Background: an optimization exercise with open tools, aiming at small area. Do not read the settings as production practice.
Function was checked by simulation only, so behaviour that the tests miss may differ from the original.
The series may have gaps, and a smaller design here may also do less where the tests do not look.
The clock cells of runs 19 to 21 come from the design's own scripts or RTL, not from TritonCTS.
No driver is modelled on the clock port, so clock power and skew are understated where the tree is cut down; a real chip needs a root buffer or a tree.

[design/flow/design.v]
module Control (
    input     [5:0]    op,
    input     [5:0]    fn,
    output             selwsource,
    output             selregdest,
    output             writereg,
    output             writeov,
    output             selimregb,
    output             selalushift,
    output    [2:0]    aluop,
    output    [1:0]    shiftop,
    output             readmem,
    output             writemem,
    output    [1:0]    selbrjumpz,
    output    [1:0]    selpctype,
    output    [2:0]    compop,
    output             unsig
);
    wire    [12:0]    sel;
    reg     [20:0]    out;
    assign sel = {op,fn};
    assign selimregb = out[20];
    assign selbrjumpz = out[19:18];
    assign selregdest = out[17];
    assign selwsource = out[16];
    assign writereg = out[15];
    assign writeov = out[14];
    assign unsig = out[13];
    assign shiftop = out[12:11];
    assign aluop = out[10:8];
    assign selalushift = out[7];
    assign compop = out[6:4];
    assign selpctype = out[3:2];
    assign readmem = out[1];
    assign writemem = out[0];
    always @(*) begin
        casex (sel)
            12'b000000000100: out <= 21'b000101101000010000000;
            12'b000000000110: out <= 21'b000101100000010000000;
            12'b000000000111: out <= 21'b000101100100010000000;
            12'b000000001000: out <= 21'b001000000000000000100;  
            12'b000000100000: out <= 21'b000101000001000000000;
            12'b000000100001: out <= 21'b000101110001000000000;
            12'b000000100010: out <= 21'b000101000011000000000;
            12'b000000100011: out <= 21'b000101110011000000000;
            12'b000000100100: out <= 21'b000101100000000000000;
            12'b000000100101: out <= 21'b000101100000100000000;
            12'b000000100110: out <= 21'b000101100010100000000;
            12'b000000100111: out <= 21'b000101100010000000000;
            12'b000010XXXXXX: out <= 21'b001000000000000001000;  
            12'b000100XXXXXX: out <= 21'b010000000000000000000;  
            12'b000101XXXXXX: out <= 21'b010000000000001010000;  
            12'b000110XXXXXX: out <= 21'b010000000000000100000;  
            12'b000111XXXXXX: out <= 21'b010000000000000110000;  
            12'b001000XXXXXX: out <= 21'b100001000001000000000;
            12'b001001XXXXXX: out <= 21'b100001110001000000000;
            12'b001100XXXXXX: out <= 21'b100001100000000000000;
            12'b001101XXXXXX: out <= 21'b100001100000100000000;
            12'b001110XXXXXX: out <= 21'b100001100010100000000;
            12'b100011XXXXXX: out <= 21'b100011100001000000010;
            12'b101011XXXXXX: out <= 21'b100100000001000000001;
            12'b000000011000: out <= 21'b000101000000000000000;
            default:          out <= 21'b000000000000000000000;
        endcase
    end
endmodule
module Comparator (
    input     [31:0]    a,
    input     [31:0]    b,
    input     [2:0]     op,
    output              compout
);
    reg compout_reg;
    assign compout = compout_reg;
    always @(*) begin
        case (op)
            3'b000:  compout_reg <= a == b;
            3'b001:  compout_reg <= $signed(a) >= $signed(b);
            3'b010:  compout_reg <= $signed(a) <= $signed(b);
            3'b011:  compout_reg <= $signed(a) > $signed(b);
            3'b100:  compout_reg <= $signed(a) < $signed(b);
            3'b101:  compout_reg <= a !=b;
            default: compout_reg <= 1'b0;
        endcase
    end
endmodule
module Fetch (
    input                   clock,
    input                   reset,
    input                   id_stall,
    output reg    [31:0]    if_id_nextpc,
    output reg    [31:0]    if_id_instruc,
    input                   id_if_selpcsource,
    input         [31:0]    id_if_rega,
    input         [31:0]    id_if_pcimd2ext,
    input         [31:0]    id_if_pcindex,
    input         [1:0]     id_if_selpctype,
    output        [9:0]     imem_addr,
    input         [31:0]    imem_data
);
    reg    [31:0]   pc;
    wire [31:0] instr_data;
    assign imem_addr = pc[11:2];
    assign instr_data = imem_data;
    always @(posedge clock or negedge reset) begin
        if (~reset) begin
            if_id_instruc <= 32'h0000_0000;
            pc <= 32'h0000_0000;
            if_id_nextpc <= 32'h0000_0000;
        end else begin
            if (id_stall) begin
                if_id_nextpc <= pc;
            end else begin
                if_id_instruc <= instr_data;
                if (id_if_selpcsource) begin
                    case (id_if_selpctype)
                        2'b00: pc <= id_if_pcimd2ext;
                        2'b01: pc <= id_if_rega;
                        2'b10: pc <= id_if_pcindex;
                        2'b11: pc <= 32'h0000_0040;
                        default: pc <= 32'h0000_0000;
                    endcase
                    case (id_if_selpctype)
                        2'b00: if_id_nextpc <= id_if_pcimd2ext;
                        2'b01: if_id_nextpc <= id_if_rega;
                        2'b10: if_id_nextpc <= id_if_pcindex;
                        2'b11: if_id_nextpc <= 32'h0000_0040;
                        default: if_id_nextpc <= 32'h0000_0000;
                    endcase
                end else begin
                    if_id_nextpc <= pc + 32'h0000_0004;
                    pc <= pc + 32'h0000_0004;
                end
            end
        end
    end
endmodule
module Decode (
    input                   clock,
    input                   reset,
    input         [31:0]    if_id_instruc,
    input         [31:0]    if_id_nextpc,
    output reg              id_if_selpcsource,
    output        [31:0]    id_if_rega,
    output        [31:0]    id_if_pcimd2ext,
    output        [31:0]    id_if_pcindex,
    output        [1:0]     id_if_selpctype,
    output reg              id_iss_selalushift,
    output reg              id_iss_selimregb,
    output reg    [2:0]     id_iss_aluop,
    output reg              id_iss_unsig,
    output reg    [1:0]     id_iss_shiftop,
    output reg              id_iss_readmem,
    output reg              id_iss_writemem,
    output reg    [31:0]    id_iss_imedext,
    output reg              id_iss_selwsource,
    output reg    [4:0]     id_iss_regdest,   
    output reg              id_iss_writereg,
    output reg              id_iss_writeov,
    output reg              id_iss_selregdest,  
    output reg [5:0] id_iss_op,
    output reg [5:0] id_iss_funct,
    input id_stall,
    input iss_stall,  
    output [4:0] id_reg_addra,
    output [4:0] id_reg_addrb,
    input [31:0] reg_id_ass_dataa,
    input [31:0] reg_id_ass_datab,
    output reg [4:0] id_iss_addra,
    output reg [4:0] id_iss_addrb,
    input wb_reg_en,
    input [4:0] wb_reg_addr,
    input [31:0] wb_reg_data,
    output [31:0] id_iss_dataa,
    output [31:0] id_iss_datab,
    output [4:0] id_hd_ass_addra,
    output id_hd_check_a,
    output [4:0] id_hd_ass_addrb,
    output id_hd_check_b,
    output [4:0] id_ass_waw_write_addr,
    output id_ass_waw_write_writereg
);
    wire    [1:0]    selbrjumpz;
    wire             compout;
    wire    [1:0]    selpctype;
    wire             selalushift;
    wire             selimregb;
    wire    [2:0]    aluop;
    wire             unsig;
    wire    [1:0]    shiftop;
    wire             readmem;
    wire             writemem;
    wire             selwsource;
    wire             selregdest;
    wire             writereg;
    wire             writeov;
    wire    [2:0]    compop;
    reg [31:0] opa_q;
    reg [31:0] opb_q;
    assign id_iss_dataa = (wb_reg_en && wb_reg_addr == id_iss_addra) ? wb_reg_data : opa_q;
    assign id_iss_datab = (wb_reg_en && wb_reg_addr == id_iss_addrb) ? wb_reg_data : opb_q;
    reg discard_instruction;  
    assign id_if_rega = reg_id_ass_dataa;
    assign id_reg_addra = if_id_instruc[25:21];
    assign id_reg_addrb = if_id_instruc[20:16];
    assign id_if_selpctype = selpctype;
    assign id_if_pcindex = {if_id_nextpc[31:28],if_id_instruc[25:0]<<2'b10};
    assign id_if_pcimd2ext = if_id_nextpc + $signed({{16{if_id_instruc[15]}},if_id_instruc[15:0]}<<2'b10);
    assign id_hd_ass_addra = id_reg_addra;
    assign id_hd_ass_addrb = id_reg_addrb;
    assign id_hd_check_a = ~discard_instruction && (selbrjumpz === 2'b10 ||
        selbrjumpz === 2'b01 && selpctype === 2'b01);
    assign id_hd_check_b = ~discard_instruction && selbrjumpz === 2'b10;
    assign id_ass_waw_write_addr = (selregdest) ? if_id_instruc[15:11] : if_id_instruc[20:16];
    assign id_ass_waw_write_writereg = writereg && ~discard_instruction;
    Comparator COMPARATOR(.a(reg_id_ass_dataa),.b(reg_id_ass_datab),.op(compop),.compout(compout));
    Control CONTROL(.op(if_id_instruc[31:26]),.fn(if_id_instruc[5:0]),
                    .selwsource(selwsource),.selregdest(selregdest),.writereg(writereg),
                    .writeov(writeov),.selimregb(selimregb),.selalushift(selalushift),
                    .aluop(aluop),.shiftop(shiftop),.readmem(readmem),.writemem(writemem),
                    .selbrjumpz(selbrjumpz),.selpctype(selpctype),.compop(compop),
                    .unsig(unsig));
    always @(*) begin
        if (discard_instruction)
            id_if_selpcsource <= 1'b0;
        else case (selbrjumpz)
            2'b00:   id_if_selpcsource <= 1'b0;
            2'b01:   id_if_selpcsource <= 1'b1;
            2'b10:   id_if_selpcsource <= compout;
            2'b11:   id_if_selpcsource <= 1'b0;
            default: id_if_selpcsource <= 1'b0;
        endcase
    end
    always @(posedge clock or negedge reset) begin
        if (~reset) begin
            id_iss_selalushift <= 1'b0;
            id_iss_selimregb <= 1'b0;
            id_iss_aluop <= 3'b000;
            id_iss_unsig <= 1'b0;
            id_iss_shiftop <= 2'b00;
            id_iss_readmem <= 1'b0;
            id_iss_writemem <= 1'b0;
            id_iss_selwsource <= 1'b0;
            id_iss_regdest <= 5'b00000;
            id_iss_writereg <= 1'b0;
            id_iss_writeov <= 1'b0;
            id_iss_imedext <= 32'h0000_0000;
            id_iss_selregdest <= 1'b0;
            id_iss_op <= 6'b000000;
            id_iss_funct <= 6'b000000;
            id_iss_addra <= 5'b00000;
            id_iss_addrb <= 5'b00000;
            opa_q <= 32'h0000_0000;
            opb_q <= 32'h0000_0000;
            discard_instruction <= 1'b0;
        end else begin
            if (~id_stall && ~discard_instruction) begin
                id_iss_selalushift <= selalushift;
                id_iss_selimregb <= selimregb;
                id_iss_aluop <= aluop;
                id_iss_unsig <= unsig;
                id_iss_shiftop <= shiftop;
                id_iss_readmem <= readmem;
                id_iss_writemem <= writemem;
                id_iss_selwsource <= selwsource;
                id_iss_regdest <= (selregdest) ? if_id_instruc[15:11] : if_id_instruc[20:16];
                id_iss_writereg <= writereg;
                id_iss_writeov <= writeov;
                id_iss_imedext <= $signed(if_id_instruc[15:0]);
                id_iss_selregdest <= selregdest;
                id_iss_op <= if_id_instruc[31:26];
                id_iss_funct <= if_id_instruc[5:0];
                id_iss_addra <= id_reg_addra;
                id_iss_addrb <= id_reg_addrb;
                opa_q <= reg_id_ass_dataa;
                opb_q <= reg_id_ass_datab;
            end else begin
                opa_q <= id_iss_dataa;
                opb_q <= id_iss_datab;
                if (~iss_stall) begin
                    id_iss_writereg <= 1'b0;
                    id_iss_readmem <= 1'b0;
                    id_iss_writemem <= 1'b0;
                    id_iss_selregdest <= 1'b0;
                    id_iss_op <= 6'b000000;
                    id_iss_funct <= 6'b000000;
                end
            end
            if (~id_stall) begin
                discard_instruction <= id_if_selpcsource;
            end
        end
    end
endmodule
module Scoreboard (
    input            clock,
    input            reset,
    input      [4:0] iss_ass_addr_a,       
    output           iss_ass_pending_a,    
    output     [1:0] iss_ass_unit_a,       
    output     [4:0] iss_ass_row_a,        
    input      [4:0] iss_ass_addr_b,       
    output           iss_ass_pending_b,    
    output     [1:0] iss_ass_unit_b,       
    output     [4:0] iss_ass_row_b,        
    input      [4:0] id_ass_addr_a,       
    output           id_ass_pending_a,    
    output     [1:0] id_ass_unit_a,       
    output     [4:0] id_ass_row_a,        
    input      [4:0] id_ass_addr_b,       
    output           id_ass_pending_b,    
    output     [1:0] id_ass_unit_b,       
    output     [4:0] id_ass_row_b,        
    input [4:0] id_ass_waw_write_addr,
    output           id_ass_waw_write_pending,
    output     [1:0] id_ass_waw_write_unit,
    output     [4:0] id_ass_waw_write_row,
    input      [4:0] writeaddr,      
    input      [1:0] registerunit,   
    input            enablewrite,   
    output [31:0] sb_haz_column
);
    reg [7:0] rows[31:0];
    reg [5:0] i;
    assign iss_ass_pending_a = rows[iss_ass_addr_a][7];
    assign iss_ass_unit_a    = rows[iss_ass_addr_a][6:5];
    assign iss_ass_row_a     = rows[iss_ass_addr_a][4:0];
    assign iss_ass_pending_b = rows[iss_ass_addr_b][7];
    assign iss_ass_unit_b    = rows[iss_ass_addr_b][6:5];
    assign iss_ass_row_b     = rows[iss_ass_addr_b][4:0];
    assign id_ass_pending_a = rows[id_ass_addr_a][7];
    assign id_ass_unit_a    = rows[id_ass_addr_a][6:5];
    assign id_ass_row_a     = rows[id_ass_addr_a][4:0];
    assign id_ass_pending_b = rows[id_ass_addr_b][7];
    assign id_ass_unit_b    = rows[id_ass_addr_b][6:5];
    assign id_ass_row_b     = rows[id_ass_addr_b][4:0];
    assign id_ass_waw_write_pending = rows[id_ass_waw_write_addr][7];
    assign id_ass_waw_write_unit    = rows[id_ass_waw_write_addr][6:5];
    assign id_ass_waw_write_row     = rows[id_ass_waw_write_addr][4:0];
    always @(posedge clock or negedge reset) begin
        if(~reset) begin
            for (i=0; i<32; i=i+1) begin
                rows[i] <= 8'b00000000;
            end
        end else begin
            for (i=0; i<32; i=i+1) begin
                rows[i][4:0] = rows[i][4:0] >> 1;
                if(rows[i][4:0] == 5'b00000) begin
                    rows[i][7:5] = 3'b000;
                end
            end
            if(enablewrite) begin
                rows[writeaddr][7] = 1'b1;
                rows[writeaddr][6:5] = registerunit;
                case (registerunit)
                    2'b00: rows[writeaddr][1] = 1'b1;  
                    2'b01: rows[writeaddr][2] = 1'b1;  
                    2'b10: rows[writeaddr][4] = 1'b1;  
                    2'b11: rows[writeaddr][4] = 1'b1;
                    default: rows[writeaddr][4] = 1'b1;
                endcase
            end
        end
    end
    assign sb_haz_column =
    registerunit === 2'b00 ?
    {
        rows[0][2],
        rows[1][2],
        rows[2][2],
        rows[3][2],
        rows[4][2],
        rows[5][2],
        rows[6][2],
        rows[7][2],
        rows[8][2],
        rows[9][2],
        rows[10][2],
        rows[11][2],
        rows[12][2],
        rows[13][2],
        rows[14][2],
        rows[15][2],
        rows[16][2],
        rows[17][2],
        rows[18][2],
        rows[19][2],
        rows[20][2],
        rows[21][2],
        rows[22][2],
        rows[23][2],
        rows[24][2],
        rows[25][2],
        rows[26][2],
        rows[27][2],
        rows[28][2],
        rows[29][2],
        rows[30][2],
        rows[31][2]
    }  
    : ( registerunit === 2'b01 ?
    {
        rows[0][3],
        rows[1][3],
        rows[2][3],
        rows[3][3],
        rows[4][3],
        rows[5][3],
        rows[6][3],
        rows[7][3],
        rows[8][3],
        rows[9][3],
        rows[10][3],
        rows[11][3],
        rows[12][3],
        rows[13][3],
        rows[14][3],
        rows[15][3],
        rows[16][3],
        rows[17][3],
        rows[18][3],
        rows[19][3],
        rows[20][3],
        rows[21][3],
        rows[22][3],
        rows[23][3],
        rows[24][3],
        rows[25][3],
        rows[26][3],
        rows[27][3],
        rows[28][3],
        rows[29][3],
        rows[30][3],
        rows[31][3]
    } : ( registerunit === 2'b10 ?
        32'h0000_0000 : 32'h0000_0000
    ));
endmodule
module HazardDetector (
    input iss_ass_pending_a,
    input [4:0] iss_ass_row_a,
    input iss_check_a,
    input iss_ass_pending_b,
    input [4:0] iss_ass_row_b,
    input iss_check_b,
    output iss_stalled,
    input [4:0] id_ass_addr_a,
    input id_ass_pending_a,
    input [4:0] id_ass_row_a,
    input id_check_a,  
    input [4:0] id_ass_addr_b,
    input id_ass_pending_b,
    input [4:0] id_ass_row_b,
    input id_check_b,
    input [4:0] iss_ass_writeaddr,
    input iss_ass_writereg,
    input iss_wants_write,  
    input [31:0] sb_haz_column,
    input id_ass_waw_write_pending,
    input [4:0] id_ass_waw_write_row,
    input id_ass_waw_write_check,
    input [4:0] id_ass_waw_write_addr,
    output id_stalled
);
assign iss_stalled =
    iss_check_a &&
    (iss_ass_pending_a && !(iss_ass_row_a[0]) || iss_ass_row_a[4:1] != 0) ||
    iss_check_b &&
    (iss_ass_pending_b && !(iss_ass_row_a[0]) || iss_ass_row_b[4:1] != 0) ||
    iss_wants_write && (sb_haz_column != 0);
assign id_stalled = iss_stalled || (
        iss_ass_writereg && (
            (id_check_a && id_ass_addr_a === iss_ass_writeaddr) ||
            (id_check_b && id_ass_addr_b === iss_ass_writeaddr)
        )
    ) || (
    id_check_a &&
    (id_ass_pending_a && !(id_ass_row_a[0]) || id_ass_row_a[4:1] != 0) ||
    id_check_b &&
    (id_ass_pending_b && !(id_ass_row_b[0]) || id_ass_row_b[4:1] != 0) ||
    id_ass_waw_write_check &&
    (id_ass_waw_write_pending && !(id_ass_waw_write_row[0]) ||
        id_ass_waw_write_row[4:1] != 0 ||
        iss_ass_writereg && id_ass_waw_write_addr === iss_ass_writeaddr)
);
endmodule
module Issue (
    input        clock,
    input        reset,
    input        id_iss_selalushift,
    input        id_iss_selimregb,
    input [2:0]  id_iss_aluop,
    input        id_iss_unsig,
    input [1:0]  id_iss_shiftop,
    input        id_iss_readmem,
    input        id_iss_writemem,
    input [31:0] id_iss_imedext,
    input        id_iss_selwsource,
    input [4:0]  id_iss_regdest,
    input        id_iss_writereg,
    input        id_iss_writeov,
    output reg iss_ex_selalushift,
    output reg iss_ex_selimregb,
    output reg [2:0] iss_ex_aluop,
    output reg iss_ex_unsig,
    output reg [1:0] iss_ex_shiftop,
    output reg [4:0] iss_ex_shiftamt,
    output reg iss_ex_readmem,
    output reg iss_ex_writemem,
    output reg [31:0] iss_ex_imedext,
    output reg iss_ex_selwsource,
    output reg [4:0] iss_ex_regdest,
    output reg iss_ex_writereg,
    output reg iss_ex_writeov,
    input [4:0] id_iss_addra,
    input [4:0] id_iss_addrb,
    output [4:0] iss_reg_addra,
    output [4:0] iss_reg_addrb,
    input [31:0] reg_iss_dataa,
    input [31:0] reg_iss_datab,
    output reg [31:0] iss_ex_rega,
    output reg [31:0] iss_ex_regb,
    input id_iss_selregdest,
    input [5:0] id_iss_op,
    input [5:0] id_iss_funct,
    output iss_am_oper,
    output iss_mem_oper,
    output iss_mul_oper,
    input [4:0] id_hd_ass_addra,
    input id_hd_check_a,
    input [4:0] id_hd_ass_addrb,
    input id_hd_check_b,
    input [4:0] id_ass_waw_write_addr,
    input id_ass_waw_write_writereg,
    output hd_id_stall,
    output iss_stall
);
    wire iss_ass_pending_a;
    wire [1:0] iss_ass_unit_a;
    wire [4:0] iss_ass_row_a;
    wire iss_ass_pending_b;
    wire [1:0] iss_ass_unit_b;
    wire [4:0] iss_ass_row_b;
    wire id_ass_pending_a;
    wire [1:0] id_ass_unit_a;  
    wire [4:0] id_ass_row_a;
    wire id_ass_pending_b;
    wire [1:0] id_ass_unit_b;  
    wire [4:0] id_ass_row_b;
    wire id_ass_waw_write_pending;
    wire [1:0] id_ass_waw_write_unit;
    wire [4:0] id_ass_waw_write_row;
    wire [1:0] registerunit;
    wire [4:0] writeaddr;
    wire       enablewrite;
    wire [31:0] sb_haz_column;
    Scoreboard SB (
        .clock(clock),
        .reset(reset),
        .iss_ass_addr_a(id_iss_addra),
        .iss_ass_pending_a(iss_ass_pending_a),
        .iss_ass_unit_a(iss_ass_unit_a),
        .iss_ass_row_a(iss_ass_row_a),
        .iss_ass_addr_b(id_iss_addrb),
        .iss_ass_pending_b(iss_ass_pending_b),
        .iss_ass_unit_b(iss_ass_unit_b),
        .iss_ass_row_b(iss_ass_row_b),
        .id_ass_addr_a(id_hd_ass_addra),
        .id_ass_pending_a(id_ass_pending_a),
        .id_ass_unit_a(id_ass_unit_a),
        .id_ass_row_a(id_ass_row_a),
        .id_ass_addr_b(id_hd_ass_addrb),
        .id_ass_pending_b(id_ass_pending_b),
        .id_ass_unit_b(id_ass_unit_b),
        .id_ass_row_b(id_ass_row_b),
        .id_ass_waw_write_addr(id_ass_waw_write_addr),
        .id_ass_waw_write_pending(id_ass_waw_write_pending),
        .id_ass_waw_write_unit(id_ass_waw_write_unit),
        .id_ass_waw_write_row(id_ass_waw_write_row),
        .writeaddr(writeaddr),
        .registerunit(registerunit),
        .enablewrite(enablewrite),
        .sb_haz_column(sb_haz_column)
    );
    HazardDetector HDETECTOR (
        .iss_ass_pending_a(iss_ass_pending_a),
        .iss_ass_row_a(iss_ass_row_a),
        .iss_check_a(1'b1),
        .iss_ass_pending_b(iss_ass_pending_b),
        .iss_ass_row_b(iss_ass_row_b),
        .iss_check_b(id_iss_selregdest),
        .iss_stalled(iss_stall),
        .id_ass_addr_a(id_hd_ass_addra),
        .id_ass_pending_a(id_ass_pending_a),
        .id_ass_row_a(id_ass_row_a),
        .id_check_a(id_hd_check_a),
        .id_ass_addr_b(id_hd_ass_addrb),
        .id_ass_pending_b(id_ass_pending_b),
        .id_ass_row_b(id_ass_row_b),
        .id_check_b(id_hd_check_b),
        .iss_ass_writeaddr(writeaddr),
        .iss_ass_writereg(enablewrite),
        .iss_wants_write(wants_write),
        .sb_haz_column(sb_haz_column),
        .id_ass_waw_write_pending(id_ass_waw_write_pending),
        .id_ass_waw_write_row(id_ass_waw_write_row),
        .id_ass_waw_write_check(id_ass_waw_write_writereg),
        .id_ass_waw_write_addr(id_ass_waw_write_addr),
        .id_stalled(hd_id_stall)
    );
    reg [1:0] functional_unit;
    reg prev_stall;
    assign iss_am_oper = functional_unit === 2'b00 && !prev_stall;
    assign iss_mem_oper = functional_unit === 2'b01 && !prev_stall;
    assign iss_mul_oper = functional_unit === 2'b10 && !prev_stall;
    assign iss_reg_addra = id_iss_addra;
    assign iss_reg_addrb = id_iss_addrb;
    assign writeaddr = id_iss_regdest;
    wire wants_write;
    assign wants_write = id_iss_writereg && registerunit !== 2'b11;
    assign enablewrite = wants_write && !iss_stall;
    assign registerunit = (id_iss_op === 6'b000000 && id_iss_funct === 6'b011000) ? 
        2'b10 : (id_iss_op === 6'b101011 || id_iss_op === 6'b100011 ? 2'b01 : (
        2'b00
    ));
    always @(posedge clock or negedge reset) begin
        if (~reset) begin
            iss_ex_selalushift <= 1'b0;
            iss_ex_selimregb <= 1'b0;
            iss_ex_aluop <= 3'b000;
            iss_ex_unsig <= 1'b0;
            iss_ex_shiftop <= 2'b00;
            iss_ex_shiftamt <= 5'b00000;
            iss_ex_readmem <= 1'b0;
            iss_ex_writemem <= 1'b0;
            iss_ex_imedext <= 32'h0000_0000;
            iss_ex_selwsource <= 1'b0;
            iss_ex_regdest <= 5'b00000;
            iss_ex_writereg <= 1'b0;
            iss_ex_writeov <= 1'b0;
            functional_unit <= 2'b11;
            iss_ex_rega <= 32'h0000_0000;
            iss_ex_regb <= 32'h0000_0000;
            prev_stall <= 1'b0;
        end else if (~iss_stall) begin
            iss_ex_selalushift <= id_iss_selalushift;
            iss_ex_selimregb <= id_iss_selimregb;
            iss_ex_aluop <= id_iss_aluop;
            iss_ex_unsig <= id_iss_unsig;
            iss_ex_shiftop <= id_iss_shiftop;
            iss_ex_readmem <= id_iss_readmem;
            iss_ex_writemem <= id_iss_writemem;
            iss_ex_imedext <= id_iss_imedext;
            iss_ex_selwsource <= id_iss_selwsource;
            iss_ex_regdest <= id_iss_regdest;
            iss_ex_writereg <= id_iss_writereg;
            iss_ex_writeov <= id_iss_writeov;
            iss_ex_shiftamt <= reg_iss_dataa;
            iss_ex_rega <= reg_iss_dataa;
            iss_ex_regb <= reg_iss_datab;
            prev_stall <= 1'b0;
            if (id_iss_op === 6'b101011 || id_iss_op === 6'b100011) begin
                functional_unit <= 2'b01;
            end else if (id_iss_op === 6'b000000 && id_iss_funct === 6'b011000) begin
                functional_unit <= 2'b10;
            end else begin
                functional_unit <= 2'b00;
            end
        end else begin
            prev_stall <= 1'b1;
        end
    end
endmodule
module Alu (
    input     [31:0]    a,
    input     [31:0]    b,
    output    [31:0]    aluout,
    input     [2:0]     op,
    input               unsig,
    output              overflow
);
    reg    [31:0]    aluout_reg;
    reg              overflow_reg;
    assign aluout = aluout_reg;
    assign overflow = overflow_reg;
    always @(*) begin
        case (op)
            3'b000:  aluout_reg = a & b;
            3'b001:  aluout_reg = a | b;
            3'b010:  aluout_reg = a + b;
            3'b100:  aluout_reg = ~(a | b);
            3'b101:  aluout_reg = a ^ b;
            3'b110:  aluout_reg = a - b;
            default: aluout_reg = 32'h0000_0000;
        endcase
        if ((op==3'b010 & a[31]==0 & b[31]==0 & aluout_reg[31]==1) ||
            (op==3'b010 & a[31]==1 & b[31]==1 & aluout_reg[31]==0) ||
            (op==3'b110 & a[31]==0 & b[31]==1 & aluout_reg[31]==1) ||
            (op==3'b110 & a[31]==1 & b[31]==0 & aluout_reg[31]==0)) begin
            overflow_reg <= 1'b1;
        end else begin
            overflow_reg <= 1'b0;
        end
    end
endmodule
module Shifter (
    input     [31:0]     in,
    input     [1:0]      shiftop,
    input     [4:0]      shiftamt,
    output    [31:0]     result
);
    reg    [31:0]    result_reg;
    assign result = result_reg;
    always @(*) begin
        case (shiftop)
            2'b00:   result_reg <= in >> shiftamt;
            2'b01:   result_reg <= $signed(in) >>> shiftamt;
            2'b10:   result_reg <= in << shiftamt;
            default: result_reg <= 32'h0000_0000;
        endcase
    end
endmodule
module AluMisc (
    input clock,
    input reset,
    input iss_am_oper,  
    input                   iss_am_selalushift,
    input                   iss_am_selimregb,
    input         [2:0]     iss_am_aluop,
    input                   iss_am_unsig,
    input         [1:0]     iss_am_shiftop,
    input         [4:0]     iss_am_shiftamt,
    input         [31:0]    iss_am_rega,
    input         [31:0]    iss_am_regb,
    input         [31:0]    iss_am_imedext,
    input         [4:0]     iss_am_regdest,
    input                   iss_am_writereg,
    input                   iss_am_writeov, 
    output reg    [4:0]     am_wb_regdest,
    output reg              am_wb_writereg,
    output reg    [31:0]    am_wb_wbvalue,
    output reg am_wb_oper
);
    wire    [31:0]    aluout;
    wire              aluov;
    wire    [31:0]    result;
    wire    [31:0]    mux_imregb;
    assign mux_imregb = (iss_am_selimregb) ? iss_am_imedext : iss_am_regb;
    Alu ALU(.a(iss_am_rega),.b(mux_imregb),.aluout(aluout),.op(iss_am_aluop),.unsig(iss_am_unsig),.overflow(aluov));
    Shifter SHIFTER(.in(iss_am_regb),.shiftop(iss_am_shiftop),.shiftamt(iss_am_shiftamt),.result(result));
    always @(posedge clock or negedge reset) begin
        if (~reset) begin
            am_wb_oper <= 1'b0;  
            am_wb_regdest <= 5'b00000;
            am_wb_writereg <= 1'b0;
            am_wb_wbvalue <= 32'h0000_0000;
        end else if (~iss_am_oper) begin
            am_wb_oper <= 1'b0;  
            am_wb_regdest <= 5'b00000;
            am_wb_writereg <= 1'b0;
            am_wb_wbvalue <= 32'h0000_0000;
        end else begin
            am_wb_oper <= 1'b1;
            am_wb_regdest <= iss_am_regdest;
            am_wb_writereg <= (!aluov | iss_am_writeov) & iss_am_writereg;
            am_wb_wbvalue <= (iss_am_selalushift) ? result : aluout;
        end
    end
endmodule
module Mem_0 (
    input clock,
    input reset,
    input mem_m0_oper,
    input mem_m0_readmem,
    input mem_m0_writemem,
    input [31:0] mem_m0_rega,
    input [31:0] mem_m0_imedext,
    input [31:0] mem_m0_regb,
    input [4:0] mem_m0_regdest,
    input mem_m0_writereg,
    output reg m0_m1_oper,
    output reg m0_m1_readmem,
    output reg m0_m1_writemem,
    output reg [31:0] m0_m1_data_addr,
    output reg [31:0] m0_m1_regb,
    output reg [4:0] m0_m1_regdest,
    output reg m0_m1_writereg
);
    always @(posedge clock or negedge reset) begin
        if (~reset) begin
            m0_m1_oper <= 1'b0;
            m0_m1_readmem <= 1'b0;
            m0_m1_writemem <= 1'b0;
            m0_m1_data_addr <= 32'h0000_0000;
            m0_m1_regb <= 32'h0000_0000;
            m0_m1_regdest <= 5'b00000;
            m0_m1_writereg <= 1'b0;
        end else if (~mem_m0_oper) begin
            m0_m1_oper <= 1'b0;
            m0_m1_readmem <= 1'b0;
            m0_m1_writemem <= 1'b0;
            m0_m1_data_addr <= 32'h0000_0000;
            m0_m1_regb <= 32'h0000_0000;
            m0_m1_regdest <= 5'b00000;
            m0_m1_writereg <= 1'b0;
        end else begin
            m0_m1_oper <= 1'b1;
            m0_m1_readmem <= mem_m0_readmem;
            m0_m1_writemem <= mem_m0_writemem;
            m0_m1_data_addr <= mem_m0_rega + mem_m0_imedext;
            m0_m1_regb <= mem_m0_regb;
            m0_m1_regdest <= mem_m0_regdest;
            m0_m1_writereg <= mem_m0_writereg;
        end
    end
endmodule
module Mem_1 (
    input clock,
    input reset,
    output [9:0] dmem_addr,
    output [31:0] dmem_wdata,
    output dmem_we,
    input [31:0] dmem_rdata,
    input m0_m1_oper,
    input m0_m1_readmem,
    input m0_m1_writemem,
    input [31:0] m0_m1_data_addr,
    input [31:0] m0_m1_regb,
    input [4:0] m0_m1_regdest,
    input m0_m1_writereg,
    output reg [4:0] m1_mem_regdest,
    output reg m1_mem_writereg,
    output reg [31:0] m1_mem_wbvalue
);
    wire [9:0] data_addr;
    assign data_addr = m0_m1_data_addr[11:2];
    wire data_wre;
    assign data_wre = !m0_m1_readmem & m0_m1_writemem;
    wire [31:0] data_data_out;
    assign dmem_addr = data_addr;
    assign dmem_wdata = m0_m1_regb;
    assign dmem_we = data_wre;
    assign data_data_out = dmem_rdata;
    always @(posedge clock or negedge reset) begin
        if (~reset) begin
            m1_mem_regdest <= 5'b00000;
            m1_mem_writereg <= 1'b0;
            m1_mem_wbvalue <= 32'h0000_0000;
        end else if (~m0_m1_oper) begin
            m1_mem_regdest <= 5'b00000;
            m1_mem_writereg <= 1'b0;
            m1_mem_wbvalue <= 32'h0000_0000;
        end else begin
            m1_mem_regdest <= m0_m1_regdest;
            m1_mem_writereg <= m0_m1_writereg;
            m1_mem_wbvalue <= data_data_out;
        end
    end
endmodule
module Mem (
    input clock,
    input reset,
    input iss_mem_oper,
    input iss_mem_readmem,
    input iss_mem_writemem,
    input [31:0] iss_mem_rega,
    input [31:0] iss_mem_imedext,
    input [31:0] iss_mem_regb,
    input [4:0] iss_mem_regdest,
    input iss_mem_writereg,
    output [4:0] mem_wb_regdest,
    output mem_wb_writereg,
    output [31:0] mem_wb_wbvalue,
    output [9:0] dmem_addr,
    output [31:0] dmem_wdata,
    output dmem_we,
    input [31:0] dmem_rdata,
    output mem_wb_oper
);
    assign mem_wb_oper = mem_wb_writereg;
    wire m0_m1_oper;
    wire m0_m1_readmem;
    wire m0_m1_writemem;
    wire m0_m1_writereg;
    wire [31:0] m0_m1_data_addr;
    wire [31:0] m0_m1_regb;
    wire [4:0] m0_m1_regdest;
    Mem_0 MEM_0 (
        .clock(clock),
        .reset(reset),
        .mem_m0_oper(iss_mem_oper),
        .mem_m0_readmem(iss_mem_readmem),
        .mem_m0_writemem(iss_mem_writemem),
        .mem_m0_rega(iss_mem_rega),
        .mem_m0_imedext(iss_mem_imedext),
        .mem_m0_regb(iss_mem_regb),
        .mem_m0_regdest(iss_mem_regdest),
        .mem_m0_writereg(iss_mem_writereg),
        .m0_m1_oper(m0_m1_oper),
        .m0_m1_readmem(m0_m1_readmem),
        .m0_m1_writemem(m0_m1_writemem),
        .m0_m1_data_addr(m0_m1_data_addr),
        .m0_m1_regb(m0_m1_regb),
        .m0_m1_regdest(m0_m1_regdest),
        .m0_m1_writereg(m0_m1_writereg)
    );
    Mem_1 MEM_1 (
        .clock(clock),
        .reset(reset),
        .dmem_addr(dmem_addr),
        .dmem_wdata(dmem_wdata),
        .dmem_we(dmem_we),
        .dmem_rdata(dmem_rdata),
        .m0_m1_oper(m0_m1_oper),
        .m0_m1_readmem(m0_m1_readmem),
        .m0_m1_writemem(m0_m1_writemem),
        .m0_m1_data_addr(m0_m1_data_addr),
        .m0_m1_regb(m0_m1_regb),
        .m0_m1_regdest(m0_m1_regdest),
        .m0_m1_writereg(m0_m1_writereg),
        .m1_mem_regdest(mem_wb_regdest),
        .m1_mem_writereg(mem_wb_writereg),
        .m1_mem_wbvalue(mem_wb_wbvalue)
    );
endmodule
module Mult_0 (
    input clock,
    input reset,
    input mul_m0_oper,
    input [31:0] mul_m0_rega,  
    input [31:0] mul_m0_regb,  
    input [4:0] mul_m0_regdest,
    output reg m0_m1_oper,
    output reg [31:0] m0_m1_rega,
    output reg [31:0] m0_m1_regb,
    output reg [4:0] m0_m1_regdest,
    output reg m0_m1_ispositive,
    output reg m0_m1_iszero
);
always @(posedge clock or negedge reset) begin
    if (~reset) begin
        m0_m1_oper <= 1'b0;
        m0_m1_rega <= 32'h0000_0000;
        m0_m1_regb <= 32'h0000_0000;
        m0_m1_regdest <= 5'b00000;
        m0_m1_ispositive <= 1'b0;
        m0_m1_iszero <= 1'b0;
    end else if (~mul_m0_oper) begin
        m0_m1_oper <= 1'b0;
        m0_m1_rega <= 32'h0000_0000;
        m0_m1_regb <= 32'h0000_0000;
        m0_m1_regdest <= 5'b00000;
        m0_m1_ispositive <= 1'b0;
        m0_m1_iszero <= 1'b0;
    end else begin
        m0_m1_oper <= 1'b1;
        m0_m1_rega <= mul_m0_rega;
        m0_m1_regb <= mul_m0_regb;
        m0_m1_regdest <= mul_m0_regdest;
        if (mul_m0_rega === 32'h0000_0000 || mul_m0_regb === 32'h0000_0000) begin
            m0_m1_iszero <= 1'b1;
        end else begin
            m0_m1_iszero <= 1'b0;
        end
        if (($signed(mul_m0_rega) < 32'sh0000_0000) != ($signed(mul_m0_regb) < 32'sh0000_0000)) begin
            m0_m1_ispositive <= 1'b0;
        end else begin
            m0_m1_ispositive <= 1'b1;
        end
    end
end
endmodule
module Mult_1 (
    input clock,
    input reset,
    input m0_m1_oper,
    input [31:0] m0_m1_rega,  
    input [31:0] m0_m1_regb,  
    input [4:0] m0_m1_regdest,
    input m0_m1_ispositive,
    input m0_m1_iszero,
    output reg m1_m2_oper,
    output reg [31:0] m1_m2_rega,
    output reg [31:0] m1_m2_regb,    
    output reg [4:0] m1_m2_regdest,
    output reg m1_m2_ispositive,
    output reg m1_m2_iszero
);
always @(posedge clock or negedge reset) begin
    if (~reset) begin
        m1_m2_oper <= 1'b0;
        m1_m2_rega <= 32'h0000_0000;
        m1_m2_regb <= 32'h0000_0000;
        m1_m2_regdest <= 5'b00000;
        m1_m2_ispositive <= 1'b0;
        m1_m2_iszero <= 1'b0;
    end else if (~m0_m1_oper) begin
        m1_m2_oper <= 1'b0;
        m1_m2_rega <= 32'h0000_0000;
        m1_m2_regb <= 32'h0000_0000;
        m1_m2_regdest <= 5'b00000;
        m1_m2_ispositive <= 1'b0;
        m1_m2_iszero <= 1'b0;
    end else begin
        m1_m2_oper <= 1'b1;
        m1_m2_regdest <= m0_m1_regdest;
        m1_m2_iszero <= m0_m1_iszero;
        m1_m2_ispositive <= m0_m1_ispositive;
        if ($signed(m0_m1_rega) < 32'sh0000_0000) begin
            m1_m2_rega <= ~m0_m1_rega + 32'h0000_0001;
        end else begin
            m1_m2_rega <= m0_m1_rega;
        end
        if ($signed(m0_m1_regb) < 32'sh0000_0000) begin
            m1_m2_regb <= ~m0_m1_regb + 32'h0000_0001;
        end else begin
            m1_m2_regb <= m0_m1_regb;
        end
    end
end
endmodule
module Mult_2 (
    input clock,
    input reset,
    input m1_m2_oper,
    input [31:0] m1_m2_rega,  
    input [31:0] m1_m2_regb,  
    input [4:0] m1_m2_regdest,
    input m1_m2_ispositive,
    input m1_m2_iszero,
    output reg m2_m3_oper,
    output reg [63:0] m2_m3_multres,
    output reg [4:0] m2_m3_regdest,
    output reg m2_m3_ispositive,
    output reg m2_m3_iszero
);
always @(posedge clock or negedge reset) begin
    if (~reset) begin
        m2_m3_oper <= 1'b0;
        m2_m3_multres <= 64'h00000000_00000000;
        m2_m3_regdest <= 5'b00000;
        m2_m3_ispositive <= 1'b0;
        m2_m3_iszero <= 1'b0;
    end else if (~m1_m2_oper) begin
        m2_m3_oper <= 1'b0;
        m2_m3_multres <= 64'h00000000_00000000;
        m2_m3_regdest <= 5'b00000;
        m2_m3_ispositive <= 1'b0;
        m2_m3_iszero <= 1'b0;
    end else begin
        m2_m3_oper <= 1'b1;
        m2_m3_multres <= m1_m2_rega * m1_m2_regb;
        m2_m3_regdest <= m1_m2_regdest;
        m2_m3_ispositive <= m1_m2_ispositive;
        m2_m3_iszero <= m1_m2_iszero;
    end
end
endmodule
module Mult_3 (
    input clock,
    input reset,
    input m2_m3_oper,
    input [63:0] m2_m3_multres,
    input [4:0] m2_m3_regdest,
    input m2_m3_ispositive,
    input m2_m3_iszero,
    output reg [4:0] m3_mul_regdest,
    output reg m3_mul_writereg,
    output reg [31:0] m3_mul_wbvalue
);
wire [32:0] upper_bits;
wire [31:0] lower_bits;
assign upper_bits = m2_m3_multres[63:31];
assign lower_bits = m2_m3_multres[31:0];
always @(posedge clock or negedge reset) begin
    if (~reset) begin
        m3_mul_regdest <= 5'b00000;
        m3_mul_writereg <= 1'b0;
        m3_mul_wbvalue <= 32'h0000_0000;
    end else if (~m2_m3_oper) begin
        m3_mul_regdest <= 5'b00000;
        m3_mul_writereg <= 1'b0;
        m3_mul_wbvalue <= 32'h0000_0000;
    end else begin
        m3_mul_regdest <= m2_m3_regdest;
        m3_mul_writereg <= 1'b1;
        if (!m2_m3_ispositive) begin
            m3_mul_wbvalue <= ~lower_bits + 1;
        end else begin
            m3_mul_wbvalue <= lower_bits;
        end
    end
end
endmodule
module Mult (
    input clock,
    input reset,
    input iss_mul_oper,  
    input [31:0] iss_mul_rega,  
    input [31:0] iss_mul_regb,  
    input [4:0] iss_mul_regdest,
    output [4:0] mul_wb_regdest,
    output mul_wb_writereg,
    output [31:0] mul_wb_wbvalue,
    output mul_wb_oper
);
assign mul_wb_oper = mul_wb_writereg;
wire m0_m1_oper;
wire m1_m2_oper;
wire m2_m3_oper;
wire m0_m1_ispositive;
wire m1_m2_ispositive;
wire m2_m3_ispositive;
wire m0_m1_iszero;
wire m1_m2_iszero;
wire m2_m3_iszero;
wire [31:0] m0_m1_rega;
wire [31:0] m1_m2_rega;
wire [31:0] m0_m1_regb;
wire [31:0] m1_m2_regb;
wire [4:0] m0_m1_regdest;
wire [4:0] m1_m2_regdest;
wire [4:0] m2_m3_regdest;
wire [63:0] m2_m3_multres;
Mult_0 MULT_0(
    .clock(clock),
    .reset(reset),
    .mul_m0_oper(iss_mul_oper),
    .mul_m0_rega(iss_mul_rega),
    .mul_m0_regb(iss_mul_regb),
    .mul_m0_regdest(iss_mul_regdest),
    .m0_m1_oper(m0_m1_oper),
    .m0_m1_rega(m0_m1_rega),
    .m0_m1_regb(m0_m1_regb),
    .m0_m1_regdest(m0_m1_regdest),
    .m0_m1_ispositive(m0_m1_ispositive),
    .m0_m1_iszero(m0_m1_iszero)
);
Mult_1 MULT_1(
    .clock(clock),
    .reset(reset),
    .m0_m1_oper(m0_m1_oper),
    .m0_m1_rega(m0_m1_rega),
    .m0_m1_regb(m0_m1_regb),
    .m0_m1_regdest(m0_m1_regdest),
    .m0_m1_ispositive(m0_m1_ispositive),
    .m0_m1_iszero(m0_m1_iszero),
    .m1_m2_oper(m1_m2_oper),
    .m1_m2_rega(m1_m2_rega),
    .m1_m2_regb(m1_m2_regb),    
    .m1_m2_regdest(m1_m2_regdest),
    .m1_m2_ispositive(m1_m2_ispositive),
    .m1_m2_iszero(m1_m2_iszero)
);
Mult_2 MULT_2(
    .clock(clock),
    .reset(reset),
    .m1_m2_oper(m1_m2_oper),
    .m1_m2_rega(m1_m2_rega),
    .m1_m2_regb(m1_m2_regb),
    .m1_m2_regdest(m1_m2_regdest),
    .m1_m2_ispositive(m1_m2_ispositive),
    .m1_m2_iszero(m1_m2_iszero),
    .m2_m3_oper(m2_m3_oper),
    .m2_m3_multres(m2_m3_multres),
    .m2_m3_regdest(m2_m3_regdest),
    .m2_m3_ispositive(m2_m3_ispositive),
    .m2_m3_iszero(m2_m3_iszero)
);
Mult_3 MULT_3(
    .clock(clock),
    .reset(reset),
    .m2_m3_oper(m2_m3_oper),
    .m2_m3_multres(m2_m3_multres),
    .m2_m3_regdest(m2_m3_regdest),
    .m2_m3_ispositive(m2_m3_ispositive),
    .m2_m3_iszero(m2_m3_iszero),
    .m3_mul_regdest(mul_wb_regdest),
    .m3_mul_writereg(mul_wb_writereg),
    .m3_mul_wbvalue(mul_wb_wbvalue)
);
endmodule
module Writeback (
    input clock,
    input reset,
    input mul_wb_oper,
    input [4:0] mul_wb_regdest,
    input mul_wb_writereg,
    input [31:0] mul_wb_wbvalue,
    input am_wb_oper,
    input [4:0] am_wb_regdest,
    input am_wb_writereg,
    input [31:0] am_wb_wbvalue,
    input [4:0] mem_wb_regdest,
    input mem_wb_writereg,
    input [31:0] mem_wb_wbvalue,
    input mem_wb_oper,
    output        wb_reg_en,
    output [4:0]  wb_reg_addr,
    output [31:0] wb_reg_data
);
    assign wb_reg_en = mem_wb_oper ? mem_wb_writereg : (
        am_wb_writereg ? am_wb_writereg : (
            mul_wb_oper ? mul_wb_writereg : 1'b0
        )
    );
    assign wb_reg_addr = mem_wb_oper ? mem_wb_regdest : (
        am_wb_writereg ? am_wb_regdest : (
            mul_wb_oper ? mul_wb_regdest : 5'b00000
        )
    );
    assign wb_reg_data = mem_wb_oper ? mem_wb_wbvalue : (
        am_wb_writereg ? am_wb_wbvalue : (
            mul_wb_oper ? mul_wb_wbvalue : 32'h0000_0000
        )
    );
endmodule
module Registers (
    input                   clock,
    input                   reset,
    input         [4:0]     addra,
    output reg    [31:0]    dataa,
    output        [31:0]    ass_dataa,
    input         [4:0]     addrb,
    output reg    [31:0]    datab,
    output        [31:0]    ass_datab,
    input                   enc,
    input         [4:0]     addrc,
    input         [31:0]    datac,
    input         [4:0]     addr_iss_a,
    input         [4:0]     addr_iss_b,
    output        [31:0]    ass_data_iss_a,
    output        [31:0]    ass_data_iss_b
);
    reg [31:0] registers [31:0];
    assign ass_dataa = registers[addra];
    assign ass_datab = registers[addrb];
    assign ass_data_iss_a = registers[addr_iss_a];
    assign ass_data_iss_b = registers[addr_iss_b];
    reg [5:0] i;
    generate
        always @(negedge clock or negedge reset) begin
            if (~reset) begin
                for (i=0; i<32; i=i+1) begin: Reg
                    registers[i] <= 32'h0000_0000;
                end
            end else begin
                dataa <= registers[addra];
                datab <= registers[addrb];
                if (enc) begin
                    registers[addrc] <= datac;
                end
            end
        end
    endgenerate
endmodule
module Mips (
    input clock,
    input reset,
    output [9:0] imem_addr,
    input [31:0] imem_data,
    output [9:0] dmem_addr,
    output [31:0] dmem_wdata,
    output dmem_we,
    input [31:0] dmem_rdata
);
    wire              id_stall;
    wire iss_stall;
    wire    [31:0]    if_id_nextpc;
    wire    [31:0]    if_id_instruc;
    wire              id_if_selpcsource;
    wire    [31:0]    id_if_rega;
    wire    [31:0]    id_if_pcimd2ext;
    wire    [31:0]    id_if_pcindex;
    wire    [1:0]     id_if_selpctype;
    Fetch FETCH(
        .clock(clock),
        .reset(reset),
        .id_stall(id_stall),
        .if_id_nextpc(if_id_nextpc),
        .if_id_instruc(if_id_instruc),
        .id_if_selpcsource(id_if_selpcsource),
        .id_if_rega(id_if_rega),
        .id_if_pcimd2ext(id_if_pcimd2ext),
        .id_if_pcindex(id_if_pcindex),
        .id_if_selpctype(id_if_selpctype),
        .imem_addr(imem_addr),
        .imem_data(imem_data)
    );
    wire id_iss_selalushift;
    wire id_iss_selimregb;
    wire [2:0] id_iss_aluop;
    wire id_iss_unsig;
    wire [1:0] id_iss_shiftop;
    wire id_iss_readmem;
    wire id_iss_writemem;
    wire [31:0] id_iss_imedext;
    wire id_iss_selwsource;
    wire [4:0] id_iss_regdest;
    wire id_iss_writereg;
    wire id_iss_writeov;
    wire id_iss_selregdest;
    wire [5:0] id_iss_op;
    wire [5:0] id_iss_funct;
    wire [4:0] id_reg_addra;
    wire [4:0] id_reg_addrb;
    wire [31:0] reg_id_dataa;
    wire [31:0] reg_id_datab;
    wire [31:0] reg_id_ass_dataa;
    wire [31:0] reg_id_ass_datab;
    wire [4:0] id_iss_addra;
    wire [4:0] id_iss_addrb;
    wire [4:0] id_hd_ass_addra;
    wire id_hd_check_a;
    wire [4:0] id_hd_ass_addrb;
    wire id_hd_check_b;
    wire [4:0] id_ass_waw_write_addr;
    wire id_ass_waw_write_writereg;
    wire wb_reg_en;
    wire [4:0] wb_reg_addr;
    wire [31:0] wb_reg_data;
    wire [31:0] id_iss_dataa;
    wire [31:0] id_iss_datab;
    Decode DECODE(
        .clock(clock),
        .reset(reset),
        .if_id_instruc(if_id_instruc),
        .if_id_nextpc(if_id_nextpc),
        .id_if_selpcsource(id_if_selpcsource),
        .id_if_rega(id_if_rega),
        .id_if_pcimd2ext(id_if_pcimd2ext),
        .id_if_pcindex(id_if_pcindex),
        .id_if_selpctype(id_if_selpctype),
        .id_iss_selalushift(id_iss_selalushift),
        .id_iss_selimregb(id_iss_selimregb),
        .id_iss_aluop(id_iss_aluop),
        .id_iss_unsig(id_iss_unsig),
        .id_iss_shiftop(id_iss_shiftop),
        .id_iss_readmem(id_iss_readmem),
        .id_iss_writemem(id_iss_writemem),
        .id_iss_imedext(id_iss_imedext),
        .id_iss_selwsource(id_iss_selwsource),
        .id_iss_regdest(id_iss_regdest),
        .id_iss_writereg(id_iss_writereg),
        .id_iss_writeov(id_iss_writeov),
        .id_iss_selregdest(id_iss_selregdest),
        .id_iss_op(id_iss_op),
        .id_iss_funct(id_iss_funct),
        .id_stall(id_stall),
        .iss_stall(iss_stall),
        .id_reg_addra(id_reg_addra),
        .id_reg_addrb(id_reg_addrb),
        .reg_id_ass_dataa(reg_id_ass_dataa),
        .reg_id_ass_datab(reg_id_ass_datab),
        .id_iss_addra(id_iss_addra),
        .id_iss_addrb(id_iss_addrb),
        .wb_reg_en(wb_reg_en),
        .wb_reg_addr(wb_reg_addr),
        .wb_reg_data(wb_reg_data),
        .id_iss_dataa(id_iss_dataa),
        .id_iss_datab(id_iss_datab),
        .id_hd_ass_addra(id_hd_ass_addra),
        .id_hd_check_a(id_hd_check_a),
        .id_hd_ass_addrb(id_hd_ass_addrb),
        .id_hd_check_b(id_hd_check_b),
        .id_ass_waw_write_addr(id_ass_waw_write_addr),
        .id_ass_waw_write_writereg(id_ass_waw_write_writereg)
    );
    wire iss_ex_selalushift;
    wire iss_ex_selimregb;
    wire [2:0] iss_ex_aluop;
    wire iss_ex_unsig;
    wire [1:0] iss_ex_shiftop;
    wire [4:0] iss_ex_shiftamt;
    wire iss_ex_readmem;
    wire iss_ex_writemem;
    wire [31:0] iss_ex_imedext;
    wire iss_ex_selwsource;
    wire [4:0] iss_ex_regdest;
    wire iss_ex_writereg;
    wire iss_ex_writeov;
    wire [31:0] iss_ex_rega;
    wire [31:0] iss_ex_regb;
    wire iss_am_oper;
    wire iss_mem_oper;
    wire iss_mul_oper;
    wire [4:0]  iss_reg_addra;
    wire [4:0]  iss_reg_addrb;
    wire [31:0] reg_iss_dataa;
    wire [31:0] reg_iss_datab;
    Issue ISSUE (
        .clock(clock),
        .reset(reset),
        .id_iss_selalushift(id_iss_selalushift),
        .id_iss_selimregb(id_iss_selimregb),
        .id_iss_aluop(id_iss_aluop),
        .id_iss_unsig(id_iss_unsig),
        .id_iss_shiftop(id_iss_shiftop),
        .id_iss_readmem(id_iss_readmem),
        .id_iss_writemem(id_iss_writemem),
        .id_iss_imedext(id_iss_imedext),
        .id_iss_selwsource(id_iss_selwsource),
        .id_iss_regdest(id_iss_regdest),
        .id_iss_writereg(id_iss_writereg),
        .id_iss_writeov(id_iss_writeov),
        .iss_ex_selalushift(iss_ex_selalushift),
        .iss_ex_selimregb(iss_ex_selimregb),
        .iss_ex_aluop(iss_ex_aluop),
        .iss_ex_unsig(iss_ex_unsig),
        .iss_ex_shiftop(iss_ex_shiftop),
        .iss_ex_shiftamt(iss_ex_shiftamt),
        .iss_ex_readmem(iss_ex_readmem),
        .iss_ex_writemem(iss_ex_writemem),
        .iss_ex_imedext(iss_ex_imedext),
        .iss_ex_selwsource(iss_ex_selwsource),
        .iss_ex_regdest(iss_ex_regdest),
        .iss_ex_writereg(iss_ex_writereg),
        .iss_ex_writeov(iss_ex_writeov),
        .id_iss_addra(id_iss_addra),
        .id_iss_addrb(id_iss_addrb),
        .iss_reg_addra(iss_reg_addra),
        .iss_reg_addrb(iss_reg_addrb),
        .reg_iss_dataa(id_iss_dataa),
        .reg_iss_datab(id_iss_datab),
        .iss_ex_rega(iss_ex_rega),
        .iss_ex_regb(iss_ex_regb),
        .id_iss_selregdest(id_iss_selregdest),
        .id_iss_op(id_iss_op),
        .id_iss_funct(id_iss_funct),
        .iss_am_oper(iss_am_oper),
        .iss_mem_oper(iss_mem_oper),
        .iss_mul_oper(iss_mul_oper),
        .id_hd_ass_addra(id_hd_ass_addra),
        .id_hd_check_a(id_hd_check_a),
        .id_hd_ass_addrb(id_hd_ass_addrb),
        .id_hd_check_b(id_hd_check_b),
        .id_ass_waw_write_addr(id_ass_waw_write_addr),
        .id_ass_waw_write_writereg(id_ass_waw_write_writereg),
        .hd_id_stall(id_stall),
        .iss_stall(iss_stall)
    );
    wire [4:0] am_wb_regdest;
    wire am_wb_writereg;
    wire [31:0] am_wb_wbvalue;
    wire am_wb_oper;
    AluMisc ALUMISC (
        .clock(clock),
        .reset(reset),
        .iss_am_oper(iss_am_oper),
        .iss_am_selalushift(iss_ex_selalushift),
        .iss_am_selimregb(iss_ex_selimregb),
        .iss_am_aluop(iss_ex_aluop),
        .iss_am_unsig(iss_ex_unsig),
        .iss_am_shiftop(iss_ex_shiftop),
        .iss_am_shiftamt(iss_ex_shiftamt),
        .iss_am_rega(iss_ex_rega),
        .iss_am_regb(iss_ex_regb),
        .iss_am_imedext(iss_ex_imedext),
        .iss_am_regdest(iss_ex_regdest),
        .iss_am_writereg(iss_ex_writereg),
        .iss_am_writeov(iss_ex_writeov),
        .am_wb_regdest(am_wb_regdest),
        .am_wb_writereg(am_wb_writereg),
        .am_wb_wbvalue(am_wb_wbvalue),
        .am_wb_oper(am_wb_oper)
    );
    wire [4:0] mem_wb_regdest;
    wire mem_wb_writereg;
    wire [31:0] mem_wb_wbvalue;
    wire mem_wb_oper;
    Mem MEM (
        .clock(clock),
        .reset(reset),
        .iss_mem_oper(iss_mem_oper),
        .iss_mem_readmem(iss_ex_readmem),
        .iss_mem_writemem(iss_ex_writemem),
        .iss_mem_rega(iss_ex_rega),
        .iss_mem_imedext(iss_ex_imedext),
        .iss_mem_regb(iss_ex_regb),
        .iss_mem_regdest(iss_ex_regdest),
        .iss_mem_writereg(iss_ex_writereg),
        .mem_wb_regdest(mem_wb_regdest),
        .mem_wb_writereg(mem_wb_writereg),
        .mem_wb_wbvalue(mem_wb_wbvalue),
        .dmem_addr(dmem_addr),
        .dmem_wdata(dmem_wdata),
        .dmem_we(dmem_we),
        .dmem_rdata(dmem_rdata),
        .mem_wb_oper(mem_wb_oper)
    );
    wire [4:0] mul_wb_regdest;
    wire mul_wb_writereg;
    wire [31:0] mul_wb_wbvalue;
    wire mul_wb_oper;
    Mult MULT (
        .clock(clock),
        .reset(reset),
        .iss_mul_oper(iss_mul_oper),
        .iss_mul_rega(iss_ex_rega),
        .iss_mul_regb(iss_ex_regb),
        .iss_mul_regdest(iss_ex_regdest),
        .mul_wb_regdest(mul_wb_regdest),
        .mul_wb_writereg(mul_wb_writereg),
        .mul_wb_wbvalue(mul_wb_wbvalue),
        .mul_wb_oper(mul_wb_oper)
    );
    Writeback WRITEBACK(
        .clock(clock),
        .reset(reset),
        .mul_wb_oper(mul_wb_oper),
        .mul_wb_regdest(mul_wb_regdest),
        .mul_wb_writereg(mul_wb_writereg),
        .mul_wb_wbvalue(mul_wb_wbvalue),
        .am_wb_oper(am_wb_oper),
        .am_wb_regdest(am_wb_regdest),
        .am_wb_writereg(am_wb_writereg),
        .am_wb_wbvalue(am_wb_wbvalue),
        .mem_wb_regdest(mem_wb_regdest),
        .mem_wb_writereg(mem_wb_writereg),
        .mem_wb_wbvalue(mem_wb_wbvalue),
        .mem_wb_oper(mem_wb_oper),
        .wb_reg_en(wb_reg_en),
        .wb_reg_addr(wb_reg_addr),
        .wb_reg_data(wb_reg_data)
    );
    Registers REGISTERS(
        .clock(clock),
        .reset(reset),
        .addra(id_reg_addra),
        .dataa(reg_id_dataa),
        .ass_dataa(reg_id_ass_dataa),
        .addrb(id_reg_addrb),
        .datab(reg_id_datab),
        .ass_datab(reg_id_ass_datab),
        .enc(wb_reg_en),
        .addrc(wb_reg_addr),
        .datac(wb_reg_data),
        .addr_iss_a(iss_reg_addra),
        .ass_data_iss_a(),
        .addr_iss_b(iss_reg_addrb),
        .ass_data_iss_b()
    );
endmodule
[design/flow/run.sh]
#!/bin/bash
# synth_recipe.tcl (not shown) runs the flow's synth.tcl, then flattens the netlist and writes it again
# the make line also repeats each setting of config.mk as NAME=value (left out here)
make -C /OpenROAD-flow-scripts/flow DESIGN_CONFIG=/design/flow/config.mk WORK_HOME=/design/flow/orfs CLKGATE_MAP_FILE= SYNTH_SCRIPT=/design/flow/synth_recipe.tcl finish
[design/flow/config.mk]
export PLATFORM = sky130hd
export DESIGN_NAME = Mips
export DESIGN_NICKNAME = Mips
export VERILOG_FILES = /design/flow/design.v
export SDC_FILE = /design/flow/constraint.sdc
export NUM_CORES = 8
export LEC_CHECK = 0
export CAP_MARGIN = 20
export CORE_MARGIN = 2
export CORE_UTILIZATION = 30
export SLEW_MARGIN = 20
[design/flow/constraint.sdc]
create_clock -name core_clock -period 15.0 [get_ports {clock}]
set_input_delay 3.0000 -clock core_clock [delete_from_list [all_inputs] [get_ports {clock}]]
set_output_delay 3.0000 -clock core_clock [all_outputs]
set_load 0.01 [all_outputs]
==> impl_metrics.py, run 1 <==
metrics = {
    "layout": {
        "largest_register_ffs": 1024,
        "final_cell_mix": "2068 x nand2_1, 1448 x o21ai_0, 1024 x dfrtn_1",
        "final_cells": 17700,
        "final_nets": 13240,
        "top_register": "REGISTERS.registers",
        "synthToLayoutAreaGrowth_pct": 13.00,
        "final_common_cell": "nand2_1",
        "layout-drive-gt1-share_pct": 8.965,
    },
    "drt": {
        "wl_per_cell_um": 33.68,
        "wl_um": 596300,
        "via_per_inst": 6.081,
        "ant_nets": 0,
        "vias": 107700,
        "drc": 0,
        "dr.pass1.iters": 13,
    },
    "sta": {
        "worstMarginPinSlew_ns": 1.255,
        "setup_viol": 0,
        "skew_ns": 0.1094,
        "fin_ws_ns": 2.289,
        "drv_slew": 0,
        "rsz0062_at_grt": "no",
        "tns_ns": 0,
    },
    "placement": {
        "hpwl_um": 390900,
        "pre_cts_ws_ns": 2.188,
        "dp_cells": 17270,
        "gp_congestion": 1.063,
        "port_buffers": 118,
    },
    "clock_tree": {
        "cts_setup_buffers": 0,
        "cts-resized-gates": 0,
        "cts_hold_buf": 0,
        "cts_tree": "yes",
        "ctsHtreeMaxLevel": 4,
        "numClockSinks": 1823,
        "path_clk_slew_ns": 0.06,
        "cts_buffers": 204,
        "clkLatencyLatePin_ns": 0.96,
        "cts-root-buf": "clkbuf_16",
    },
    "worst_setup_path": {
        "end_kind": "register",
        "cp_max_fo": 28,
        "cp.required_ns": 15.84,
    },
    "grt": {
        "grt_pass1_wl_um": 825900,
        "antenna_found_initial": 66,
        "grtUsageTotal_pct": 30.42,
    },
    "yosys": {
        "async_flop_share_pct": 100.0,
        "yosysSeqAreaShare_pct": 40.30,
        "syn_area_um2": 113200,
        "avgSynthCellArea_um2": 8.873,
        "yosys_warnings": 18,
        "synth_flop_cell": "dfrtn_1",
        "synth-edff-count": 0,
        "postSynthCellCount": 12760,
        "yosysUniqueCellTypes": 97,
        "synth_seq_cells": 1823,
    },
    "outcome": {
        "status": "complete, no violations",
    },
    "floorplan": {
        "coreArea_um2": 375500,
        "die-area_um2": 382300,
        "rows": 225,
        "die_h_um": 618.3,
        "fp.dieW_um": 618.3,
        "io_pins": 119,
        "start_util_pct": 30.15,
    },
    "hold_path": {
        "hp-class": "reg -> reg",
    },
    "flow_run": {
        "drv_cap": 0,
    },
}
-- run 1: kinds of logic (layout without fill, tap and decap cells) --
kind of cell	Yosys count	in the layout	share of synthesized area, %
AO/OA/AOI/OAI	3649	3649	20.40
XOR/XNOR	251	251	1.942
adder cells (fa/ha/maj)	686	686	10.30
buffers and inverters	1597	1487	5.391
flip-flops	1823	1823	40.30
multiplexers	383	383	3.779
other	0	60	0
AND/OR/NAND/NOR	4370	4370	17.89
-- run 1: routing by layer --
| layer | share of wire (%) | wire length (µm) | vias up | GRT usage (%) |
|---|---|---|---|---|
| met5 | 0.039 | 232 | - | 0.08838 |
| met4 | 8.9 | 53190 | 34 | 21.39 |
| met3 | 13 | 76370 | 2654 | 10.81 |
| met2 | 41 | 246400 | 8150 | 44.31 |
| met1 | 37 | 220100 | 52700 | 37.33 |
| li1 | - | - | 44120 | - |
-- run 1: cells in the mapped netlist, drive strengths merged, types with 170 or more instances --
library cell | instances | area share, %
dfrtn | 1024 | 23
nand2 | 2088 | 6.9
fa | 410 | 7.3
dfrtp | 797 | 18
nor2 | 640 | 2.1
clkbuf | 871 | 2.9
ha | 276 | 3.1
xnor2 | 197 | 1.5
a22oi | 1009 | 6.7
o21ai | 1454 | 6.4
nand3 | 170 | 0.75
and2 | 559 | 3.1
inv | 587 | 1.9
mux2i | 205 | 1.8
nor3 | 232 | 1.0
a21oi | 439 | 1.9
-- run 1: stage by stage --
| step | utilization [%] | instance area [µm²] | hold WS, ns |
|---|---|---|---|
| floorplan | - | 113200 | 0.3519 |
| CTS | 34.01 | 127700 | 0.4055 |
| global route | 34.03 | 127800 | 0.4278 |
| finish | 34.06 | 127900 | 0.4088 |
| global placement | 32.19 | 120900 | 0.3985 |
| detailed placement | 32.19 | 120900 | 0.3916 |
-- run 1: critical path, stage by stage (launching register included) --
cell	delay, ns
dfrtn_1	0.37
a22oi_1	0.20
nand2_1	0.09
nor4_1	0.47
a21oi_1	0.39
ha_1	0.42
nand2_1	0.06
o21ai_0	0.61
nor2_1	0.30
and4b_1	0.39
or3_1	0.40
a21oi_1	0.15
o311a_1	0.84
nor2_1	0.12
nor3_1	0.17
o22a_1	0.17
-- run 1: path summary, 6_finish.rpt --
check / startpoint / endpoint / slack [ns] / depth (start not counted)
setup / recovery: REGISTERS.registers[11][20] / FETCH.if_id_nextpc[10] / 2.29 / 15
hold / removal: ISSUE.SB.rows[0][4] / ISSUE.SB.rows[0][3] / 0.41 / 0
setup reg to reg: REGISTERS.registers[11][20] / FETCH.if_id_nextpc[10] / 2.29 / 15
hold reg to reg: ISSUE.SB.rows[0][4] / ISSUE.SB.rows[0][3] / 0.41 / 0
max in group asynchronous: reset / REGISTERS.registers[23][23] / 3.93 / 2
min in group asynchronous: reset / ISSUE.SB.rows[6][1] / 1.93 / 1
-- run 1: cell type report --
| type | count | area (µm²) |
|---|---|---|
| fillers | 38820 | 247600 |
| multi-input cells | 9339 | 62430 |
| flip-flops and latches | 1823 | 45640 |
| well taps | 4994 | 6248 |
| clock buffers | 286 | 5921 |
| repair buffers | 527 | 4398 |
| inverters | 591 | 2218 |
| clock inverters | 83 | 914.6 |
| diodes | 60 | 150.1 |
### Supply network, run 1

Pins as bars on the die edge.
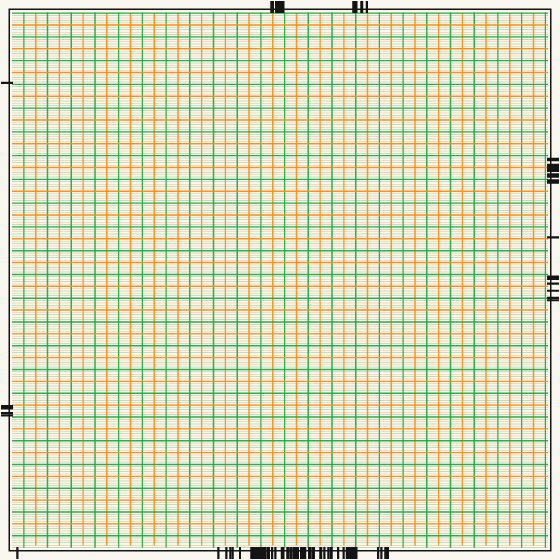
legend:
  green:
    net: VSS
  orange:
    net: VDD
rows: 225
met5 straps: 45
met1 rails: 226

### Cell classes on the final placement, run 1

(1 px per µm)
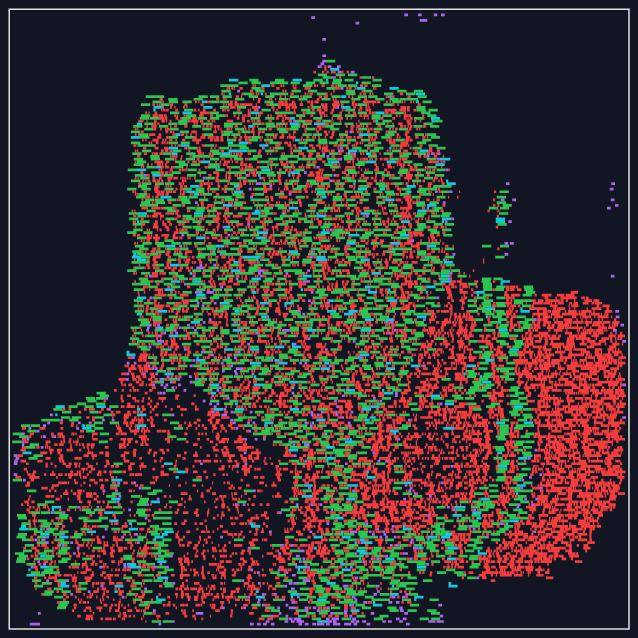
legend:
  purple:
    class: remaining buffers and delay cells
    cells: 527
    share_of_their_area: 3.6%
  cyan:
    class: clock drivers and dummy loads
    cells: 369
    share_of_their_area: 5.6%
  green:
    class: registers
    cells: 1823
    share_of_their_area: 38%
  red:
    class: remaining logic cells
    cells: 9930
    share_of_their_area: 53%

### Clock network drawn from the DEF, run 1

(1 px per µm)
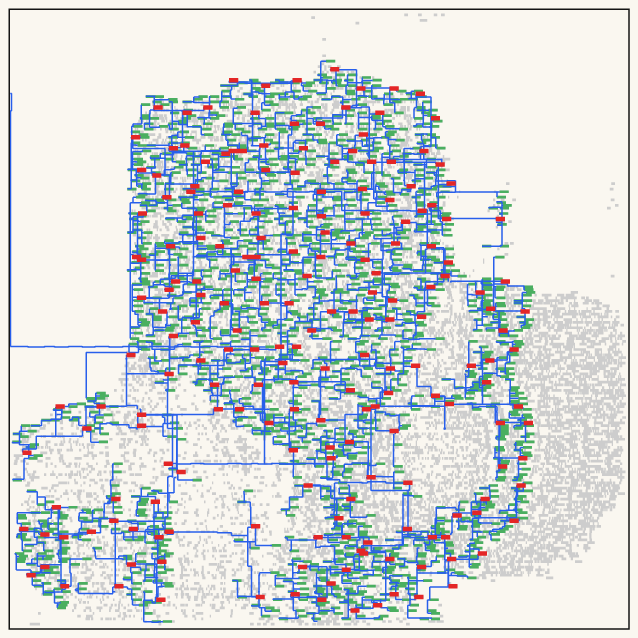
legend:
  red:
    item: clock-net drivers
    count: 204
  green:
    item: flip-flops
    count: 1823
  blue:
    item: clock wires
    length: 26.5 mm
routed clock nets: 205

### Routed metal, one colour a layer, run 1

(1 px per µm) Only two layers are drawn.
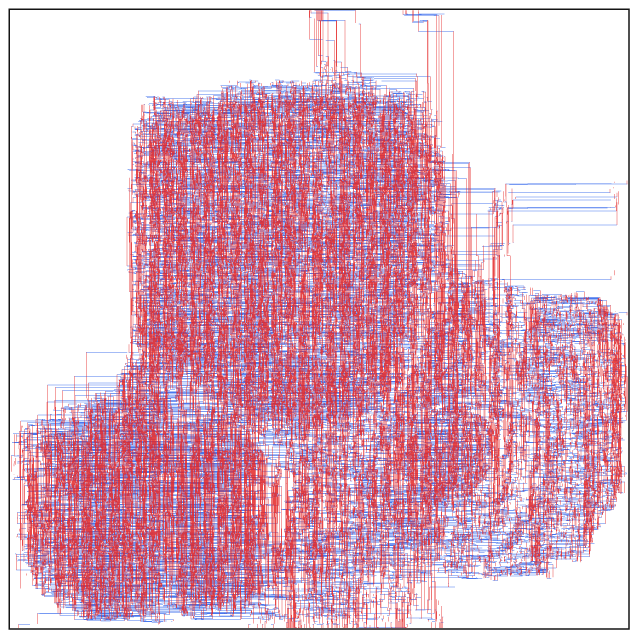
legend:
  red:
    layer: M2
    wire_length: 246 mm
  blue:
    layer: M1
    wire_length: 220 mm

### Critical path on the layout, run 1

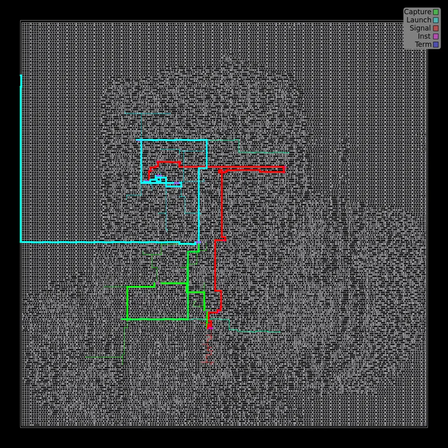

==> run 2: a larger rewrite; changed files in full <==
==> design/flow/design.v <==
module Mips (
    input clock,
    input reset,
    output [9:0] imem_addr,
    input [31:0] imem_data,
    output [9:0] dmem_addr,
    output [31:0] dmem_wdata,
    output dmem_we,
    input [31:0] dmem_rdata
);
    reg [4:0] ph;
    wire last = &ph;
    wire first = ~|ph;
    always @(posedge clock or negedge reset)
        if (!reset) ph <= 5'd0;
        else ph <= ph + 5'd1;
    reg init;
    always @(posedge clock or negedge reset)
        if (!reset) init <= 1'b1;
        else if (last) init <= 1'b0;
    wire [31:0] ins = imem_data;
    wire [5:0] op = ins[31:26];
    wire [5:0] fn = ins[5:0];
    wire [4:0] rs = ins[25:21];
    wire [4:0] rt = ins[20:16];
    wire [4:0] rd = ins[15:11];
    wire is_r   = (op == 6'h00);
    wire r_sll  = is_r & (fn == 6'h04);
    wire r_srl  = is_r & (fn == 6'h06);
    wire r_sra  = is_r & (fn == 6'h07);
    wire r_jr   = is_r & (fn == 6'h08);
    wire r_mult = is_r & (fn == 6'h18);
    wire r_addt = is_r & (fn[5:2] == 4'b1000);    
    wire r_logic = is_r & (fn[5:2] == 4'b1001);   
    wire i_j    = (op == 6'h02);
    wire i_br   = (op[5:2] == 4'b0001);           
    wire i_addt = (op[5:1] == 5'b00100);          
    wire i_logic = (op[5:2] == 4'b0011) & ~(op[1] & op[0]);  
    wire i_lw   = (op == 6'h23);
    wire i_sw   = (op == 6'h2b);
    wire use_imm = i_addt | i_logic | i_lw | i_sw;
    wire do_sub  = (r_addt & fn[1]) | i_br;
    wire trap    = (r_addt & ~fn[0]) | (i_addt & ~op[0]);
    wire is_add  = r_addt | i_addt;
    wire alu_wr  = r_addt | r_logic | i_addt | i_logic;
    wire [1:0] lsel = is_r ? fn[1:0] : op[1:0];
    wire shift   = r_sll | r_srl | r_sra;
    wire sb = ph[4] ? ins[15] : ins[ph[3:0]];
    reg cwe;           
    reg [4:0] crd;
    reg cA, cB, cS;    
    reg [4:0] X;       
    reg pend_sw;
    wire C;            
    wire [31:0] rout;
    wire wbit = C & ~init;
    genvar r;
    generate
        for (r = 0; r < 32; r = r + 1) begin : g_rf
            reg [31:0] q;
            wire we = init | (cwe & (crd == r));
            always @(posedge clock)
                q <= {we ? wbit : q[0], q[31:1]};
            assign rout[r] = q[0];
        end
    endgenerate
    wire fwdA = cwe & (crd == rs);
    wire fwdB = cwe & (crd == rt);
    wire a = ~init & (fwdA ? C : rout[rs]);
    wire b = ~init & (fwdB ? C : rout[rt]);
    wire op2 = use_imm ? sb : b;
    wire op2x = op2 ^ do_sub;
    reg cy;
    wire cin = first ? do_sub : cy;
    wire sum = a ^ op2x ^ cin;
    wire cout = (a & op2x) | (a & cin) | (op2x & cin);
    always @(posedge clock) cy <= cout;
    reg lo;
    always @(*)
        case (lsel)
            2'b00: lo = a & op2;
            2'b01: lo = a | op2;
            2'b10: lo = a ^ op2;
            default: lo = ~(a | op2);
        endcase
    wire alu_out = is_add ? sum : lo;
    wire V = alu_wr ? alu_out : b;
    reg neq;
    always @(posedge clock) neq <= (~first & neq) | (a ^ b);
    wire eq = ~(neq | (a ^ b));
    wire lt = a ^ op2x ^ cout;
    wire taken = (op[1:0] == 2'b00) ? eq :
                 (op[1:0] == 2'b01) ? ~eq :
                 (op[1:0] == 2'b10) ? (lt | eq) : ~(lt | eq);
    wire ovf = (a == op2x) & (sum != a);
    reg [9:0] PC;
    reg [9:0] DA;
    wire px = i_br & PC[ph[3:0]];
    reg tc;
    wire tcin = first ? i_br : tc;
    wire tbit = px ^ sb ^ tcin;
    always @(posedge clock) tc <= (px & sb) | (px & tcin) | (sb & tcin);
    wire win_lo = (ph < 5'd10);
    wire win_hi = (ph >= 5'd2) & (ph < 5'd12);
    wire da_en = (win_lo & (i_br | i_j | shift)) | (win_hi & (r_jr | i_lw | i_sw));
    wire din = (i_br | i_j) ? tbit : (i_lw | i_sw) ? sum : a;
    always @(posedge clock)
        if (da_en) DA <= {din, DA[9:1]};
    wire redirect = i_j | r_jr | (i_br & taken);
    always @(posedge clock or negedge reset)
        if (!reset) PC <= 10'd0;
        else if (last) PC <= redirect ? DA : PC + 10'd1;
    reg [31:0] RD;
    always @(posedge clock)
        if (last & i_lw) RD <= dmem_rdata;
        else RD <= {V, RD[31:1]};
    always @(posedge clock or negedge reset)
        if (!reset) begin
            cwe <= 1'b0;
            pend_sw <= 1'b0;
        end else if (last) begin
            cwe <= (alu_wr & ~(trap & ovf)) | i_lw | r_mult | shift;
            pend_sw <= i_sw;
        end
    always @(posedge clock)
        if (last) begin
            crd <= is_r ? rd : rt;
            cA <= r_mult | r_sll;
            cB <= r_srl | r_sra;
            cS <= r_sll | r_sra;
            X <= r_mult ? rs : DA[4:0];
        end
    wire u = cS ? (ph == X) : rout[X];
    wire v = RD[0];
    reg [15:0] MA, MB, R;
    reg [15:0] MAn, MBn, xr, yr;
    integer m;
    always @(*)
        for (m = 0; m < 16; m = m + 1) begin
            MAn[m] = (ph == m) ? u : MA[m];
            MBn[m] = (ph == m) ? v : MB[m];
            xr[m] = u & MB[m] & (ph > m);
            yr[m] = v & MAn[m] & (ph >= m);
        end
    wire [15:0] Rm = first ? 16'd0 : R;
    wire [16:0] tot = {1'b0, Rm} + {1'b0, xr} + {1'b0, yr};
    always @(posedge clock) begin
        MA <= MAn;
        MB <= MBn;
        R <= tot[16:1];
    end
    wire mul_out = tot[0];
    wire inrange = (ph <= ~X);
    reg Cprev;
    wire sh_out = inrange ? RD[X] : (cS & Cprev);
    assign C = cA ? mul_out : cB ? sh_out : RD[0];
    always @(posedge clock) Cprev <= C;
    assign imem_addr = PC;
    assign dmem_addr = DA;
    assign dmem_wdata = RD;
    assign dmem_we = pend_sw & first;
endmodule
==> design/flow/config.mk <==
export PLATFORM = sky130hd
export DESIGN_NAME = Mips
export DESIGN_NICKNAME = Mips
export VERILOG_FILES = /design/flow/design.v
export SDC_FILE = /design/flow/constraint.sdc
export NUM_CORES = 8
export LEC_CHECK = 0
export CAP_MARGIN = 20
export CORE_MARGIN = 2
export CORE_UTILIZATION = 55
export CTS_BUF_LIST = sky130_fd_sc_hd__clkbuf_16
export CTS_CLUSTER_DIAMETER = 60
export CTS_CLUSTER_SIZE = 30
export SLEW_MARGIN = 20
### Critical path on the layout, run 2

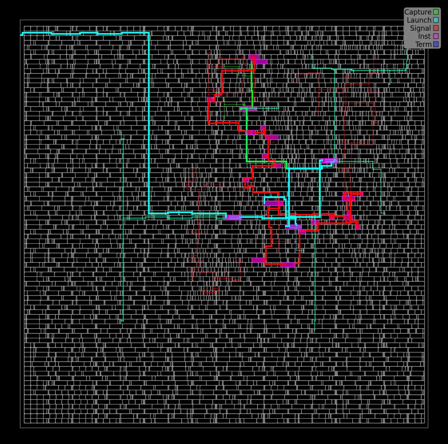
Post-Route Setup TNS: 0 ns
Non-Filler Instances: 2797
PnR worst setup slack: 7.629 ns
Layout Utilization: 62.15%

### Supply network, run 2

(2 px per µm) Pins as bars on the die edge.
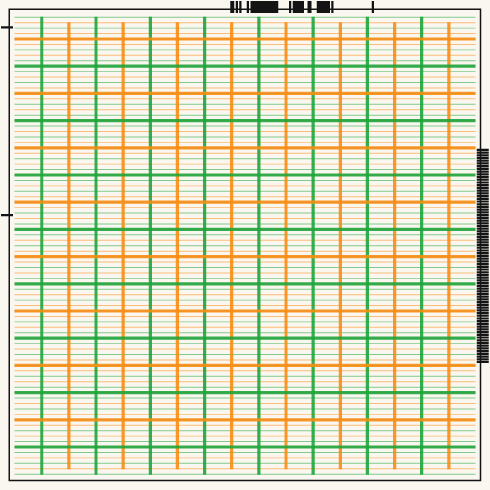
legend:
  orange:
    net: VDD
  green:
    net: VSS
rows: 84
met1 rails: 85
met5 straps: 16

==> impl_metrics.py, run 2 <==
metrics = {
    "layout": {
        "synthToLayoutAreaGrowth_pct": 11.69,
        "design_area_um2": 32730,
        "multiInputGateArea_um2": 5296,
        "layout-drive-gt1-share_pct": 8.681,
        "final_cell_mix": "1092 x dfxtp_1, 118 x clkdlybuf4s50_1, 100 x nand2_1",
        "final_common_cell": "dfxtp_1",
        "seq_area_um2": 23480,
        "largest_register_ffs": 1024,
    },
    "grt": {
        "grtUsageTotal_pct": 16.55,
        "antenna_found_initial": 3,
        "grt_pass1_wl_um": 72740,
    },
    "sta": {
        "drv_slew": 0,
        "skew_ns": 0.04049,
        "setup_viol": 0,
        "worstMarginPinSlew_ns": 1.018,
        "rsz0062_at_grt": "no",
    },
    "yosys": {
        "syn_area_um2": 29300,
        "async_flop_share_pct": 1.567,
        "synth.most_common_cell": "dfxtp_1",
        "yosys-top-cells-count": "1092 x dfxtp_1, 100 x nand2_1, 81 x nor2_1",
        "yosys.area.top_type": "dfxtp_1",
        "yosysSeqAreaShare_pct": 80.14,
        "yosysUniqueCellTypes": 73,
        "yosys_warnings": 1,
        "ys_top_cells_by_area": "dfxtp_1 75%, edfxtp_1 4.0%, mux4_2 2.8%, mux2_2 1.7%, dfrtp_1 1.5%",
        "synth_seq_cells": 1149,
    },
    "drt": {
        "dr.pass1.iters": 5,
        "drc": 0,
        "via_per_inst": 4.892,
        "wl_per_cell_um": 16.41,
        "vias": 13680,
    },
    "floorplan": {
        "die_h_um": 234.8,
        "io_pins": 119,
        "coreArea_um2": 52660,
        "rows": 84,
        "start_util_pct": 55.65,
    },
    "outcome": {
        "status": "complete, no violations",
    },
    "worst_setup_path": {
        "cp_max_fo": 36,
        "r2r_cells": 21,
        "worstPathCellList": "mux4_2, mux4_2, mux2i_1, o32a_1, inv_1, nand3_1, fa_1, nand2b_1, nand2_1, nor4_1, a32o_1, buf_4, a211o_1, mux2i_1, xor2_1, fa_1, a21boi_0, nor3b_1, a21oi_2, and2_4, o221ai_2",
        "cp.required_ns": 15.46,
        "end_kind": "register",
        "slowest_delay_ns": 0.77,
        "slowest_stage": "o32a_1",
    },
    "clock_tree": {
        "ctsHtreeMaxLevel": 2,
        "clkLatencyLatePin_ns": 0.62,
        "cts-resized-gates": 0,
        "cts_buffers": 54,
        "path_clk_slew_ns": 0.09,
        "cts_tree": "yes",
    },
    "placement": {
        "port_buffers": 118,
        "place_area_um2": 31140,
        "hpwl_um": 29940,
    },
    "flow_run": {
        "drv_cap": 0,
    },
}
### Cell classes on the final placement, run 2

(1.5 px per µm)
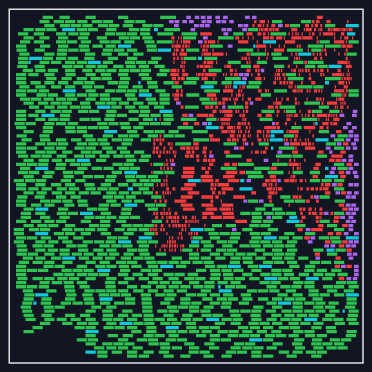
legend:
  red:
    class: remaining logic cells
    cells: 755
    share_of_their_area: 17%
  green:
    class: registers
    cells: 1149
    share_of_their_area: 74%
  purple:
    class: remaining buffers and delay cells
    cells: 126
    share_of_their_area: 3.9%
  cyan:
    class: clock drivers and dummy loads
    cells: 78
    share_of_their_area: 5.0%

### Clock network drawn from the DEF, run 2

(1.5 px per µm)
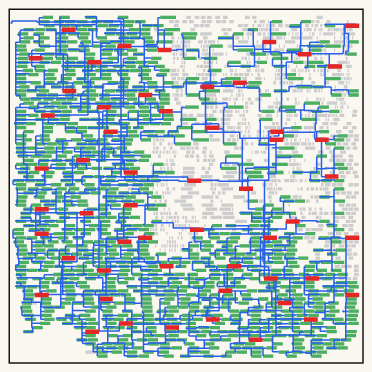
legend:
  green:
    item: flip-flops
    count: 1149
  blue:
    item: clock wires
    length: 9780 µm
  red:
    item: clock-net drivers
    count: 54
routed clock nets: 55

run 2: cell count changes in the layout (fill, tap and decap cells not counted), moves of 769 or more:
| cell | delta |
|---|---|
| a22oi_1 | -1005 |
| nand2_1 | -1968 |
| o21ai_0 | -1414 |
| dfrtn_1 | -1024 |
| dfrtp_1 | -769 |
| dfxtp_1 | +1092 |
run 2: routing by layer:
| layer | track usage, % | wire [µm] | vias up |
|---|---|---|---|
| met5 | 0 | 13 | - |
| met4 | 5.562 | 1188 | 2 |
| met3 | 3.301 | 2151 | 71 |
| met2 | 25.04 | 20000 | 294 |
| met1 | 23.99 | 22530 | 6588 |
| li1 | - | - | 6728 |
run 2: per-stage QoR:
step,setup slack [ns],std cells
detailed placement,7.113,2718
finish,7.629,2797
global route,7.141,2797
global placement,7.214,2718
CTS,7.612,2796
floorplan,8.325,1961
run 2: area by class of cell:
type | instances | share of cell area, %
inverter | 69 | 0.7914
timing repair buffer | 126 | 3.792
multi-input combinational | 686 | 16.18
sequential | 1149 | 71.76
antenna | 1 | 0.007646
clock buffer | 55 | 4.205
clock inverter | 23 | 0.6346
tap | 688 | 2.630
run 2: logic make-up (layout without fill, tap and decap cells):
group	after synthesis	in the layout	synth area share, %
AO/OA/AOI/OAI	174	174	4.018
XOR/XNOR	29	29	0.8668
adder cells (fa/ha/maj)	50	50	2.647
buffers and inverters	126	273	1.806
flip-flops	1149	1149	80.14
multiplexers	91	91	4.851
other	0	1	0
AND/OR/NAND/NOR	342	342	5.670
run 2: path summary, 6_finish.rpt:
check | from | to | slack (ns)
setup reg to reg | X[0] | PC[0] | 7.63
hold reg to reg | g_rf[0].q[1] | g_rf[0].q[0] | 0.28
setup / recovery | X[0] | PC[0] | 7.63
hold / removal | g_rf[0].q[1] | g_rf[0].q[0] | 0.28
min in group asynchronous | reset | PC[6] | 2.91
max in group asynchronous | reset | PC[9] | 11.46
run 2: critical path: cells and delay by family (launching register included):
family / cells / cell delay [ns]
AOI/OAI and AO/OA: 6 / 2.35
adders and majority gates: 2 / 0.67
DFF: 1 / 0.66
xor gates and xnor gates: 1 / 0.33
buffers and inverters: 2 / 0.62
and+or+nand+nor: 6 / 1.07
muxes: 4 / 1.51
### Routed metal, one colour a layer, run 2

(2 px per µm) Only two layers are drawn.
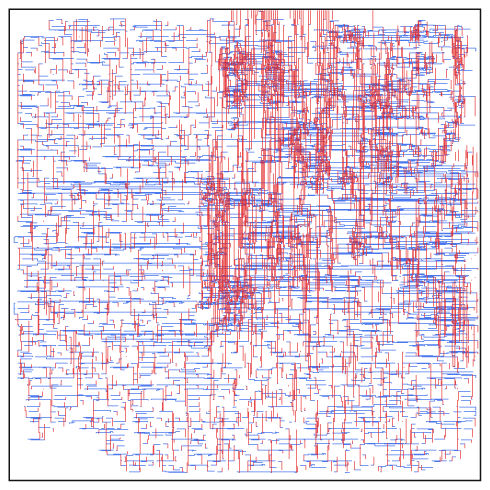

## Run 3: what changed since run 2
--- a/design/flow/config.mk
+++ b/design/flow/config.mk
@@ -9,6 +9,6 @@
 export CORE_MARGIN = 2
-export CORE_UTILIZATION = 55
+export CORE_UTILIZATION = 60
 export CTS_BUF_LIST = sky130_fd_sc_hd__clkbuf_16
 export CTS_CLUSTER_DIAMETER = 60
-export CTS_CLUSTER_SIZE = 30
+export CTS_CLUSTER_SIZE = 36
 export SLEW_MARGIN = 20
### Routed metal, one colour a layer, run 3

(2 px per µm) Only two layers are drawn.
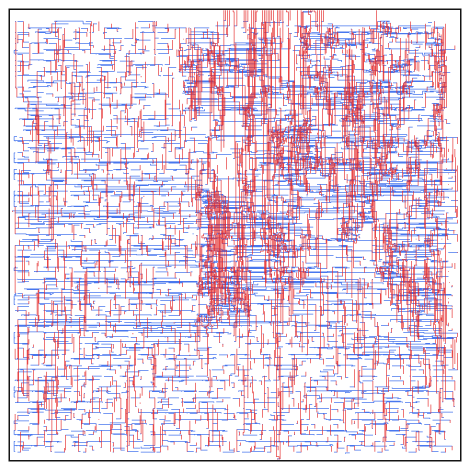
legend:
  red:
    layer: M2
    wire_length: 20.6 mm
  blue:
    layer: M1
    wire_length: 22.2 mm

### Supply network, run 3

(2 px per µm) Pins as bars on the die edge.
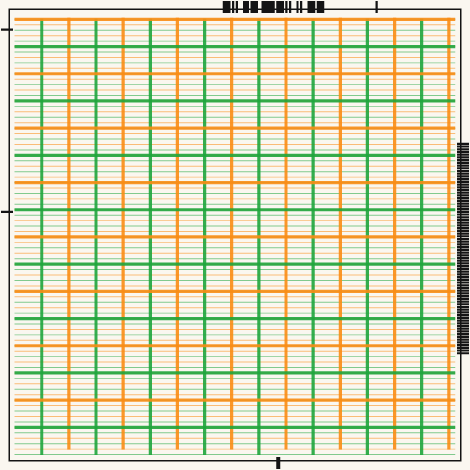
legend:
  orange:
    net: VDD
  green:
    net: VSS
met1 rails: 81
met5 straps: 16
rows: 80
signal pins: 119

==> impl_metrics.py, run 3 <==
metrics = {
    "outcome": {
        "status": "complete, no violations",
    },
    "yosys": {
        "synth_seq_cells": 1149,
        "synth.most_common_cell": "dfxtp_1",
        "yosysSeqAreaShare_pct": 80.14,
        "avgSynthCellArea_um2": 14.94,
        "syn_area_um2": 29300,
        "yosys-top-cells-count": "1092 x dfxtp_1, 100 x nand2_1, 81 x nor2_1",
        "synth-edff-count": 39,
        "yosys.area.top_type": "dfxtp_1",
        "synth_top_area_share_pct": 74.60,
        "yosysUniqueCellTypes": 73,
        "synth_flop_cell": "dfxtp_1",
        "async_flop_share_pct": 1.567,
        "yosys_warnings": 1,
        "postSynthCellCount": 1961,
        "synth_nets": 2077,
        "ys_top_cells_by_area": "dfxtp_1 75%, edfxtp_1 4.0%, mux4_2 2.8%, mux2_2 1.7%, dfrtp_1 1.5%",
    },
    "worst_setup_path": {
        "crit_arrival_ns": 7.95,
        "start_kind": "register",
        "end_kind": "register",
        "cp_max_fo": 36,
        "cp.required_ns": 15.46,
        "critical_path_class": "reg -> reg",
    },
    "grt": {
        "grt_pass1_vias": 13490,
        "grtUsageTotal_pct": 18.78,
        "antenna_found_initial": 2,
        "grt-ovfl-total": 0,
        "grt_max_degree": 39,
        "grt_pass1_wl_um": 73750,
    },
    "layout": {
        "final_common_cell": "dfxtp_1",
        "fillers": 3277,
        "final_nets": 2196,
        "layout-drive-gt1-share_pct": 8.567,
        "final_cell_mix": "1092 x dfxtp_1, 117 x clkdlybuf4s50_1, 100 x nand2_1",
        "largest_register_ffs": 1024,
        "fin_util_pct": 68.09,
        "synthToLayoutAreaGrowth_pct": 11.40,
        "top_register": "g_rf.q",
        "top_regs": "g_rf.q x1024, RD x32",
        "design_area_um2": 32650,
    },
    "floorplan": {
        "rows": 80,
        "fp.dieW_um": 225.0,
        "start_util_pct": 61.12,
        "coreArea_um2": 47950,
        "die-area_um2": 50620,
        "io_pins": 119,
        "die_h_um": 225.0,
    },
    "sta": {
        "setup_viol": 0,
        "period_needed_ns": 7.488,
        "maxSlewHeadroom_pct": 28.64,
        "timing.final.crit_share_pct": 49.92,
        "tns_ns": 0,
        "fin_ws_ns": 7.512,
        "timing.fmax_ghz": 0.1335,
        "worstMarginPinSlew_ns": 1.068,
        "skew_ns": 0.04869,
        "hold_viol_final": 0,
        "rsz0062_at_grt": "no",
        "drv_slew": 0,
    },
    "clock_tree": {
        "cts_hold_buf": 0,
        "clkLatencyLatePin_ns": 0.64,
        "clockBufferDepth": 3,
        "numClockSinks": 1149,
        "path_clk_slew_ns": 0.10,
        "cts-root-buf": "clkbuf_16",
        "cts-resized-gates": 0,
        "cts_setup_buffers": 0,
        "ctsHtreeMaxLevel": 2,
        "cts_buffers": 47,
        "cts_tree": "yes",
    },
    "placement": {
        "hpwl_um": 30460,
        "place_area_um2": 31050,
        "port_buffers": 118,
        "gp_congestion": 0.8328,
        "pre_cts_ws_ns": 6.971,
    },
    "drt": {
        "wl_um": 46560,
        "dr.pass1.iters": 5,
        "via_per_inst": 5.025,
        "ant_nets": 0,
        "drc": 0,
        "wl_per_cell_um": 17.13,
        "first_iter_violations": 842,
        "vias": 13660,
    },
    "hold_path": {
        "hp-class": "reg -> reg",
    },
    "flow_run": {
        "drv_cap": 0,
    },
}
### Clock network drawn from the DEF, run 3

(1.5 px per µm)
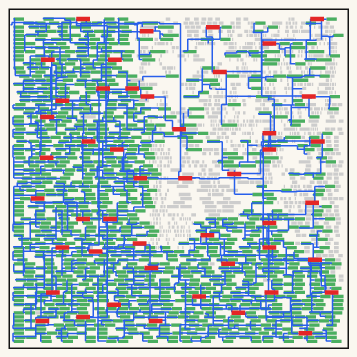
legend:
  blue:
    item: clock wires
    length: 9400 µm
  green:
    item: flip-flops
    count: 1149
  red:
    item: clock-net drivers
    count: 47
flops lie: spread over the die
routed clock nets: 48

### Cell classes on the final placement, run 3

(1.5 px per µm)
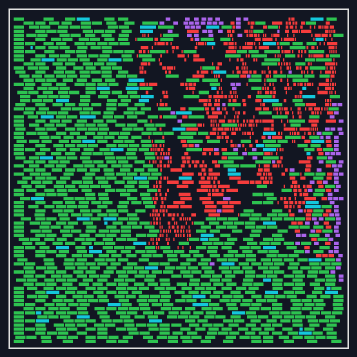
legend:
  green:
    class: registers
    cells: 1149
    share_of_their_area: 74%
  red:
    class: remaining logic cells
    cells: 755
    share_of_their_area: 17%
  purple:
    class: remaining buffers and delay cells
    cells: 127
    share_of_their_area: 3.9%
  cyan:
    class: clock drivers and dummy loads
    cells: 70
    share_of_their_area: 5.0%

## run 3: cell types whose count changed in the layout (fill, tap and decap cells not counted), sizes merged
cell,before,now
buf,8,10
clkdlybuf4s50,118,117
bufinv,0,2
diode,1,2
inv,78,79
clkinv,12,9
clkbuf,55,47
## run 3: cell families after synthesis
group                      count (synthesis)  share of synthesized area (%)
DFF                                     1149                          80.14
and+or+nand+nor                          342                          5.670
AOI/OAI and AO/OA                        174                          4.018
buffers and inverters                    126                          1.806
muxes                                     91                          4.851
adders and majority gates                 50                          2.647
xor gates and xnor gates                  29                         0.8668
## run 3: cell type report
class	instances	area [µm²]	share of cell area [%]
tap	615	769.5	2.357
timing repair buffer	127	1251	3.833
clock inverter	23	404.1	1.238
antenna	2	5.005	0.01533
multi-input combinational	686	5296	16.22
inverter	69	259.0	0.7934
clock buffer	47	1176	3.603
sequential	1149	23480	71.94
## run 3: path summary, 6_finish.rpt
check                              start             to  slack, ns  cells past startpoint
setup reg to reg                    X[0]          PC[3]       7.51                     22
min in group asynchronous          reset          PC[9]       2.36                      1
setup / recovery                    X[0]          PC[3]       7.51                     22
max in group asynchronous          reset          PC[1]      12.23                      1
hold reg to reg            g_rf[25].q[1]  g_rf[25].q[0]       0.31                      0
hold / removal             g_rf[25].q[1]  g_rf[25].q[0]       0.31                      0
## run 3: per-layer routing
layer / track usage, % / wire length (µm) / part of all wire, % / vias to the layer above
met4: 6.238 / 1221 / 2.6 / 4
met1: 27.11 / 22200 / 48 / 6539
met5: 0 / 26 / 0.056 / -
met2: 28.98 / 20610 / 44 / 333
li1: - / - / - / 6698
met3: 3.338 / 2508 / 5.4 / 83
## run 3: worst max-delay path, stage by stage (launching register included)
cell and delay (ns):
edfxtp_1 0.57, buf_8 0.23, mux4_2 0.52, mux4_2 0.48, mux2i_1 0.17, o32a_1 0.74, inv_1 0.36, nand3_1 0.21
fa_1 0.43, nand2b_1 0.17, nand2_1 0.07, nor4_1 0.05, a32o_1 0.27, buf_4 0.24, a211o_1 0.40, mux2i_1 0.30
xor2_1 0.34, fa_1 0.25, a21boi_0 0.10, nor3b_1 0.19, a21oi_2 0.73, and2_4 0.40, o221ai_2 0.12
## run 3: stage by stage
stage / hold slack (ns) / std cells
global route: 0.3115 / 2716
global placement: 0.3096 / 2645
CTS: 0.3074 / 2715
finish: 0.3076 / 2718
detailed placement: 0.3121 / 2645
floorplan: 0.3096 / 1961
### Critical path on the layout, run 3

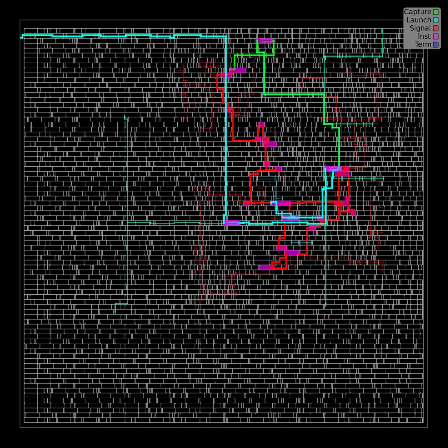

## Run 4: what changed since run 3
--- a/design/flow/config.mk
+++ b/design/flow/config.mk
@@ -11,4 +11,4 @@
 export CTS_BUF_LIST = sky130_fd_sc_hd__clkbuf_16
-export CTS_CLUSTER_DIAMETER = 60
-export CTS_CLUSTER_SIZE = 36
+export CTS_CLUSTER_DIAMETER = 50
+export CTS_CLUSTER_SIZE = 40
 export SLEW_MARGIN = 20
### Critical path on the layout, run 4

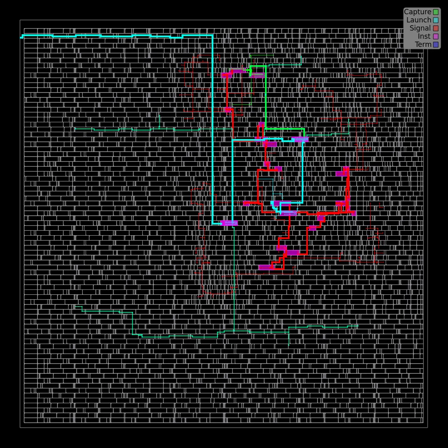
Non-Filler Instances: 2766
Layout Utilization: 69.89%
Period minus WS final: 7.487 ns

### Cell classes on the final placement, run 4

(1.5 px per µm)
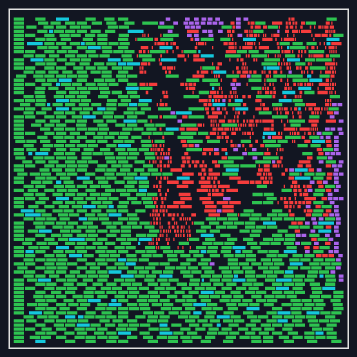
legend:
  purple:
    class: remaining buffers and delay cells
    cells: 127
    share_of_their_area: 3.8%
  cyan:
    class: clock drivers and dummy loads
    cells: 119
    share_of_their_area: 7.5%
  green:
    class: registers
    cells: 1149
    share_of_their_area: 72%
  red:
    class: remaining logic cells
    cells: 755
    share_of_their_area: 17%

### Routed metal, one colour a layer, run 4

(2 px per µm) Only two layers are drawn.
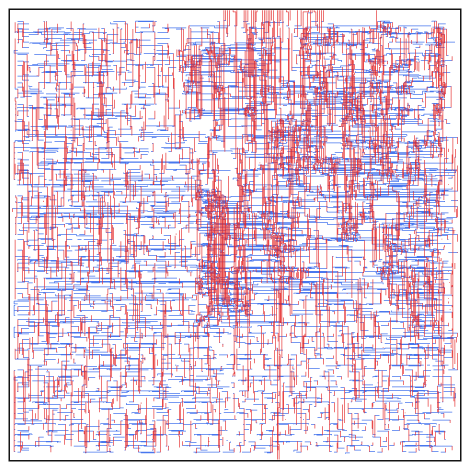
legend:
  red:
    layer: M2
    wire_length: 22.5 mm
  blue:
    layer: M1
    wire_length: 22.9 mm

### Clock network drawn from the DEF, run 4

(1.5 px per µm)
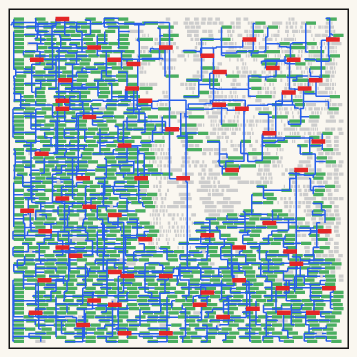
legend:
  green:
    item: flip-flops
    count: 1149
  blue:
    item: clock wires
    length: 10100 µm
  red:
    item: clock-net drivers
    count: 66
flops lie: spread over the die
routed clock nets: 67

==> impl_metrics.py, run 4 <==
metrics = {
    "outcome": {
        "status": "complete, no violations",
    },
    "yosys": {
        "yosys.area.top_type": "dfxtp_1",
        "postSynthCellCount": 1961,
        "yosys-top-cells-count": "1092 x dfxtp_1, 100 x nand2_1, 81 x nor2_1",
        "yosysSeqAreaShare_pct": 80.14,
        "yosys_warnings": 1,
        "avgSynthCellArea_um2": 14.94,
        "synth-edff-count": 39,
        "synth_nets": 2077,
        "yosysUniqueCellTypes": 73,
        "synth_seq_cells": 1149,
    },
    "layout": {
        "final_cell_mix": "1092 x dfxtp_1, 117 x clkdlybuf4s50_1, 100 x nand2_1",
        "design_area_um2": 33510,
        "top_register": "g_rf.q",
        "largest_register_ffs": 1024,
        "final_nets": 2215,
        "final_common_cell": "dfxtp_1",
        "fillers": 3137,
    },
    "drt": {
        "wl_per_cell_um": 17.89,
        "via_per_inst": 5.027,
        "ant_nets": 0,
        "drc": 0,
        "first_iter_violations": 808,
    },
    "placement": {
        "port_buffers": 118,
        "place_area_um2": 31050,
    },
    "clock_tree": {
        "numClockSinks": 1149,
        "cts_setup_buffers": 0,
        "cts-resized-gates": 0,
        "cts-root-buf": "clkbuf_16",
        "clockBufferDepth": 3,
        "cts_tree": "yes",
        "clkLatencyLatePin_ns": 0.64,
        "ctsHtreeMaxLevel": 3,
        "cts_hold_buf": 0,
    },
    "floorplan": {
        "fp.dieW_um": 225.0,
        "die_h_um": 225.0,
        "io_pins": 119,
        "die-area_um2": 50620,
    },
    "grt": {
        "grt_pass1_wl_um": 78390,
        "grt_max_degree": 41,
        "grt-ovfl-total": 0,
        "grtUsageTotal_pct": 20.17,
        "grt_pass1_vias": 14200,
    },
    "sta": {
        "hold_ws_ns": 0.2897,
        "timing.fmax_ghz": 0.1336,
        "rsz0062_at_grt": "no",
        "timing.final.crit_share_pct": 49.91,
        "skew_ns": 0.07885,
        "hold_viol_final": 0,
        "drv_slew": 0,
        "tns_ns": 0,
    },
    "worst_setup_path": {
        "end_kind": "register",
        "crit_arrival_ns": 7.92,
        "critical_path_class": "reg -> reg",
        "cp_max_fo": 36,
        "start_kind": "register",
    },
    "hold_path": {
        "hp-class": "reg -> reg",
    },
}
==> run 4: area by class of cell <==
type                    instances  area [µm²]  area share (%)
clock inverters                51       744.5           2.222
multi-input cells             686        5296           15.81
diodes                          1       2.502        0.007468
flip-flops and latches       1149       23480           70.08
clock buffers                  68        1702           5.078
well taps                     615       769.5           2.296
repair buffers                127        1251           3.734
inverters                      69       259.0          0.7729
==> run 4: metal layers <==
metal | global-route usage (%) | vias to the layer above | share of wire (%)
met4 | 6.729 | 4 | 2.6
met5 | 0 | - | 0.053
li1 | - | 6778 | -
met3 | 4.420 | 84 | 5.5
met1 | 27.95 | 6703 | 46
met2 | 31.78 | 337 | 46
==> run 4: path summary, 6_finish.rpt <==
path	start	to	slack, ns	cells after the start
setup / recovery	X[0]	PC[3]	7.51	22
hold / removal	g_rf[13].q[2]	g_rf[13].q[1]	0.29	0
setup reg to reg	X[0]	PC[3]	7.51	22
hold reg to reg	g_rf[13].q[2]	g_rf[13].q[1]	0.29	0
max in group asynchronous	reset	pend_sw	12.19	1
min in group asynchronous	reset	PC[8]	2.36	1
==> run 4: cell families after synthesis <==
logic type,Yosys count,synth area share (%)
buffers and inverters,126,1.806
AOI/OAI and AO/OA,174,4.018
and+or+nand+nor,342,5.670
xor gates and xnor gates,29,0.8668
DFF,1149,80.14
adders and majority gates,50,2.647
muxes,91,4.851
==> run 4: worst max-delay path, cell delays in order (launching register included) <==
cell      delay, ns
edfxtp_1       0.57
buf_8          0.24
mux4_2         0.52
mux4_2         0.48
mux2i_1        0.17
o32a_1         0.72
inv_1          0.36
nand3_1        0.21
fa_1           0.43
nand2b_1       0.17
nand2_1        0.07
nor4_1         0.05
a32o_1         0.27
buf_4          0.24
a211o_1        0.40
mux2i_1        0.30
xor2_1         0.34
fa_1           0.24
a21boi_0       0.10
nor3b_1        0.19
a21oi_2        0.73
and2_4         0.40
o221ai_2       0.13
==> run 4: per-stage QoR <==
| step | worst slack [ns] | std cells | utilization, % |
|---|---|---|---|
| 5_1_grt | 7.046 | 2765 | 69.88 |
| 2_1_floorplan | 8.325 | 1961 | - |
| 6_report | 7.513 | 2766 | 69.89 |
| 3_3_place_gp | 7.071 | 2645 | 64.76 |
| 4_1_cts | 7.121 | 2764 | 69.86 |
| 3_5_place_dp | 6.971 | 2645 | 64.76 |
## Run 5: what changed since run 4
--- a/design/flow/config.mk
+++ b/design/flow/config.mk
@@ -9,6 +9,3 @@
 export CORE_MARGIN = 2
-export CORE_UTILIZATION = 60
-export CTS_BUF_LIST = sky130_fd_sc_hd__clkbuf_16
-export CTS_CLUSTER_DIAMETER = 50
-export CTS_CLUSTER_SIZE = 40
+export CORE_UTILIZATION = 30
 export SLEW_MARGIN = 20
### Routed metal, one colour a layer, run 5

(1.5 px per µm) Only two layers are drawn.
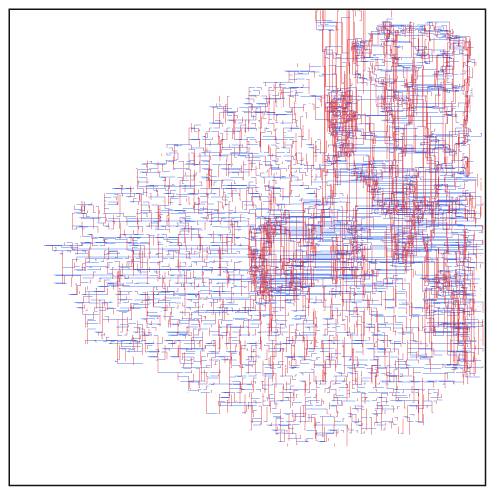
legend:
  blue:
    layer: M1
    wire_length: 23.9 mm
  red:
    layer: M2
    wire_length: 21.5 mm

### Clock network drawn from the DEF, run 5

(1 px per µm)
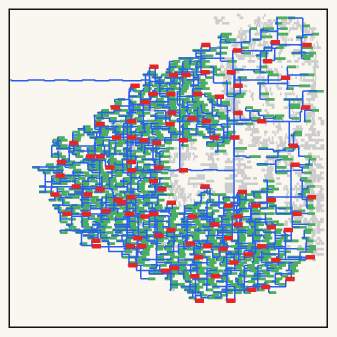
legend:
  blue:
    item: clock wires
    length: 11300 µm
  red:
    item: clock-net drivers
    count: 103
  green:
    item: flip-flops
    count: 1149
routed clock nets: 104

==> impl_metrics.py, run 5 <==
metrics = {
    "yosys": {
        "synth_flop_cell": "dfxtp_1",
        "yosysSeqAreaShare_pct": 80.14,
        "synth.most_common_cell": "dfxtp_1",
        "syn_area_um2": 29300,
        "postSynthCellCount": 1961,
        "yosys-top-cells-count": "1092 x dfxtp_1, 100 x nand2_1, 81 x nor2_1",
        "yosys.area.top_type": "dfxtp_1",
        "async_flop_share_pct": 1.567,
        "ys_top_cells_by_area": "dfxtp_1 75%, edfxtp_1 4.0%, mux4_2 2.8%, mux2_2 1.7%, dfrtp_1 1.5%",
        "synth_top_area_share_pct": 74.60,
        "synth-edff-count": 39,
        "yosysUniqueCellTypes": 73,
    },
    "hold_path": {
        "hp-class": "reg -> reg",
    },
    "grt": {
        "antenna_found_initial": 4,
        "grt_max_degree": 39,
        "grtUsageTotal_pct": 10.02,
        "grt-ovfl-total": 0,
    },
    "sta": {
        "hold_ws_ns": 0.2646,
        "timing.fmax_ghz": 0.1327,
        "maxSlewHeadroom_pct": 30.70,
        "rsz0062_at_grt": "no",
        "skew_ns": 0.09581,
        "tns_ns": 0,
        "hold_viol_final": 0,
        "timing.final.crit_share_pct": 50.22,
    },
    "layout": {
        "synthToLayoutAreaGrowth_pct": 20.85,
        "final_cell_mix": "1092 x dfxtp_1, 117 x clkdlybuf4s50_1, 106 x clkbuf_16",
        "final_common_cell": "dfxtp_1",
        "top_register": "g_rf.q",
        "layout-drive-gt1-share_pct": 12.31,
        "largest_register_ffs": 1024,
        "final_nets": 2251,
    },
    "clock_tree": {
        "path_clk_slew_ns": 0.06,
        "ctsHtreeMaxLevel": 3,
        "cts-resized-gates": 0,
        "cts-root-buf": "clkbuf_16",
        "clkLatencyLatePin_ns": 0.71,
        "cts_setup_buffers": 0,
        "cts_buffers": 103,
        "numClockSinks": 1149,
    },
    "worst_setup_path": {
        "critical_path_class": "reg -> reg",
        "end_kind": "register",
        "cp.required_ns": 15.51,
        "start_kind": "register",
        "slowest_stage": "o32a_1",
    },
    "drt": {
        "dr.pass1.iters": 4,
        "first_iter_violations": 735,
        "ant_nets": 0,
    },
    "floorplan": {
        "die-area_um2": 100200,
        "coreArea_um2": 96710,
        "io_pins": 119,
        "start_util_pct": 30.30,
        "fp.dieW_um": 316.5,
    },
    "outcome": {
        "status": "complete, no violations",
    },
    "placement": {
        "port_buffers": 118,
        "hpwl_um": 32350,
    },
}
### Critical path on the layout, run 5

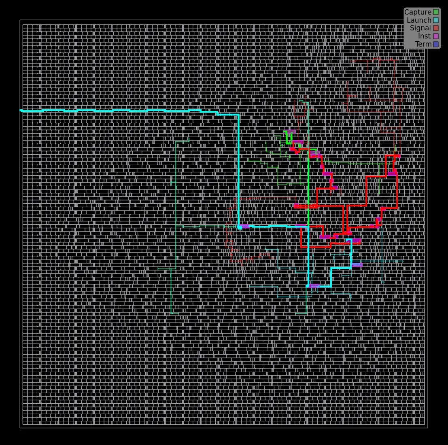
Period minus WS final: 7.534 ns
PnR worst setup slack: 7.466 ns

### Supply network, run 5

(1.5 px per µm) Pins as bars on the die edge.
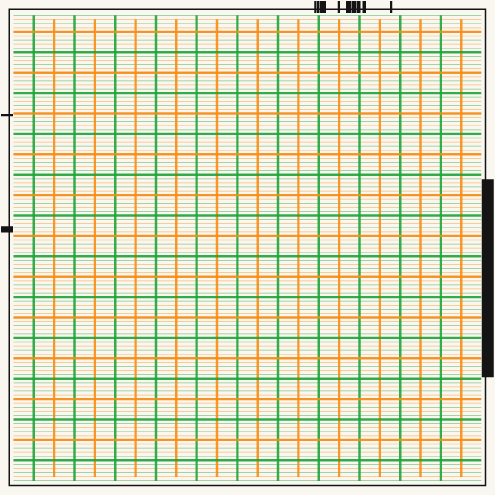
legend:
  green:
    net: VSS
  orange:
    net: VDD
met1 rails: 115
rows: 114

-- run 5: cell counts after synthesis --
No cell type changed its count.
-- run 5: final timing paths --
| path | from | to | slack [ns] | cells after the start |
|---|---|---|---|---|
| worst min-delay path | g_rf[10].q[8] | g_rf[10].q[7] | 0.26 | 0 |
| worst min register to register | g_rf[10].q[8] | g_rf[10].q[7] | 0.26 | 0 |
| min in group asynchronous | reset | PC[5] | 2.32 | 1 |
| worst max-delay path | X[0] | PC[9] | 7.47 | 21 |
| max in group asynchronous | reset | init | 12.29 | 1 |
| worst max register to register | X[0] | PC[9] | 7.47 | 21 |
-- run 5: logic make-up after synthesis --
logic type / Yosys count / synth area share (%)
AND/OR/NAND/NOR: 342 / 5.670
multiplexers: 91 / 4.851
AO/OA/AOI/OAI: 174 / 4.018
XOR/XNOR: 29 / 0.8668
buffers and inverters: 126 / 1.806
flip-flops: 1149 / 80.14
adder cells (fa/ha/maj): 50 / 2.647
-- run 5: metal layers --
layer | track usage [%] | share of wire (%) | up-vias
li1 | - | - | 6881
met1 | 13.63 | 48 | 6907
met2 | 15.22 | 43 | 366
met3 | 2.753 | 6.9 | 100
met4 | 3.688 | 2.6 | 0
met5 | 0 | 0 | -
-- run 5: worst register-to-register path, cell delays in order, from the launching register on --
cell and delay (ns):
edfxtp_1 0.73, mux4_2 0.60, mux4_2 0.47, mux2i_1 0.16, o32a_1 0.79, inv_1 0.40
nand3_1 0.22, fa_1 0.45, nand2b_1 0.18, nand2_1 0.08, nor4_1 0.05, a32o_1 0.28
buf_4 0.24, a211o_1 0.43, mux2i_1 0.30, xor2_1 0.33, fa_1 0.24, a21boi_0 0.10
nor3b_1 0.19, a21oi_2 0.64, nand2_1 0.12, a311o_1 0.37
-- run 5: cell type report --
| cell class | count | area, µm² | area share (%) |
|---|---|---|---|
| diodes | 6 | 15.01 | 0.04240 |
| clock inverters | 38 | 513.0 | 1.449 |
| clock buffers | 149 | 3004 | 8.483 |
| inverters | 69 | 259.0 | 0.7314 |
| flip-flops and latches | 1149 | 23480 | 66.32 |
| repair buffers | 126 | 1244 | 3.512 |
| well taps | 1276 | 1597 | 4.509 |
| multi-input cells | 686 | 5296 | 14.96 |
-- run 5: metrics by stage --
step | instances | cell area [µm²]
detailed placement | 3305 | 31870
global route | 3493 | 35400
floorplan | 1961 | 29300
finish | 3499 | 35410
global placement | 3305 | 31870
CTS | 3492 | 35390
### Cell classes on the final placement, run 5

(1 px per µm)
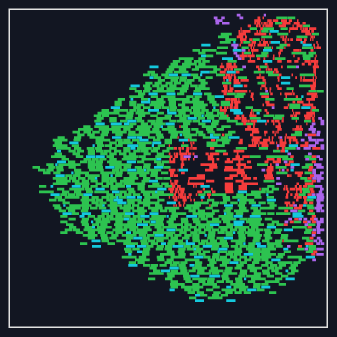

## Run 6: what changed since run 5
--- a/design/flow/config.mk
+++ b/design/flow/config.mk
@@ -9,3 +9,6 @@
 export CORE_MARGIN = 2
-export CORE_UTILIZATION = 30
+export CORE_UTILIZATION = 55
+export CTS_BUF_LIST = sky130_fd_sc_hd__clkbuf_8
+export CTS_CLUSTER_DIAMETER = 40
+export CTS_CLUSTER_SIZE = 18
 export SLEW_MARGIN = 20
### Cell classes on the final placement, run 6

(1.5 px per µm)
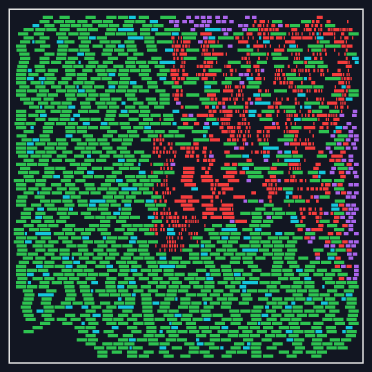
legend:
  purple:
    class: remaining buffers and delay cells
    cells: 126
    share_of_their_area: 3.8%
  cyan:
    class: clock drivers and dummy loads
    cells: 194
    share_of_their_area: 7.8%
  green:
    class: registers
    cells: 1149
    share_of_their_area: 71%
  red:
    class: remaining logic cells
    cells: 755
    share_of_their_area: 17%

### Critical path on the layout, run 6

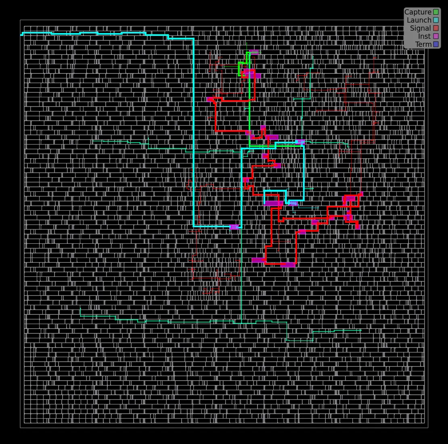
Period minus WS final: 7.387 ns
PnR worst setup slack: 7.613 ns
Layout Utilization: 64.05%
Non-Filler Instances: 2915

==> impl_metrics.py, run 6 <==
metrics = {
    "outcome": {
        "status": "complete, no violations",
    },
    "clock_tree": {
        "cts-resized-gates": 0,
        "clkLatencyLatePin_ns": 0.72,
        "cts_hold_buf": 0,
        "cts_tree": "yes",
        "path_clk_slew_ns": 0.09,
        "clockBufferDepth": 3,
    },
    "layout": {
        "layout-drive-gt1-share_pct": 13.40,
        "final_nets": 2254,
        "top_register": "g_rf.q",
        "final_common_cell": "dfxtp_1",
        "design_area_um2": 33730,
        "top_regs": "g_rf.q x1024, RD x32",
        "final_cell_mix": "1092 x dfxtp_1, 118 x clkdlybuf4s50_1, 115 x clkbuf_8",
    },
    "yosys": {
        "yosys.area.top_type": "dfxtp_1",
        "avgSynthCellArea_um2": 14.94,
        "syn_area_um2": 29300,
        "yosysUniqueCellTypes": 73,
        "yosys_warnings": 1,
        "async_flop_share_pct": 1.567,
        "synth_seq_cells": 1149,
        "ys_top_cells_by_area": "dfxtp_1 75%, edfxtp_1 4.0%, mux4_2 2.8%, mux2_2 1.7%, dfrtp_1 1.5%",
        "yosys-top-cells-count": "1092 x dfxtp_1, 100 x nand2_1, 81 x nor2_1",
        "synth_nets": 2077,
        "synth-edff-count": 39,
        "synth_top_area_share_pct": 74.60,
        "yosysSeqAreaShare_pct": 80.14,
        "synth_flop_cell": "dfxtp_1",
    },
    "placement": {
        "port_buffers": 118,
        "hpwl_um": 29940,
        "place_area_um2": 31140,
        "gp_congestion": 0.8406,
    },
    "drt": {
        "via_per_inst": 4.870,
        "wl_per_cell_um": 16.04,
        "dr.pass1.iters": 7,
        "vias": 14200,
        "first_iter_violations": 866,
        "wl_um": 46760,
        "drc": 0,
    },
    "worst_setup_path": {
        "start_kind": "register",
        "end_kind": "register",
        "slowest_stage": "o32a_1",
        "cp.required_ns": 15.54,
        "r2r-end": "PC[3]",
        "r2r_cells": 21,
        "worstPathCellList": "mux4_2, mux4_2, mux2i_1, o32a_1, inv_1, nand3_1, fa_1, nand2b_1, nand2_1, nor4_1, a32o_1, buf_4, a211o_1, mux2i_1, xor2_1, fa_1, a21boi_0, nor3b_1, a21oi_2, and2_4, o221ai_2",
        "worstReg2RegStart": "X[0]",
    },
    "sta": {
        "worstMarginPinSlew_ns": 1.046,
        "hold_ws_ns": 0.3196,
        "tns_ns": 0,
        "rsz0062_at_grt": "no",
    },
    "grt": {
        "grt_pass1_wl_um": 74400,
        "antenna_found_initial": 4,
        "grt_pass1_vias": 14100,
        "grt-ovfl-total": 0,
        "grt_max_degree": 39,
    },
    "hold_path": {
        "hp-class": "reg -> reg",
        "min_to": "g_rf[12].q[16]",
        "hold_path.startpoint": "g_rf[12].q[17]",
    },
    "floorplan": {
        "die_h_um": 234.8,
        "coreArea_um2": 52660,
        "start_util_pct": 55.65,
    },
}
### Routed metal, one colour a layer, run 6

(2 px per µm) Only two layers are drawn.
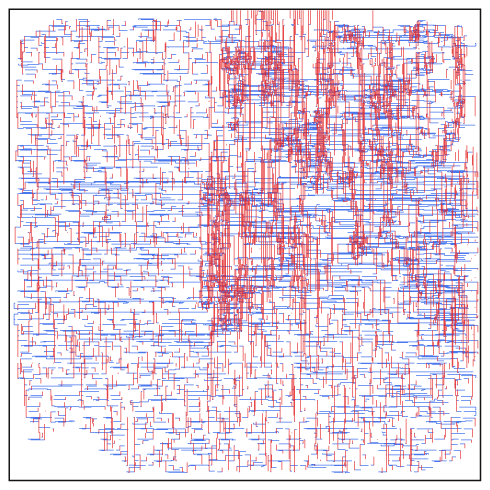
legend:
  blue:
    layer: M1
    wire_length: 22.3 mm
  red:
    layer: M2
    wire_length: 20.2 mm

### Clock network drawn from the DEF, run 6

(1.5 px per µm)
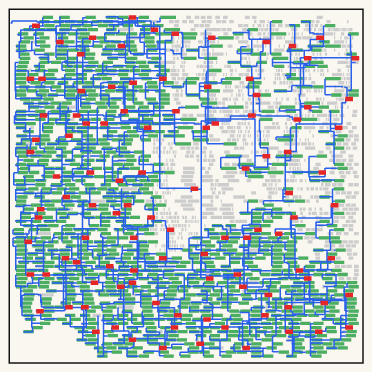
legend:
  blue:
    item: clock wires
    length: 10700 µm
  red:
    item: clock-net drivers
    count: 106
  green:
    item: flip-flops
    count: 1149
flops lie: spread over the die

[run 6: worst max path at each step]
stage	startpoint	slack, ns	end	cells past startpoint
2_1_floorplan	imem_data[16]	8.33	PC[8]	15
6_report	X[0]	7.61	PC[3]	21
4_1_cts	X[0]	7.59	PC[5]	21
5_1_grt	X[0]	7.10	PC[9]	21
3_5_place_dp	imem_data[16]	7.11	PC[7]	14
3_3_place_gp	imem_data[16]	7.21	PC[9]	14
[run 6: final cells by class]
class	count	area, µm²
flip-flops and latches	1149	23480
fillers	3931	18930
multi-input cells	686	5296
clock buffers	115	1583
repair buffers	126	1241
clock inverters	79	996.0
well taps	688	860.8
inverters	69	259.0
diodes	3	7.507
[run 6: cell families after synthesis]
kind of cell | after synthesis | synth area share (%)
flip-flops | 1149 | 80.14
AND/OR/NAND/NOR | 342 | 5.670
AO/OA/AOI/OAI | 174 | 4.018
buffers and inverters | 126 | 1.806
multiplexers | 91 | 4.851
adder cells (fa/ha/maj) | 50 | 2.647
XOR/XNOR | 29 | 0.8668
[run 6: per-layer routing]
layer	wire, µm	vias to the layer above	track usage, %
met1	22300	6803	23.70
met2	20160	383	25.29
li1	-	6890	-
met5	17	-	0
met3	2667	119	4.500
met4	1616	2	7.077
[run 6: per-stage QoR]
stage	std cells	worst slack, ns
floorplan	1961	8.325
global placement	2718	7.214
detailed placement	2718	7.113
CTS	2912	7.594
global route	2914	7.097
finish	2915	7.613
[run 6: critical path, delay by kind of cell (launching register included)]
kind                     cells  cell delay [ns]
AO/OA/AOI/OAI                6             2.35
multiplexers                 4             1.51
AND/OR/NAND/NOR              6             1.06
adder cells (fa/ha/maj)      2             0.67
flip-flops                   1             0.66
buffers and inverters        2             0.64
XOR/XNOR                     1             0.32
## Run 7: what changed since run 6
==> design/flow/flow/run.sh (new file) <==
#!/bin/bash
set -euo pipefail
export BUFFER_PORTS_ARGS="-buffer_cell sky130_fd_sc_hd__buf_1"
export CTS_ARGS="-sink_clustering_enable -repair_clock_nets -sink_clustering_size 36 -sink_clustering_max_diameter 60 -buf_list sky130_fd_sc_hd__clkbuf_16 -dont_use_dummy_load"
bash standard.sh > standard.log 2>&1
==> design/flow/standard.sh (new file) <==
#!/bin/bash
# synth_recipe.tcl (not shown) runs the flow's synth.tcl, then flattens the netlist and writes it again
# the make line also repeats each setting of config.mk as NAME=value (left out here)
make -C /OpenROAD-flow-scripts/flow DESIGN_CONFIG=/design/flow/config.mk WORK_HOME=/design/flow/orfs CLKGATE_MAP_FILE= SYNTH_SCRIPT=/design/flow/synth_recipe.tcl "${@:-finish}"
--- a/design/flow/config.mk
+++ b/design/flow/config.mk
@@ -9,6 +9,3 @@
 export CORE_MARGIN = 2
-export CORE_UTILIZATION = 55
-export CTS_BUF_LIST = sky130_fd_sc_hd__clkbuf_8
-export CTS_CLUSTER_DIAMETER = 40
-export CTS_CLUSTER_SIZE = 18
+export CORE_UTILIZATION = 60
 export SLEW_MARGIN = 20
removed: design/flow/run.sh
### Routed metal, one colour a layer, run 7

(2 px per µm) Only two layers are drawn.
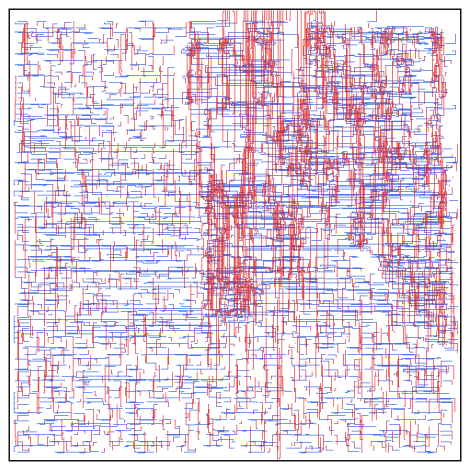
legend:
  blue:
    layer: M1
    wire_length: 22.3 mm
  red:
    layer: M2
    wire_length: 19700 µm

### Clock network drawn from the DEF, run 7

(1.5 px per µm)
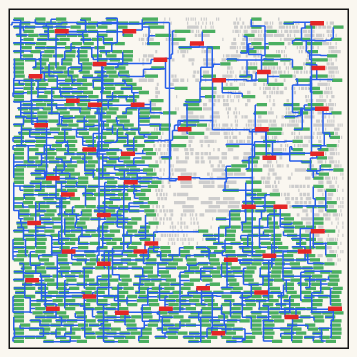
legend:
  blue:
    item: clock wires
    length: 9450 µm
  green:
    item: flip-flops
    count: 1149
  red:
    item: clock-net drivers
    count: 47
flops lie: spread over the die

### Cell classes on the final placement, run 7

(1.5 px per µm)
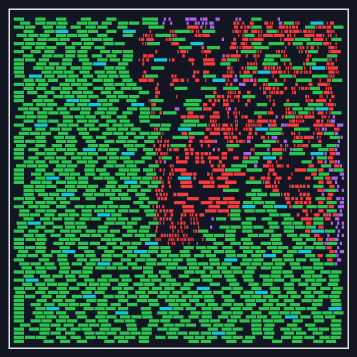
legend:
  cyan:
    class: clock-net drivers
    cells: 47
    share_of_their_area: 3.8%
  green:
    class: registers
    cells: 1149
    share_of_their_area: 76%
  red:
    class: remaining logic cells
    cells: 755
    share_of_their_area: 18%
  purple:
    class: remaining buffers and delay cells
    cells: 128
    share_of_their_area: 1.7%

### Critical path on the layout, run 7

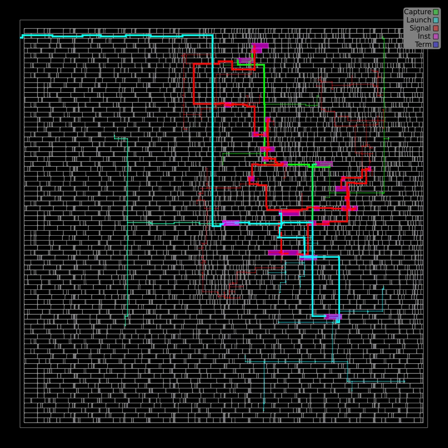
Non-Filler Instances: 2696
PnR worst setup slack: 7.625 ns

==> impl_metrics.py, run 7 <==
metrics = {
    "outcome": {
        "status": "complete, no violations",
    },
    "yosys": {
        "yosysUniqueCellTypes": 73,
        "yosys.area.top_type": "dfxtp_1",
        "yosys-top-cells-count": "1092 x dfxtp_1, 100 x nand2_1, 81 x nor2_1",
        "synth_top_area_share_pct": 74.60,
        "synth_nets": 2077,
        "avgSynthCellArea_um2": 14.94,
        "synth_flop_cell": "dfxtp_1",
        "syn_area_um2": 29300,
        "ys_top_cells_by_area": "dfxtp_1 75%, edfxtp_1 4.0%, mux4_2 2.8%, mux2_2 1.7%, dfrtp_1 1.5%",
        "synth-edff-count": 39,
        "async_flop_share_pct": 1.567,
        "synth.most_common_cell": "dfxtp_1",
        "yosys_warnings": 1,
        "yosysSeqAreaShare_pct": 80.14,
    },
    "worst_setup_path": {
        "start_kind": "register",
        "r2r-end": "PC[3]",
        "end_kind": "register",
        "critical_path_class": "reg -> reg",
        "cp_max_fo": 36,
        "cp.required_ns": 15.39,
        "startpoint": "X[0]",
        "crit_arrival_ns": 7.77,
        "worst-r2r-setup-slack_ns": 7.62,
        "worstReg2RegStart": "X[0]",
        "endpoint": "PC[3]",
    },
    "drt": {
        "dr.pass1.iters": 7,
        "wl_per_cell_um": 16.84,
        "via_per_inst": 5.030,
        "drc": 0,
        "wl_um": 45400,
        "ant_nets": 0,
    },
    "layout": {
        "multiInputGateArea_um2": 5296,
        "fillers": 3477,
        "final_common_cell": "dfxtp_1",
        "top_regs": "g_rf.q x1024, RD x32",
        "synthToLayoutAreaGrowth_pct": 7.549,
        "top_register": "g_rf.q",
        "final_nets": 2197,
        "final_cell_mix": "1092 x dfxtp_1, 118 x buf_1, 100 x nand2_1",
        "seq_area_um2": 23480,
        "largest_register_ffs": 1024,
    },
    "clock_tree": {
        "cts_hold_buf": 0,
        "clockBufferDepth": 3,
        "cts-root-buf": "clkbuf_16",
        "cts_buffers": 47,
        "clkLatencyLatePin_ns": 0.61,
        "cts_tree": "yes",
        "path_clk_slew_ns": 0.11,
        "numClockSinks": 1149,
        "cts_setup_buffers": 0,
        "cts-resized-gates": 0,
    },
    "placement": {
        "gp_congestion": 0.8625,
        "hpwl_um": 29950,
        "dp_cells": 2646,
        "port_buffers": 118,
    },
    "sta": {
        "hold_viol_final": 0,
        "drv_slew": 0,
        "period_needed_ns": 7.375,
        "skew_ns": 0.09079,
        "timing.final.crit_share_pct": 49.17,
        "rsz0062_at_grt": "no",
        "setup_viol": 0,
        "timing.fmax_ghz": 0.1356,
        "tns_ns": 0,
    },
    "hold_path": {
        "hp-class": "reg -> reg",
    },
    "grt": {
        "antenna_found_initial": 6,
        "grt-ovfl-total": 0,
        "grt_pass1_wl_um": 71250,
        "grt_max_degree": 39,
    },
    "floorplan": {
        "io_pins": 119,
        "fp.dieW_um": 225.0,
        "coreArea_um2": 47950,
        "die_h_um": 225.0,
        "start_util_pct": 61.12,
        "rows": 80,
    },
    "flow_run": {
        "drv_cap": 0,
    },
}
## run 7: metal layers
layer  wire length (µm)  up-vias  global-route usage [%]
li1                   -     6690                       -
met1              22270     6495                   26.58
met2              19670      302                   27.34
met3               2380       68                   3.377
met4               1047        6                   5.768
met5                 34        -                       0
## run 7: worst min path at each step
stage              startpoint        endpoint  slack (ns)  cells after the start
2_1_floorplan    g_rf[0].q[1]    g_rf[0].q[0]        0.31                      0
3_3_place_gp   g_rf[24].q[24]  g_rf[24].q[23]        0.31                      0
3_5_place_dp     g_rf[0].q[6]    g_rf[0].q[5]        0.31                      0
4_1_cts         g_rf[28].q[5]   g_rf[28].q[4]        0.27                      0
5_1_grt         g_rf[28].q[5]   g_rf[28].q[4]        0.27                      0
6_report        g_rf[28].q[5]   g_rf[28].q[4]        0.27                      0
## run 7: area by class of cell
cell class / count / share of cell area [%]
Sequential cell: 1149 / 74.52
Antenna cell: 2 / 0.01588
Inverter: 69 / 0.8218
Timing Repair Buffer: 128 / 1.667
Multi-Input combinational cell: 686 / 16.81
Clock buffer: 47 / 3.732
Tap cell: 615 / 2.442
## run 7: logic make-up (layout without fill, tap and decap cells)
kind of cell,Yosys count,in the layout,share of synthesized area [%]
compound gates,174,174,4.018
xor+xnor,29,29,0.8668
fa+ha+maj,50,50,2.647
buf+inv,126,244,1.806
flops,1149,1149,80.14
mux,91,91,4.851
other cells,0,2,0
simple gates,342,342,5.670
## run 7: through the flow
step	setup slack, ns	util [%]	hold WS, ns	area, µm²
6_report	7.625	65.73	0.2666	31520
5_1_grt	7.070	65.72	0.2670	31510
4_1_cts	7.138	65.69	0.2675	31500
3_5_place_dp	7.220	63.24	0.3121	30320
3_3_place_gp	7.360	63.24	0.3102	30320
2_1_floorplan	8.325	-	0.3096	29300
## run 7: worst max-delay path, cell delays in order (launching register included)
cell and delay [ns]:
edfxtp_1 0.70, mux4_2 0.56, mux4_2 0.49, mux2i_1 0.15
o32a_1 0.71, inv_1 0.37, nand3_1 0.22, fa_1 0.40
nand2b_1 0.16, nand2_1 0.07, nor4_1 0.05, a32o_1 0.28
buf_4 0.24, a211o_1 0.39, mux2i_1 0.30, xor2_1 0.31
fa_1 0.25, a21boi_0 0.12, nor3b_1 0.19, a21oi_2 0.71
and2_4 0.40, o221ai_2 0.12
## Run 8: what changed since run 7
==> design/flow/flow/run.sh (replaced) <==
#!/bin/bash
# Own layout flow: the standard ORFS flow (standard.sh) with
#  - the standard synthesis script, except that Yosys does not extract full
#    adders and ABC maps with an area-oriented script (flow/area.abc);
#    registers, their names and cells are those of the standard synthesis;
#  - port buffers of the smallest buffer cell;
#  - CTS without dummy loads, with larger sink clusters.
# Every tool's output goes to the ORFS logs under orfs/logs and to own_flow.log.
set -euo pipefail
HERE=$(pwd)
S=$FLOW_HOME/scripts/synth.tcl
sed -e 's|^  extract_fa {\*}\[dont_use_extract_fa_args\]$|  # extract_fa skipped|' \
    -e "s|^  log_cmd abc {\*}\$abc_args\$|  set abc_args [lreplace \$abc_args 1 1 $HERE/flow/area.abc]\n  log_cmd abc {*}\$abc_args|" \
    "$S" > own_synth.tcl
grep -q '# extract_fa skipped' own_synth.tcl
grep -q 'flow/area.abc' own_synth.tcl
sed "s|source \$::env(SCRIPTS_DIR)/synth.tcl|source $HERE/own_synth.tcl|" synth_recipe.tcl > own_synth_recipe.tcl
grep -q own_synth.tcl own_synth_recipe.tcl
sed "s|SYNTH_SCRIPT=[^ ]*|SYNTH_SCRIPT=$HERE/own_synth_recipe.tcl|" standard.sh > own_standard.sh
grep -q own_synth_recipe.tcl own_standard.sh
export BUFFER_PORTS_ARGS="-buffer_cell sky130_fd_sc_hd__buf_1"
export CTS_ARGS="-sink_clustering_enable -repair_clock_nets -sink_clustering_size 36 -sink_clustering_max_diameter 60 -buf_list sky130_fd_sc_hd__clkbuf_16 -dont_use_dummy_load"
bash own_standard.sh > own_flow.log 2>&1
==> design/flow/flow/area.abc (new file) <==
strash
dch -f
amap
topo
### Cell classes on the final placement, run 8

(1.5 px per µm)
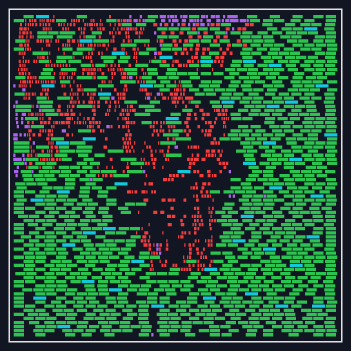
legend:
  cyan:
    class: clock-net drivers
    cells: 47
    share_of_their_area: 3.9%
  purple:
    class: remaining buffers and delay cells
    cells: 126
    share_of_their_area: 1.7%
  green:
    class: registers
    cells: 1149
    share_of_their_area: 79%
  red:
    class: remaining logic cells
    cells: 884
    share_of_their_area: 16%

### Clock network drawn from the DEF, run 8

(1.5 px per µm)
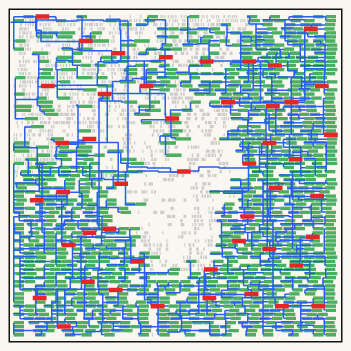
legend:
  blue:
    item: clock wires
    length: 9330 µm
  green:
    item: flip-flops
    count: 1149
  red:
    item: clock-net drivers
    count: 47
flops lie: spread over the die
routed clock nets: 48

==> impl_metrics.py, run 8 <==
metrics = {
    "floorplan": {
        "io_pins": 119,
        "start_util_pct": 60.59,
        "rows": 79,
        "coreArea_um2": 46460,
        "fp.dieW_um": 220.6,
    },
    "outcome": {
        "status": "complete, no violations",
    },
    "drt": {
        "wl_per_cell_um": 17.85,
        "wl_um": 50200,
        "ant_nets": 0,
        "drc": 0,
        "dr.pass1.iters": 6,
    },
    "yosys": {
        "synth_top_area_share_pct": 77.67,
        "syn_area_um2": 28150,
        "avgSynthCellArea_um2": 13.84,
        "postSynthCellCount": 2034,
        "synth_nets": 2100,
        "yosys.area.top_type": "dfxtp_1",
        "yosys-top-cells-count": "1092 x dfxtp_1, 133 x o21ai_0, 132 x nor2_1",
        "yosysSeqAreaShare_pct": 83.43,
        "synth_seq_cells": 1149,
    },
    "sta": {
        "maxSlewHeadroom_pct": 27.79,
        "timing.fmax_ghz": 0.1177,
        "tns_ns": 0,
        "hold_viol_final": 0,
        "timing.final.crit_share_pct": 56.66,
    },
    "hold_path": {
        "hp-class": "reg -> reg",
        "min_to": "g_rf[16].q[21]",
    },
    "placement": {
        "dp_cells": 2766,
    },
    "worst_setup_path": {
        "r2r_cells": 30,
        "cp_num_buf_inv": 4,
        "r2r-end": "PC[6]",
        "end_kind": "register",
        "start_kind": "register",
        "crit_arrival_ns": 9.00,
        "slowest_stage": "edfxtp_1",
    },
    "layout": {
        "layout-drive-gt1-share_pct": 2.675,
        "seq_area_um2": 23480,
        "multiInputGateArea_um2": 4264,
        "diodes": 0,
    },
    "grt": {
        "grtUsageTotal_pct": 20.57,
        "top_usage_layer": "met2",
        "grt_use_met2_pct": 31.36,
        "gr-usage-met1_pct": 29.81,
        "grt_pass1_wl_um": 76890,
    },
    "clock_tree": {
        "cts-root-buf": "clkbuf_16",
        "cts_setup_buffers": 0,
        "numClockSinks": 1149,
        "cts_tree": "yes",
    },
    "flow_run": {
        "drv_cap": 0,
    },
}
### Supply network, run 8

(2 px per µm) Pins as bars on the die edge.
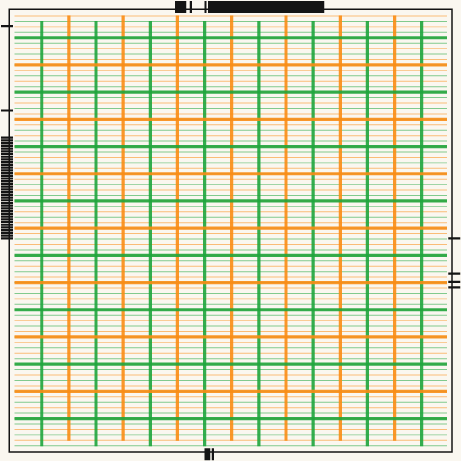
legend:
  orange:
    net: VDD
  green:
    net: VSS
met1 rails: 80
met5 straps: 15
signal pins: 119

### Critical path on the layout, run 8

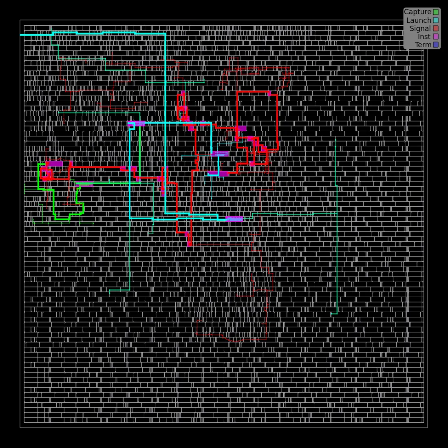
PnR worst setup slack: 6.501 ns
Layout Utilization: 65.85%
Non-Filler Instances: 2813

-- run 8: cell types whose count changed after synthesis, moves of 39 or more --
| cell | delta |
|---|---|
| o22ai_1 | +87 |
| o21ai_0 | +99 |
| inv_1 | -68 |
| nor2_1 | +51 |
| clkinv_1 | +108 |
| clkbuf_1 | -39 |
| mux2_2 | -44 |
-- run 8: worst max path at each step --
stage                  to  slack, ns  depth (start not counted)
floorplan           PC[1]       6.71                         28
global placement    PC[7]       6.57                         20
detailed placement  PC[1]       6.30                         20
CTS                 PC[1]       6.62                         28
global route        PC[6]       5.50                         28
finish              PC[6]       6.50                         30
-- run 8: kinds of logic after synthesis --
kind of cell	Yosys count	synth area share, %
flops	1149	83.43
simple gates	333	5.214
compound gates	443	9.886
buf+inv	109	1.467
-- run 8: per-layer routing --
metal | up-vias | part of all wire, % | wire length, µm
met4 | 4 | 3.0 | 1518
li1 | 7296 | - | -
met3 | 93 | 4.9 | 2443
met1 | 6948 | 48 | 24320
met5 | - | 0.044 | 22
met2 | 349 | 44 | 21900
-- run 8: cell type report --
| type | count | area share, % |
|---|---|---|
| Clock buffer | 47 | 3.845 |
| Inverter | 108 | 1.325 |
| Multi-Input combinational cell | 776 | 13.94 |
| Sequential cell | 1149 | 76.77 |
| Tap cell | 607 | 2.483 |
| Timing Repair Buffer | 126 | 1.644 |
-- run 8: per-stage QoR --
stage	utilization, %	worst slack [ns]
2_1_floorplan	-	6.715
3_3_place_gp	63.31	6.568
3_5_place_dp	63.31	6.299
4_1_cts	65.84	6.625
5_1_grt	65.85	5.497
6_report	65.85	6.501
### Routed metal, one colour a layer, run 8

(2 px per µm) Only two layers are drawn.
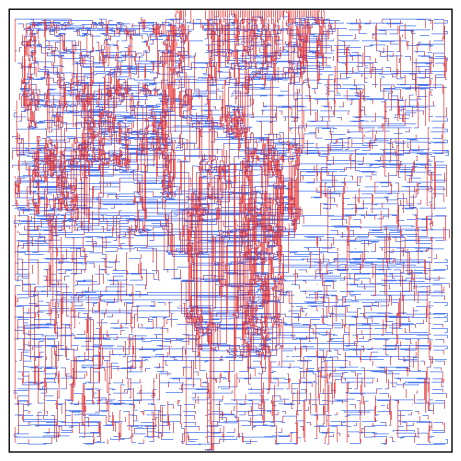

## Run 9: what changed since run 8
--- a/design/flow/flow/run.sh
+++ b/design/flow/flow/run.sh
@@ -21,3 +21,3 @@
 export BUFFER_PORTS_ARGS="-buffer_cell sky130_fd_sc_hd__buf_1"
-export CTS_ARGS="-sink_clustering_enable -repair_clock_nets -sink_clustering_size 36 -sink_clustering_max_diameter 60 -buf_list sky130_fd_sc_hd__clkbuf_16 -dont_use_dummy_load"
+export CTS_ARGS="-sink_clustering_enable -repair_clock_nets -sink_clustering_size 48 -sink_clustering_max_diameter 45 -buf_list sky130_fd_sc_hd__clkbuf_16 -dont_use_dummy_load"
 bash own_standard.sh > own_flow.log 2>&1
--- a/design/flow/config.mk
+++ b/design/flow/config.mk
@@ -9,3 +9,3 @@
 export CORE_MARGIN = 2
-export CORE_UTILIZATION = 60
+export CORE_UTILIZATION = 65
 export SLEW_MARGIN = 20
### Routed metal, one colour a layer, run 9

(2 px per µm) Only two layers are drawn.
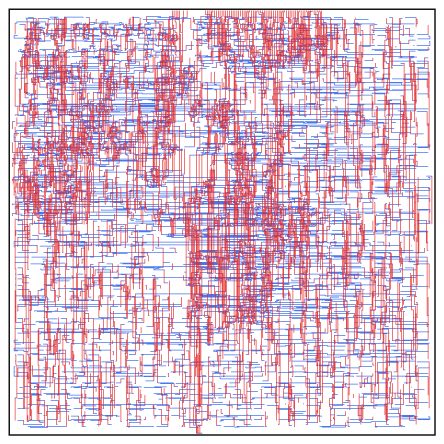
legend:
  blue:
    layer: M1
    wire_length: 24.8 mm
  red:
    layer: M2
    wire_length: 26.8 mm

### Supply network, run 9

(2 px per µm) Pins as bars on the die edge.
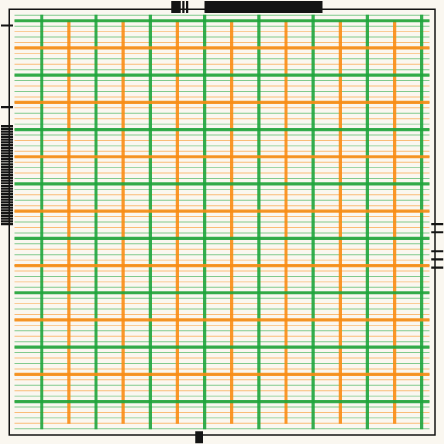
legend:
  orange:
    net: VDD
  green:
    net: VSS
rows: 76
met1 rails: 77

==> impl_metrics.py, run 9 <==
metrics = {
    "yosys": {
        "synth_seq_cells": 1149,
        "yosys.area.top_type": "dfxtp_1",
        "postSynthCellCount": 2034,
        "yosys-mux-area-fraction_pct": 0,
        "ys_top_cells_by_area": "dfxtp_1 78%, edfxtp_1 4.2%, o21ai_0 2.4%, o22ai_1 2.0%, nor2_1 1.8%",
        "synth_top_area_share_pct": 77.67,
        "synth.most_common_cell": "dfxtp_1",
        "yosysSeqAreaShare_pct": 83.43,
        "synth_flop_cell": "dfxtp_1",
        "synth_xor_area_share_pct": 0,
        "synth-edff-count": 39,
        "async_flop_share_pct": 1.567,
        "synth_top_family_by_area": "compound AO/OA/AOI/OAI gates",
    },
    "placement": {
        "port_buffers": 118,
    },
    "hold_path": {
        "hold_path.startpoint": "g_rf[14].q[31]",
        "hp-class": "reg -> reg",
    },
    "clock_tree": {
        "cts_tree": "yes",
        "path_clk_slew_ns": 0.10,
        "cts_setup_buffers": 0,
        "cts_hold_buf": 0,
        "clockBufferDepth": 3,
    },
    "sta": {
        "worstMarginPinSlew_ns": 1.053,
        "hold_viol_final": 0,
        "timing.fmax_ghz": 0.1141,
        "setup_viol": 0,
        "drv_slew": 0,
        "skew_ns": 0.08008,
    },
    "floorplan": {
        "io_pins": 119,
        "coreArea_um2": 42890,
        "die-area_um2": 44980,
        "start_util_pct": 65.63,
        "die_h_um": 212.1,
        "rows": 76,
    },
    "worst_setup_path": {
        "crit_arrival_ns": 9.27,
        "start_kind": "register",
        "cp_max_fo": 35,
        "slowest_delay_ns": 1.05,
    },
    "layout": {
        "multiInputGateArea_um2": 4264,
        "layout-drive-gt1-share_pct": 3.767,
        "final_nets": 2298,
        "fillers": 2640,
        "final_common_cell": "dfxtp_1",
    },
    "grt": {
        "grt_max_degree": 66,
        "grt_pass1_vias": 15270,
        "grt_pass1_wl_um": 86920,
        "grtUsageTotal_pct": 25.62,
    },
    "drt": {
        "ant_nets": 0,
        "wl_per_cell_um": 20.17,
        "via_per_inst": 5.409,
        "first_iter_violations": 1339,
        "drc": 0,
    },
    "outcome": {
        "status": "complete, no violations",
    },
    "flow_run": {
        "drv_cap": 0,
    },
}
### Clock network drawn from the DEF, run 9

(2 px per µm)
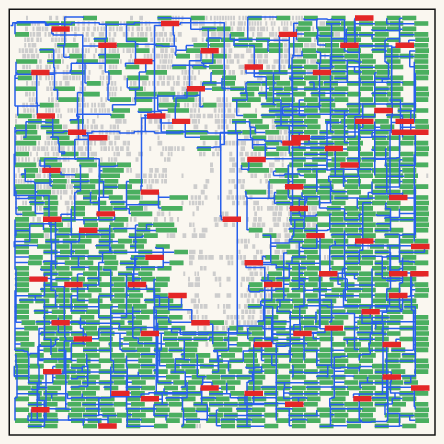
legend:
  blue:
    item: clock wires
    length: 10500 µm
  green:
    item: flip-flops
    count: 1149
  red:
    item: clock-net drivers
    count: 71
routed clock nets: 72
flops lie: spread over the die

### Critical path on the layout, run 9

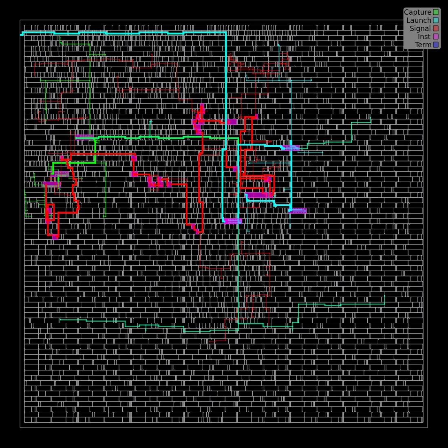
Period minus WS final: 8.768 ns
PnR worst setup slack: 6.232 ns
Layout Utilization: 72.68%
Non-Filler Instances: 2817

run 9: logic make-up (layout without fill, tap and decap cells):
logic type,after synthesis,count (layout)
AOI/OAI and AO/OA,443,443
buffers and inverters,109,305
DFF,1149,1149
other,0,2
and+or+nand+nor,333,333
run 9: layer usage:
layer / track usage, % / vias up / share of wire (%)
met5: 0 / - / 0.037
met4: 8.305 / 4 / 3.0
met3: 5.495 / 128 / 6.1
met2: 41.74 / 507 / 47
met1: 34.47 / 7253 / 44
li1: - / 7346 / -
run 9: worst max-delay path: cells and delay by family, from the launching register on:
| family | cells | cell delay, ns |
|---|---|---|
| AO/OA/AOI/OAI | 18 | 4.04 |
| buffers and inverters | 4 | 2.45 |
| flip-flops | 1 | 1.04 |
| AND/OR/NAND/NOR | 6 | 1.10 |
run 9: layout make-up:
cell class,instances,share of cell area (%)
well taps,585,2.348
diodes,2,0.01606
clock buffers,71,5.700
multi-input cells,776,13.68
repair buffers,126,1.618
inverters,108,1.301
flip-flops and latches,1149,75.34
run 9: path summary, 6_finish.rpt:
| path | slack [ns] | cells past startpoint | end |
|---|---|---|---|
| hold reg to reg | 0.27 | 0 | g_rf[14].q[30] |
| setup reg to reg | 6.23 | 28 | PC[5] |
| min in group asynchronous | 2.35 | 1 | ph[0] |
| hold / removal | 0.27 | 0 | g_rf[14].q[30] |
| max in group asynchronous | 12.24 | 1 | init |
| setup / recovery | 6.23 | 28 | PC[5] |
run 9: through the flow:
step           hold slack [ns]  instances  utilization (%)  instance area [µm²]
6_report                0.2689       2817            72.68                31170
5_1_grt                 0.2678       2815            72.67                31170
4_1_cts                 0.2698       2815            72.67                31160
3_5_place_dp            0.3121       2744            68.52                29390
3_3_place_gp            0.3099       2744            68.52                29390
2_1_floorplan           0.3096       2034                -                28150
### Cell classes on the final placement, run 9

(2 px per µm)
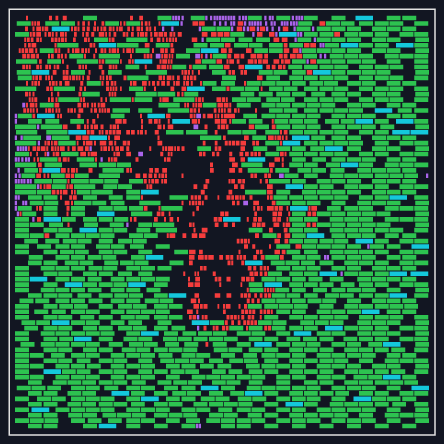

## Run 10: what changed since run 9
--- a/design/flow/design.v
+++ b/design/flow/design.v
@@ -11,2 +11,3 @@
     reg [4:0] ph;
+    wire [4:0] ph_inc = ph ^ {&ph[3:0], &ph[2:0], &ph[1:0], ph[0], 1'b1};
     wire last = &ph;
@@ -15,3 +16,3 @@
         if (!reset) ph <= 5'd0;
-        else ph <= ph + 5'd1;
+        else ph <= ph_inc;
     reg init;
@@ -54,3 +55,3 @@
     wire C;            
-    wire [31:0] rout;
+    wire [31:0] rout, rin;
     wire wbit = C & ~init;
@@ -61,4 +62,5 @@
             wire we = init | (cwe & (crd == r));
+            assign rin[r] = we ? wbit : q[0];
             always @(posedge clock)
-                q <= {we ? wbit : q[0], q[31:1]};
+                q <= {rin[r], q[31:1]};
             assign rout[r] = q[0];
@@ -66,6 +68,4 @@
     endgenerate
-    wire fwdA = cwe & (crd == rs);
-    wire fwdB = cwe & (crd == rt);
-    wire a = ~init & (fwdA ? C : rout[rs]);
-    wire b = ~init & (fwdB ? C : rout[rt]);
+    wire a = rin[rs];
+    wire b = rin[rt];
     wire op2 = use_imm ? sb : b;
@@ -97,2 +97,11 @@
     reg [9:0] DA;
+    wire [10:0] pck;
+    assign pck[0] = 1'b1;
+    genvar gp;
+    generate
+        for (gp = 0; gp < 10; gp = gp + 1) begin : g_pcinc
+            assign pck[gp+1] = pck[gp] & PC[gp];
+        end
+    endgenerate
+    wire [9:0] pc_inc = PC ^ pck[9:0];
     wire px = i_br & PC[ph[3:0]];
@@ -111,3 +120,3 @@
         if (!reset) PC <= 10'd0;
-        else if (last) PC <= redirect ? DA : PC + 10'd1;
+        else if (last) PC <= redirect ? DA : pc_inc;
     reg [31:0] RD;
@@ -141,11 +150,23 @@
             MBn[m] = (ph == m) ? v : MB[m];
-            xr[m] = u & MB[m] & (ph > m);
-            yr[m] = v & MAn[m] & (ph >= m);
+            xr[m] = u & MB[m];
+            yr[m] = v & MAn[m];
         end
-    wire [15:0] Rm = first ? 16'd0 : R;
-    wire [16:0] tot = {1'b0, Rm} + {1'b0, xr} + {1'b0, yr};
+    wire [15:0] ms = R ^ xr ^ yr;
+    wire [15:0] mc = (R & xr) | (R & yr) | (xr & yr);
+    wire [16:0] tot;
+    wire [16:0] mk;
+    assign tot[0] = ms[0];
+    assign mk[1] = 1'b0;
+    genvar gi;
+    generate
+        for (gi = 1; gi < 16; gi = gi + 1) begin : g_mrip
+            assign tot[gi] = ms[gi] ^ mc[gi-1] ^ mk[gi];
+            assign mk[gi+1] = (ms[gi] & mc[gi-1]) | (ms[gi] & mk[gi]) | (mc[gi-1] & mk[gi]);
+        end
+    endgenerate
+    assign tot[16] = mc[15] ^ mk[16];
     always @(posedge clock) begin
-        MA <= MAn;
-        MB <= MBn;
-        R <= tot[16:1];
+        MA <= last ? 16'd0 : MAn;
+        MB <= last ? 16'd0 : MBn;
+        R <= last ? 16'd0 : tot[16:1];
     end
==> design/flow/flow/run.sh (replaced) <==
#!/bin/bash
# Own layout flow: the standard ORFS flow (standard.sh) with
#  - the standard synthesis script, except that Yosys extracts only full
#    adders (no half adders) and ABC maps with an area-oriented script
#    (flow/area.abc);
#    registers, their names and cells are those of the standard synthesis;
#  - port buffers of the smallest buffer cell;
#  - CTS without dummy loads, with larger sink clusters.
# Every tool's output goes to the ORFS logs under orfs/logs and to own_flow.log.
set -euo pipefail
HERE=$(pwd)
S=$FLOW_HOME/scripts/synth.tcl
sed -e 's|^  extract_fa {\*}\[dont_use_extract_fa_args\]$|  extract_fa -fa|' \
    -e "s|^  log_cmd abc {\*}\$abc_args\$|  set abc_args [lreplace \$abc_args 1 1 $HERE/flow/area.abc]\n  log_cmd abc {*}\$abc_args|" \
    "$S" > own_synth.tcl
grep -q '^  extract_fa -fa$' own_synth.tcl
grep -q 'flow/area.abc' own_synth.tcl
sed "s|source \$::env(SCRIPTS_DIR)/synth.tcl|source $HERE/own_synth.tcl|" synth_recipe.tcl > own_synth_recipe.tcl
grep -q own_synth.tcl own_synth_recipe.tcl
sed "s|SYNTH_SCRIPT=[^ ]*|SYNTH_SCRIPT=$HERE/own_synth_recipe.tcl|" standard.sh > own_standard.sh
grep -q own_synth_recipe.tcl own_standard.sh
export BUFFER_PORTS_ARGS="-buffer_cell sky130_fd_sc_hd__buf_1"
export CTS_ARGS="-sink_clustering_enable -repair_clock_nets -sink_clustering_size 40 -sink_clustering_max_diameter 70 -buf_list sky130_fd_sc_hd__clkbuf_16 -dont_use_dummy_load"
bash own_standard.sh > own_flow.log 2>&1
--- a/design/flow/config.mk
+++ b/design/flow/config.mk
@@ -9,3 +9,3 @@
 export CORE_MARGIN = 2
-export CORE_UTILIZATION = 65
+export CORE_UTILIZATION = 55
 export SLEW_MARGIN = 20
### Cell classes on the final placement, run 10

(1.5 px per µm)
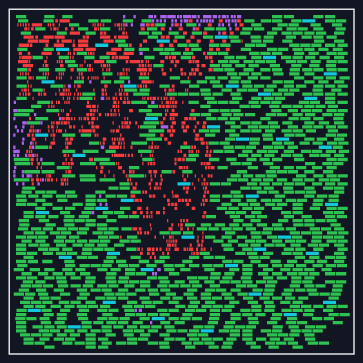
legend:
  cyan:
    class: clock-net drivers
    cells: 41
    share_of_their_area: 3.5%
  green:
    class: registers
    cells: 1149
    share_of_their_area: 79%
  purple:
    class: remaining buffers and delay cells
    cells: 126
    share_of_their_area: 1.7%
  red:
    class: remaining logic cells
    cells: 740
    share_of_their_area: 15%

### Routed metal, one colour a layer, run 10

(2 px per µm) Only two layers are drawn.
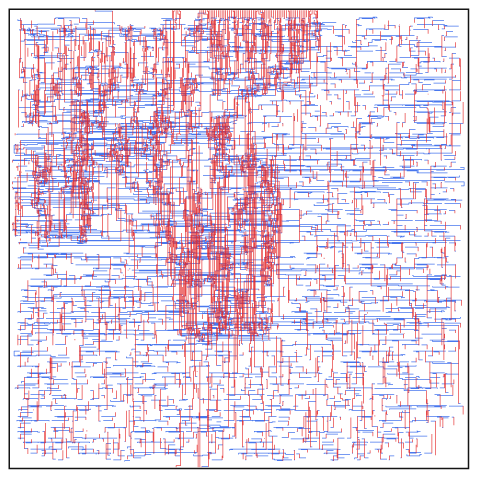
legend:
  blue:
    layer: M1
    wire_length: 22.3 mm
  red:
    layer: M2
    wire_length: 19500 µm

==> impl_metrics.py, run 10 <==
metrics = {
    "drt": {
        "via_per_inst": 4.953,
        "ant_nets": 0,
        "first_iter_violations": 777,
        "drc": 0,
        "wl_per_cell_um": 16.69,
        "wl_um": 45580,
        "vias": 13520,
        "dr.pass1.iters": 5,
    },
    "yosys": {
        "async_flop_share_pct": 1.567,
        "syn_area_um2": 27810,
        "yosys-top-cells-count": "1108 x dfxtp_1, 154 x nor2_1, 86 x clkinv_1",
        "avgSynthCellArea_um2": 14.71,
        "synth-edff-count": 23,
        "postSynthCellCount": 1890,
        "ys_top_cells_by_area": "dfxtp_1 80%, edfxtp_1 2.5%, fa_1 2.4%, nor2_1 2.1%, a21oi_1 1.5%",
        "yosys.area.top_type": "dfxtp_1",
        "synth_seq_cells": 1149,
        "yosysUniqueCellTypes": 43,
        "synth_nets": 1989,
        "synth_flop_cell": "dfxtp_1",
        "synth.most_common_cell": "dfxtp_1",
        "yosysSeqAreaShare_pct": 83.87,
        "synth_top_area_share_pct": 79.76,
        "yosys_warnings": 1,
    },
    "floorplan": {
        "rows": 82,
        "die-area_um2": 52380,
        "io_pins": 119,
        "coreArea_um2": 50070,
        "fp.dieW_um": 228.9,
        "start_util_pct": 55.55,
        "die_h_um": 228.9,
    },
    "sta": {
        "maxSlewHeadroom_pct": 38.66,
        "timing.fmax_ghz": 0.1012,
        "tns_ns": 0,
        "worstMarginPinSlew_ns": 0.9145,
        "skew_ns": 0.08273,
        "timing.final.crit_share_pct": 65.90,
        "setup_viol": 0,
        "rsz0062_at_grt": "no",
        "drv_slew": 0,
        "hold_viol_final": 0,
    },
    "hold_path": {
        "hp-class": "reg -> reg",
        "hold_path.startpoint": "g_rf[17].q[29]",
    },
    "layout": {
        "synthToLayoutAreaGrowth_pct": 8.598,
        "layout-drive-gt1-share_pct": 2.578,
        "seq_area_um2": 23320,
        "multiInputGateArea_um2": 4172,
        "top_regs": "g_rf.q x1024, RD x32",
        "top_register": "g_rf.q",
        "final_nets": 2157,
        "largest_register_ffs": 1024,
        "final_common_cell": "dfxtp_1",
        "final_cell_mix": "1108 x dfxtp_1, 153 x nor2_1, 117 x buf_1",
        "fillers": 4039,
    },
    "clock_tree": {
        "cts_hold_buf": 0,
        "clkLatencyLatePin_ns": 0.62,
        "cts_setup_buffers": 0,
        "numClockSinks": 1149,
        "cts_buffers": 41,
        "clockBufferDepth": 3,
        "path_clk_slew_ns": 0.12,
        "cts-root-buf": "clkbuf_16",
        "cts_tree": "yes",
        "ctsHtreeMaxLevel": 2,
        "cts-resized-gates": 0,
    },
    "worst_setup_path": {
        "critical_path_class": "reg -> reg",
        "start_kind": "register",
        "end_kind": "register",
        "crit_arrival_ns": 10.27,
        "cp.required_ns": 15.39,
        "startpoint": "X[0]",
        "cp_max_fo": 32,
        "slowest_delay_ns": 0.69,
        "slowest_stage": "edfxtp_1",
        "worstReg2RegStart": "X[0]",
        "cp_common_cell": "fa_1",
        "worst-r2r-setup-slack_ns": 5.11,
    },
    "outcome": {
        "status": "complete, no violations",
    },
    "grt": {
        "grt_pass1_vias": 13240,
        "grt_pass1_wl_um": 72120,
        "antenna_found_initial": 6,
        "grt-ovfl-total": 0,
        "grtUsageTotal_pct": 17.42,
        "grt_max_degree": 74,
    },
    "placement": {
        "pre_cts_ws_ns": 4.564,
        "gp_congestion": 0.8840,
        "hpwl_um": 29630,
        "port_buffers": 118,
    },
    "flow_run": {
        "drv_cap": 0,
    },
}
### Clock network drawn from the DEF, run 10

(1.5 px per µm)
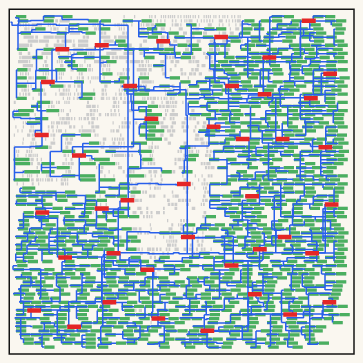
legend:
  green:
    item: flip-flops
    count: 1149
  blue:
    item: clock wires
    length: 9540 µm
  red:
    item: clock-net drivers
    count: 41
flops lie: spread over the die

### Critical path on the layout, run 10

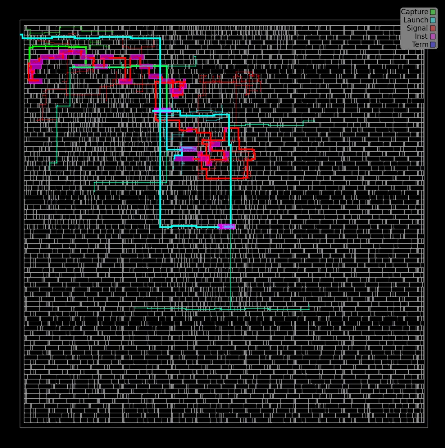
PnR worst setup slack: 5.114 ns
Non-Filler Instances: 2730
Period minus WS final: 9.886 ns
Layout Utilization: 60.32%

[run 10: cell families (layout without fill, tap and decap cells)]
group / count (synthesis) / after routing / share of synthesized area [%]
fa+ha+maj: 33 / 33 / 2.375
buf+inv: 87 / 253 / 1.188
compound gates: 340 / 340 / 8.080
other cells: 0 / 2 / 0
simple gates: 281 / 281 / 4.490
flops: 1149 / 1149 / 83.87
[run 10: cell type report]
class	count	area share (%)
Sequential cell	1149	77.23
Multi-Input combinational cell	654	13.81
Clock buffer	41	3.397
Tap cell	672	2.784
Timing Repair Buffer	126	1.694
Inverter	86	1.069
Antenna cell	2	0.01657
[run 10: worst max-delay path: cells and delay by family, from the launching register on]
kind | cells | cell delay [ns]
fa+ha+maj | 15 | 5.90
buf+inv | 3 | 1.29
compound gates | 8 | 1.37
simple gates | 4 | 0.44
flops | 1 | 0.69
[run 10: routing by layer]
metal | GRT usage (%) | wire length (µm) | up-vias
li1 | - | - | 6660
met1 | 25.08 | 22270 | 6484
met2 | 26.31 | 19480 | 284
met3 | 3.530 | 2292 | 89
met4 | 6.230 | 1512 | 4
met5 | 0 | 23 | -
[run 10: path summary, 6_finish.rpt]
path | to | cells after the start
setup reg to reg | R[15] | 30
setup / recovery | R[15] | 30
hold reg to reg | g_rf[17].q[28] | 0
hold / removal | g_rf[17].q[28] | 0
max in group asynchronous | PC[7] | 1
min in group asynchronous | PC[5] | 1
[run 10: metrics by stage]
stage	hold slack [ns]	std cells	cell area, µm²
5_1_grt	0.2445	2728	30200
6_report	0.2551	2730	30200
4_1_cts	0.2464	2727	30180
3_3_place_gp	0.3100	2686	29150
3_5_place_dp	0.3121	2686	29160
2_1_floorplan	0.3096	1890	27810
### Supply network, run 10

(2 px per µm) Pins as bars on the die edge.
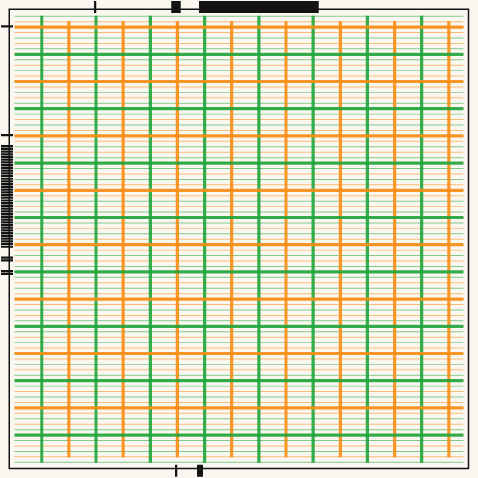

## Run 11: what changed since run 10
--- a/design/flow/flow/run.sh
+++ b/design/flow/flow/run.sh
@@ -22,3 +22,3 @@
 export BUFFER_PORTS_ARGS="-buffer_cell sky130_fd_sc_hd__buf_1"
-export CTS_ARGS="-sink_clustering_enable -repair_clock_nets -sink_clustering_size 40 -sink_clustering_max_diameter 70 -buf_list sky130_fd_sc_hd__clkbuf_16 -dont_use_dummy_load"
+export CTS_ARGS="-sink_clustering_enable -repair_clock_nets -sink_clustering_size 40 -sink_clustering_max_diameter 60 -buf_list sky130_fd_sc_hd__clkbuf_16 -dont_use_dummy_load"
 bash own_standard.sh > own_flow.log 2>&1
--- a/design/flow/config.mk
+++ b/design/flow/config.mk
@@ -9,3 +9,3 @@
 export CORE_MARGIN = 2
-export CORE_UTILIZATION = 55
+export CORE_UTILIZATION = 50
 export SLEW_MARGIN = 20
### Supply network, run 11

(2 px per µm) Pins as bars on the die edge.
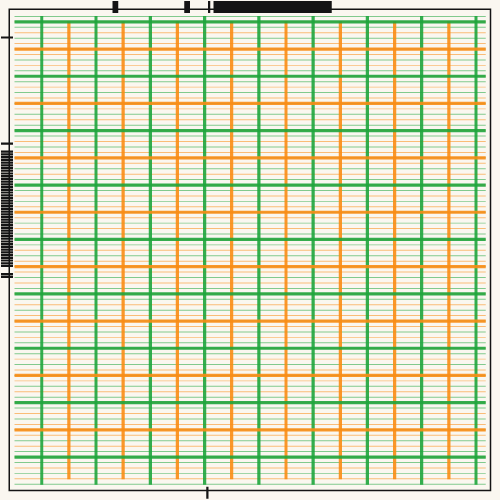
legend:
  orange:
    net: VDD
  green:
    net: VSS
rows: 86
met1 rails: 87
signal pins: 119

### Cell classes on the final placement, run 11

(1.5 px per µm)
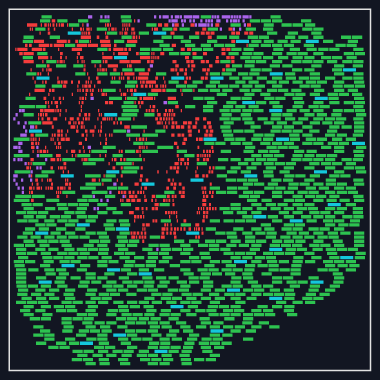
legend:
  green:
    class: registers
    cells: 1149
    share_of_their_area: 79%
  purple:
    class: remaining buffers and delay cells
    cells: 125
    share_of_their_area: 1.7%
  cyan:
    class: clock-net drivers
    cells: 47
    share_of_their_area: 4.0%
  red:
    class: remaining logic cells
    cells: 740
    share_of_their_area: 15%

### Clock network drawn from the DEF, run 11

(1.5 px per µm)
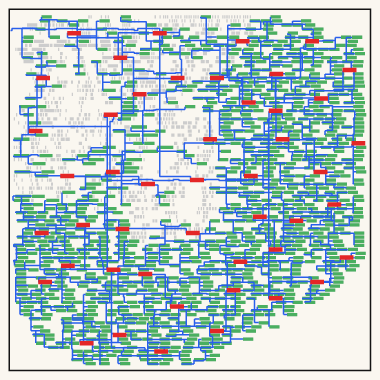
legend:
  red:
    item: clock-net drivers
    count: 47
  blue:
    item: clock wires
    length: 9650 µm
  green:
    item: flip-flops
    count: 1149
flops lie: spread over the die

### Routed metal, one colour a layer, run 11

(2 px per µm) Only two layers are drawn.
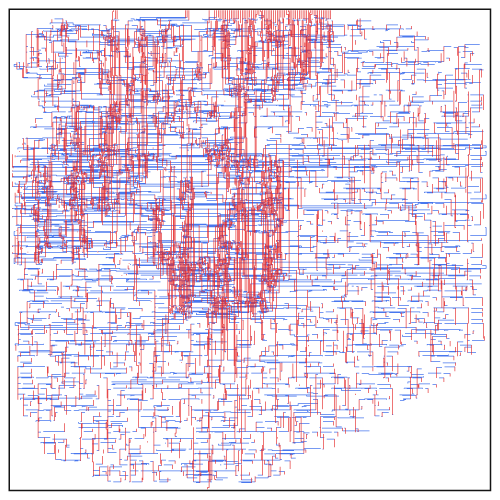
legend:
  blue:
    layer: M1
    wire_length: 22.6 mm
  red:
    layer: M2
    wire_length: 19500 µm

==> impl_metrics.py, run 11 <==
metrics = {
    "grt": {
        "grt_max_degree": 75,
        "antenna_found_initial": 10,
    },
    "layout": {
        "layout-drive-gt1-share_pct": 2.766,
        "final_nets": 2162,
        "top_register": "g_rf.q",
        "final_cell_mix": "1108 x dfxtp_1, 153 x nor2_1, 118 x buf_1",
        "synthToLayoutAreaGrowth_pct": 9.421,
    },
    "drt": {
        "vias": 13630,
        "wl_per_cell_um": 16.41,
        "drc": 0,
        "via_per_inst": 4.850,
        "dr.pass1.iters": 7,
    },
    "sta": {
        "hold_ws_ns": 0.2649,
        "skew_ns": 0.08681,
        "period_needed_ns": 10.47,
        "fin_ws_ns": 4.531,
        "timing.final.crit_share_pct": 69.80,
        "drv_slew": 0,
        "timing.fmax_ghz": 0.09552,
    },
    "yosys": {
        "async_flop_share_pct": 1.567,
        "synth_seq_cells": 1149,
        "yosysSeqAreaShare_pct": 83.87,
        "synth_nets": 1989,
        "synth.most_common_cell": "dfxtp_1",
        "yosys_warnings": 1,
        "synth-edff-count": 23,
        "synth_top_area_share_pct": 79.76,
        "yosys-top-cells-count": "1108 x dfxtp_1, 154 x nor2_1, 86 x clkinv_1",
        "yosysUniqueCellTypes": 43,
        "ys_top_cells_by_area": "dfxtp_1 80%, edfxtp_1 2.5%, fa_1 2.4%, nor2_1 2.1%, a21oi_1 1.5%",
        "avgSynthCellArea_um2": 14.71,
        "postSynthCellCount": 1890,
        "syn_area_um2": 27810,
        "yosys.area.top_type": "dfxtp_1",
    },
    "worst_setup_path": {
        "cp.required_ns": 15.42,
        "critical_path_class": "reg -> reg",
        "crit_arrival_ns": 10.89,
        "slowest_delay_ns": 1.07,
        "start_kind": "register",
        "cp_common_cell": "fa_1",
    },
    "outcome": {
        "status": "complete, no violations",
    },
    "floorplan": {
        "fp.dieW_um": 239.8,
        "coreArea_um2": 55090,
        "start_util_pct": 50.48,
        "die_h_um": 239.8,
    },
    "clock_tree": {
        "cts-resized-gates": 0,
        "cts_setup_buffers": 0,
        "path_clk_slew_ns": 0.12,
        "ctsHtreeMaxLevel": 2,
    },
    "flow_run": {
        "drv_cap": 0,
    },
    "hold_path": {
        "hp-class": "reg -> reg",
    },
}
[run 11: path summary, 6_finish.rpt]
| check | startpoint | slack, ns | cells past startpoint | to |
|---|---|---|---|---|
| setup / recovery | X[0] | 4.53 | 29 | R[15] |
| hold / removal | g_rf[29].q[29] | 0.26 | 0 | g_rf[29].q[28] |
| setup reg to reg | X[0] | 4.53 | 29 | R[15] |
| hold reg to reg | g_rf[29].q[29] | 0.26 | 0 | g_rf[29].q[28] |
| max in group asynchronous | reset | 12.35 | 2 | init |
| min in group asynchronous | reset | 2.32 | 2 | PC[2] |
[run 11: area by class of cell]
cell class                      count  area, µm²  share of cell area [%]
Tap cell                          748      935.9                   3.076
Timing Repair Buffer              125      495.5                   1.628
Sequential cell                  1149      23320                   76.65
Inverter                           86      322.8                   1.061
Clock buffer                       47       1176                   3.865
Antenna cell                        2      5.005                 0.01645
Multi-Input combinational cell    654       4172                   13.71
[run 11: layer usage]
metal,track usage [%],up-vias,wire length [µm]
met4,5.948,10,1330
met5,0,-,82
met1,23.63,6516,22550
met3,3.619,100,2665
met2,23.88,322,19490
li1,-,6686,-
[run 11: per-stage QoR]
stage | util, % | instances
floorplan | - | 1890
global placement | 53.09 | 2762
detailed placement | 53.09 | 2762
CTS | 55.23 | 2809
global route | 55.23 | 2810
finish | 55.23 | 2811
[run 11: cell families after synthesis]
| group | after synthesis | synth area share (%) |
|---|---|---|
| buffers and inverters | 87 | 1.188 |
| AO/OA/AOI/OAI | 340 | 8.080 |
| adder cells (fa/ha/maj) | 33 | 2.375 |
| AND/OR/NAND/NOR | 281 | 4.490 |
| flip-flops | 1149 | 83.87 |
[run 11: critical path: cells and delay by family (launching register included)]
kind            cells  cell delay, ns
compound gates      8            1.45
simple gates        4            0.46
fa+ha+maj          15            5.89
flops               1            1.07
buf+inv             2            1.41
### Critical path on the layout, run 11

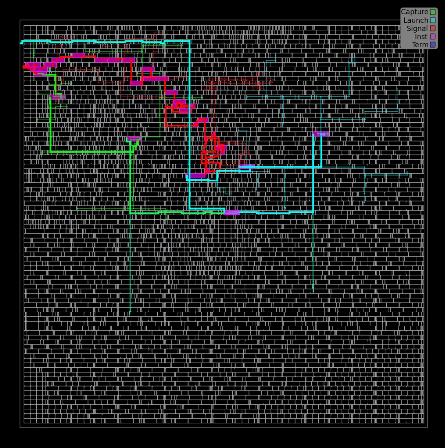

## Run 12: what changed since run 11
--- a/design/flow/config.mk
+++ b/design/flow/config.mk
@@ -9,3 +9,4 @@
 export CORE_MARGIN = 2
-export CORE_UTILIZATION = 50
+export CORE_UTILIZATION = 60
+export GPL_TIMING_DRIVEN = 0
 export SLEW_MARGIN = 20
### Critical path on the layout, run 12

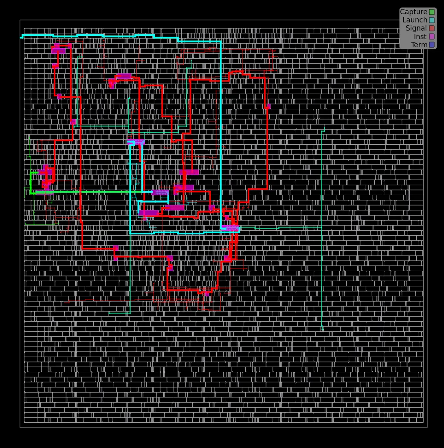
PnR worst setup slack: 3.750 ns
Non-Filler Instances: 2660
Layout Utilization: 66.45%
Period minus WS final: 11.25 ns

### Cell classes on the final placement, run 12

(1.5 px per µm)
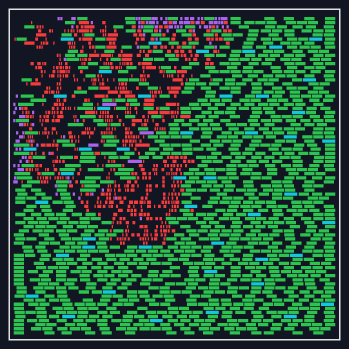
legend:
  red:
    class: remaining logic cells
    cells: 740
    share_of_their_area: 15%
  cyan:
    class: clock-net drivers
    cells: 45
    share_of_their_area: 3.8%
  green:
    class: registers
    cells: 1149
    share_of_their_area: 79%
  purple:
    class: remaining buffers and delay cells
    cells: 124
    share_of_their_area: 1.9%

==> impl_metrics.py, run 12 <==
metrics = {
    "floorplan": {
        "die_h_um": 219.3,
        "die-area_um2": 48090,
        "rows": 78,
        "io_pins": 119,
        "coreArea_um2": 45580,
    },
    "drt": {
        "vias": 13660,
        "drc": 0,
        "dr.pass1.iters": 6,
        "ant_nets": 0,
        "wl_um": 43930,
        "wl_per_cell_um": 16.51,
        "first_iter_violations": 858,
        "via_per_inst": 5.136,
    },
    "sta": {
        "setup_viol": 0,
        "hold_viol_final": 0,
        "skew_ns": 0.1076,
        "drv_slew": 0,
        "timing.final.crit_share_pct": 75.00,
        "worstMarginPinSlew_ns": 1.134,
        "maxSlewHeadroom_pct": 23.73,
        "rsz0062_at_grt": "no",
        "timing.fmax_ghz": 0.08889,
        "tns_ns": 0,
    },
    "grt": {
        "grtUsageTotal_pct": 18.27,
        "grt_max_degree": 41,
        "grt-ovfl-total": 0,
        "grt_pass1_wl_um": 67980,
        "grt_pass1_vias": 13050,
        "antenna_found_initial": 4,
    },
    "clock_tree": {
        "cts_tree": "yes",
        "cts_hold_buf": 0,
        "path_clk_slew_ns": 0.11,
        "cts-root-buf": "clkbuf_16",
        "cts_buffers": 45,
        "clockBufferDepth": 3,
        "cts_setup_buffers": 0,
        "numClockSinks": 1149,
        "cts-resized-gates": 0,
        "clkLatencyLatePin_ns": 0.63,
    },
    "worst_setup_path": {
        "worstReg2RegStart": "X[0]",
        "end_kind": "register",
        "cp.required_ns": 15.44,
        "critical_path.top_delay_family": "compound AO/OA/AOI/OAI gates",
        "start_kind": "register",
        "cp_num_buf_inv": 5,
        "crit_arrival_ns": 11.69,
        "cp_max_fo": 32,
        "cp_common_cell": "a21oi_1",
        "slowest_delay_ns": 0.94,
    },
    "outcome": {
        "status": "complete, no violations",
    },
    "yosys": {
        "avgSynthCellArea_um2": 14.71,
        "synth_top_area_share_pct": 79.76,
        "ys_top_cells_by_area": "dfxtp_1 80%, edfxtp_1 2.5%, fa_1 2.4%, nor2_1 2.1%, a21oi_1 1.5%",
        "synth_flop_cell": "dfxtp_1",
        "postSynthCellCount": 1890,
        "syn_area_um2": 27810,
        "synth-edff-count": 23,
        "yosys_warnings": 1,
        "synth.most_common_cell": "dfxtp_1",
        "async_flop_share_pct": 1.567,
        "synth_seq_cells": 1149,
        "yosys-top-cells-count": "1108 x dfxtp_1, 154 x nor2_1, 86 x clkinv_1",
        "yosys.area.top_type": "dfxtp_1",
        "yosysSeqAreaShare_pct": 83.87,
        "yosysUniqueCellTypes": 43,
    },
    "placement": {
        "port_buffers": 118,
        "gp_congestion": 0.9093,
        "hpwl_um": 29170,
        "dp_cells": 2613,
    },
    "layout": {
        "synthToLayoutAreaGrowth_pct": 8.899,
        "top_register": "g_rf.q",
        "final_cell_mix": "1108 x dfxtp_1, 153 x nor2_1, 117 x buf_1",
        "seq_area_um2": 23320,
        "layout-drive-gt1-share_pct": 2.818,
        "top_regs": "g_rf.q x1024, RD x32",
        "largest_register_ffs": 1024,
        "fillers": 3301,
    },
    "hold_path": {
        "hold_path.startpoint": "g_rf[16].q[26]",
        "hp-class": "reg -> reg",
    },
    "flow_run": {
        "drv_cap": 0,
    },
}
### Clock network drawn from the DEF, run 12

(1.5 px per µm)
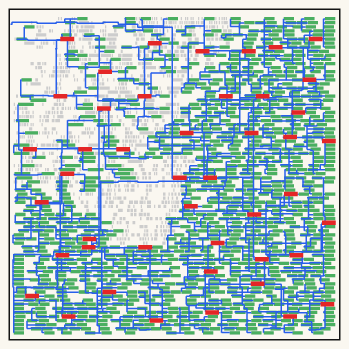
legend:
  blue:
    item: clock wires
    length: 9180 µm
  red:
    item: clock-net drivers
    count: 45
  green:
    item: flip-flops
    count: 1149
flops lie: spread over the die

### Routed metal, one colour a layer, run 12

(2 px per µm) Only two layers are drawn.
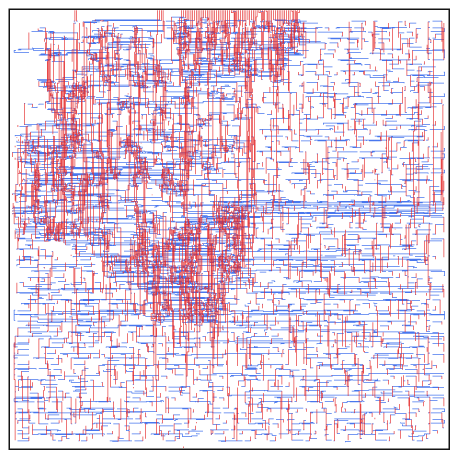
legend:
  blue:
    layer: M1
    wire_length: 21.1 mm
  red:
    layer: M2
    wire_length: 18700 µm

## run 12: layout make-up
type / count / area share [%]
Sequential cell: 1149 / 77.01
Inverter: 86 / 1.066
Clock buffer: 45 / 3.718
Tap cell: 600 / 2.479
Timing Repair Buffer: 123 / 1.822
Buffer: 1 / 0.02479
Antenna cell: 2 / 0.01653
Multi-Input combinational cell: 654 / 13.86
## run 12: worst paths after layout
check                            endpoint  slack (ns)  depth (start not counted)
setup / recovery                    PC[7]        3.75                         30
hold / removal             g_rf[16].q[25]        0.25                          0
setup reg to reg                    PC[7]        3.75                         30
hold reg to reg            g_rf[16].q[25]        0.25                          0
max in group asynchronous             cwe       12.24                          1
min in group asynchronous           PC[4]        2.40                          1
## run 12: routing by layer
layer	vias up	share of wire, %	track usage [%]
met3	79	6.5	4.394
li1	6671	-	-
met5	-	0.059	0
met4	4	2.9	7.072
met2	360	43	27.08
met1	6548	48	26.07
## run 12: per-stage QoR
step | hold WS (ns) | area (µm²) | worst slack [ns]
6_report | 0.2507 | 30290 | 3.750
3_3_place_gp | 0.3098 | 29000 | 1.778
5_1_grt | 0.2373 | 30280 | 2.850
4_1_cts | 0.2418 | 30280 | 3.740
3_5_place_dp | 0.3121 | 29150 | 3.781
2_1_floorplan | 0.3096 | 27810 | 4.744
## run 12: kinds of logic (layout without fill, tap and decap cells)
logic type,Yosys count,count (layout),share of synthesized area (%)
adders and majority gates,33,33,2.375
buffers and inverters,87,255,1.188
AOI/OAI and AO/OA,340,340,8.080
DFF,1149,1149,83.87
and+or+nand+nor,281,281,4.490
other,0,2,0
### Supply network, run 12

(2 px per µm) Pins as bars on the die edge.
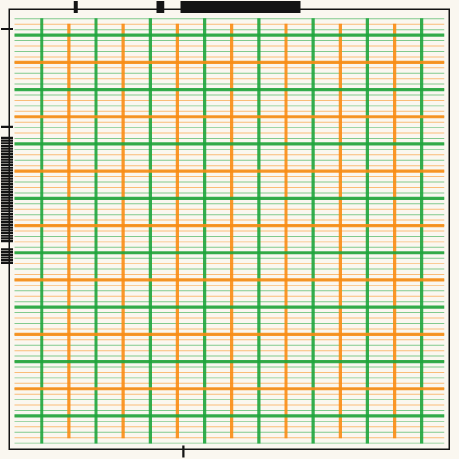

## Run 13: what changed since run 12
--- a/design/flow/flow/run.sh
+++ b/design/flow/flow/run.sh
@@ -22,3 +22,3 @@
 export BUFFER_PORTS_ARGS="-buffer_cell sky130_fd_sc_hd__buf_1"
-export CTS_ARGS="-sink_clustering_enable -repair_clock_nets -sink_clustering_size 40 -sink_clustering_max_diameter 60 -buf_list sky130_fd_sc_hd__clkbuf_16 -dont_use_dummy_load"
+export CTS_ARGS="-sink_clustering_enable -repair_clock_nets -sink_clustering_size 38 -sink_clustering_max_diameter 62 -buf_list sky130_fd_sc_hd__clkbuf_16 -dont_use_dummy_load"
 bash own_standard.sh > own_flow.log 2>&1
--- a/design/flow/config.mk
+++ b/design/flow/config.mk
@@ -9,4 +9,3 @@
 export CORE_MARGIN = 2
-export CORE_UTILIZATION = 60
-export GPL_TIMING_DRIVEN = 0
+export CORE_UTILIZATION = 58
 export SLEW_MARGIN = 20
### Supply network, run 13

(2 px per µm) Pins as bars on the die edge.
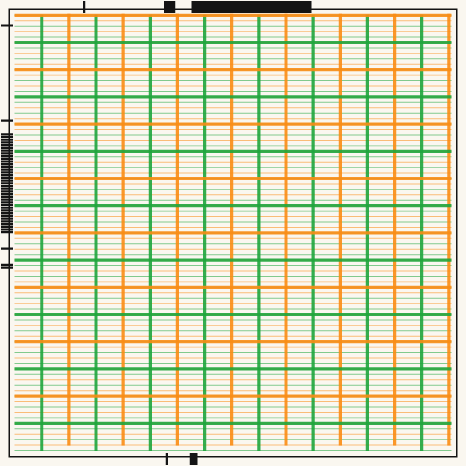
legend:
  green:
    net: VSS
  orange:
    net: VDD
met5 straps: 16
rows: 80
met1 rails: 81
signal pins: 119

### Routed metal, one colour a layer, run 13

(2 px per µm) Only two layers are drawn.
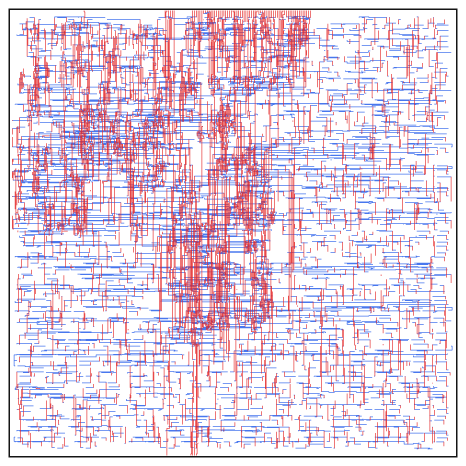
legend:
  blue:
    layer: M1
    wire_length: 21.8 mm
  red:
    layer: M2
    wire_length: 19200 µm

==> impl_metrics.py, run 13 <==
metrics = {
    "grt": {
        "grt_pass1_wl_um": 71200,
        "grt-ovfl-total": 0,
        "grt_max_degree": 74,
        "antenna_found_initial": 1,
        "grt_pass1_vias": 13270,
        "grtUsageTotal_pct": 18.27,
    },
    "clock_tree": {
        "cts_tree": "yes",
        "cts_hold_buf": 0,
        "clockBufferDepth": 3,
        "cts_buffers": 46,
        "path_clk_slew_ns": 0.12,
        "cts-root-buf": "clkbuf_16",
        "cts-resized-gates": 0,
        "ctsHtreeMaxLevel": 2,
    },
    "sta": {
        "skew_ns": 0.08510,
        "worstMarginPinSlew_ns": 1.073,
        "timing.final.crit_share_pct": 69.65,
        "drv_slew": 0,
        "maxSlewHeadroom_pct": 28.47,
        "rsz0062_at_grt": "no",
        "hold_viol_final": 0,
        "tns_ns": 0,
        "setup_viol": 0,
    },
    "layout": {
        "layout-drive-gt1-share_pct": 2.718,
        "top_register": "g_rf.q",
        "final_nets": 2161,
        "diodes": 0,
        "top_regs": "g_rf.q x1024, RD x32",
    },
    "flow_run": {
        "drv_cap": 0,
    },
    "floorplan": {
        "die-area_um2": 49720,
        "rows": 80,
        "die_h_um": 223.0,
        "fp.dieW_um": 223.0,
        "coreArea_um2": 47550,
        "io_pins": 119,
    },
    "yosys": {
        "synth_flop_cell": "dfxtp_1",
        "synth-edff-count": 23,
        "ys_top_cells_by_area": "dfxtp_1 80%, edfxtp_1 2.5%, fa_1 2.4%, nor2_1 2.1%, a21oi_1 1.5%",
        "postSynthCellCount": 1890,
        "synth.most_common_cell": "dfxtp_1",
        "yosys.area.top_type": "dfxtp_1",
    },
    "drt": {
        "wl_per_cell_um": 16.87,
        "vias": 13620,
        "drc": 0,
        "ant_nets": 0,
        "wl_um": 45120,
        "first_iter_violations": 857,
        "via_per_inst": 5.090,
    },
    "worst_setup_path": {
        "cp_common_cell": "fa_1",
        "slowest_delay_ns": 1.06,
        "cp.required_ns": 15.41,
        "crit_arrival_ns": 10.86,
        "end_kind": "register",
        "critical_path_class": "reg -> reg",
        "worst-r2r-setup-slack_ns": 4.55,
        "slowest_stage": "edfxtp_1",
        "cp_max_fo": 35,
    },
    "placement": {
        "port_buffers": 118,
        "hpwl_um": 29450,
    },
    "outcome": {
        "status": "complete, no violations",
    },
}
### Critical path on the layout, run 13

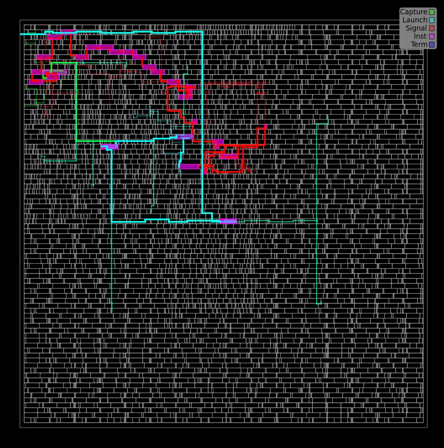
PnR worst setup slack: 4.552 ns
Period minus WS final: 10.45 ns
Non-Filler Instances: 2675
Layout Utilization: 63.59%

### Clock network drawn from the DEF, run 13

(1.5 px per µm)
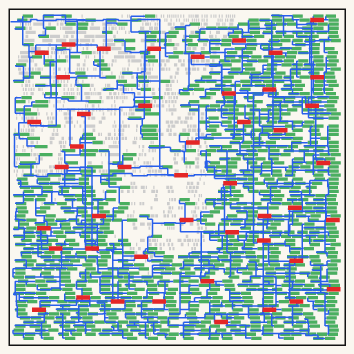
legend:
  green:
    item: flip-flops
    count: 1149
  blue:
    item: clock wires
    length: 9340 µm
  red:
    item: clock-net drivers
    count: 46
flops lie: spread over the die
routed clock nets: 47

==> run 13: through the flow <==
stage | area (µm²) | setup slack (ns) | util, % | instances
floorplan | 27810 | 4.744 | - | 1890
global placement | 29080 | 4.982 | 61.17 | 2629
detailed placement | 29080 | 4.630 | 61.17 | 2629
CTS | 30230 | 4.602 | 63.59 | 2675
global route | 30230 | 3.558 | 63.59 | 2675
finish | 30230 | 4.552 | 63.59 | 2675
==> run 13: routing by layer <==
metal	vias up	GRT usage, %	share of wire [%]
met4	2	8.378	4.2
met2	326	27.29	42
met1	6487	26.09	48
li1	6683	-	-
met5	-	0	0.038
met3	117	3.411	5.0
==> run 13: logic make-up after synthesis <==
group           Yosys count  share of synthesized area (%)
simple gates            281                          4.490
compound gates          340                          8.080
flops                  1149                          83.87
buf+inv                  87                          1.188
fa+ha+maj                33                          2.375
==> run 13: worst paths after layout <==
kind                                      from              to  cells after the start
worst max-delay path                      X[0]           R[14]                     28
worst min-delay path            g_rf[17].q[29]  g_rf[17].q[28]                      0
worst max register to register            X[0]           R[14]                     28
worst min register to register  g_rf[17].q[29]  g_rf[17].q[28]                      0
max in group asynchronous                reset            init                      2
min in group asynchronous                reset           PC[5]                      2
==> run 13: layout make-up <==
type,instances,area (µm²)
flip-flops and latches,1149,23320
well taps,615,769.5
repair buffers,125,495.5
inverters,86,322.8
fillers,3625,17310
multi-input cells,654,4172
clock buffers,46,1151
### Cell classes on the final placement, run 13

(1.5 px per µm)
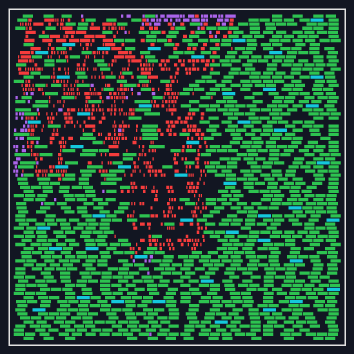

## Run 14: what changed since run 13
--- a/design/flow/flow/run.sh
+++ b/design/flow/flow/run.sh
@@ -22,3 +22,3 @@
 export BUFFER_PORTS_ARGS="-buffer_cell sky130_fd_sc_hd__buf_1"
-export CTS_ARGS="-sink_clustering_enable -repair_clock_nets -sink_clustering_size 38 -sink_clustering_max_diameter 62 -buf_list sky130_fd_sc_hd__clkbuf_16 -dont_use_dummy_load"
+export CTS_ARGS='-sink_clustering_enable -repair_clock_nets -sink_clustering_size 36 -sink_clustering_max_diameter 60 -buf_list {sky130_fd_sc_hd__clkbuf_8 sky130_fd_sc_hd__clkbuf_16} -dont_use_dummy_load'
 bash own_standard.sh > own_flow.log 2>&1
--- a/design/flow/config.mk
+++ b/design/flow/config.mk
@@ -9,3 +9,3 @@
 export CORE_MARGIN = 2
-export CORE_UTILIZATION = 58
+export CORE_UTILIZATION = 60
 export SLEW_MARGIN = 20
### Cell classes on the final placement, run 14

(1.5 px per µm)
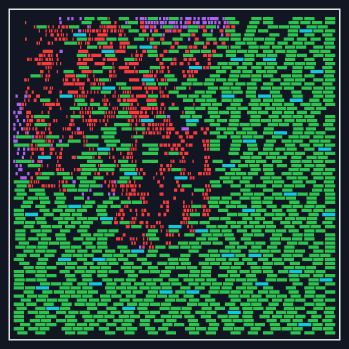
legend:
  red:
    class: remaining logic cells
    cells: 740
    share_of_their_area: 15%
  cyan:
    class: clock-net drivers
    cells: 48
    share_of_their_area: 4.1%
  green:
    class: registers
    cells: 1149
    share_of_their_area: 79%
  purple:
    class: remaining buffers and delay cells
    cells: 126
    share_of_their_area: 1.7%

### Routed metal, one colour a layer, run 14

(2 px per µm) Only two layers are drawn.
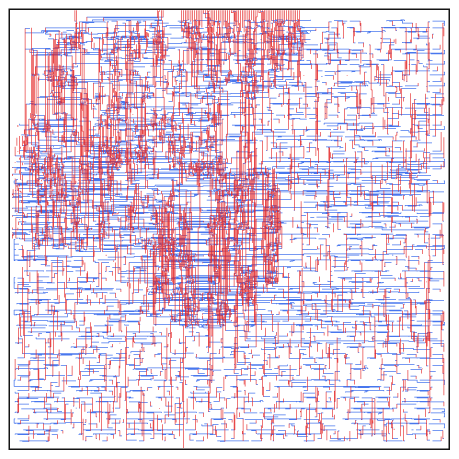
legend:
  blue:
    layer: M1
    wire_length: 22.3 mm
  red:
    layer: M2
    wire_length: 20.2 mm

### Clock network drawn from the DEF, run 14

(1.5 px per µm)
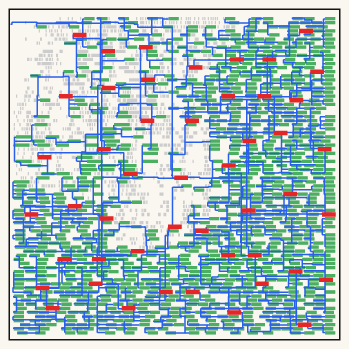
legend:
  blue:
    item: clock wires
    length: 9430 µm
  green:
    item: flip-flops
    count: 1149
  red:
    item: clock-net drivers
    count: 48
routed clock nets: 49
flops lie: spread over the die

### Critical path on the layout, run 14

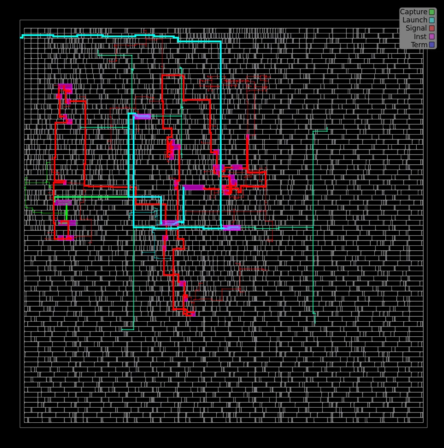
Non-Filler Instances: 2666
Period minus WS final: 9.926 ns
Layout Utilization: 66.46%
PnR worst setup slack: 5.074 ns

==> impl_metrics.py, run 14 <==
metrics = {
    "outcome": {
        "status": "complete, no violations",
    },
    "placement": {
        "port_buffers": 118,
        "hpwl_um": 30100,
        "gp_congestion": 0.8971,
        "dp_cells": 2614,
    },
    "worst_setup_path": {
        "critical_path_class": "reg -> reg",
        "endpoint": "PC[4]",
        "cp.required_ns": 15.45,
        "slowest_delay_ns": 0.84,
        "start_kind": "register",
        "end_kind": "register",
        "r2r_cells": 31,
        "crit_arrival_ns": 10.38,
        "slowest_stage": "o31ai_1",
        "startpoint": "X[0]",
        "worst-r2r-setup-slack_ns": 5.07,
        "cp_common_cell": "a21oi_1",
        "worstReg2RegStart": "X[0]",
        "cp_max_fo": 32,
        "r2r-end": "PC[4]",
    },
    "yosys": {
        "async_flop_share_pct": 1.567,
        "synth_seq_cells": 1149,
        "avgSynthCellArea_um2": 14.71,
        "synth.most_common_cell": "dfxtp_1",
        "yosys_warnings": 1,
        "yosys-top-cells-count": "1108 x dfxtp_1, 154 x nor2_1, 86 x clkinv_1",
        "synth_nets": 1989,
        "yosysUniqueCellTypes": 43,
        "yosys.area.top_type": "dfxtp_1",
        "yosysSeqAreaShare_pct": 83.87,
        "syn_area_um2": 27810,
        "postSynthCellCount": 1890,
        "synth-edff-count": 23,
        "synth_top_area_share_pct": 79.76,
        "synth_flop_cell": "dfxtp_1",
        "ys_top_cells_by_area": "dfxtp_1 80%, edfxtp_1 2.5%, fa_1 2.4%, nor2_1 2.1%, a21oi_1 1.5%",
    },
    "drt": {
        "wl_um": 46310,
        "via_per_inst": 5.108,
        "drc": 0,
        "wl_per_cell_um": 17.37,
        "vias": 13620,
        "dr.pass1.iters": 5,
        "first_iter_violations": 910,
        "ant_nets": 0,
    },
    "clock_tree": {
        "clockBufferDepth": 3,
        "cts-resized-gates": 0,
        "clkLatencyLatePin_ns": 0.63,
        "numClockSinks": 1149,
        "cts_tree": "yes",
        "cts_hold_buf": 0,
        "cts_setup_buffers": 0,
        "cts_buffers": 48,
        "cts-root-buf": "clkbuf_16",
        "ctsHtreeMaxLevel": 2,
        "path_clk_slew_ns": 0.07,
    },
    "sta": {
        "skew_ns": 0.08718,
        "setup_viol": 0,
        "worstMarginPinSlew_ns": 1.090,
        "timing.final.crit_share_pct": 66.17,
        "maxSlewHeadroom_pct": 27.31,
        "timing.fmax_ghz": 0.1008,
        "hold_ws_ns": 0.2801,
        "tns_ns": 0,
        "drv_slew": 0,
        "rsz0062_at_grt": "no",
        "hold_viol_final": 0,
    },
    "floorplan": {
        "coreArea_um2": 45580,
        "die_h_um": 219.3,
        "die-area_um2": 48090,
        "start_util_pct": 61.02,
        "rows": 78,
        "fp.dieW_um": 219.3,
        "io_pins": 119,
    },
    "layout": {
        "top_register": "g_rf.q",
        "layout-drive-gt1-share_pct": 2.860,
        "final_common_cell": "dfxtp_1",
        "synthToLayoutAreaGrowth_pct": 8.908,
        "fillers": 3323,
        "largest_register_ffs": 1024,
        "final_nets": 2164,
        "top_regs": "g_rf.q x1024, RD x32",
        "final_cell_mix": "1108 x dfxtp_1, 153 x nor2_1, 118 x buf_1",
    },
    "hold_path": {
        "hold_path.startpoint": "g_rf[21].q[31]",
        "hp-class": "reg -> reg",
    },
    "grt": {
        "grt_pass1_vias": 13230,
        "grt_max_degree": 74,
        "grtUsageTotal_pct": 19.25,
        "grt-ovfl-total": 0,
        "antenna_found_initial": 8,
        "grt_pass1_wl_um": 71500,
    },
    "flow_run": {
        "drv_cap": 0,
    },
}
==> run 14: per-stage QoR <==
stage | cell area, µm² | setup WS (ns)
floorplan | 27810 | 4.744
global placement | 29060 | 4.967
detailed placement | 29060 | 4.483
CTS | 30270 | 4.501
global route | 30280 | 4.122
finish | 30290 | 5.074
==> run 14: logic make-up (layout without fill, tap and decap cells) <==
group | Yosys count | in the layout | share of synthesized area, %
DFF | 1149 | 1149 | 83.87
AOI/OAI and AO/OA | 340 | 340 | 8.080
and+or+nand+nor | 281 | 281 | 4.490
buffers and inverters | 87 | 260 | 1.188
adders and majority gates | 33 | 33 | 2.375
other | 0 | 3 | 0
==> run 14: area by class of cell <==
class                   instances  area, µm²  area share, %
flip-flops and latches       1149      23320          77.01
multi-input cells             654       4172          13.77
clock buffers                  48       1201          3.966
well taps                     600      750.7          2.479
repair buffers                126      510.5          1.685
inverters                      86      322.8          1.066
diodes                          3      7.507        0.02479
==> run 14: per-layer routing <==
metal  up-vias  routed length [µm]  track usage [%]
met5         -                  47                0
met4         8                1185            6.667
met3        84                2568            3.992
met2       324               20190            29.46
met1      6514               22320            27.40
li1       6688                   -                -
==> run 14: worst min path at each step <==
stage               cells after the start  slack, ns              to
floorplan                               0       0.31    g_rf[0].q[0]
global placement                        0       0.31  g_rf[20].q[29]
detailed placement                      0       0.31   g_rf[0].q[27]
CTS                                     0       0.27  g_rf[21].q[30]
global route                            0       0.27  g_rf[31].q[29]
finish                                  0       0.28  g_rf[21].q[30]
==> run 14: critical path, delay by kind of cell, from the launching register on <==
kind | cells | cell delay (ns)
compound gates | 20 | 5.29
buf+inv | 5 | 2.64
simple gates | 4 | 0.47
fa+ha+maj | 2 | 0.87
flops | 1 | 0.55
## Run 15: what changed since run 14
--- a/design/flow/flow/run.sh
+++ b/design/flow/flow/run.sh
@@ -22,3 +22,3 @@
 export BUFFER_PORTS_ARGS="-buffer_cell sky130_fd_sc_hd__buf_1"
-export CTS_ARGS='-sink_clustering_enable -repair_clock_nets -sink_clustering_size 36 -sink_clustering_max_diameter 60 -buf_list {sky130_fd_sc_hd__clkbuf_8 sky130_fd_sc_hd__clkbuf_16} -dont_use_dummy_load'
+export CTS_ARGS='-sink_clustering_enable -repair_clock_nets -sink_clustering_size 36 -sink_clustering_max_diameter 60 -buf_list {sky130_fd_sc_hd__clkbuf_4 sky130_fd_sc_hd__clkbuf_8 sky130_fd_sc_hd__clkbuf_16} -dont_use_dummy_load'
 bash own_standard.sh > own_flow.log 2>&1
==> impl_metrics.py, run 15 <==
metrics = {
    "outcome": {
        "status": "complete, no violations",
    },
    "layout": {
        "fillers": 3323,
        "fin_util_pct": 66.46,
        "synthToLayoutAreaGrowth_pct": 8.908,
        "seq_area_um2": 23320,
        "layout-drive-gt1-share_pct": 2.860,
        "final_cell_mix": "1108 x dfxtp_1, 153 x nor2_1, 118 x buf_1",
        "design_area_um2": 30290,
        "final_common_cell": "dfxtp_1",
        "top_register": "g_rf.q",
    },
    "yosys": {
        "synth-edff-count": 23,
        "postSynthCellCount": 1890,
        "synth_seq_cells": 1149,
        "synth.most_common_cell": "dfxtp_1",
        "yosysUniqueCellTypes": 43,
        "yosysSeqAreaShare_pct": 83.87,
        "synth_nets": 1989,
        "ys_top_cells_by_area": "dfxtp_1 80%, edfxtp_1 2.5%, fa_1 2.4%, nor2_1 2.1%, a21oi_1 1.5%",
        "synth_flop_cell": "dfxtp_1",
        "async_flop_share_pct": 1.567,
        "yosys.area.top_type": "dfxtp_1",
        "yosys_warnings": 1,
        "avgSynthCellArea_um2": 14.71,
    },
    "sta": {
        "drv_slew": 0,
        "tns_ns": 0,
        "timing.final.crit_share_pct": 66.17,
        "setup_viol": 0,
        "rsz0062_at_grt": "no",
        "skew_ns": 0.08718,
        "hold_ws_ns": 0.2801,
        "hold_viol_final": 0,
        "worstMarginPinSlew_ns": 1.090,
        "fin_ws_ns": 5.074,
        "timing.fmax_ghz": 0.1008,
        "maxSlewHeadroom_pct": 27.31,
    },
    "grt": {
        "grt-ovfl-total": 0,
        "grt_max_degree": 74,
        "grtUsageTotal_pct": 19.25,
        "grt_pass1_vias": 13230,
        "grt_pass1_wl_um": 71500,
        "antenna_found_initial": 8,
    },
    "placement": {
        "hpwl_um": 30100,
        "port_buffers": 118,
        "gp_congestion": 0.8971,
        "place_area_um2": 29060,
        "pre_cts_ws_ns": 4.483,
    },
    "drt": {
        "via_per_inst": 5.108,
        "drc": 0,
        "first_iter_violations": 910,
        "ant_nets": 0,
        "wl_per_cell_um": 17.37,
        "vias": 13620,
        "dr.pass1.iters": 5,
        "wl_um": 46310,
    },
    "clock_tree": {
        "cts-root-buf": "clkbuf_16",
        "ctsHtreeMaxLevel": 2,
        "cts-resized-gates": 0,
        "cts_tree": "yes",
        "cts_hold_buf": 0,
        "cts_setup_buffers": 0,
        "cts_buffers": 48,
        "clkLatencyLatePin_ns": 0.63,
        "clockBufferDepth": 3,
        "path_clk_slew_ns": 0.07,
        "numClockSinks": 1149,
    },
    "floorplan": {
        "coreArea_um2": 45580,
        "die_h_um": 219.3,
        "fp.dieW_um": 219.3,
        "io_pins": 119,
        "start_util_pct": 61.02,
        "die-area_um2": 48090,
    },
    "worst_setup_path": {
        "end_kind": "register",
        "cp.required_ns": 15.45,
        "critical_path_class": "reg -> reg",
        "cp_max_fo": 32,
        "slowest_stage": "o31ai_1",
        "slowest_delay_ns": 0.84,
        "start_kind": "register",
        "r2r_cells": 31,
        "crit_arrival_ns": 10.38,
    },
    "hold_path": {
        "hp-class": "reg -> reg",
        "hold_depth": 0,
    },
}
[run 15: cell counts in the layout (fill, tap and decap cells not counted)]
Identical to the previous run, type by type.
[run 15: per-stage QoR]
| stage | instances |
|---|---|
| floorplan | 1890 |
| global placement | 2614 |
| detailed placement | 2614 |
| CTS | 2662 |
| global route | 2663 |
| finish | 2666 |
[run 15: per-layer routing]
layer / part of all wire (%) / vias up / global-route usage [%]
met5: 0.10 / - / 0
met4: 2.6 / 8 / 6.667
met1: 48 / 6514 / 27.40
met3: 5.5 / 84 / 3.992
li1: - / 6688 / -
met2: 44 / 324 / 29.46
[run 15: worst paths after layout]
check | from | to | slack, ns
max | X[0] | PC[4] | 5.07
min | g_rf[21].q[31] | g_rf[21].q[30] | 0.28
max reg2reg | X[0] | PC[4] | 5.07
min reg2reg | g_rf[21].q[31] | g_rf[21].q[30] | 0.28
max in group asynchronous | reset | init | 12.35
min in group asynchronous | reset | PC[6] | 2.35
[run 15: kinds of logic after synthesis]
logic type	Yosys count	share of synthesized area [%]
DFF	1149	83.87
and+or+nand+nor	281	4.490
AOI/OAI and AO/OA	340	8.080
buffers and inverters	87	1.188
adders and majority gates	33	2.375
[run 15: area by class of cell]
type | instances | share of cell area [%]
antenna | 3 | 0.02479
clock buffer | 48 | 3.966
multi-input combinational | 654 | 13.77
sequential | 1149 | 77.01
timing repair buffer | 126 | 1.685
tap | 600 | 2.479
inverter | 86 | 1.066
[run 15: critical path, delay by kind of cell, from the launching register on]
kind | cells | cell delay (ns)
simple gates | 4 | 0.47
fa+ha+maj | 2 | 0.87
flops | 1 | 0.55
buf+inv | 5 | 2.64
compound gates | 20 | 5.29
## Run 16: what changed since run 15
--- a/design/flow/flow/run.sh
+++ b/design/flow/flow/run.sh
@@ -22,3 +22,3 @@
 export BUFFER_PORTS_ARGS="-buffer_cell sky130_fd_sc_hd__buf_1"
-export CTS_ARGS='-sink_clustering_enable -repair_clock_nets -sink_clustering_size 36 -sink_clustering_max_diameter 60 -buf_list {sky130_fd_sc_hd__clkbuf_4 sky130_fd_sc_hd__clkbuf_8 sky130_fd_sc_hd__clkbuf_16} -dont_use_dummy_load'
+export CTS_ARGS="-sink_clustering_enable -repair_clock_nets -sink_clustering_size 36 -sink_clustering_max_diameter 60 -buf_list sky130_fd_sc_hd__clkbuf_16 -dont_use_dummy_load"
 bash own_standard.sh > own_flow.log 2>&1
==> impl_metrics.py, run 16 <==
metrics = {
    "outcome": {
        "status": "complete, no violations",
    },
    "layout": {
        "final_cells": 2666,
        "final_nets": 2164,
        "top_regs": "g_rf.q x1024, RD x32",
        "top_register": "g_rf.q",
        "synthToLayoutAreaGrowth_pct": 8.908,
        "seq_area_um2": 23320,
        "fin_util_pct": 66.46,
        "fillers": 3323,
        "layout-drive-gt1-share_pct": 2.860,
        "final_common_cell": "dfxtp_1",
        "largest_register_ffs": 1024,
    },
    "worst_setup_path": {
        "start_kind": "register",
        "cp_common_cell": "a21oi_1",
        "slowest_delay_ns": 0.84,
        "worstReg2RegStart": "X[0]",
        "end_kind": "register",
        "r2r_cells": 31,
        "worst-r2r-setup-slack_ns": 5.07,
        "crit_arrival_ns": 10.38,
        "cp_max_fo": 32,
        "slowest_stage": "o31ai_1",
        "critical_path_class": "reg -> reg",
        "critical_path.top_delay_family": "compound AO/OA/AOI/OAI gates",
    },
    "clock_tree": {
        "ctsHtreeMaxLevel": 2,
        "path_clk_slew_ns": 0.07,
        "clkLatencyLatePin_ns": 0.63,
        "cts_tree": "yes",
        "cts_hold_buf": 0,
        "cts-resized-gates": 0,
        "cts_buffers": 48,
        "cts_setup_buffers": 0,
        "numClockSinks": 1149,
        "clockBufferDepth": 3,
    },
    "sta": {
        "timing.final.crit_share_pct": 66.17,
        "hold_ws_ns": 0.2801,
        "rsz0062_at_grt": "no",
        "hold_viol_final": 0,
        "drv_slew": 0,
        "timing.fmax_ghz": 0.1008,
        "maxSlewHeadroom_pct": 27.31,
        "worstMarginPinSlew_ns": 1.090,
        "tns_ns": 0,
        "period_needed_ns": 9.926,
    },
    "yosys": {
        "synth_seq_cells": 1149,
        "synth.most_common_cell": "dfxtp_1",
        "synth_top_family_by_area": "compound AO/OA/AOI/OAI gates",
        "yosys-mux-area-fraction_pct": 0,
        "synth_flop_cell": "dfxtp_1",
        "yosys.area.top_type": "dfxtp_1",
        "synth-adder-area-share_pct": 2.375,
        "avgSynthCellArea_um2": 14.71,
        "yosysSeqAreaShare_pct": 83.87,
        "synth_nets": 1989,
        "postSynthCellCount": 1890,
        "synth_compound_gate_area_share_pct": 8.080,
        "async_flop_share_pct": 1.567,
        "yosys-top-cells-count": "1108 x dfxtp_1, 154 x nor2_1, 86 x clkinv_1",
        "synth_top_area_share_pct": 79.76,
        "synth_xor_area_share_pct": 0,
        "yosys_warnings": 1,
        "synth-edff-count": 23,
        "synthSimpleGateAreaFrac_pct": 4.490,
        "syn_area_um2": 27810,
    },
    "drt": {
        "first_iter_violations": 910,
        "vias": 13620,
        "via_per_inst": 5.108,
        "wl_um": 46310,
        "drc": 0,
        "ant_nets": 0,
        "dr.pass1.iters": 5,
    },
    "hold_path": {
        "min_to": "g_rf[21].q[30]",
        "hold_depth": 0,
        "hp-class": "reg -> reg",
        "hold_path.startpoint": "g_rf[21].q[31]",
    },
    "grt": {
        "grt_pass1_vias": 13230,
        "grt_pass1_wl_um": 71500,
        "grtUsageTotal_pct": 19.25,
        "grt-ovfl-total": 0,
        "antenna_found_initial": 8,
        "grt_max_degree": 74,
    },
    "floorplan": {
        "fp.dieW_um": 219.3,
        "die-area_um2": 48090,
        "coreArea_um2": 45580,
        "io_pins": 119,
        "start_util_pct": 61.02,
        "rows": 78,
        "die_h_um": 219.3,
    },
    "placement": {
        "gp_congestion": 0.8971,
        "dp_cells": 2614,
        "port_buffers": 118,
    },
    "flow_run": {
        "drv_cap": 0,
    },
}
-- run 16: cell counts after synthesis --
No cell type changed its count.
-- run 16: logic make-up after synthesis --
family	count (synthesis)
flip-flops	1149
AO/OA/AOI/OAI	340
AND/OR/NAND/NOR	281
buffers and inverters	87
adder cells (fa/ha/maj)	33
-- run 16: per-stage QoR --
stage | instance area (µm²) | setup WS (ns)
floorplan | 27810 | 4.744
global placement | 29060 | 4.967
detailed placement | 29060 | 4.483
CTS | 30270 | 4.501
global route | 30280 | 4.122
finish | 30290 | 5.074
-- run 16: worst max path at each step --
stage	slack (ns)	depth (start not counted)	end	from
after detailed placement	4.48	30	PC[7]	X[0]
after global placement	4.97	29	R[15]	X[0]
final	5.07	31	PC[4]	X[0]
after global routing	4.12	31	PC[5]	X[0]
after CTS	4.50	30	PC[4]	X[0]
after floorplan	4.74	28	R[15]	X[0]
-- run 16: area by class of cell --
type / instances / share of cell area [%]
inverters: 86 / 1.066
flip-flops and latches: 1149 / 77.01
well taps: 600 / 2.479
multi-input cells: 654 / 13.77
clock buffers: 48 / 3.966
repair buffers: 126 / 1.685
diodes: 3 / 0.02479
-- run 16: worst register-to-register path: cells and delay by family, from the launching register on --
family | cells | cell delay, ns
AOI/OAI and AO/OA | 20 | 5.30
buffers and inverters | 5 | 2.65
adders and majority gates | 2 | 0.87
DFF | 1 | 0.55
and+or+nand+nor | 4 | 0.48
-- run 16: layer usage --
layer | global-route usage [%] | vias up | wire length (µm)
met5 | 0 | - | 47
met4 | 6.667 | 8 | 1185
met3 | 3.992 | 84 | 2568
met2 | 29.46 | 324 | 20190
met1 | 27.40 | 6514 | 22320
li1 | - | 6688 | -
## Run 17: what changed since run 16
--- a/design/flow/flow/run.sh
+++ b/design/flow/flow/run.sh
@@ -7,3 +7,4 @@
 #  - port buffers of the smallest buffer cell;
-#  - CTS without dummy loads, with larger sink clusters.
+#  - CTS without dummy loads, with larger sink clusters, and lightly loaded
+#    leaf clock buffers downsized afterwards (flow/post_cts.tcl).
 # Every tool's output goes to the ORFS logs under orfs/logs and to own_flow.log.
@@ -23,2 +24,3 @@
 export CTS_ARGS="-sink_clustering_enable -repair_clock_nets -sink_clustering_size 36 -sink_clustering_max_diameter 60 -buf_list sky130_fd_sc_hd__clkbuf_16 -dont_use_dummy_load"
+export POST_CTS_TCL=$HERE/flow/post_cts.tcl
 bash own_standard.sh > own_flow.log 2>&1
==> design/flow/flow/post_cts.tcl (new file) <==
set slew_limit 0.095
proc leaf_worst_slew { loads } {
  estimate_parasitics -placement
  set worst 0.0
  foreach p $loads {
    set s [get_property $p slew_max]
    if { $s > $worst } { set worst $s }
  }
  return $worst
}
set saved 0
foreach inst [get_cells -hierarchical clkbuf_leaf_*] {
  if { [get_property $inst ref_name] ne "sky130_fd_sc_hd__clkbuf_16" } { continue }
  set out [get_pins -of_objects $inst -filter "direction == output"]
  set loads [get_pins -of_objects [get_nets -of_objects $out] -filter "direction == input"]
  foreach cand { sky130_fd_sc_hd__clkbuf_4 sky130_fd_sc_hd__clkbuf_8 } {
    replace_cell $inst $cand
    set w [leaf_worst_slew $loads]
    if { $w <= $slew_limit } {
      puts "post_cts: [get_full_name $inst] ([llength $loads] sinks) -> $cand, slew [format %.3f $w] ns"
      incr saved
      break
    }
    replace_cell $inst sky130_fd_sc_hd__clkbuf_16
  }
}
estimate_parasitics -placement
puts "post_cts: downsized $saved leaf clock buffers"
### Clock network drawn from the DEF, run 17

(1.5 px per µm)
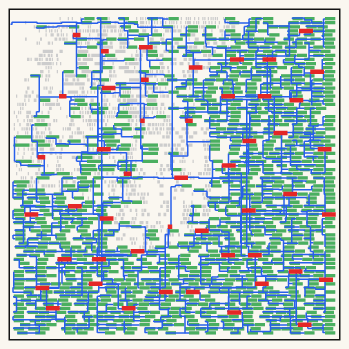
legend:
  red:
    item: clock-net drivers
    count: 48
  blue:
    item: clock wires
    length: 9430 µm
  green:
    item: flip-flops
    count: 1149
routed clock nets: 49
flops lie: spread over the die

### Critical path on the layout, run 17

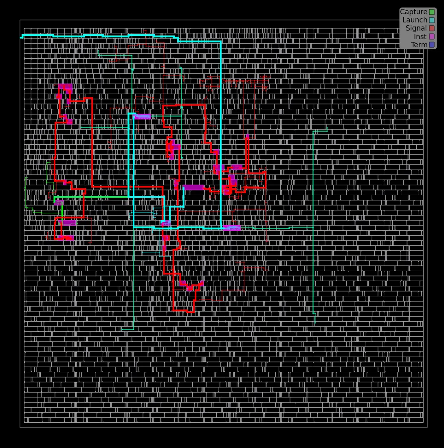
Period minus WS final: 10.02 ns
Non-Filler Instances: 2665
PnR worst setup slack: 4.982 ns
Layout Utilization: 66.20%

### Cell classes on the final placement, run 17

(1.5 px per µm)
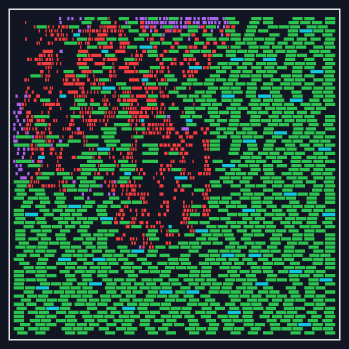
legend:
  green:
    class: registers
    cells: 1149
    share_of_their_area: 79%
  cyan:
    class: clock-net drivers
    cells: 48
    share_of_their_area: 3.7%
  red:
    class: remaining logic cells
    cells: 740
    share_of_their_area: 15%
  purple:
    class: remaining buffers and delay cells
    cells: 126
    share_of_their_area: 1.7%

### Routed metal, one colour a layer, run 17

(2 px per µm) Only two layers are drawn.
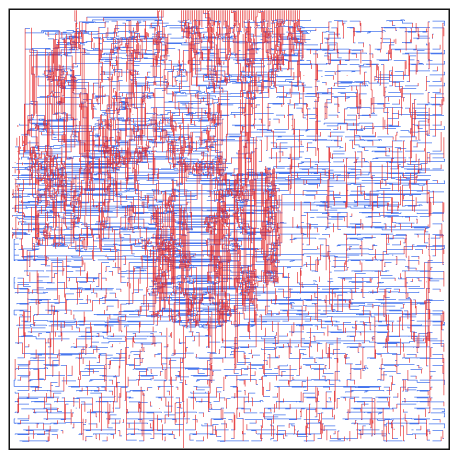
legend:
  blue:
    layer: M1
    wire_length: 22.1 mm
  red:
    layer: M2
    wire_length: 20.1 mm

==> impl_metrics.py, run 17 <==
metrics = {
    "grt": {
        "grt_use_met2_pct": 29.38,
        "grt_pass1_vias": 13230,
        "grtUsageTotal_pct": 19.24,
        "gr-usage-met1_pct": 27.33,
        "top_usage_layer": "met2",
        "grt_pass1_wl_um": 71410,
        "antenna_found_initial": 9,
        "grt-ovfl-total": 0,
        "use_met3_pct": 4.061,
        "grt_max_degree": 74,
    },
    "layout": {
        "final_nets": 2164,
        "top_register": "g_rf.q",
        "final_common_cell": "dfxtp_1",
        "seq_area_um2": 23320,
        "fillers": 3335,
        "largest_register_ffs": 1024,
        "final_cell_mix": "1108 x dfxtp_1, 153 x nor2_1, 118 x buf_1",
        "multiInputGateArea_um2": 4172,
        "synthToLayoutAreaGrowth_pct": 8.490,
        "top_regs": "g_rf.q x1024, RD x32",
        "layout-drive-gt1-share_pct": 2.860,
    },
    "sta": {
        "timing.final.crit_share_pct": 66.79,
        "maxSlewHeadroom_pct": 27.84,
        "rsz0062_at_grt": "no",
        "timing.fmax_ghz": 0.09982,
        "tns_ns": 0,
        "setup_viol": 0,
        "worstMarginPinSlew_ns": 1.082,
        "hold_viol_final": 0,
        "skew_ns": 0.1024,
        "drv_slew": 0,
    },
    "worst_setup_path": {
        "critical_path_class": "reg -> reg",
        "cp.required_ns": 15.44,
        "start_kind": "register",
        "slowest_stage": "o31ai_1",
        "cp_max_fo": 32,
        "end_kind": "register",
        "cp_common_cell": "a21oi_1",
        "slowest_delay_ns": 0.89,
        "crit_arrival_ns": 10.46,
    },
    "yosys": {
        "postSynthCellCount": 1890,
        "synth_top_area_share_pct": 79.76,
        "async_flop_share_pct": 1.567,
        "synth.most_common_cell": "dfxtp_1",
        "yosys-top-cells-count": "1108 x dfxtp_1, 154 x nor2_1, 86 x clkinv_1",
        "syn_area_um2": 27810,
        "synth_seq_cells": 1149,
        "yosysUniqueCellTypes": 43,
        "yosys_warnings": 1,
        "yosysSeqAreaShare_pct": 83.87,
        "ys_top_cells_by_area": "dfxtp_1 80%, edfxtp_1 2.5%, fa_1 2.4%, nor2_1 2.1%, a21oi_1 1.5%",
        "synth-edff-count": 23,
        "synth_flop_cell": "dfxtp_1",
        "synth_nets": 1989,
        "yosys.area.top_type": "dfxtp_1",
        "avgSynthCellArea_um2": 14.71,
    },
    "floorplan": {
        "start_util_pct": 61.02,
        "rows": 78,
        "die_h_um": 219.3,
        "die-area_um2": 48090,
        "fp.dieW_um": 219.3,
        "io_pins": 119,
        "coreArea_um2": 45580,
    },
    "clock_tree": {
        "path_clk_slew_ns": 0.11,
        "clkLatencyLatePin_ns": 0.63,
        "cts_tree": "yes",
        "numClockSinks": 1149,
    },
    "outcome": {
        "status": "complete, no violations",
    },
    "placement": {
        "gp_congestion": 0.8971,
        "hpwl_um": 30100,
        "dp_cells": 2614,
        "port_buffers": 118,
    },
    "drt": {
        "wl_um": 46270,
        "vias": 13610,
        "drc": 0,
        "wl_per_cell_um": 17.36,
        "ant_nets": 0,
        "dr.pass1.iters": 5,
        "via_per_inst": 5.108,
        "first_iter_violations": 1032,
    },
    "flow_run": {
        "drv_cap": 0,
    },
    "hold_path": {
        "hp-class": "reg -> reg",
    },
}
-- run 17: cells by family (layout without fill, tap and decap cells) --
group	count (synthesis)	count (layout)	share of synthesized area [%]
AOI/OAI and AO/OA	340	340	8.080
adders and majority gates	33	33	2.375
buffers and inverters	87	260	1.188
DFF	1149	1149	83.87
other	0	2	0
and+or+nand+nor	281	281	4.490
-- run 17: path summary, 6_finish.rpt --
kind                             endpoint      startpoint  slack (ns)  cells after the start
hold / removal             g_rf[26].q[27]  g_rf[26].q[28]        0.28                      0
max in group asynchronous            init           reset       12.32                      2
hold reg to reg            g_rf[26].q[27]  g_rf[26].q[28]        0.28                      0
setup / recovery                    PC[4]            X[0]        4.98                     31
setup reg to reg                    PC[4]            X[0]        4.98                     31
min in group asynchronous           PC[3]           reset        2.35                      2
-- run 17: layout make-up --
cell class              instances  area share [%]
diodes                          2         0.01659
repair buffers                126           1.692
flip-flops and latches       1149           77.30
multi-input cells             654           13.83
well taps                     600           2.488
clock buffers                  48           3.604
inverters                      86           1.070
-- run 17: routing by layer --
metal	vias to the layer above	wire length, µm
met5	-	55
met4	10	1284
met3	96	2700
met2	351	20120
met1	6474	22100
li1	6683	-
-- run 17: stage by stage --
stage | area [µm²] | hold WS, ns | setup WS, ns
after global routing | 30170 | 0.2833 | 4.062
after floorplan | 27810 | 0.3096 | 4.744
final | 30170 | 0.2834 | 4.982
after global placement | 29060 | 0.3096 | 4.967
after detailed placement | 29060 | 0.3121 | 4.483
-- run 17: worst max-delay path: cells and delay by family, from the launching register on --
kind	cells	cell delay (ns)
compound gates	20	5.32
fa+ha+maj	2	0.87
buf+inv	5	2.65
flops	1	0.56
simple gates	4	0.47
## Run 18: what changed since run 17
--- a/design/flow/flow/post_cts.tcl
+++ b/design/flow/flow/post_cts.tcl
@@ -26,3 +26,24 @@
 }
+# Then the buffers above the leaves, as long as no flip-flop clock pin gets
+# a slower estimated slew than the worst one the leaves already have.
+set all_loads {}
+foreach inst [get_cells -hierarchical clkbuf_leaf_*] {
+  set out [get_pins -of_objects $inst -filter "direction == output"]
+  foreach p [get_pins -of_objects [get_nets -of_objects $out] -filter "direction == input"] { lappend all_loads $p }
+}
+set base [leaf_worst_slew $all_loads]
+foreach inst [get_cells -hierarchical clkbuf_*] {
+  set name [get_full_name $inst]
+  if { [string match clkbuf_leaf_* $name] } { continue }
+  if { [get_property $inst ref_name] ne "sky130_fd_sc_hd__clkbuf_16" } { continue }
+  replace_cell $inst sky130_fd_sc_hd__clkbuf_8
+  set w [leaf_worst_slew $all_loads]
+  if { $w <= $base + 0.002 } {
+    puts "post_cts: $name -> sky130_fd_sc_hd__clkbuf_8, worst sink slew [format %.3f $w] ns"
+    incr saved
+  } else {
+    replace_cell $inst sky130_fd_sc_hd__clkbuf_16
+  }
+}
 estimate_parasitics -placement
-puts "post_cts: downsized $saved leaf clock buffers"
+puts "post_cts: downsized $saved clock buffers"
### Clock network drawn from the DEF, run 18

(1.5 px per µm)
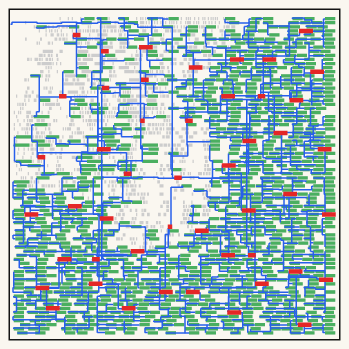
legend:
  green:
    item: flip-flops
    count: 1149
  blue:
    item: clock wires
    length: 9440 µm
  red:
    item: clock-net drivers
    count: 48
flops lie: spread over the die
routed clock nets: 49

### Critical path on the layout, run 18

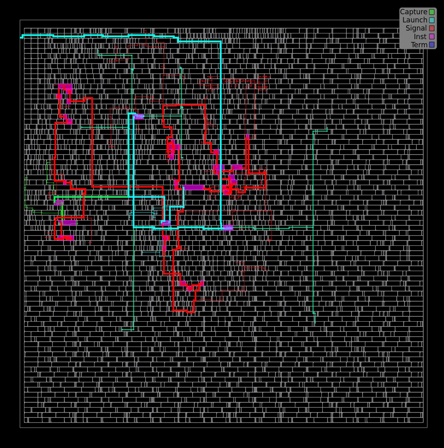
Period minus WS final: 10.05 ns
Layout Utilization: 66.08%
PnR worst setup slack: 4.945 ns

### Routed metal, one colour a layer, run 18

(2 px per µm) Only two layers are drawn.
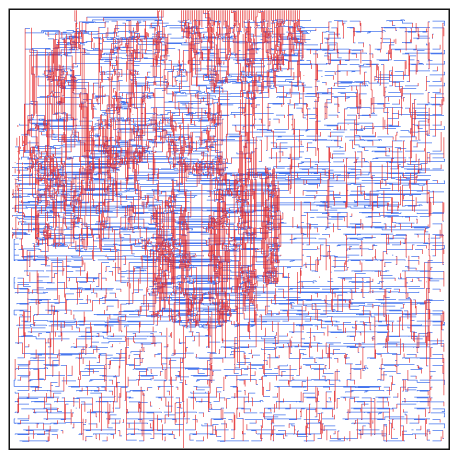
legend:
  blue:
    layer: M1
    wire_length: 22.1 mm
  red:
    layer: M2
    wire_length: 20.1 mm

### Cell classes on the final placement, run 18

(1.5 px per µm)
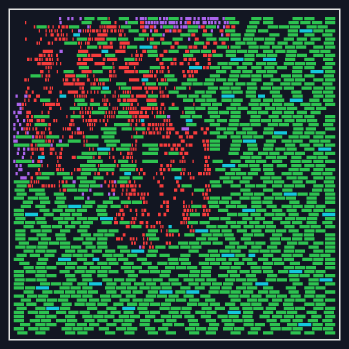
legend:
  purple:
    class: remaining buffers and delay cells
    cells: 126
    share_of_their_area: 1.7%
  red:
    class: remaining logic cells
    cells: 740
    share_of_their_area: 15%
  green:
    class: registers
    cells: 1149
    share_of_their_area: 79%
  cyan:
    class: clock-net drivers
    cells: 48
    share_of_their_area: 3.5%

==> impl_metrics.py, run 18 <==
metrics = {
    "outcome": {
        "status": "complete, no violations",
    },
    "worst_setup_path": {
        "endpoint": "PC[4]",
        "end_kind": "register",
        "cp.required_ns": 15.52,
        "r2r_cells": 31,
        "crit_arrival_ns": 10.58,
        "critical_path_class": "reg -> reg",
        "worst-r2r-setup-slack_ns": 4.95,
        "startpoint": "X[0]",
        "cp_common_cell": "a21oi_1",
        "r2r-end": "PC[4]",
        "start_kind": "register",
        "slowest_delay_ns": 0.89,
        "slowest_stage": "o31ai_1",
        "cp_max_fo": 32,
        "worstReg2RegStart": "X[0]",
    },
    "yosys": {
        "syn_area_um2": 27810,
        "synth.most_common_cell": "dfxtp_1",
        "yosysSeqAreaShare_pct": 83.87,
        "yosys-top-cells-count": "1108 x dfxtp_1, 154 x nor2_1, 86 x clkinv_1",
        "ys_top_cells_by_area": "dfxtp_1 80%, edfxtp_1 2.5%, fa_1 2.4%, nor2_1 2.1%, a21oi_1 1.5%",
        "yosys.area.top_type": "dfxtp_1",
        "yosys_warnings": 1,
        "synth_nets": 1989,
        "postSynthCellCount": 1890,
        "async_flop_share_pct": 1.567,
        "synth-edff-count": 23,
        "synth_top_area_share_pct": 79.76,
        "yosysUniqueCellTypes": 43,
        "synth_seq_cells": 1149,
        "avgSynthCellArea_um2": 14.71,
        "synth_flop_cell": "dfxtp_1",
    },
    "clock_tree": {
        "path_clk_slew_ns": 0.09,
        "cts_tree": "yes",
        "numClockSinks": 1149,
        "clkLatencyLatePin_ns": 0.75,
    },
    "layout": {
        "largest_register_ffs": 1024,
        "synthToLayoutAreaGrowth_pct": 8.287,
        "final_cells": 2665,
        "top_register": "g_rf.q",
        "final_cell_mix": "1108 x dfxtp_1, 153 x nor2_1, 118 x buf_1",
        "final_common_cell": "dfxtp_1",
        "layout-drive-gt1-share_pct": 2.860,
        "final_nets": 2164,
        "top_regs": "g_rf.q x1024, RD x32",
    },
    "drt": {
        "dr.pass1.iters": 5,
        "ant_nets": 0,
        "first_iter_violations": 1004,
        "vias": 13610,
        "wl_per_cell_um": 17.36,
        "drc": 0,
        "wl_um": 46270,
        "via_per_inst": 5.108,
    },
    "placement": {
        "hpwl_um": 30100,
        "port_buffers": 118,
        "gp_congestion": 0.8971,
        "dp_cells": 2614,
    },
    "sta": {
        "skew_ns": 0.1404,
        "worstMarginPinSlew_ns": 1.084,
        "maxSlewHeadroom_pct": 27.73,
        "hold_ws_ns": 0.2584,
        "rsz0062_at_grt": "no",
        "timing.fmax_ghz": 0.09945,
        "tns_ns": 0,
        "setup_viol": 0,
        "drv_slew": 0,
        "timing.final.crit_share_pct": 67.03,
        "hold_viol_final": 0,
    },
    "grt": {
        "grt_pass1_vias": 13220,
        "use_met3_pct": 4.061,
        "top_usage_layer": "met2",
        "grt_pass1_wl_um": 71390,
        "grt-ovfl-total": 0,
        "grt_max_degree": 74,
        "gr-usage-met1_pct": 27.33,
        "grt_use_met2_pct": 29.38,
        "antenna_found_initial": 9,
        "grtUsageTotal_pct": 19.24,
    },
    "hold_path": {
        "hp-class": "reg -> reg",
    },
    "floorplan": {
        "fp.dieW_um": 219.3,
        "die_h_um": 219.3,
        "die-area_um2": 48090,
        "rows": 78,
        "coreArea_um2": 45580,
        "io_pins": 119,
        "start_util_pct": 61.02,
    },
    "flow_run": {
        "drv_cap": 0,
    },
}
run 18: worst min path at each step:
stage,start,to,slack (ns),cells after the start
finish,g_rf[16].q[30],g_rf[16].q[29],0.26,0
global route,g_rf[16].q[30],g_rf[16].q[29],0.26,0
detailed placement,g_rf[0].q[28],g_rf[0].q[27],0.31,0
global placement,g_rf[20].q[30],g_rf[20].q[29],0.31,0
floorplan,g_rf[0].q[1],g_rf[0].q[0],0.31,0
run 18: cell families (layout without fill, tap and decap cells):
| logic type | count (synthesis) | in the layout | synth area share, % |
|---|---|---|---|
| simple gates | 281 | 281 | 4.490 |
| fa+ha+maj | 33 | 33 | 2.375 |
| buf+inv | 87 | 260 | 1.188 |
| flops | 1149 | 1149 | 83.87 |
| compound gates | 340 | 340 | 8.080 |
| other cells | 0 | 2 | 0 |
run 18: critical path, delay by kind of cell (launching register included):
family	cells	cell delay (ns)
simple gates	4	0.47
flops	1	0.56
fa+ha+maj	2	0.87
compound gates	20	5.33
buf+inv	5	2.66
run 18: stage by stage:
step,setup slack [ns],cell area [µm²]
6_report,4.945,30120
5_1_grt,4.062,30110
3_5_place_dp,4.483,29060
3_3_place_gp,4.967,29060
2_1_floorplan,4.744,27810
run 18: cell type report:
cell class | count | area (µm²)
repair buffers | 126 | 510.5
clock buffers | 48 | 1031
flip-flops and latches | 1149 | 23320
inverters | 86 | 322.8
multi-input cells | 654 | 4172
fillers | 3345 | 15460
diodes | 2 | 5.005
well taps | 600 | 750.7
run 18: metal layers:
layer / wire length [µm] / vias up
met4: 1296 / 10
li1: - / 6683
met5: 55 / -
met1: 22110 / 6482
met3: 2685 / 102
met2: 20120 / 336
## Run 19: what changed since run 18
--- a/design/flow/flow/run.sh
+++ b/design/flow/flow/run.sh
@@ -8,3 +8,4 @@
 #  - CTS without dummy loads, with larger sink clusters, and lightly loaded
-#    leaf clock buffers downsized afterwards (flow/post_cts.tcl).
+#    leaf clock buffers downsized afterwards, and the two lowest levels of
+#    clock buffers turned into inverters (flow/post_cts.tcl).
 # Every tool's output goes to the ORFS logs under orfs/logs and to own_flow.log.
--- a/design/flow/flow/post_cts.tcl
+++ b/design/flow/flow/post_cts.tcl
@@ -47,3 +47,62 @@
 }
+puts "post_cts: downsized $saved clock buffers"
+
+# Turn each clock buffer whose loads are all leaf clock buffers, and those
+# leaves, into inverters of the same drive: every flip-flop still sees an
+# even number of inversions.
+proc sink_slews { } {
+  estimate_parasitics -placement
+  set worst 0.0
+  foreach inst [get_cells -hierarchical clkbuf_leaf_*] {
+    set out [get_pins -of_objects $inst -filter "direction == output"]
+    foreach p [get_pins -of_objects [get_nets -of_objects $out] -filter "direction == input"] {
+      set s [get_property $p slew_max]
+      if { $s > $worst } { set worst $s }
+    }
+  }
+  return $worst
+}
+proc to_inverter { name } {
+  set block [ord::get_db_block]
+  set inst [$block findInst $name]
+  set m [[$inst getMaster] getName]
+  set inv [string map {clkbuf_ inv_} $m]
+  if {![string match clkbuf_leaf_* $name]} { set inv sky130_fd_sc_hd__inv_16 }
+  set master [[ord::get_db] findMaster $inv]
+  set loc [$inst getLocation]
+  set orient [$inst getOrient]
+  set status [$inst getPlacementStatus]
+  set in_net [[$inst findITerm A] getNet]
+  set out_net [[$inst findITerm X] getNet]
+  odb::dbInst_destroy $inst
+  set new [odb::dbInst_create $block $master $name]
+  [$new findITerm A] connect $in_net
+  [$new findITerm Y] connect $out_net
+  $new setOrient $orient
+  $new setLocation [lindex $loc 0] [lindex $loc 1]
+  $new setPlacementStatus $status
+  return "$m -> $inv"
+}
+set groups {}
+foreach inst [get_cells -hierarchical clkbuf_*] {
+  set name [get_full_name $inst]
+  if { [string match clkbuf_leaf_* $name] } { continue }
+  set out [get_pins -of_objects $inst -filter "direction == output"]
+  set loads [get_pins -of_objects [get_nets -of_objects $out] -filter "direction == input"]
+  set leaves {}
+  set ok 1
+  foreach p $loads {
+    set li [get_full_name [get_cells -of_objects $p]]
+    if { ![string match clkbuf_leaf_* $li] } { set ok 0 }
+    lappend leaves $li
+  }
+  if { $ok } { lappend groups [list $name $leaves] }
+}
+set n 0
+foreach g $groups {
+  puts "invert: [lindex $g 0] [to_inverter [lindex $g 0]]"
+  foreach l [lindex $g 1] { puts "invert: $l [to_inverter $l]"; incr n }
+}
+global_connect
+puts "post_cts: $n leaf clock buffers made inverters, worst estimated sink slew [format %.3f [sink_slews]] ns"
 estimate_parasitics -placement
-puts "post_cts: downsized $saved clock buffers"
### Cell classes on the final placement, run 19

(1.5 px per µm)
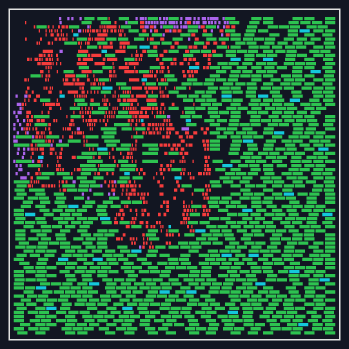
legend:
  cyan:
    class: clock-net drivers
    cells: 48
    share_of_their_area: 3.0%
  purple:
    class: remaining buffers and delay cells
    cells: 126
    share_of_their_area: 1.7%
  green:
    class: registers
    cells: 1149
    share_of_their_area: 80%
  red:
    class: remaining logic cells
    cells: 740
    share_of_their_area: 15%

### Clock network drawn from the DEF, run 19

(1.5 px per µm)
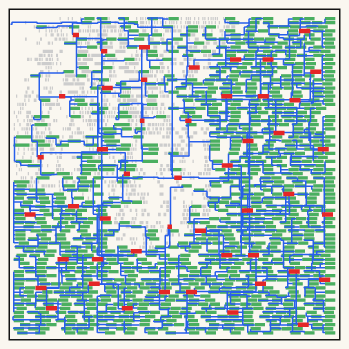
legend:
  red:
    item: clock-net drivers
    count: 48
  blue:
    item: clock wires
    length: 9220 µm
  green:
    item: flip-flops
    count: 1149
flops lie: spread over the die
routed clock nets: 49

### Critical path on the layout, run 19

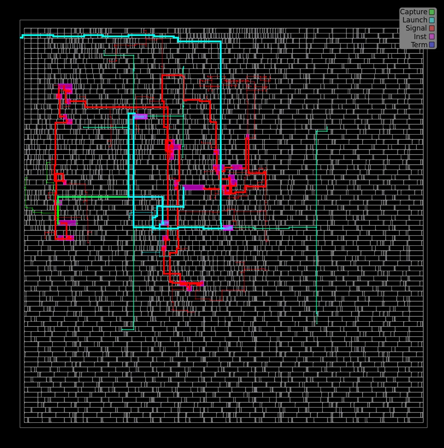
Layout Utilization: 65.71%
Period minus WS final: 9.916 ns

### Routed metal, one colour a layer, run 19

(2 px per µm) Only two layers are drawn.
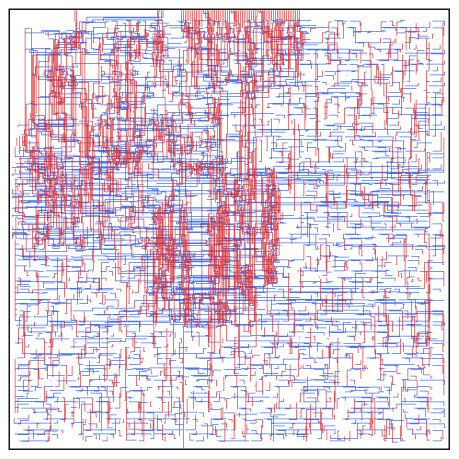
legend:
  red:
    layer: M2
    wire_length: 20.1 mm
  blue:
    layer: M1
    wire_length: 22.0 mm

==> impl_metrics.py, run 19 <==
metrics = {
    "sta": {
        "hold_viol_final": 0,
        "worstMarginPinSlew_ns": 1.079,
        "tns_ns": 0,
        "maxSlewHeadroom_pct": 28.05,
        "hold_ws_ns": 0.2399,
        "timing.fmax_ghz": 0.1008,
        "setup_viol": 0,
        "drv_slew": 0,
        "fin_ws_ns": 5.084,
        "timing.final.crit_share_pct": 66.11,
        "skew_ns": 0.1478,
    },
    "layout": {
        "synthToLayoutAreaGrowth_pct": 7.693,
        "final_cell_mix": "1108 x dfxtp_1, 153 x nor2_1, 118 x buf_1",
        "final_nets": 2164,
        "seq_area_um2": 23320,
        "final_common_cell": "dfxtp_1",
        "top_register": "g_rf.q",
        "multiInputGateArea_um2": 4172,
        "layout-drive-gt1-share_pct": 2.860,
    },
    "worst_setup_path": {
        "start_kind": "register",
        "cp_common_cell": "a21oi_1",
        "critical_path_class": "reg -> reg",
        "slowest_delay_ns": 0.82,
        "cp.required_ns": 15.49,
        "crit_arrival_ns": 10.41,
        "cp_max_fo": 32,
        "cp_num_buf_inv": 5,
        "slowest_stage": "o31ai_1",
        "critical_path.top_delay_family": "compound AO/OA/AOI/OAI gates",
    },
    "yosys": {
        "synth_top_area_share_pct": 79.76,
        "synth_seq_cells": 1149,
        "synth.most_common_cell": "dfxtp_1",
        "synth_nets": 1989,
        "synth-edff-count": 23,
        "ys_top_cells_by_area": "dfxtp_1 80%, edfxtp_1 2.5%, fa_1 2.4%, nor2_1 2.1%, a21oi_1 1.5%",
        "async_flop_share_pct": 1.567,
        "yosys.area.top_type": "dfxtp_1",
        "yosys_warnings": 1,
        "yosysSeqAreaShare_pct": 83.87,
        "yosys-top-cells-count": "1108 x dfxtp_1, 154 x nor2_1, 86 x clkinv_1",
        "synth_flop_cell": "dfxtp_1",
    },
    "grt": {
        "grt_pass1_vias": 13210,
        "grtUsageTotal_pct": 19.25,
        "grt-ovfl-total": 0,
        "grt_max_degree": 74,
        "antenna_found_initial": 9,
        "grt_pass1_wl_um": 71450,
    },
    "floorplan": {
        "coreArea_um2": 45580,
        "die-area_um2": 48090,
        "rows": 78,
        "io_pins": 119,
        "fp.dieW_um": 219.3,
    },
    "placement": {
        "gp_congestion": 0.8971,
        "port_buffers": 118,
        "pre_cts_ws_ns": 4.483,
    },
    "drt": {
        "drc": 0,
        "wl_per_cell_um": 17.28,
        "first_iter_violations": 898,
        "via_per_inst": 5.123,
        "wl_um": 46060,
    },
    "hold_path": {
        "hp-class": "reg -> reg",
    },
    "outcome": {
        "status": "complete, no violations",
    },
    "clock_tree": {
        "path_clk_slew_ns": 0.08,
    },
}
## run 19: cell counts after synthesis
Identical to the previous run, type by type.
## run 19: final cells by class, without the clock buffers
cell class | instances | area share (%)
Sequential cell | 1149 | 77.88
Multi-Input combinational cell | 654 | 13.93
Tap cell | 600 | 2.507
Inverter | 133 | 3.923
Antenna cell | 2 | 0.01671
Timing Repair Buffer | 126 | 1.704
## run 19: worst paths after layout
path,from,end,cells after the start
max in group asynchronous,reset,init,2
worst max-delay path,X[0],PC[4],31
worst min register to register,g_rf[16].q[30],g_rf[16].q[29],0
worst max register to register,X[0],PC[4],31
min in group asynchronous,reset,PC[6],2
worst min-delay path,g_rf[16].q[30],g_rf[16].q[29],0
## run 19: per-stage QoR
stage          util (%)  instances  area, µm²
2_1_floorplan         -       1890      27810
3_3_place_gp      63.77       2614      29060
3_5_place_dp      63.77       2614      29060
5_1_grt           65.70       2663      29950
6_report          65.71       2665      29950
## run 19: cells by family after synthesis
family / count (synthesis) / synth area share (%)
buf+inv: 87 / 1.188
compound gates: 340 / 8.080
flops: 1149 / 83.87
fa+ha+maj: 33 / 2.375
simple gates: 281 / 4.490
## run 19: layer usage
metal  wire length, µm  track usage (%)  vias to the layer above
met2             20060            29.24                      334
li1                  -                -                     6702
met1             22030            27.44                     6510
met4              1321            6.937                       10
met5                55                0                        -
met3              2586            4.047                       97
## Run 20: what changed since run 19
--- a/design/flow/flow/post_cts.tcl
+++ b/design/flow/flow/post_cts.tcl
@@ -108 +108,26 @@
 estimate_parasitics -placement
+
+# Finally give each leaf inverter the smallest size that keeps its sinks'
+# estimated slew within slew_limit (or the slew it has now, if larger).
+set resized 0
+foreach inst [get_cells -hierarchical clkbuf_leaf_*] {
+  set m [get_property $inst ref_name]
+  if { ![string match sky130_fd_sc_hd__inv_* $m] } { continue }
+  set out [get_pins -of_objects $inst -filter "direction == output"]
+  set loads [get_pins -of_objects [get_nets -of_objects $out] -filter "direction == input"]
+  set now [leaf_worst_slew $loads]
+  set lim [expr { max($slew_limit, $now) }]
+  foreach cand { sky130_fd_sc_hd__inv_2 sky130_fd_sc_hd__inv_4 sky130_fd_sc_hd__inv_6 sky130_fd_sc_hd__inv_8 sky130_fd_sc_hd__inv_12 sky130_fd_sc_hd__inv_16 } {
+    if { $cand eq $m } { break }
+    replace_cell $inst $cand
+    set w [leaf_worst_slew $loads]
+    if { $w <= $lim && [sink_slews] <= [expr { max(0.120, $now) }] } {
+      puts "post_cts: [get_full_name $inst] $m -> $cand, slew [format %.3f $w] ns"
+      incr resized
+      break
+    }
+    replace_cell $inst $m
+  }
+}
+estimate_parasitics -placement
+puts "post_cts: resized $resized leaf inverters, worst estimated sink slew [format %.3f [sink_slews]] ns"
--- a/design/flow/config.mk
+++ b/design/flow/config.mk
@@ -7,5 +7,5 @@
 export LEC_CHECK = 0
-export CAP_MARGIN = 20
+export CAP_MARGIN = 0
 export CORE_MARGIN = 2
 export CORE_UTILIZATION = 60
-export SLEW_MARGIN = 20
+export SLEW_MARGIN = 0
### Clock network drawn from the DEF, run 20

(1.5 px per µm)
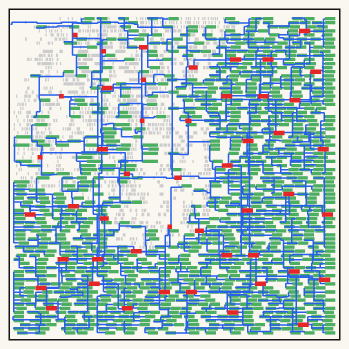
legend:
  blue:
    item: clock wires
    length: 9290 µm
  green:
    item: flip-flops
    count: 1149
  red:
    item: clock-net drivers
    count: 48
routed clock nets: 49
flops lie: spread over the die

### Cell classes on the final placement, run 20

(1.5 px per µm)
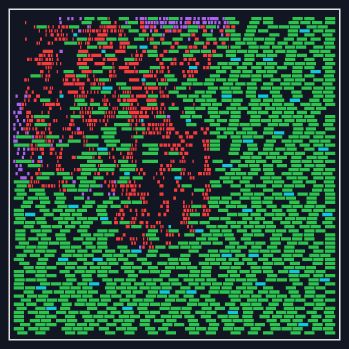
legend:
  cyan:
    class: clock-net drivers
    cells: 48
    share_of_their_area: 2.9%
  red:
    class: remaining logic cells
    cells: 740
    share_of_their_area: 15%
  purple:
    class: remaining buffers and delay cells
    cells: 125
    share_of_their_area: 1.7%
  green:
    class: registers
    cells: 1149
    share_of_their_area: 80%

==> impl_metrics.py, run 20 <==
metrics = {
    "floorplan": {
        "rows": 78,
        "fp.dieW_um": 219.3,
        "coreArea_um2": 45580,
        "io_pins": 119,
        "start_util_pct": 61.02,
        "die_h_um": 219.3,
        "die-area_um2": 48090,
    },
    "placement": {
        "pre_cts_ws_ns": 4.483,
        "gp_congestion": 0.8971,
        "port_buffers": 118,
        "hpwl_um": 30100,
    },
    "yosys": {
        "synth_seq_cells": 1149,
        "synth_top_area_share_pct": 79.76,
        "yosysSeqAreaShare_pct": 83.87,
        "ys_top_cells_by_area": "dfxtp_1 80%, edfxtp_1 2.5%, fa_1 2.4%, nor2_1 2.1%, a21oi_1 1.5%",
        "yosys-top-cells-count": "1108 x dfxtp_1, 154 x nor2_1, 86 x clkinv_1",
        "syn_area_um2": 27810,
        "synth_flop_cell": "dfxtp_1",
        "synth.most_common_cell": "dfxtp_1",
        "yosysUniqueCellTypes": 43,
        "yosys.area.top_type": "dfxtp_1",
        "postSynthCellCount": 1890,
        "avgSynthCellArea_um2": 14.71,
        "async_flop_share_pct": 1.567,
        "synth_nets": 1989,
        "synth-edff-count": 23,
        "yosys_warnings": 1,
    },
    "worst_setup_path": {
        "cp_max_fo": 35,
        "worst-r2r-setup-slack_ns": 4.41,
        "crit_arrival_ns": 11.09,
        "start_kind": "register",
        "critical_path_class": "reg -> reg",
        "cp.required_ns": 15.50,
        "end_kind": "register",
        "slowest_stage": "edfxtp_1",
        "slowest_delay_ns": 1.09,
        "cp_common_cell": "a21oi_1",
    },
    "flow_run": {
        "drv_cap": 0,
    },
    "drt": {
        "via_per_inst": 5.107,
        "ant_nets": 0,
        "dr.pass1.iters": 5,
        "drc": 0,
        "wl_per_cell_um": 17.31,
        "vias": 13610,
        "wl_um": 46120,
        "first_iter_violations": 977,
    },
    "sta": {
        "setup_viol": 0,
        "rsz0062_at_grt": "no",
        "drv_slew": 0,
        "worstMarginPinSlew_ns": 1.110,
        "maxSlewHeadroom_pct": 26.00,
        "period_needed_ns": 10.59,
        "skew_ns": 0.1558,
        "timing.final.crit_share_pct": 70.59,
        "tns_ns": 0,
        "hold_viol_final": 0,
        "timing.fmax_ghz": 0.09445,
    },
    "grt": {
        "grt_pass1_wl_um": 71390,
        "antenna_found_initial": 9,
        "grt_max_degree": 74,
        "grt_pass1_vias": 13210,
        "grtUsageTotal_pct": 19.24,
        "grt-ovfl-total": 0,
    },
    "layout": {
        "top_regs": "g_rf.q x1024, RD x32",
        "top_register": "g_rf.q",
        "final_nets": 2163,
        "layout-drive-gt1-share_pct": 2.813,
        "synthToLayoutAreaGrowth_pct": 7.540,
        "final_cell_mix": "1108 x dfxtp_1, 153 x nor2_1, 118 x buf_1",
        "largest_register_ffs": 1024,
        "final_common_cell": "dfxtp_1",
    },
    "clock_tree": {
        "clkLatencyLatePin_ns": 0.73,
        "numClockSinks": 1149,
        "path_clk_slew_ns": 0.09,
    },
    "outcome": {
        "status": "complete, no violations",
    },
    "hold_path": {
        "hp-class": "reg -> reg",
    },
}
### Critical path on the layout, run 20

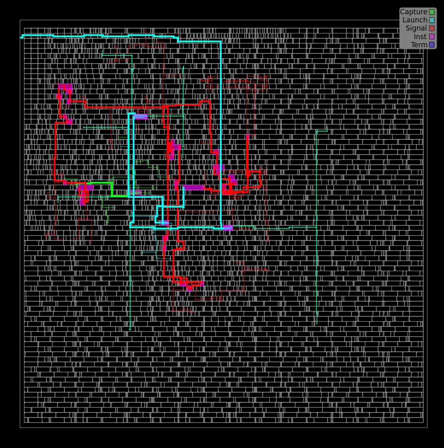
Layout Utilization: 65.62%
PnR worst setup slack: 4.412 ns

### Routed metal, one colour a layer, run 20

(2 px per µm) Only two layers are drawn.
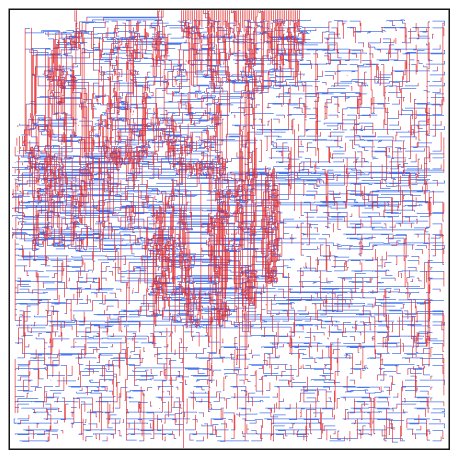
legend:
  blue:
    layer: M1
    wire_length: 22.2 mm
  red:
    layer: M2
    wire_length: 20.1 mm

[run 20: cell counts after synthesis]
No cell type changed its count.
[run 20: cells by family (layout without fill, tap and decap cells)]
kind of cell	after synthesis	in the layout	share of synthesized area, %
buf+inv	87	259	1.188
flops	1149	1149	83.87
compound gates	340	340	8.080
other cells	0	2	0
simple gates	281	281	4.490
fa+ha+maj	33	33	2.375
[run 20: area by class of cell, without the clock buffers]
type                    count  area [µm²]
inverters                 133        1147
diodes                      2       5.005
fillers                  3372       15670
flip-flops and latches   1149       23320
well taps                 600       750.7
repair buffers            125       495.5
multi-input cells         654        4172
[run 20: routing by layer]
metal,routed length [µm],part of all wire [%],vias to the layer above,track usage [%]
met3,2473,5.4,97,4.033
met2,20070,44,305,29.28
li1,-,-,6684,-
met5,57,0.12,-,0
met1,22180,48,6510,27.39
met4,1336,2.9,10,6.914
[run 20: critical path, delay by kind of cell (launching register included)]
family,cells,cell delay [ns]
compound gates,20,5.27
fa+ha+maj,2,0.87
buf+inv,4,2.77
flops,1,1.09
simple gates,4,0.47
[run 20: final timing paths]
check	cells past startpoint	from	end
min in group asynchronous	2	reset	PC[6]
worst max-delay path	30	X[0]	PC[1]
max in group asynchronous	2	reset	init
worst min register to register	0	g_rf[16].q[30]	g_rf[16].q[29]
worst max register to register	30	X[0]	PC[1]
worst min-delay path	0	g_rf[16].q[30]	g_rf[16].q[29]
[run 20: through the flow]
stage / area, µm² / hold slack (ns) / util [%] / std cells
6_report: 29910 / 0.2333 / 65.62 / 2664
5_1_grt: 29900 / 0.2409 / 65.61 / 2662
3_5_place_dp: 29060 / 0.3121 / 63.77 / 2614
3_3_place_gp: 29060 / 0.3096 / 63.77 / 2614
2_1_floorplan: 27810 / 0.3096 / - / 1890
## Run 21: what changed since run 20
--- a/design/flow/config.mk
+++ b/design/flow/config.mk
@@ -7,5 +7,5 @@
 export LEC_CHECK = 0
-export CAP_MARGIN = 0
+export CAP_MARGIN = 20
 export CORE_MARGIN = 2
 export CORE_UTILIZATION = 60
-export SLEW_MARGIN = 0
+export SLEW_MARGIN = 20
### Clock network drawn from the DEF, run 21

(1.5 px per µm)
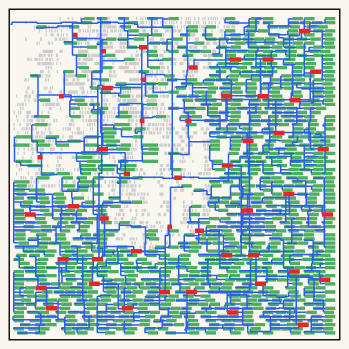
legend:
  green:
    item: flip-flops
    count: 1149
  red:
    item: clock-net drivers
    count: 48
  blue:
    item: clock wires
    length: 9250 µm
routed clock nets: 49
flops lie: spread over the die

### Cell classes on the final placement, run 21

(1.5 px per µm)
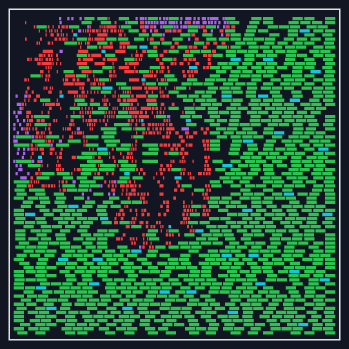
legend:
  red:
    class: remaining logic cells
    cells: 740
    share_of_their_area: 15%
  purple:
    class: remaining buffers and delay cells
    cells: 126
    share_of_their_area: 1.8%
  cyan:
    class: clock-net drivers
    cells: 48
    share_of_their_area: 2.9%
  green:
    class: registers
    cells: 1149
    share_of_their_area: 80%

### Critical path on the layout, run 21

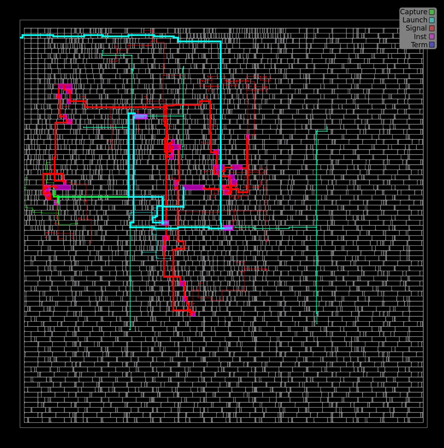
Period minus WS final: 9.909 ns
PnR worst setup slack: 5.091 ns
Layout Utilization: 65.65%

### Routed metal, one colour a layer, run 21

(2 px per µm) Only two layers are drawn.
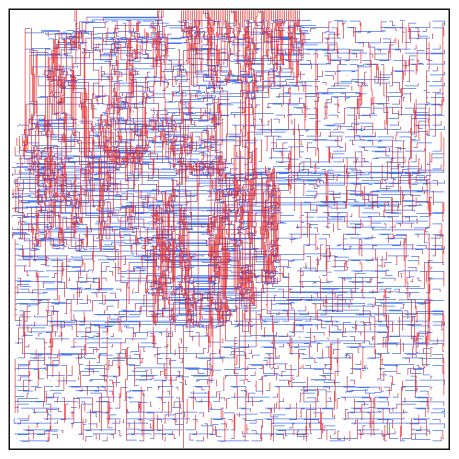
legend:
  blue:
    layer: M1
    wire_length: 22.2 mm
  red:
    layer: M2
    wire_length: 20.0 mm

==> impl_metrics.py, run 21 <==
metrics = {
    "outcome": {
        "status": "complete, no violations",
    },
    "layout": {
        "final_common_cell": "dfxtp_1",
        "top_regs": "g_rf.q x1024, RD x32",
        "layout-drive-gt1-share_pct": 2.860,
        "final_cell_mix": "1108 x dfxtp_1, 153 x nor2_1, 118 x buf_1",
        "design_area_um2": 29920,
        "final_nets": 2164,
        "synthToLayoutAreaGrowth_pct": 7.594,
    },
    "worst_setup_path": {
        "cp_common_cell": "a21oi_1",
        "cp_max_fo": 32,
        "cp.required_ns": 15.49,
        "end_kind": "register",
        "crit_arrival_ns": 10.40,
        "critical_path_class": "reg -> reg",
        "startpoint": "X[0]",
        "cp_num_buf_inv": 5,
        "r2r_cells": 31,
        "worstReg2RegStart": "X[0]",
        "crit_cells": 31,
        "slowest_delay_ns": 0.81,
        "critical_path.top_delay_family": "compound AO/OA/AOI/OAI gates",
        "start_kind": "register",
    },
    "clock_tree": {
        "clkLatencyLatePin_ns": 0.73,
        "numClockSinks": 1149,
        "path_clk_slew_ns": 0.09,
    },
    "hold_path": {
        "hold_depth": 0,
        "hold_path.startpoint": "g_rf[16].q[30]",
        "hp-class": "reg -> reg",
    },
    "drt": {
        "dr.pass1.iters": 7,
        "via_per_inst": 5.108,
        "first_iter_violations": 962,
        "wl_per_cell_um": 17.29,
        "wl_um": 46080,
        "drc": 0,
        "vias": 13610,
    },
    "flow_run": {
        "drv_cap": 0,
    },
    "placement": {
        "port_buffers": 118,
        "place_area_um2": 29060,
        "gp_congestion": 0.8971,
    },
    "sta": {
        "skew_ns": 0.1557,
        "drv_slew": 0,
        "setup_viol": 0,
        "timing.final.crit_share_pct": 66.06,
        "rsz0062_at_grt": "no",
        "tns_ns": 0,
        "maxSlewHeadroom_pct": 29.41,
        "worstMarginPinSlew_ns": 1.059,
        "timing.fmax_ghz": 0.1009,
    },
    "yosys": {
        "yosys-top-cells-count": "1108 x dfxtp_1, 154 x nor2_1, 86 x clkinv_1",
        "synth.most_common_cell": "dfxtp_1",
        "yosys_warnings": 1,
        "synth_nets": 1989,
        "avgSynthCellArea_um2": 14.71,
        "yosysSeqAreaShare_pct": 83.87,
        "synth_seq_cells": 1149,
        "synth_top_area_share_pct": 79.76,
        "syn_area_um2": 27810,
        "ys_top_cells_by_area": "dfxtp_1 80%, edfxtp_1 2.5%, fa_1 2.4%, nor2_1 2.1%, a21oi_1 1.5%",
        "async_flop_share_pct": 1.567,
        "synth-edff-count": 23,
    },
    "grt": {
        "grt_pass1_wl_um": 71390,
        "top_usage_layer": "met2",
        "use_met3_pct": 4.033,
        "gr-usage-met1_pct": 27.39,
        "grt_max_degree": 74,
        "grt_pass1_vias": 13210,
        "grtUsageTotal_pct": 19.24,
    },
    "floorplan": {
        "start_util_pct": 61.02,
        "fp.dieW_um": 219.3,
        "rows": 78,
        "io_pins": 119,
    },
}
[run 21: cells by family after synthesis]
| logic type | after synthesis | share of synthesized area, % |
|---|---|---|
| AOI/OAI and AO/OA | 340 | 8.080 |
| adders and majority gates | 33 | 2.375 |
| buffers and inverters | 87 | 1.188 |
| DFF | 1149 | 83.87 |
| and+or+nand+nor | 281 | 4.490 |
[run 21: cell type report, without the clock buffers]
class,instances,area [µm²]
sequential,1149,23320
fill,3373,15650
inverter,133,1147
tap,600,750.7
timing repair buffer,126,510.5
multi-input combinational,654,4172
antenna,2,5.005
[run 21: per-stage QoR]
step	setup WS, ns	std cells
2_1_floorplan	4.744	1890
5_1_grt	4.067	2663
3_3_place_gp	4.967	2614
3_5_place_dp	4.483	2614
6_report	5.091	2665
[run 21: path summary, 6_finish.rpt]
path,to,slack [ns]
worst max-delay path,PC[7],5.09
max in group asynchronous,init,12.35
worst min register to register,g_rf[16].q[29],0.24
worst min-delay path,g_rf[16].q[29],0.24
worst max register to register,PC[7],5.09
min in group asynchronous,PC[6],2.26
[run 21: routing by layer]
layer	up-vias	wire length, µm	share of wire (%)
met5	-	57	0.12
met4	10	1334	2.9
met3	97	2493	5.4
met2	333	20010	43
met1	6482	22190	48
li1	6690	-	-

re-timing with driven ports:
In the flow no input, the clock included, has a driving cell. The finished layouts below were timed again as built, in two steps. Step 1: set_driving_cell puts a clkbuf_16 on clock and a buf_2 on each other input, an assumption about the parent block. Step 2 also shifts input and output timing later by t, the mid clock arrival at the registers, as if the neighbouring blocks saw the same clock. Three values: no drivers, after step 1, after step 2; two values: the first two.
run	t (ns)	setup slack, ns	worst data-port slew with drivers (ns)
run 2	0.659	7.629 / 7.629 / 6.987	0.11
run 3	0.668	7.512 / 7.512 / 6.898	0.11
run 4	0.656	7.513 / 7.513 / 6.870	0.11
run 5	0.718	7.466 / 7.466 / 6.883	0.15
run 6	0.750	7.613 / 7.613 / 7.009	0.11
run 7	0.629	7.625 / 7.625 / 7.170	0.11
run 8	0.645	6.501 / 6.501 / 6.082	0.10
run 9	0.648	6.232 / 6.232 / 5.866	0.07
run 10	0.639	5.114 / 5.114 / 5.114	0.08
run 11	0.652	4.531 / 4.531 / 4.531	0.09
run 12	0.635	3.750 / 3.750 / 3.750	0.09
run 13	0.646	4.552 / 4.552 / 4.552	0.07
run 14	0.643	5.074 / 5.074 / 5.074	0.10
run 15	0.643	5.074 / 5.074 / 5.074	0.10
run 16	0.643	5.074 / 5.074 / 5.074	0.10
run 17	0.636	4.982 / 4.982 / 4.982	0.10
run 18	0.731	4.945 / 4.945 / 4.945	0.09
run 19	0.710	5.084 / 5.083 / 5.083	0.09
run 20	0.708	4.412 / 4.412 / 4.412	0.09
run 21	0.707	5.091 / 5.091 / 5.091	0.09
After both steps every run listed still meets setup and hold. For run 4, which loses most, drivers alone change the setup slack by 0.000 ns; drivers and shift together by -0.643 ns.
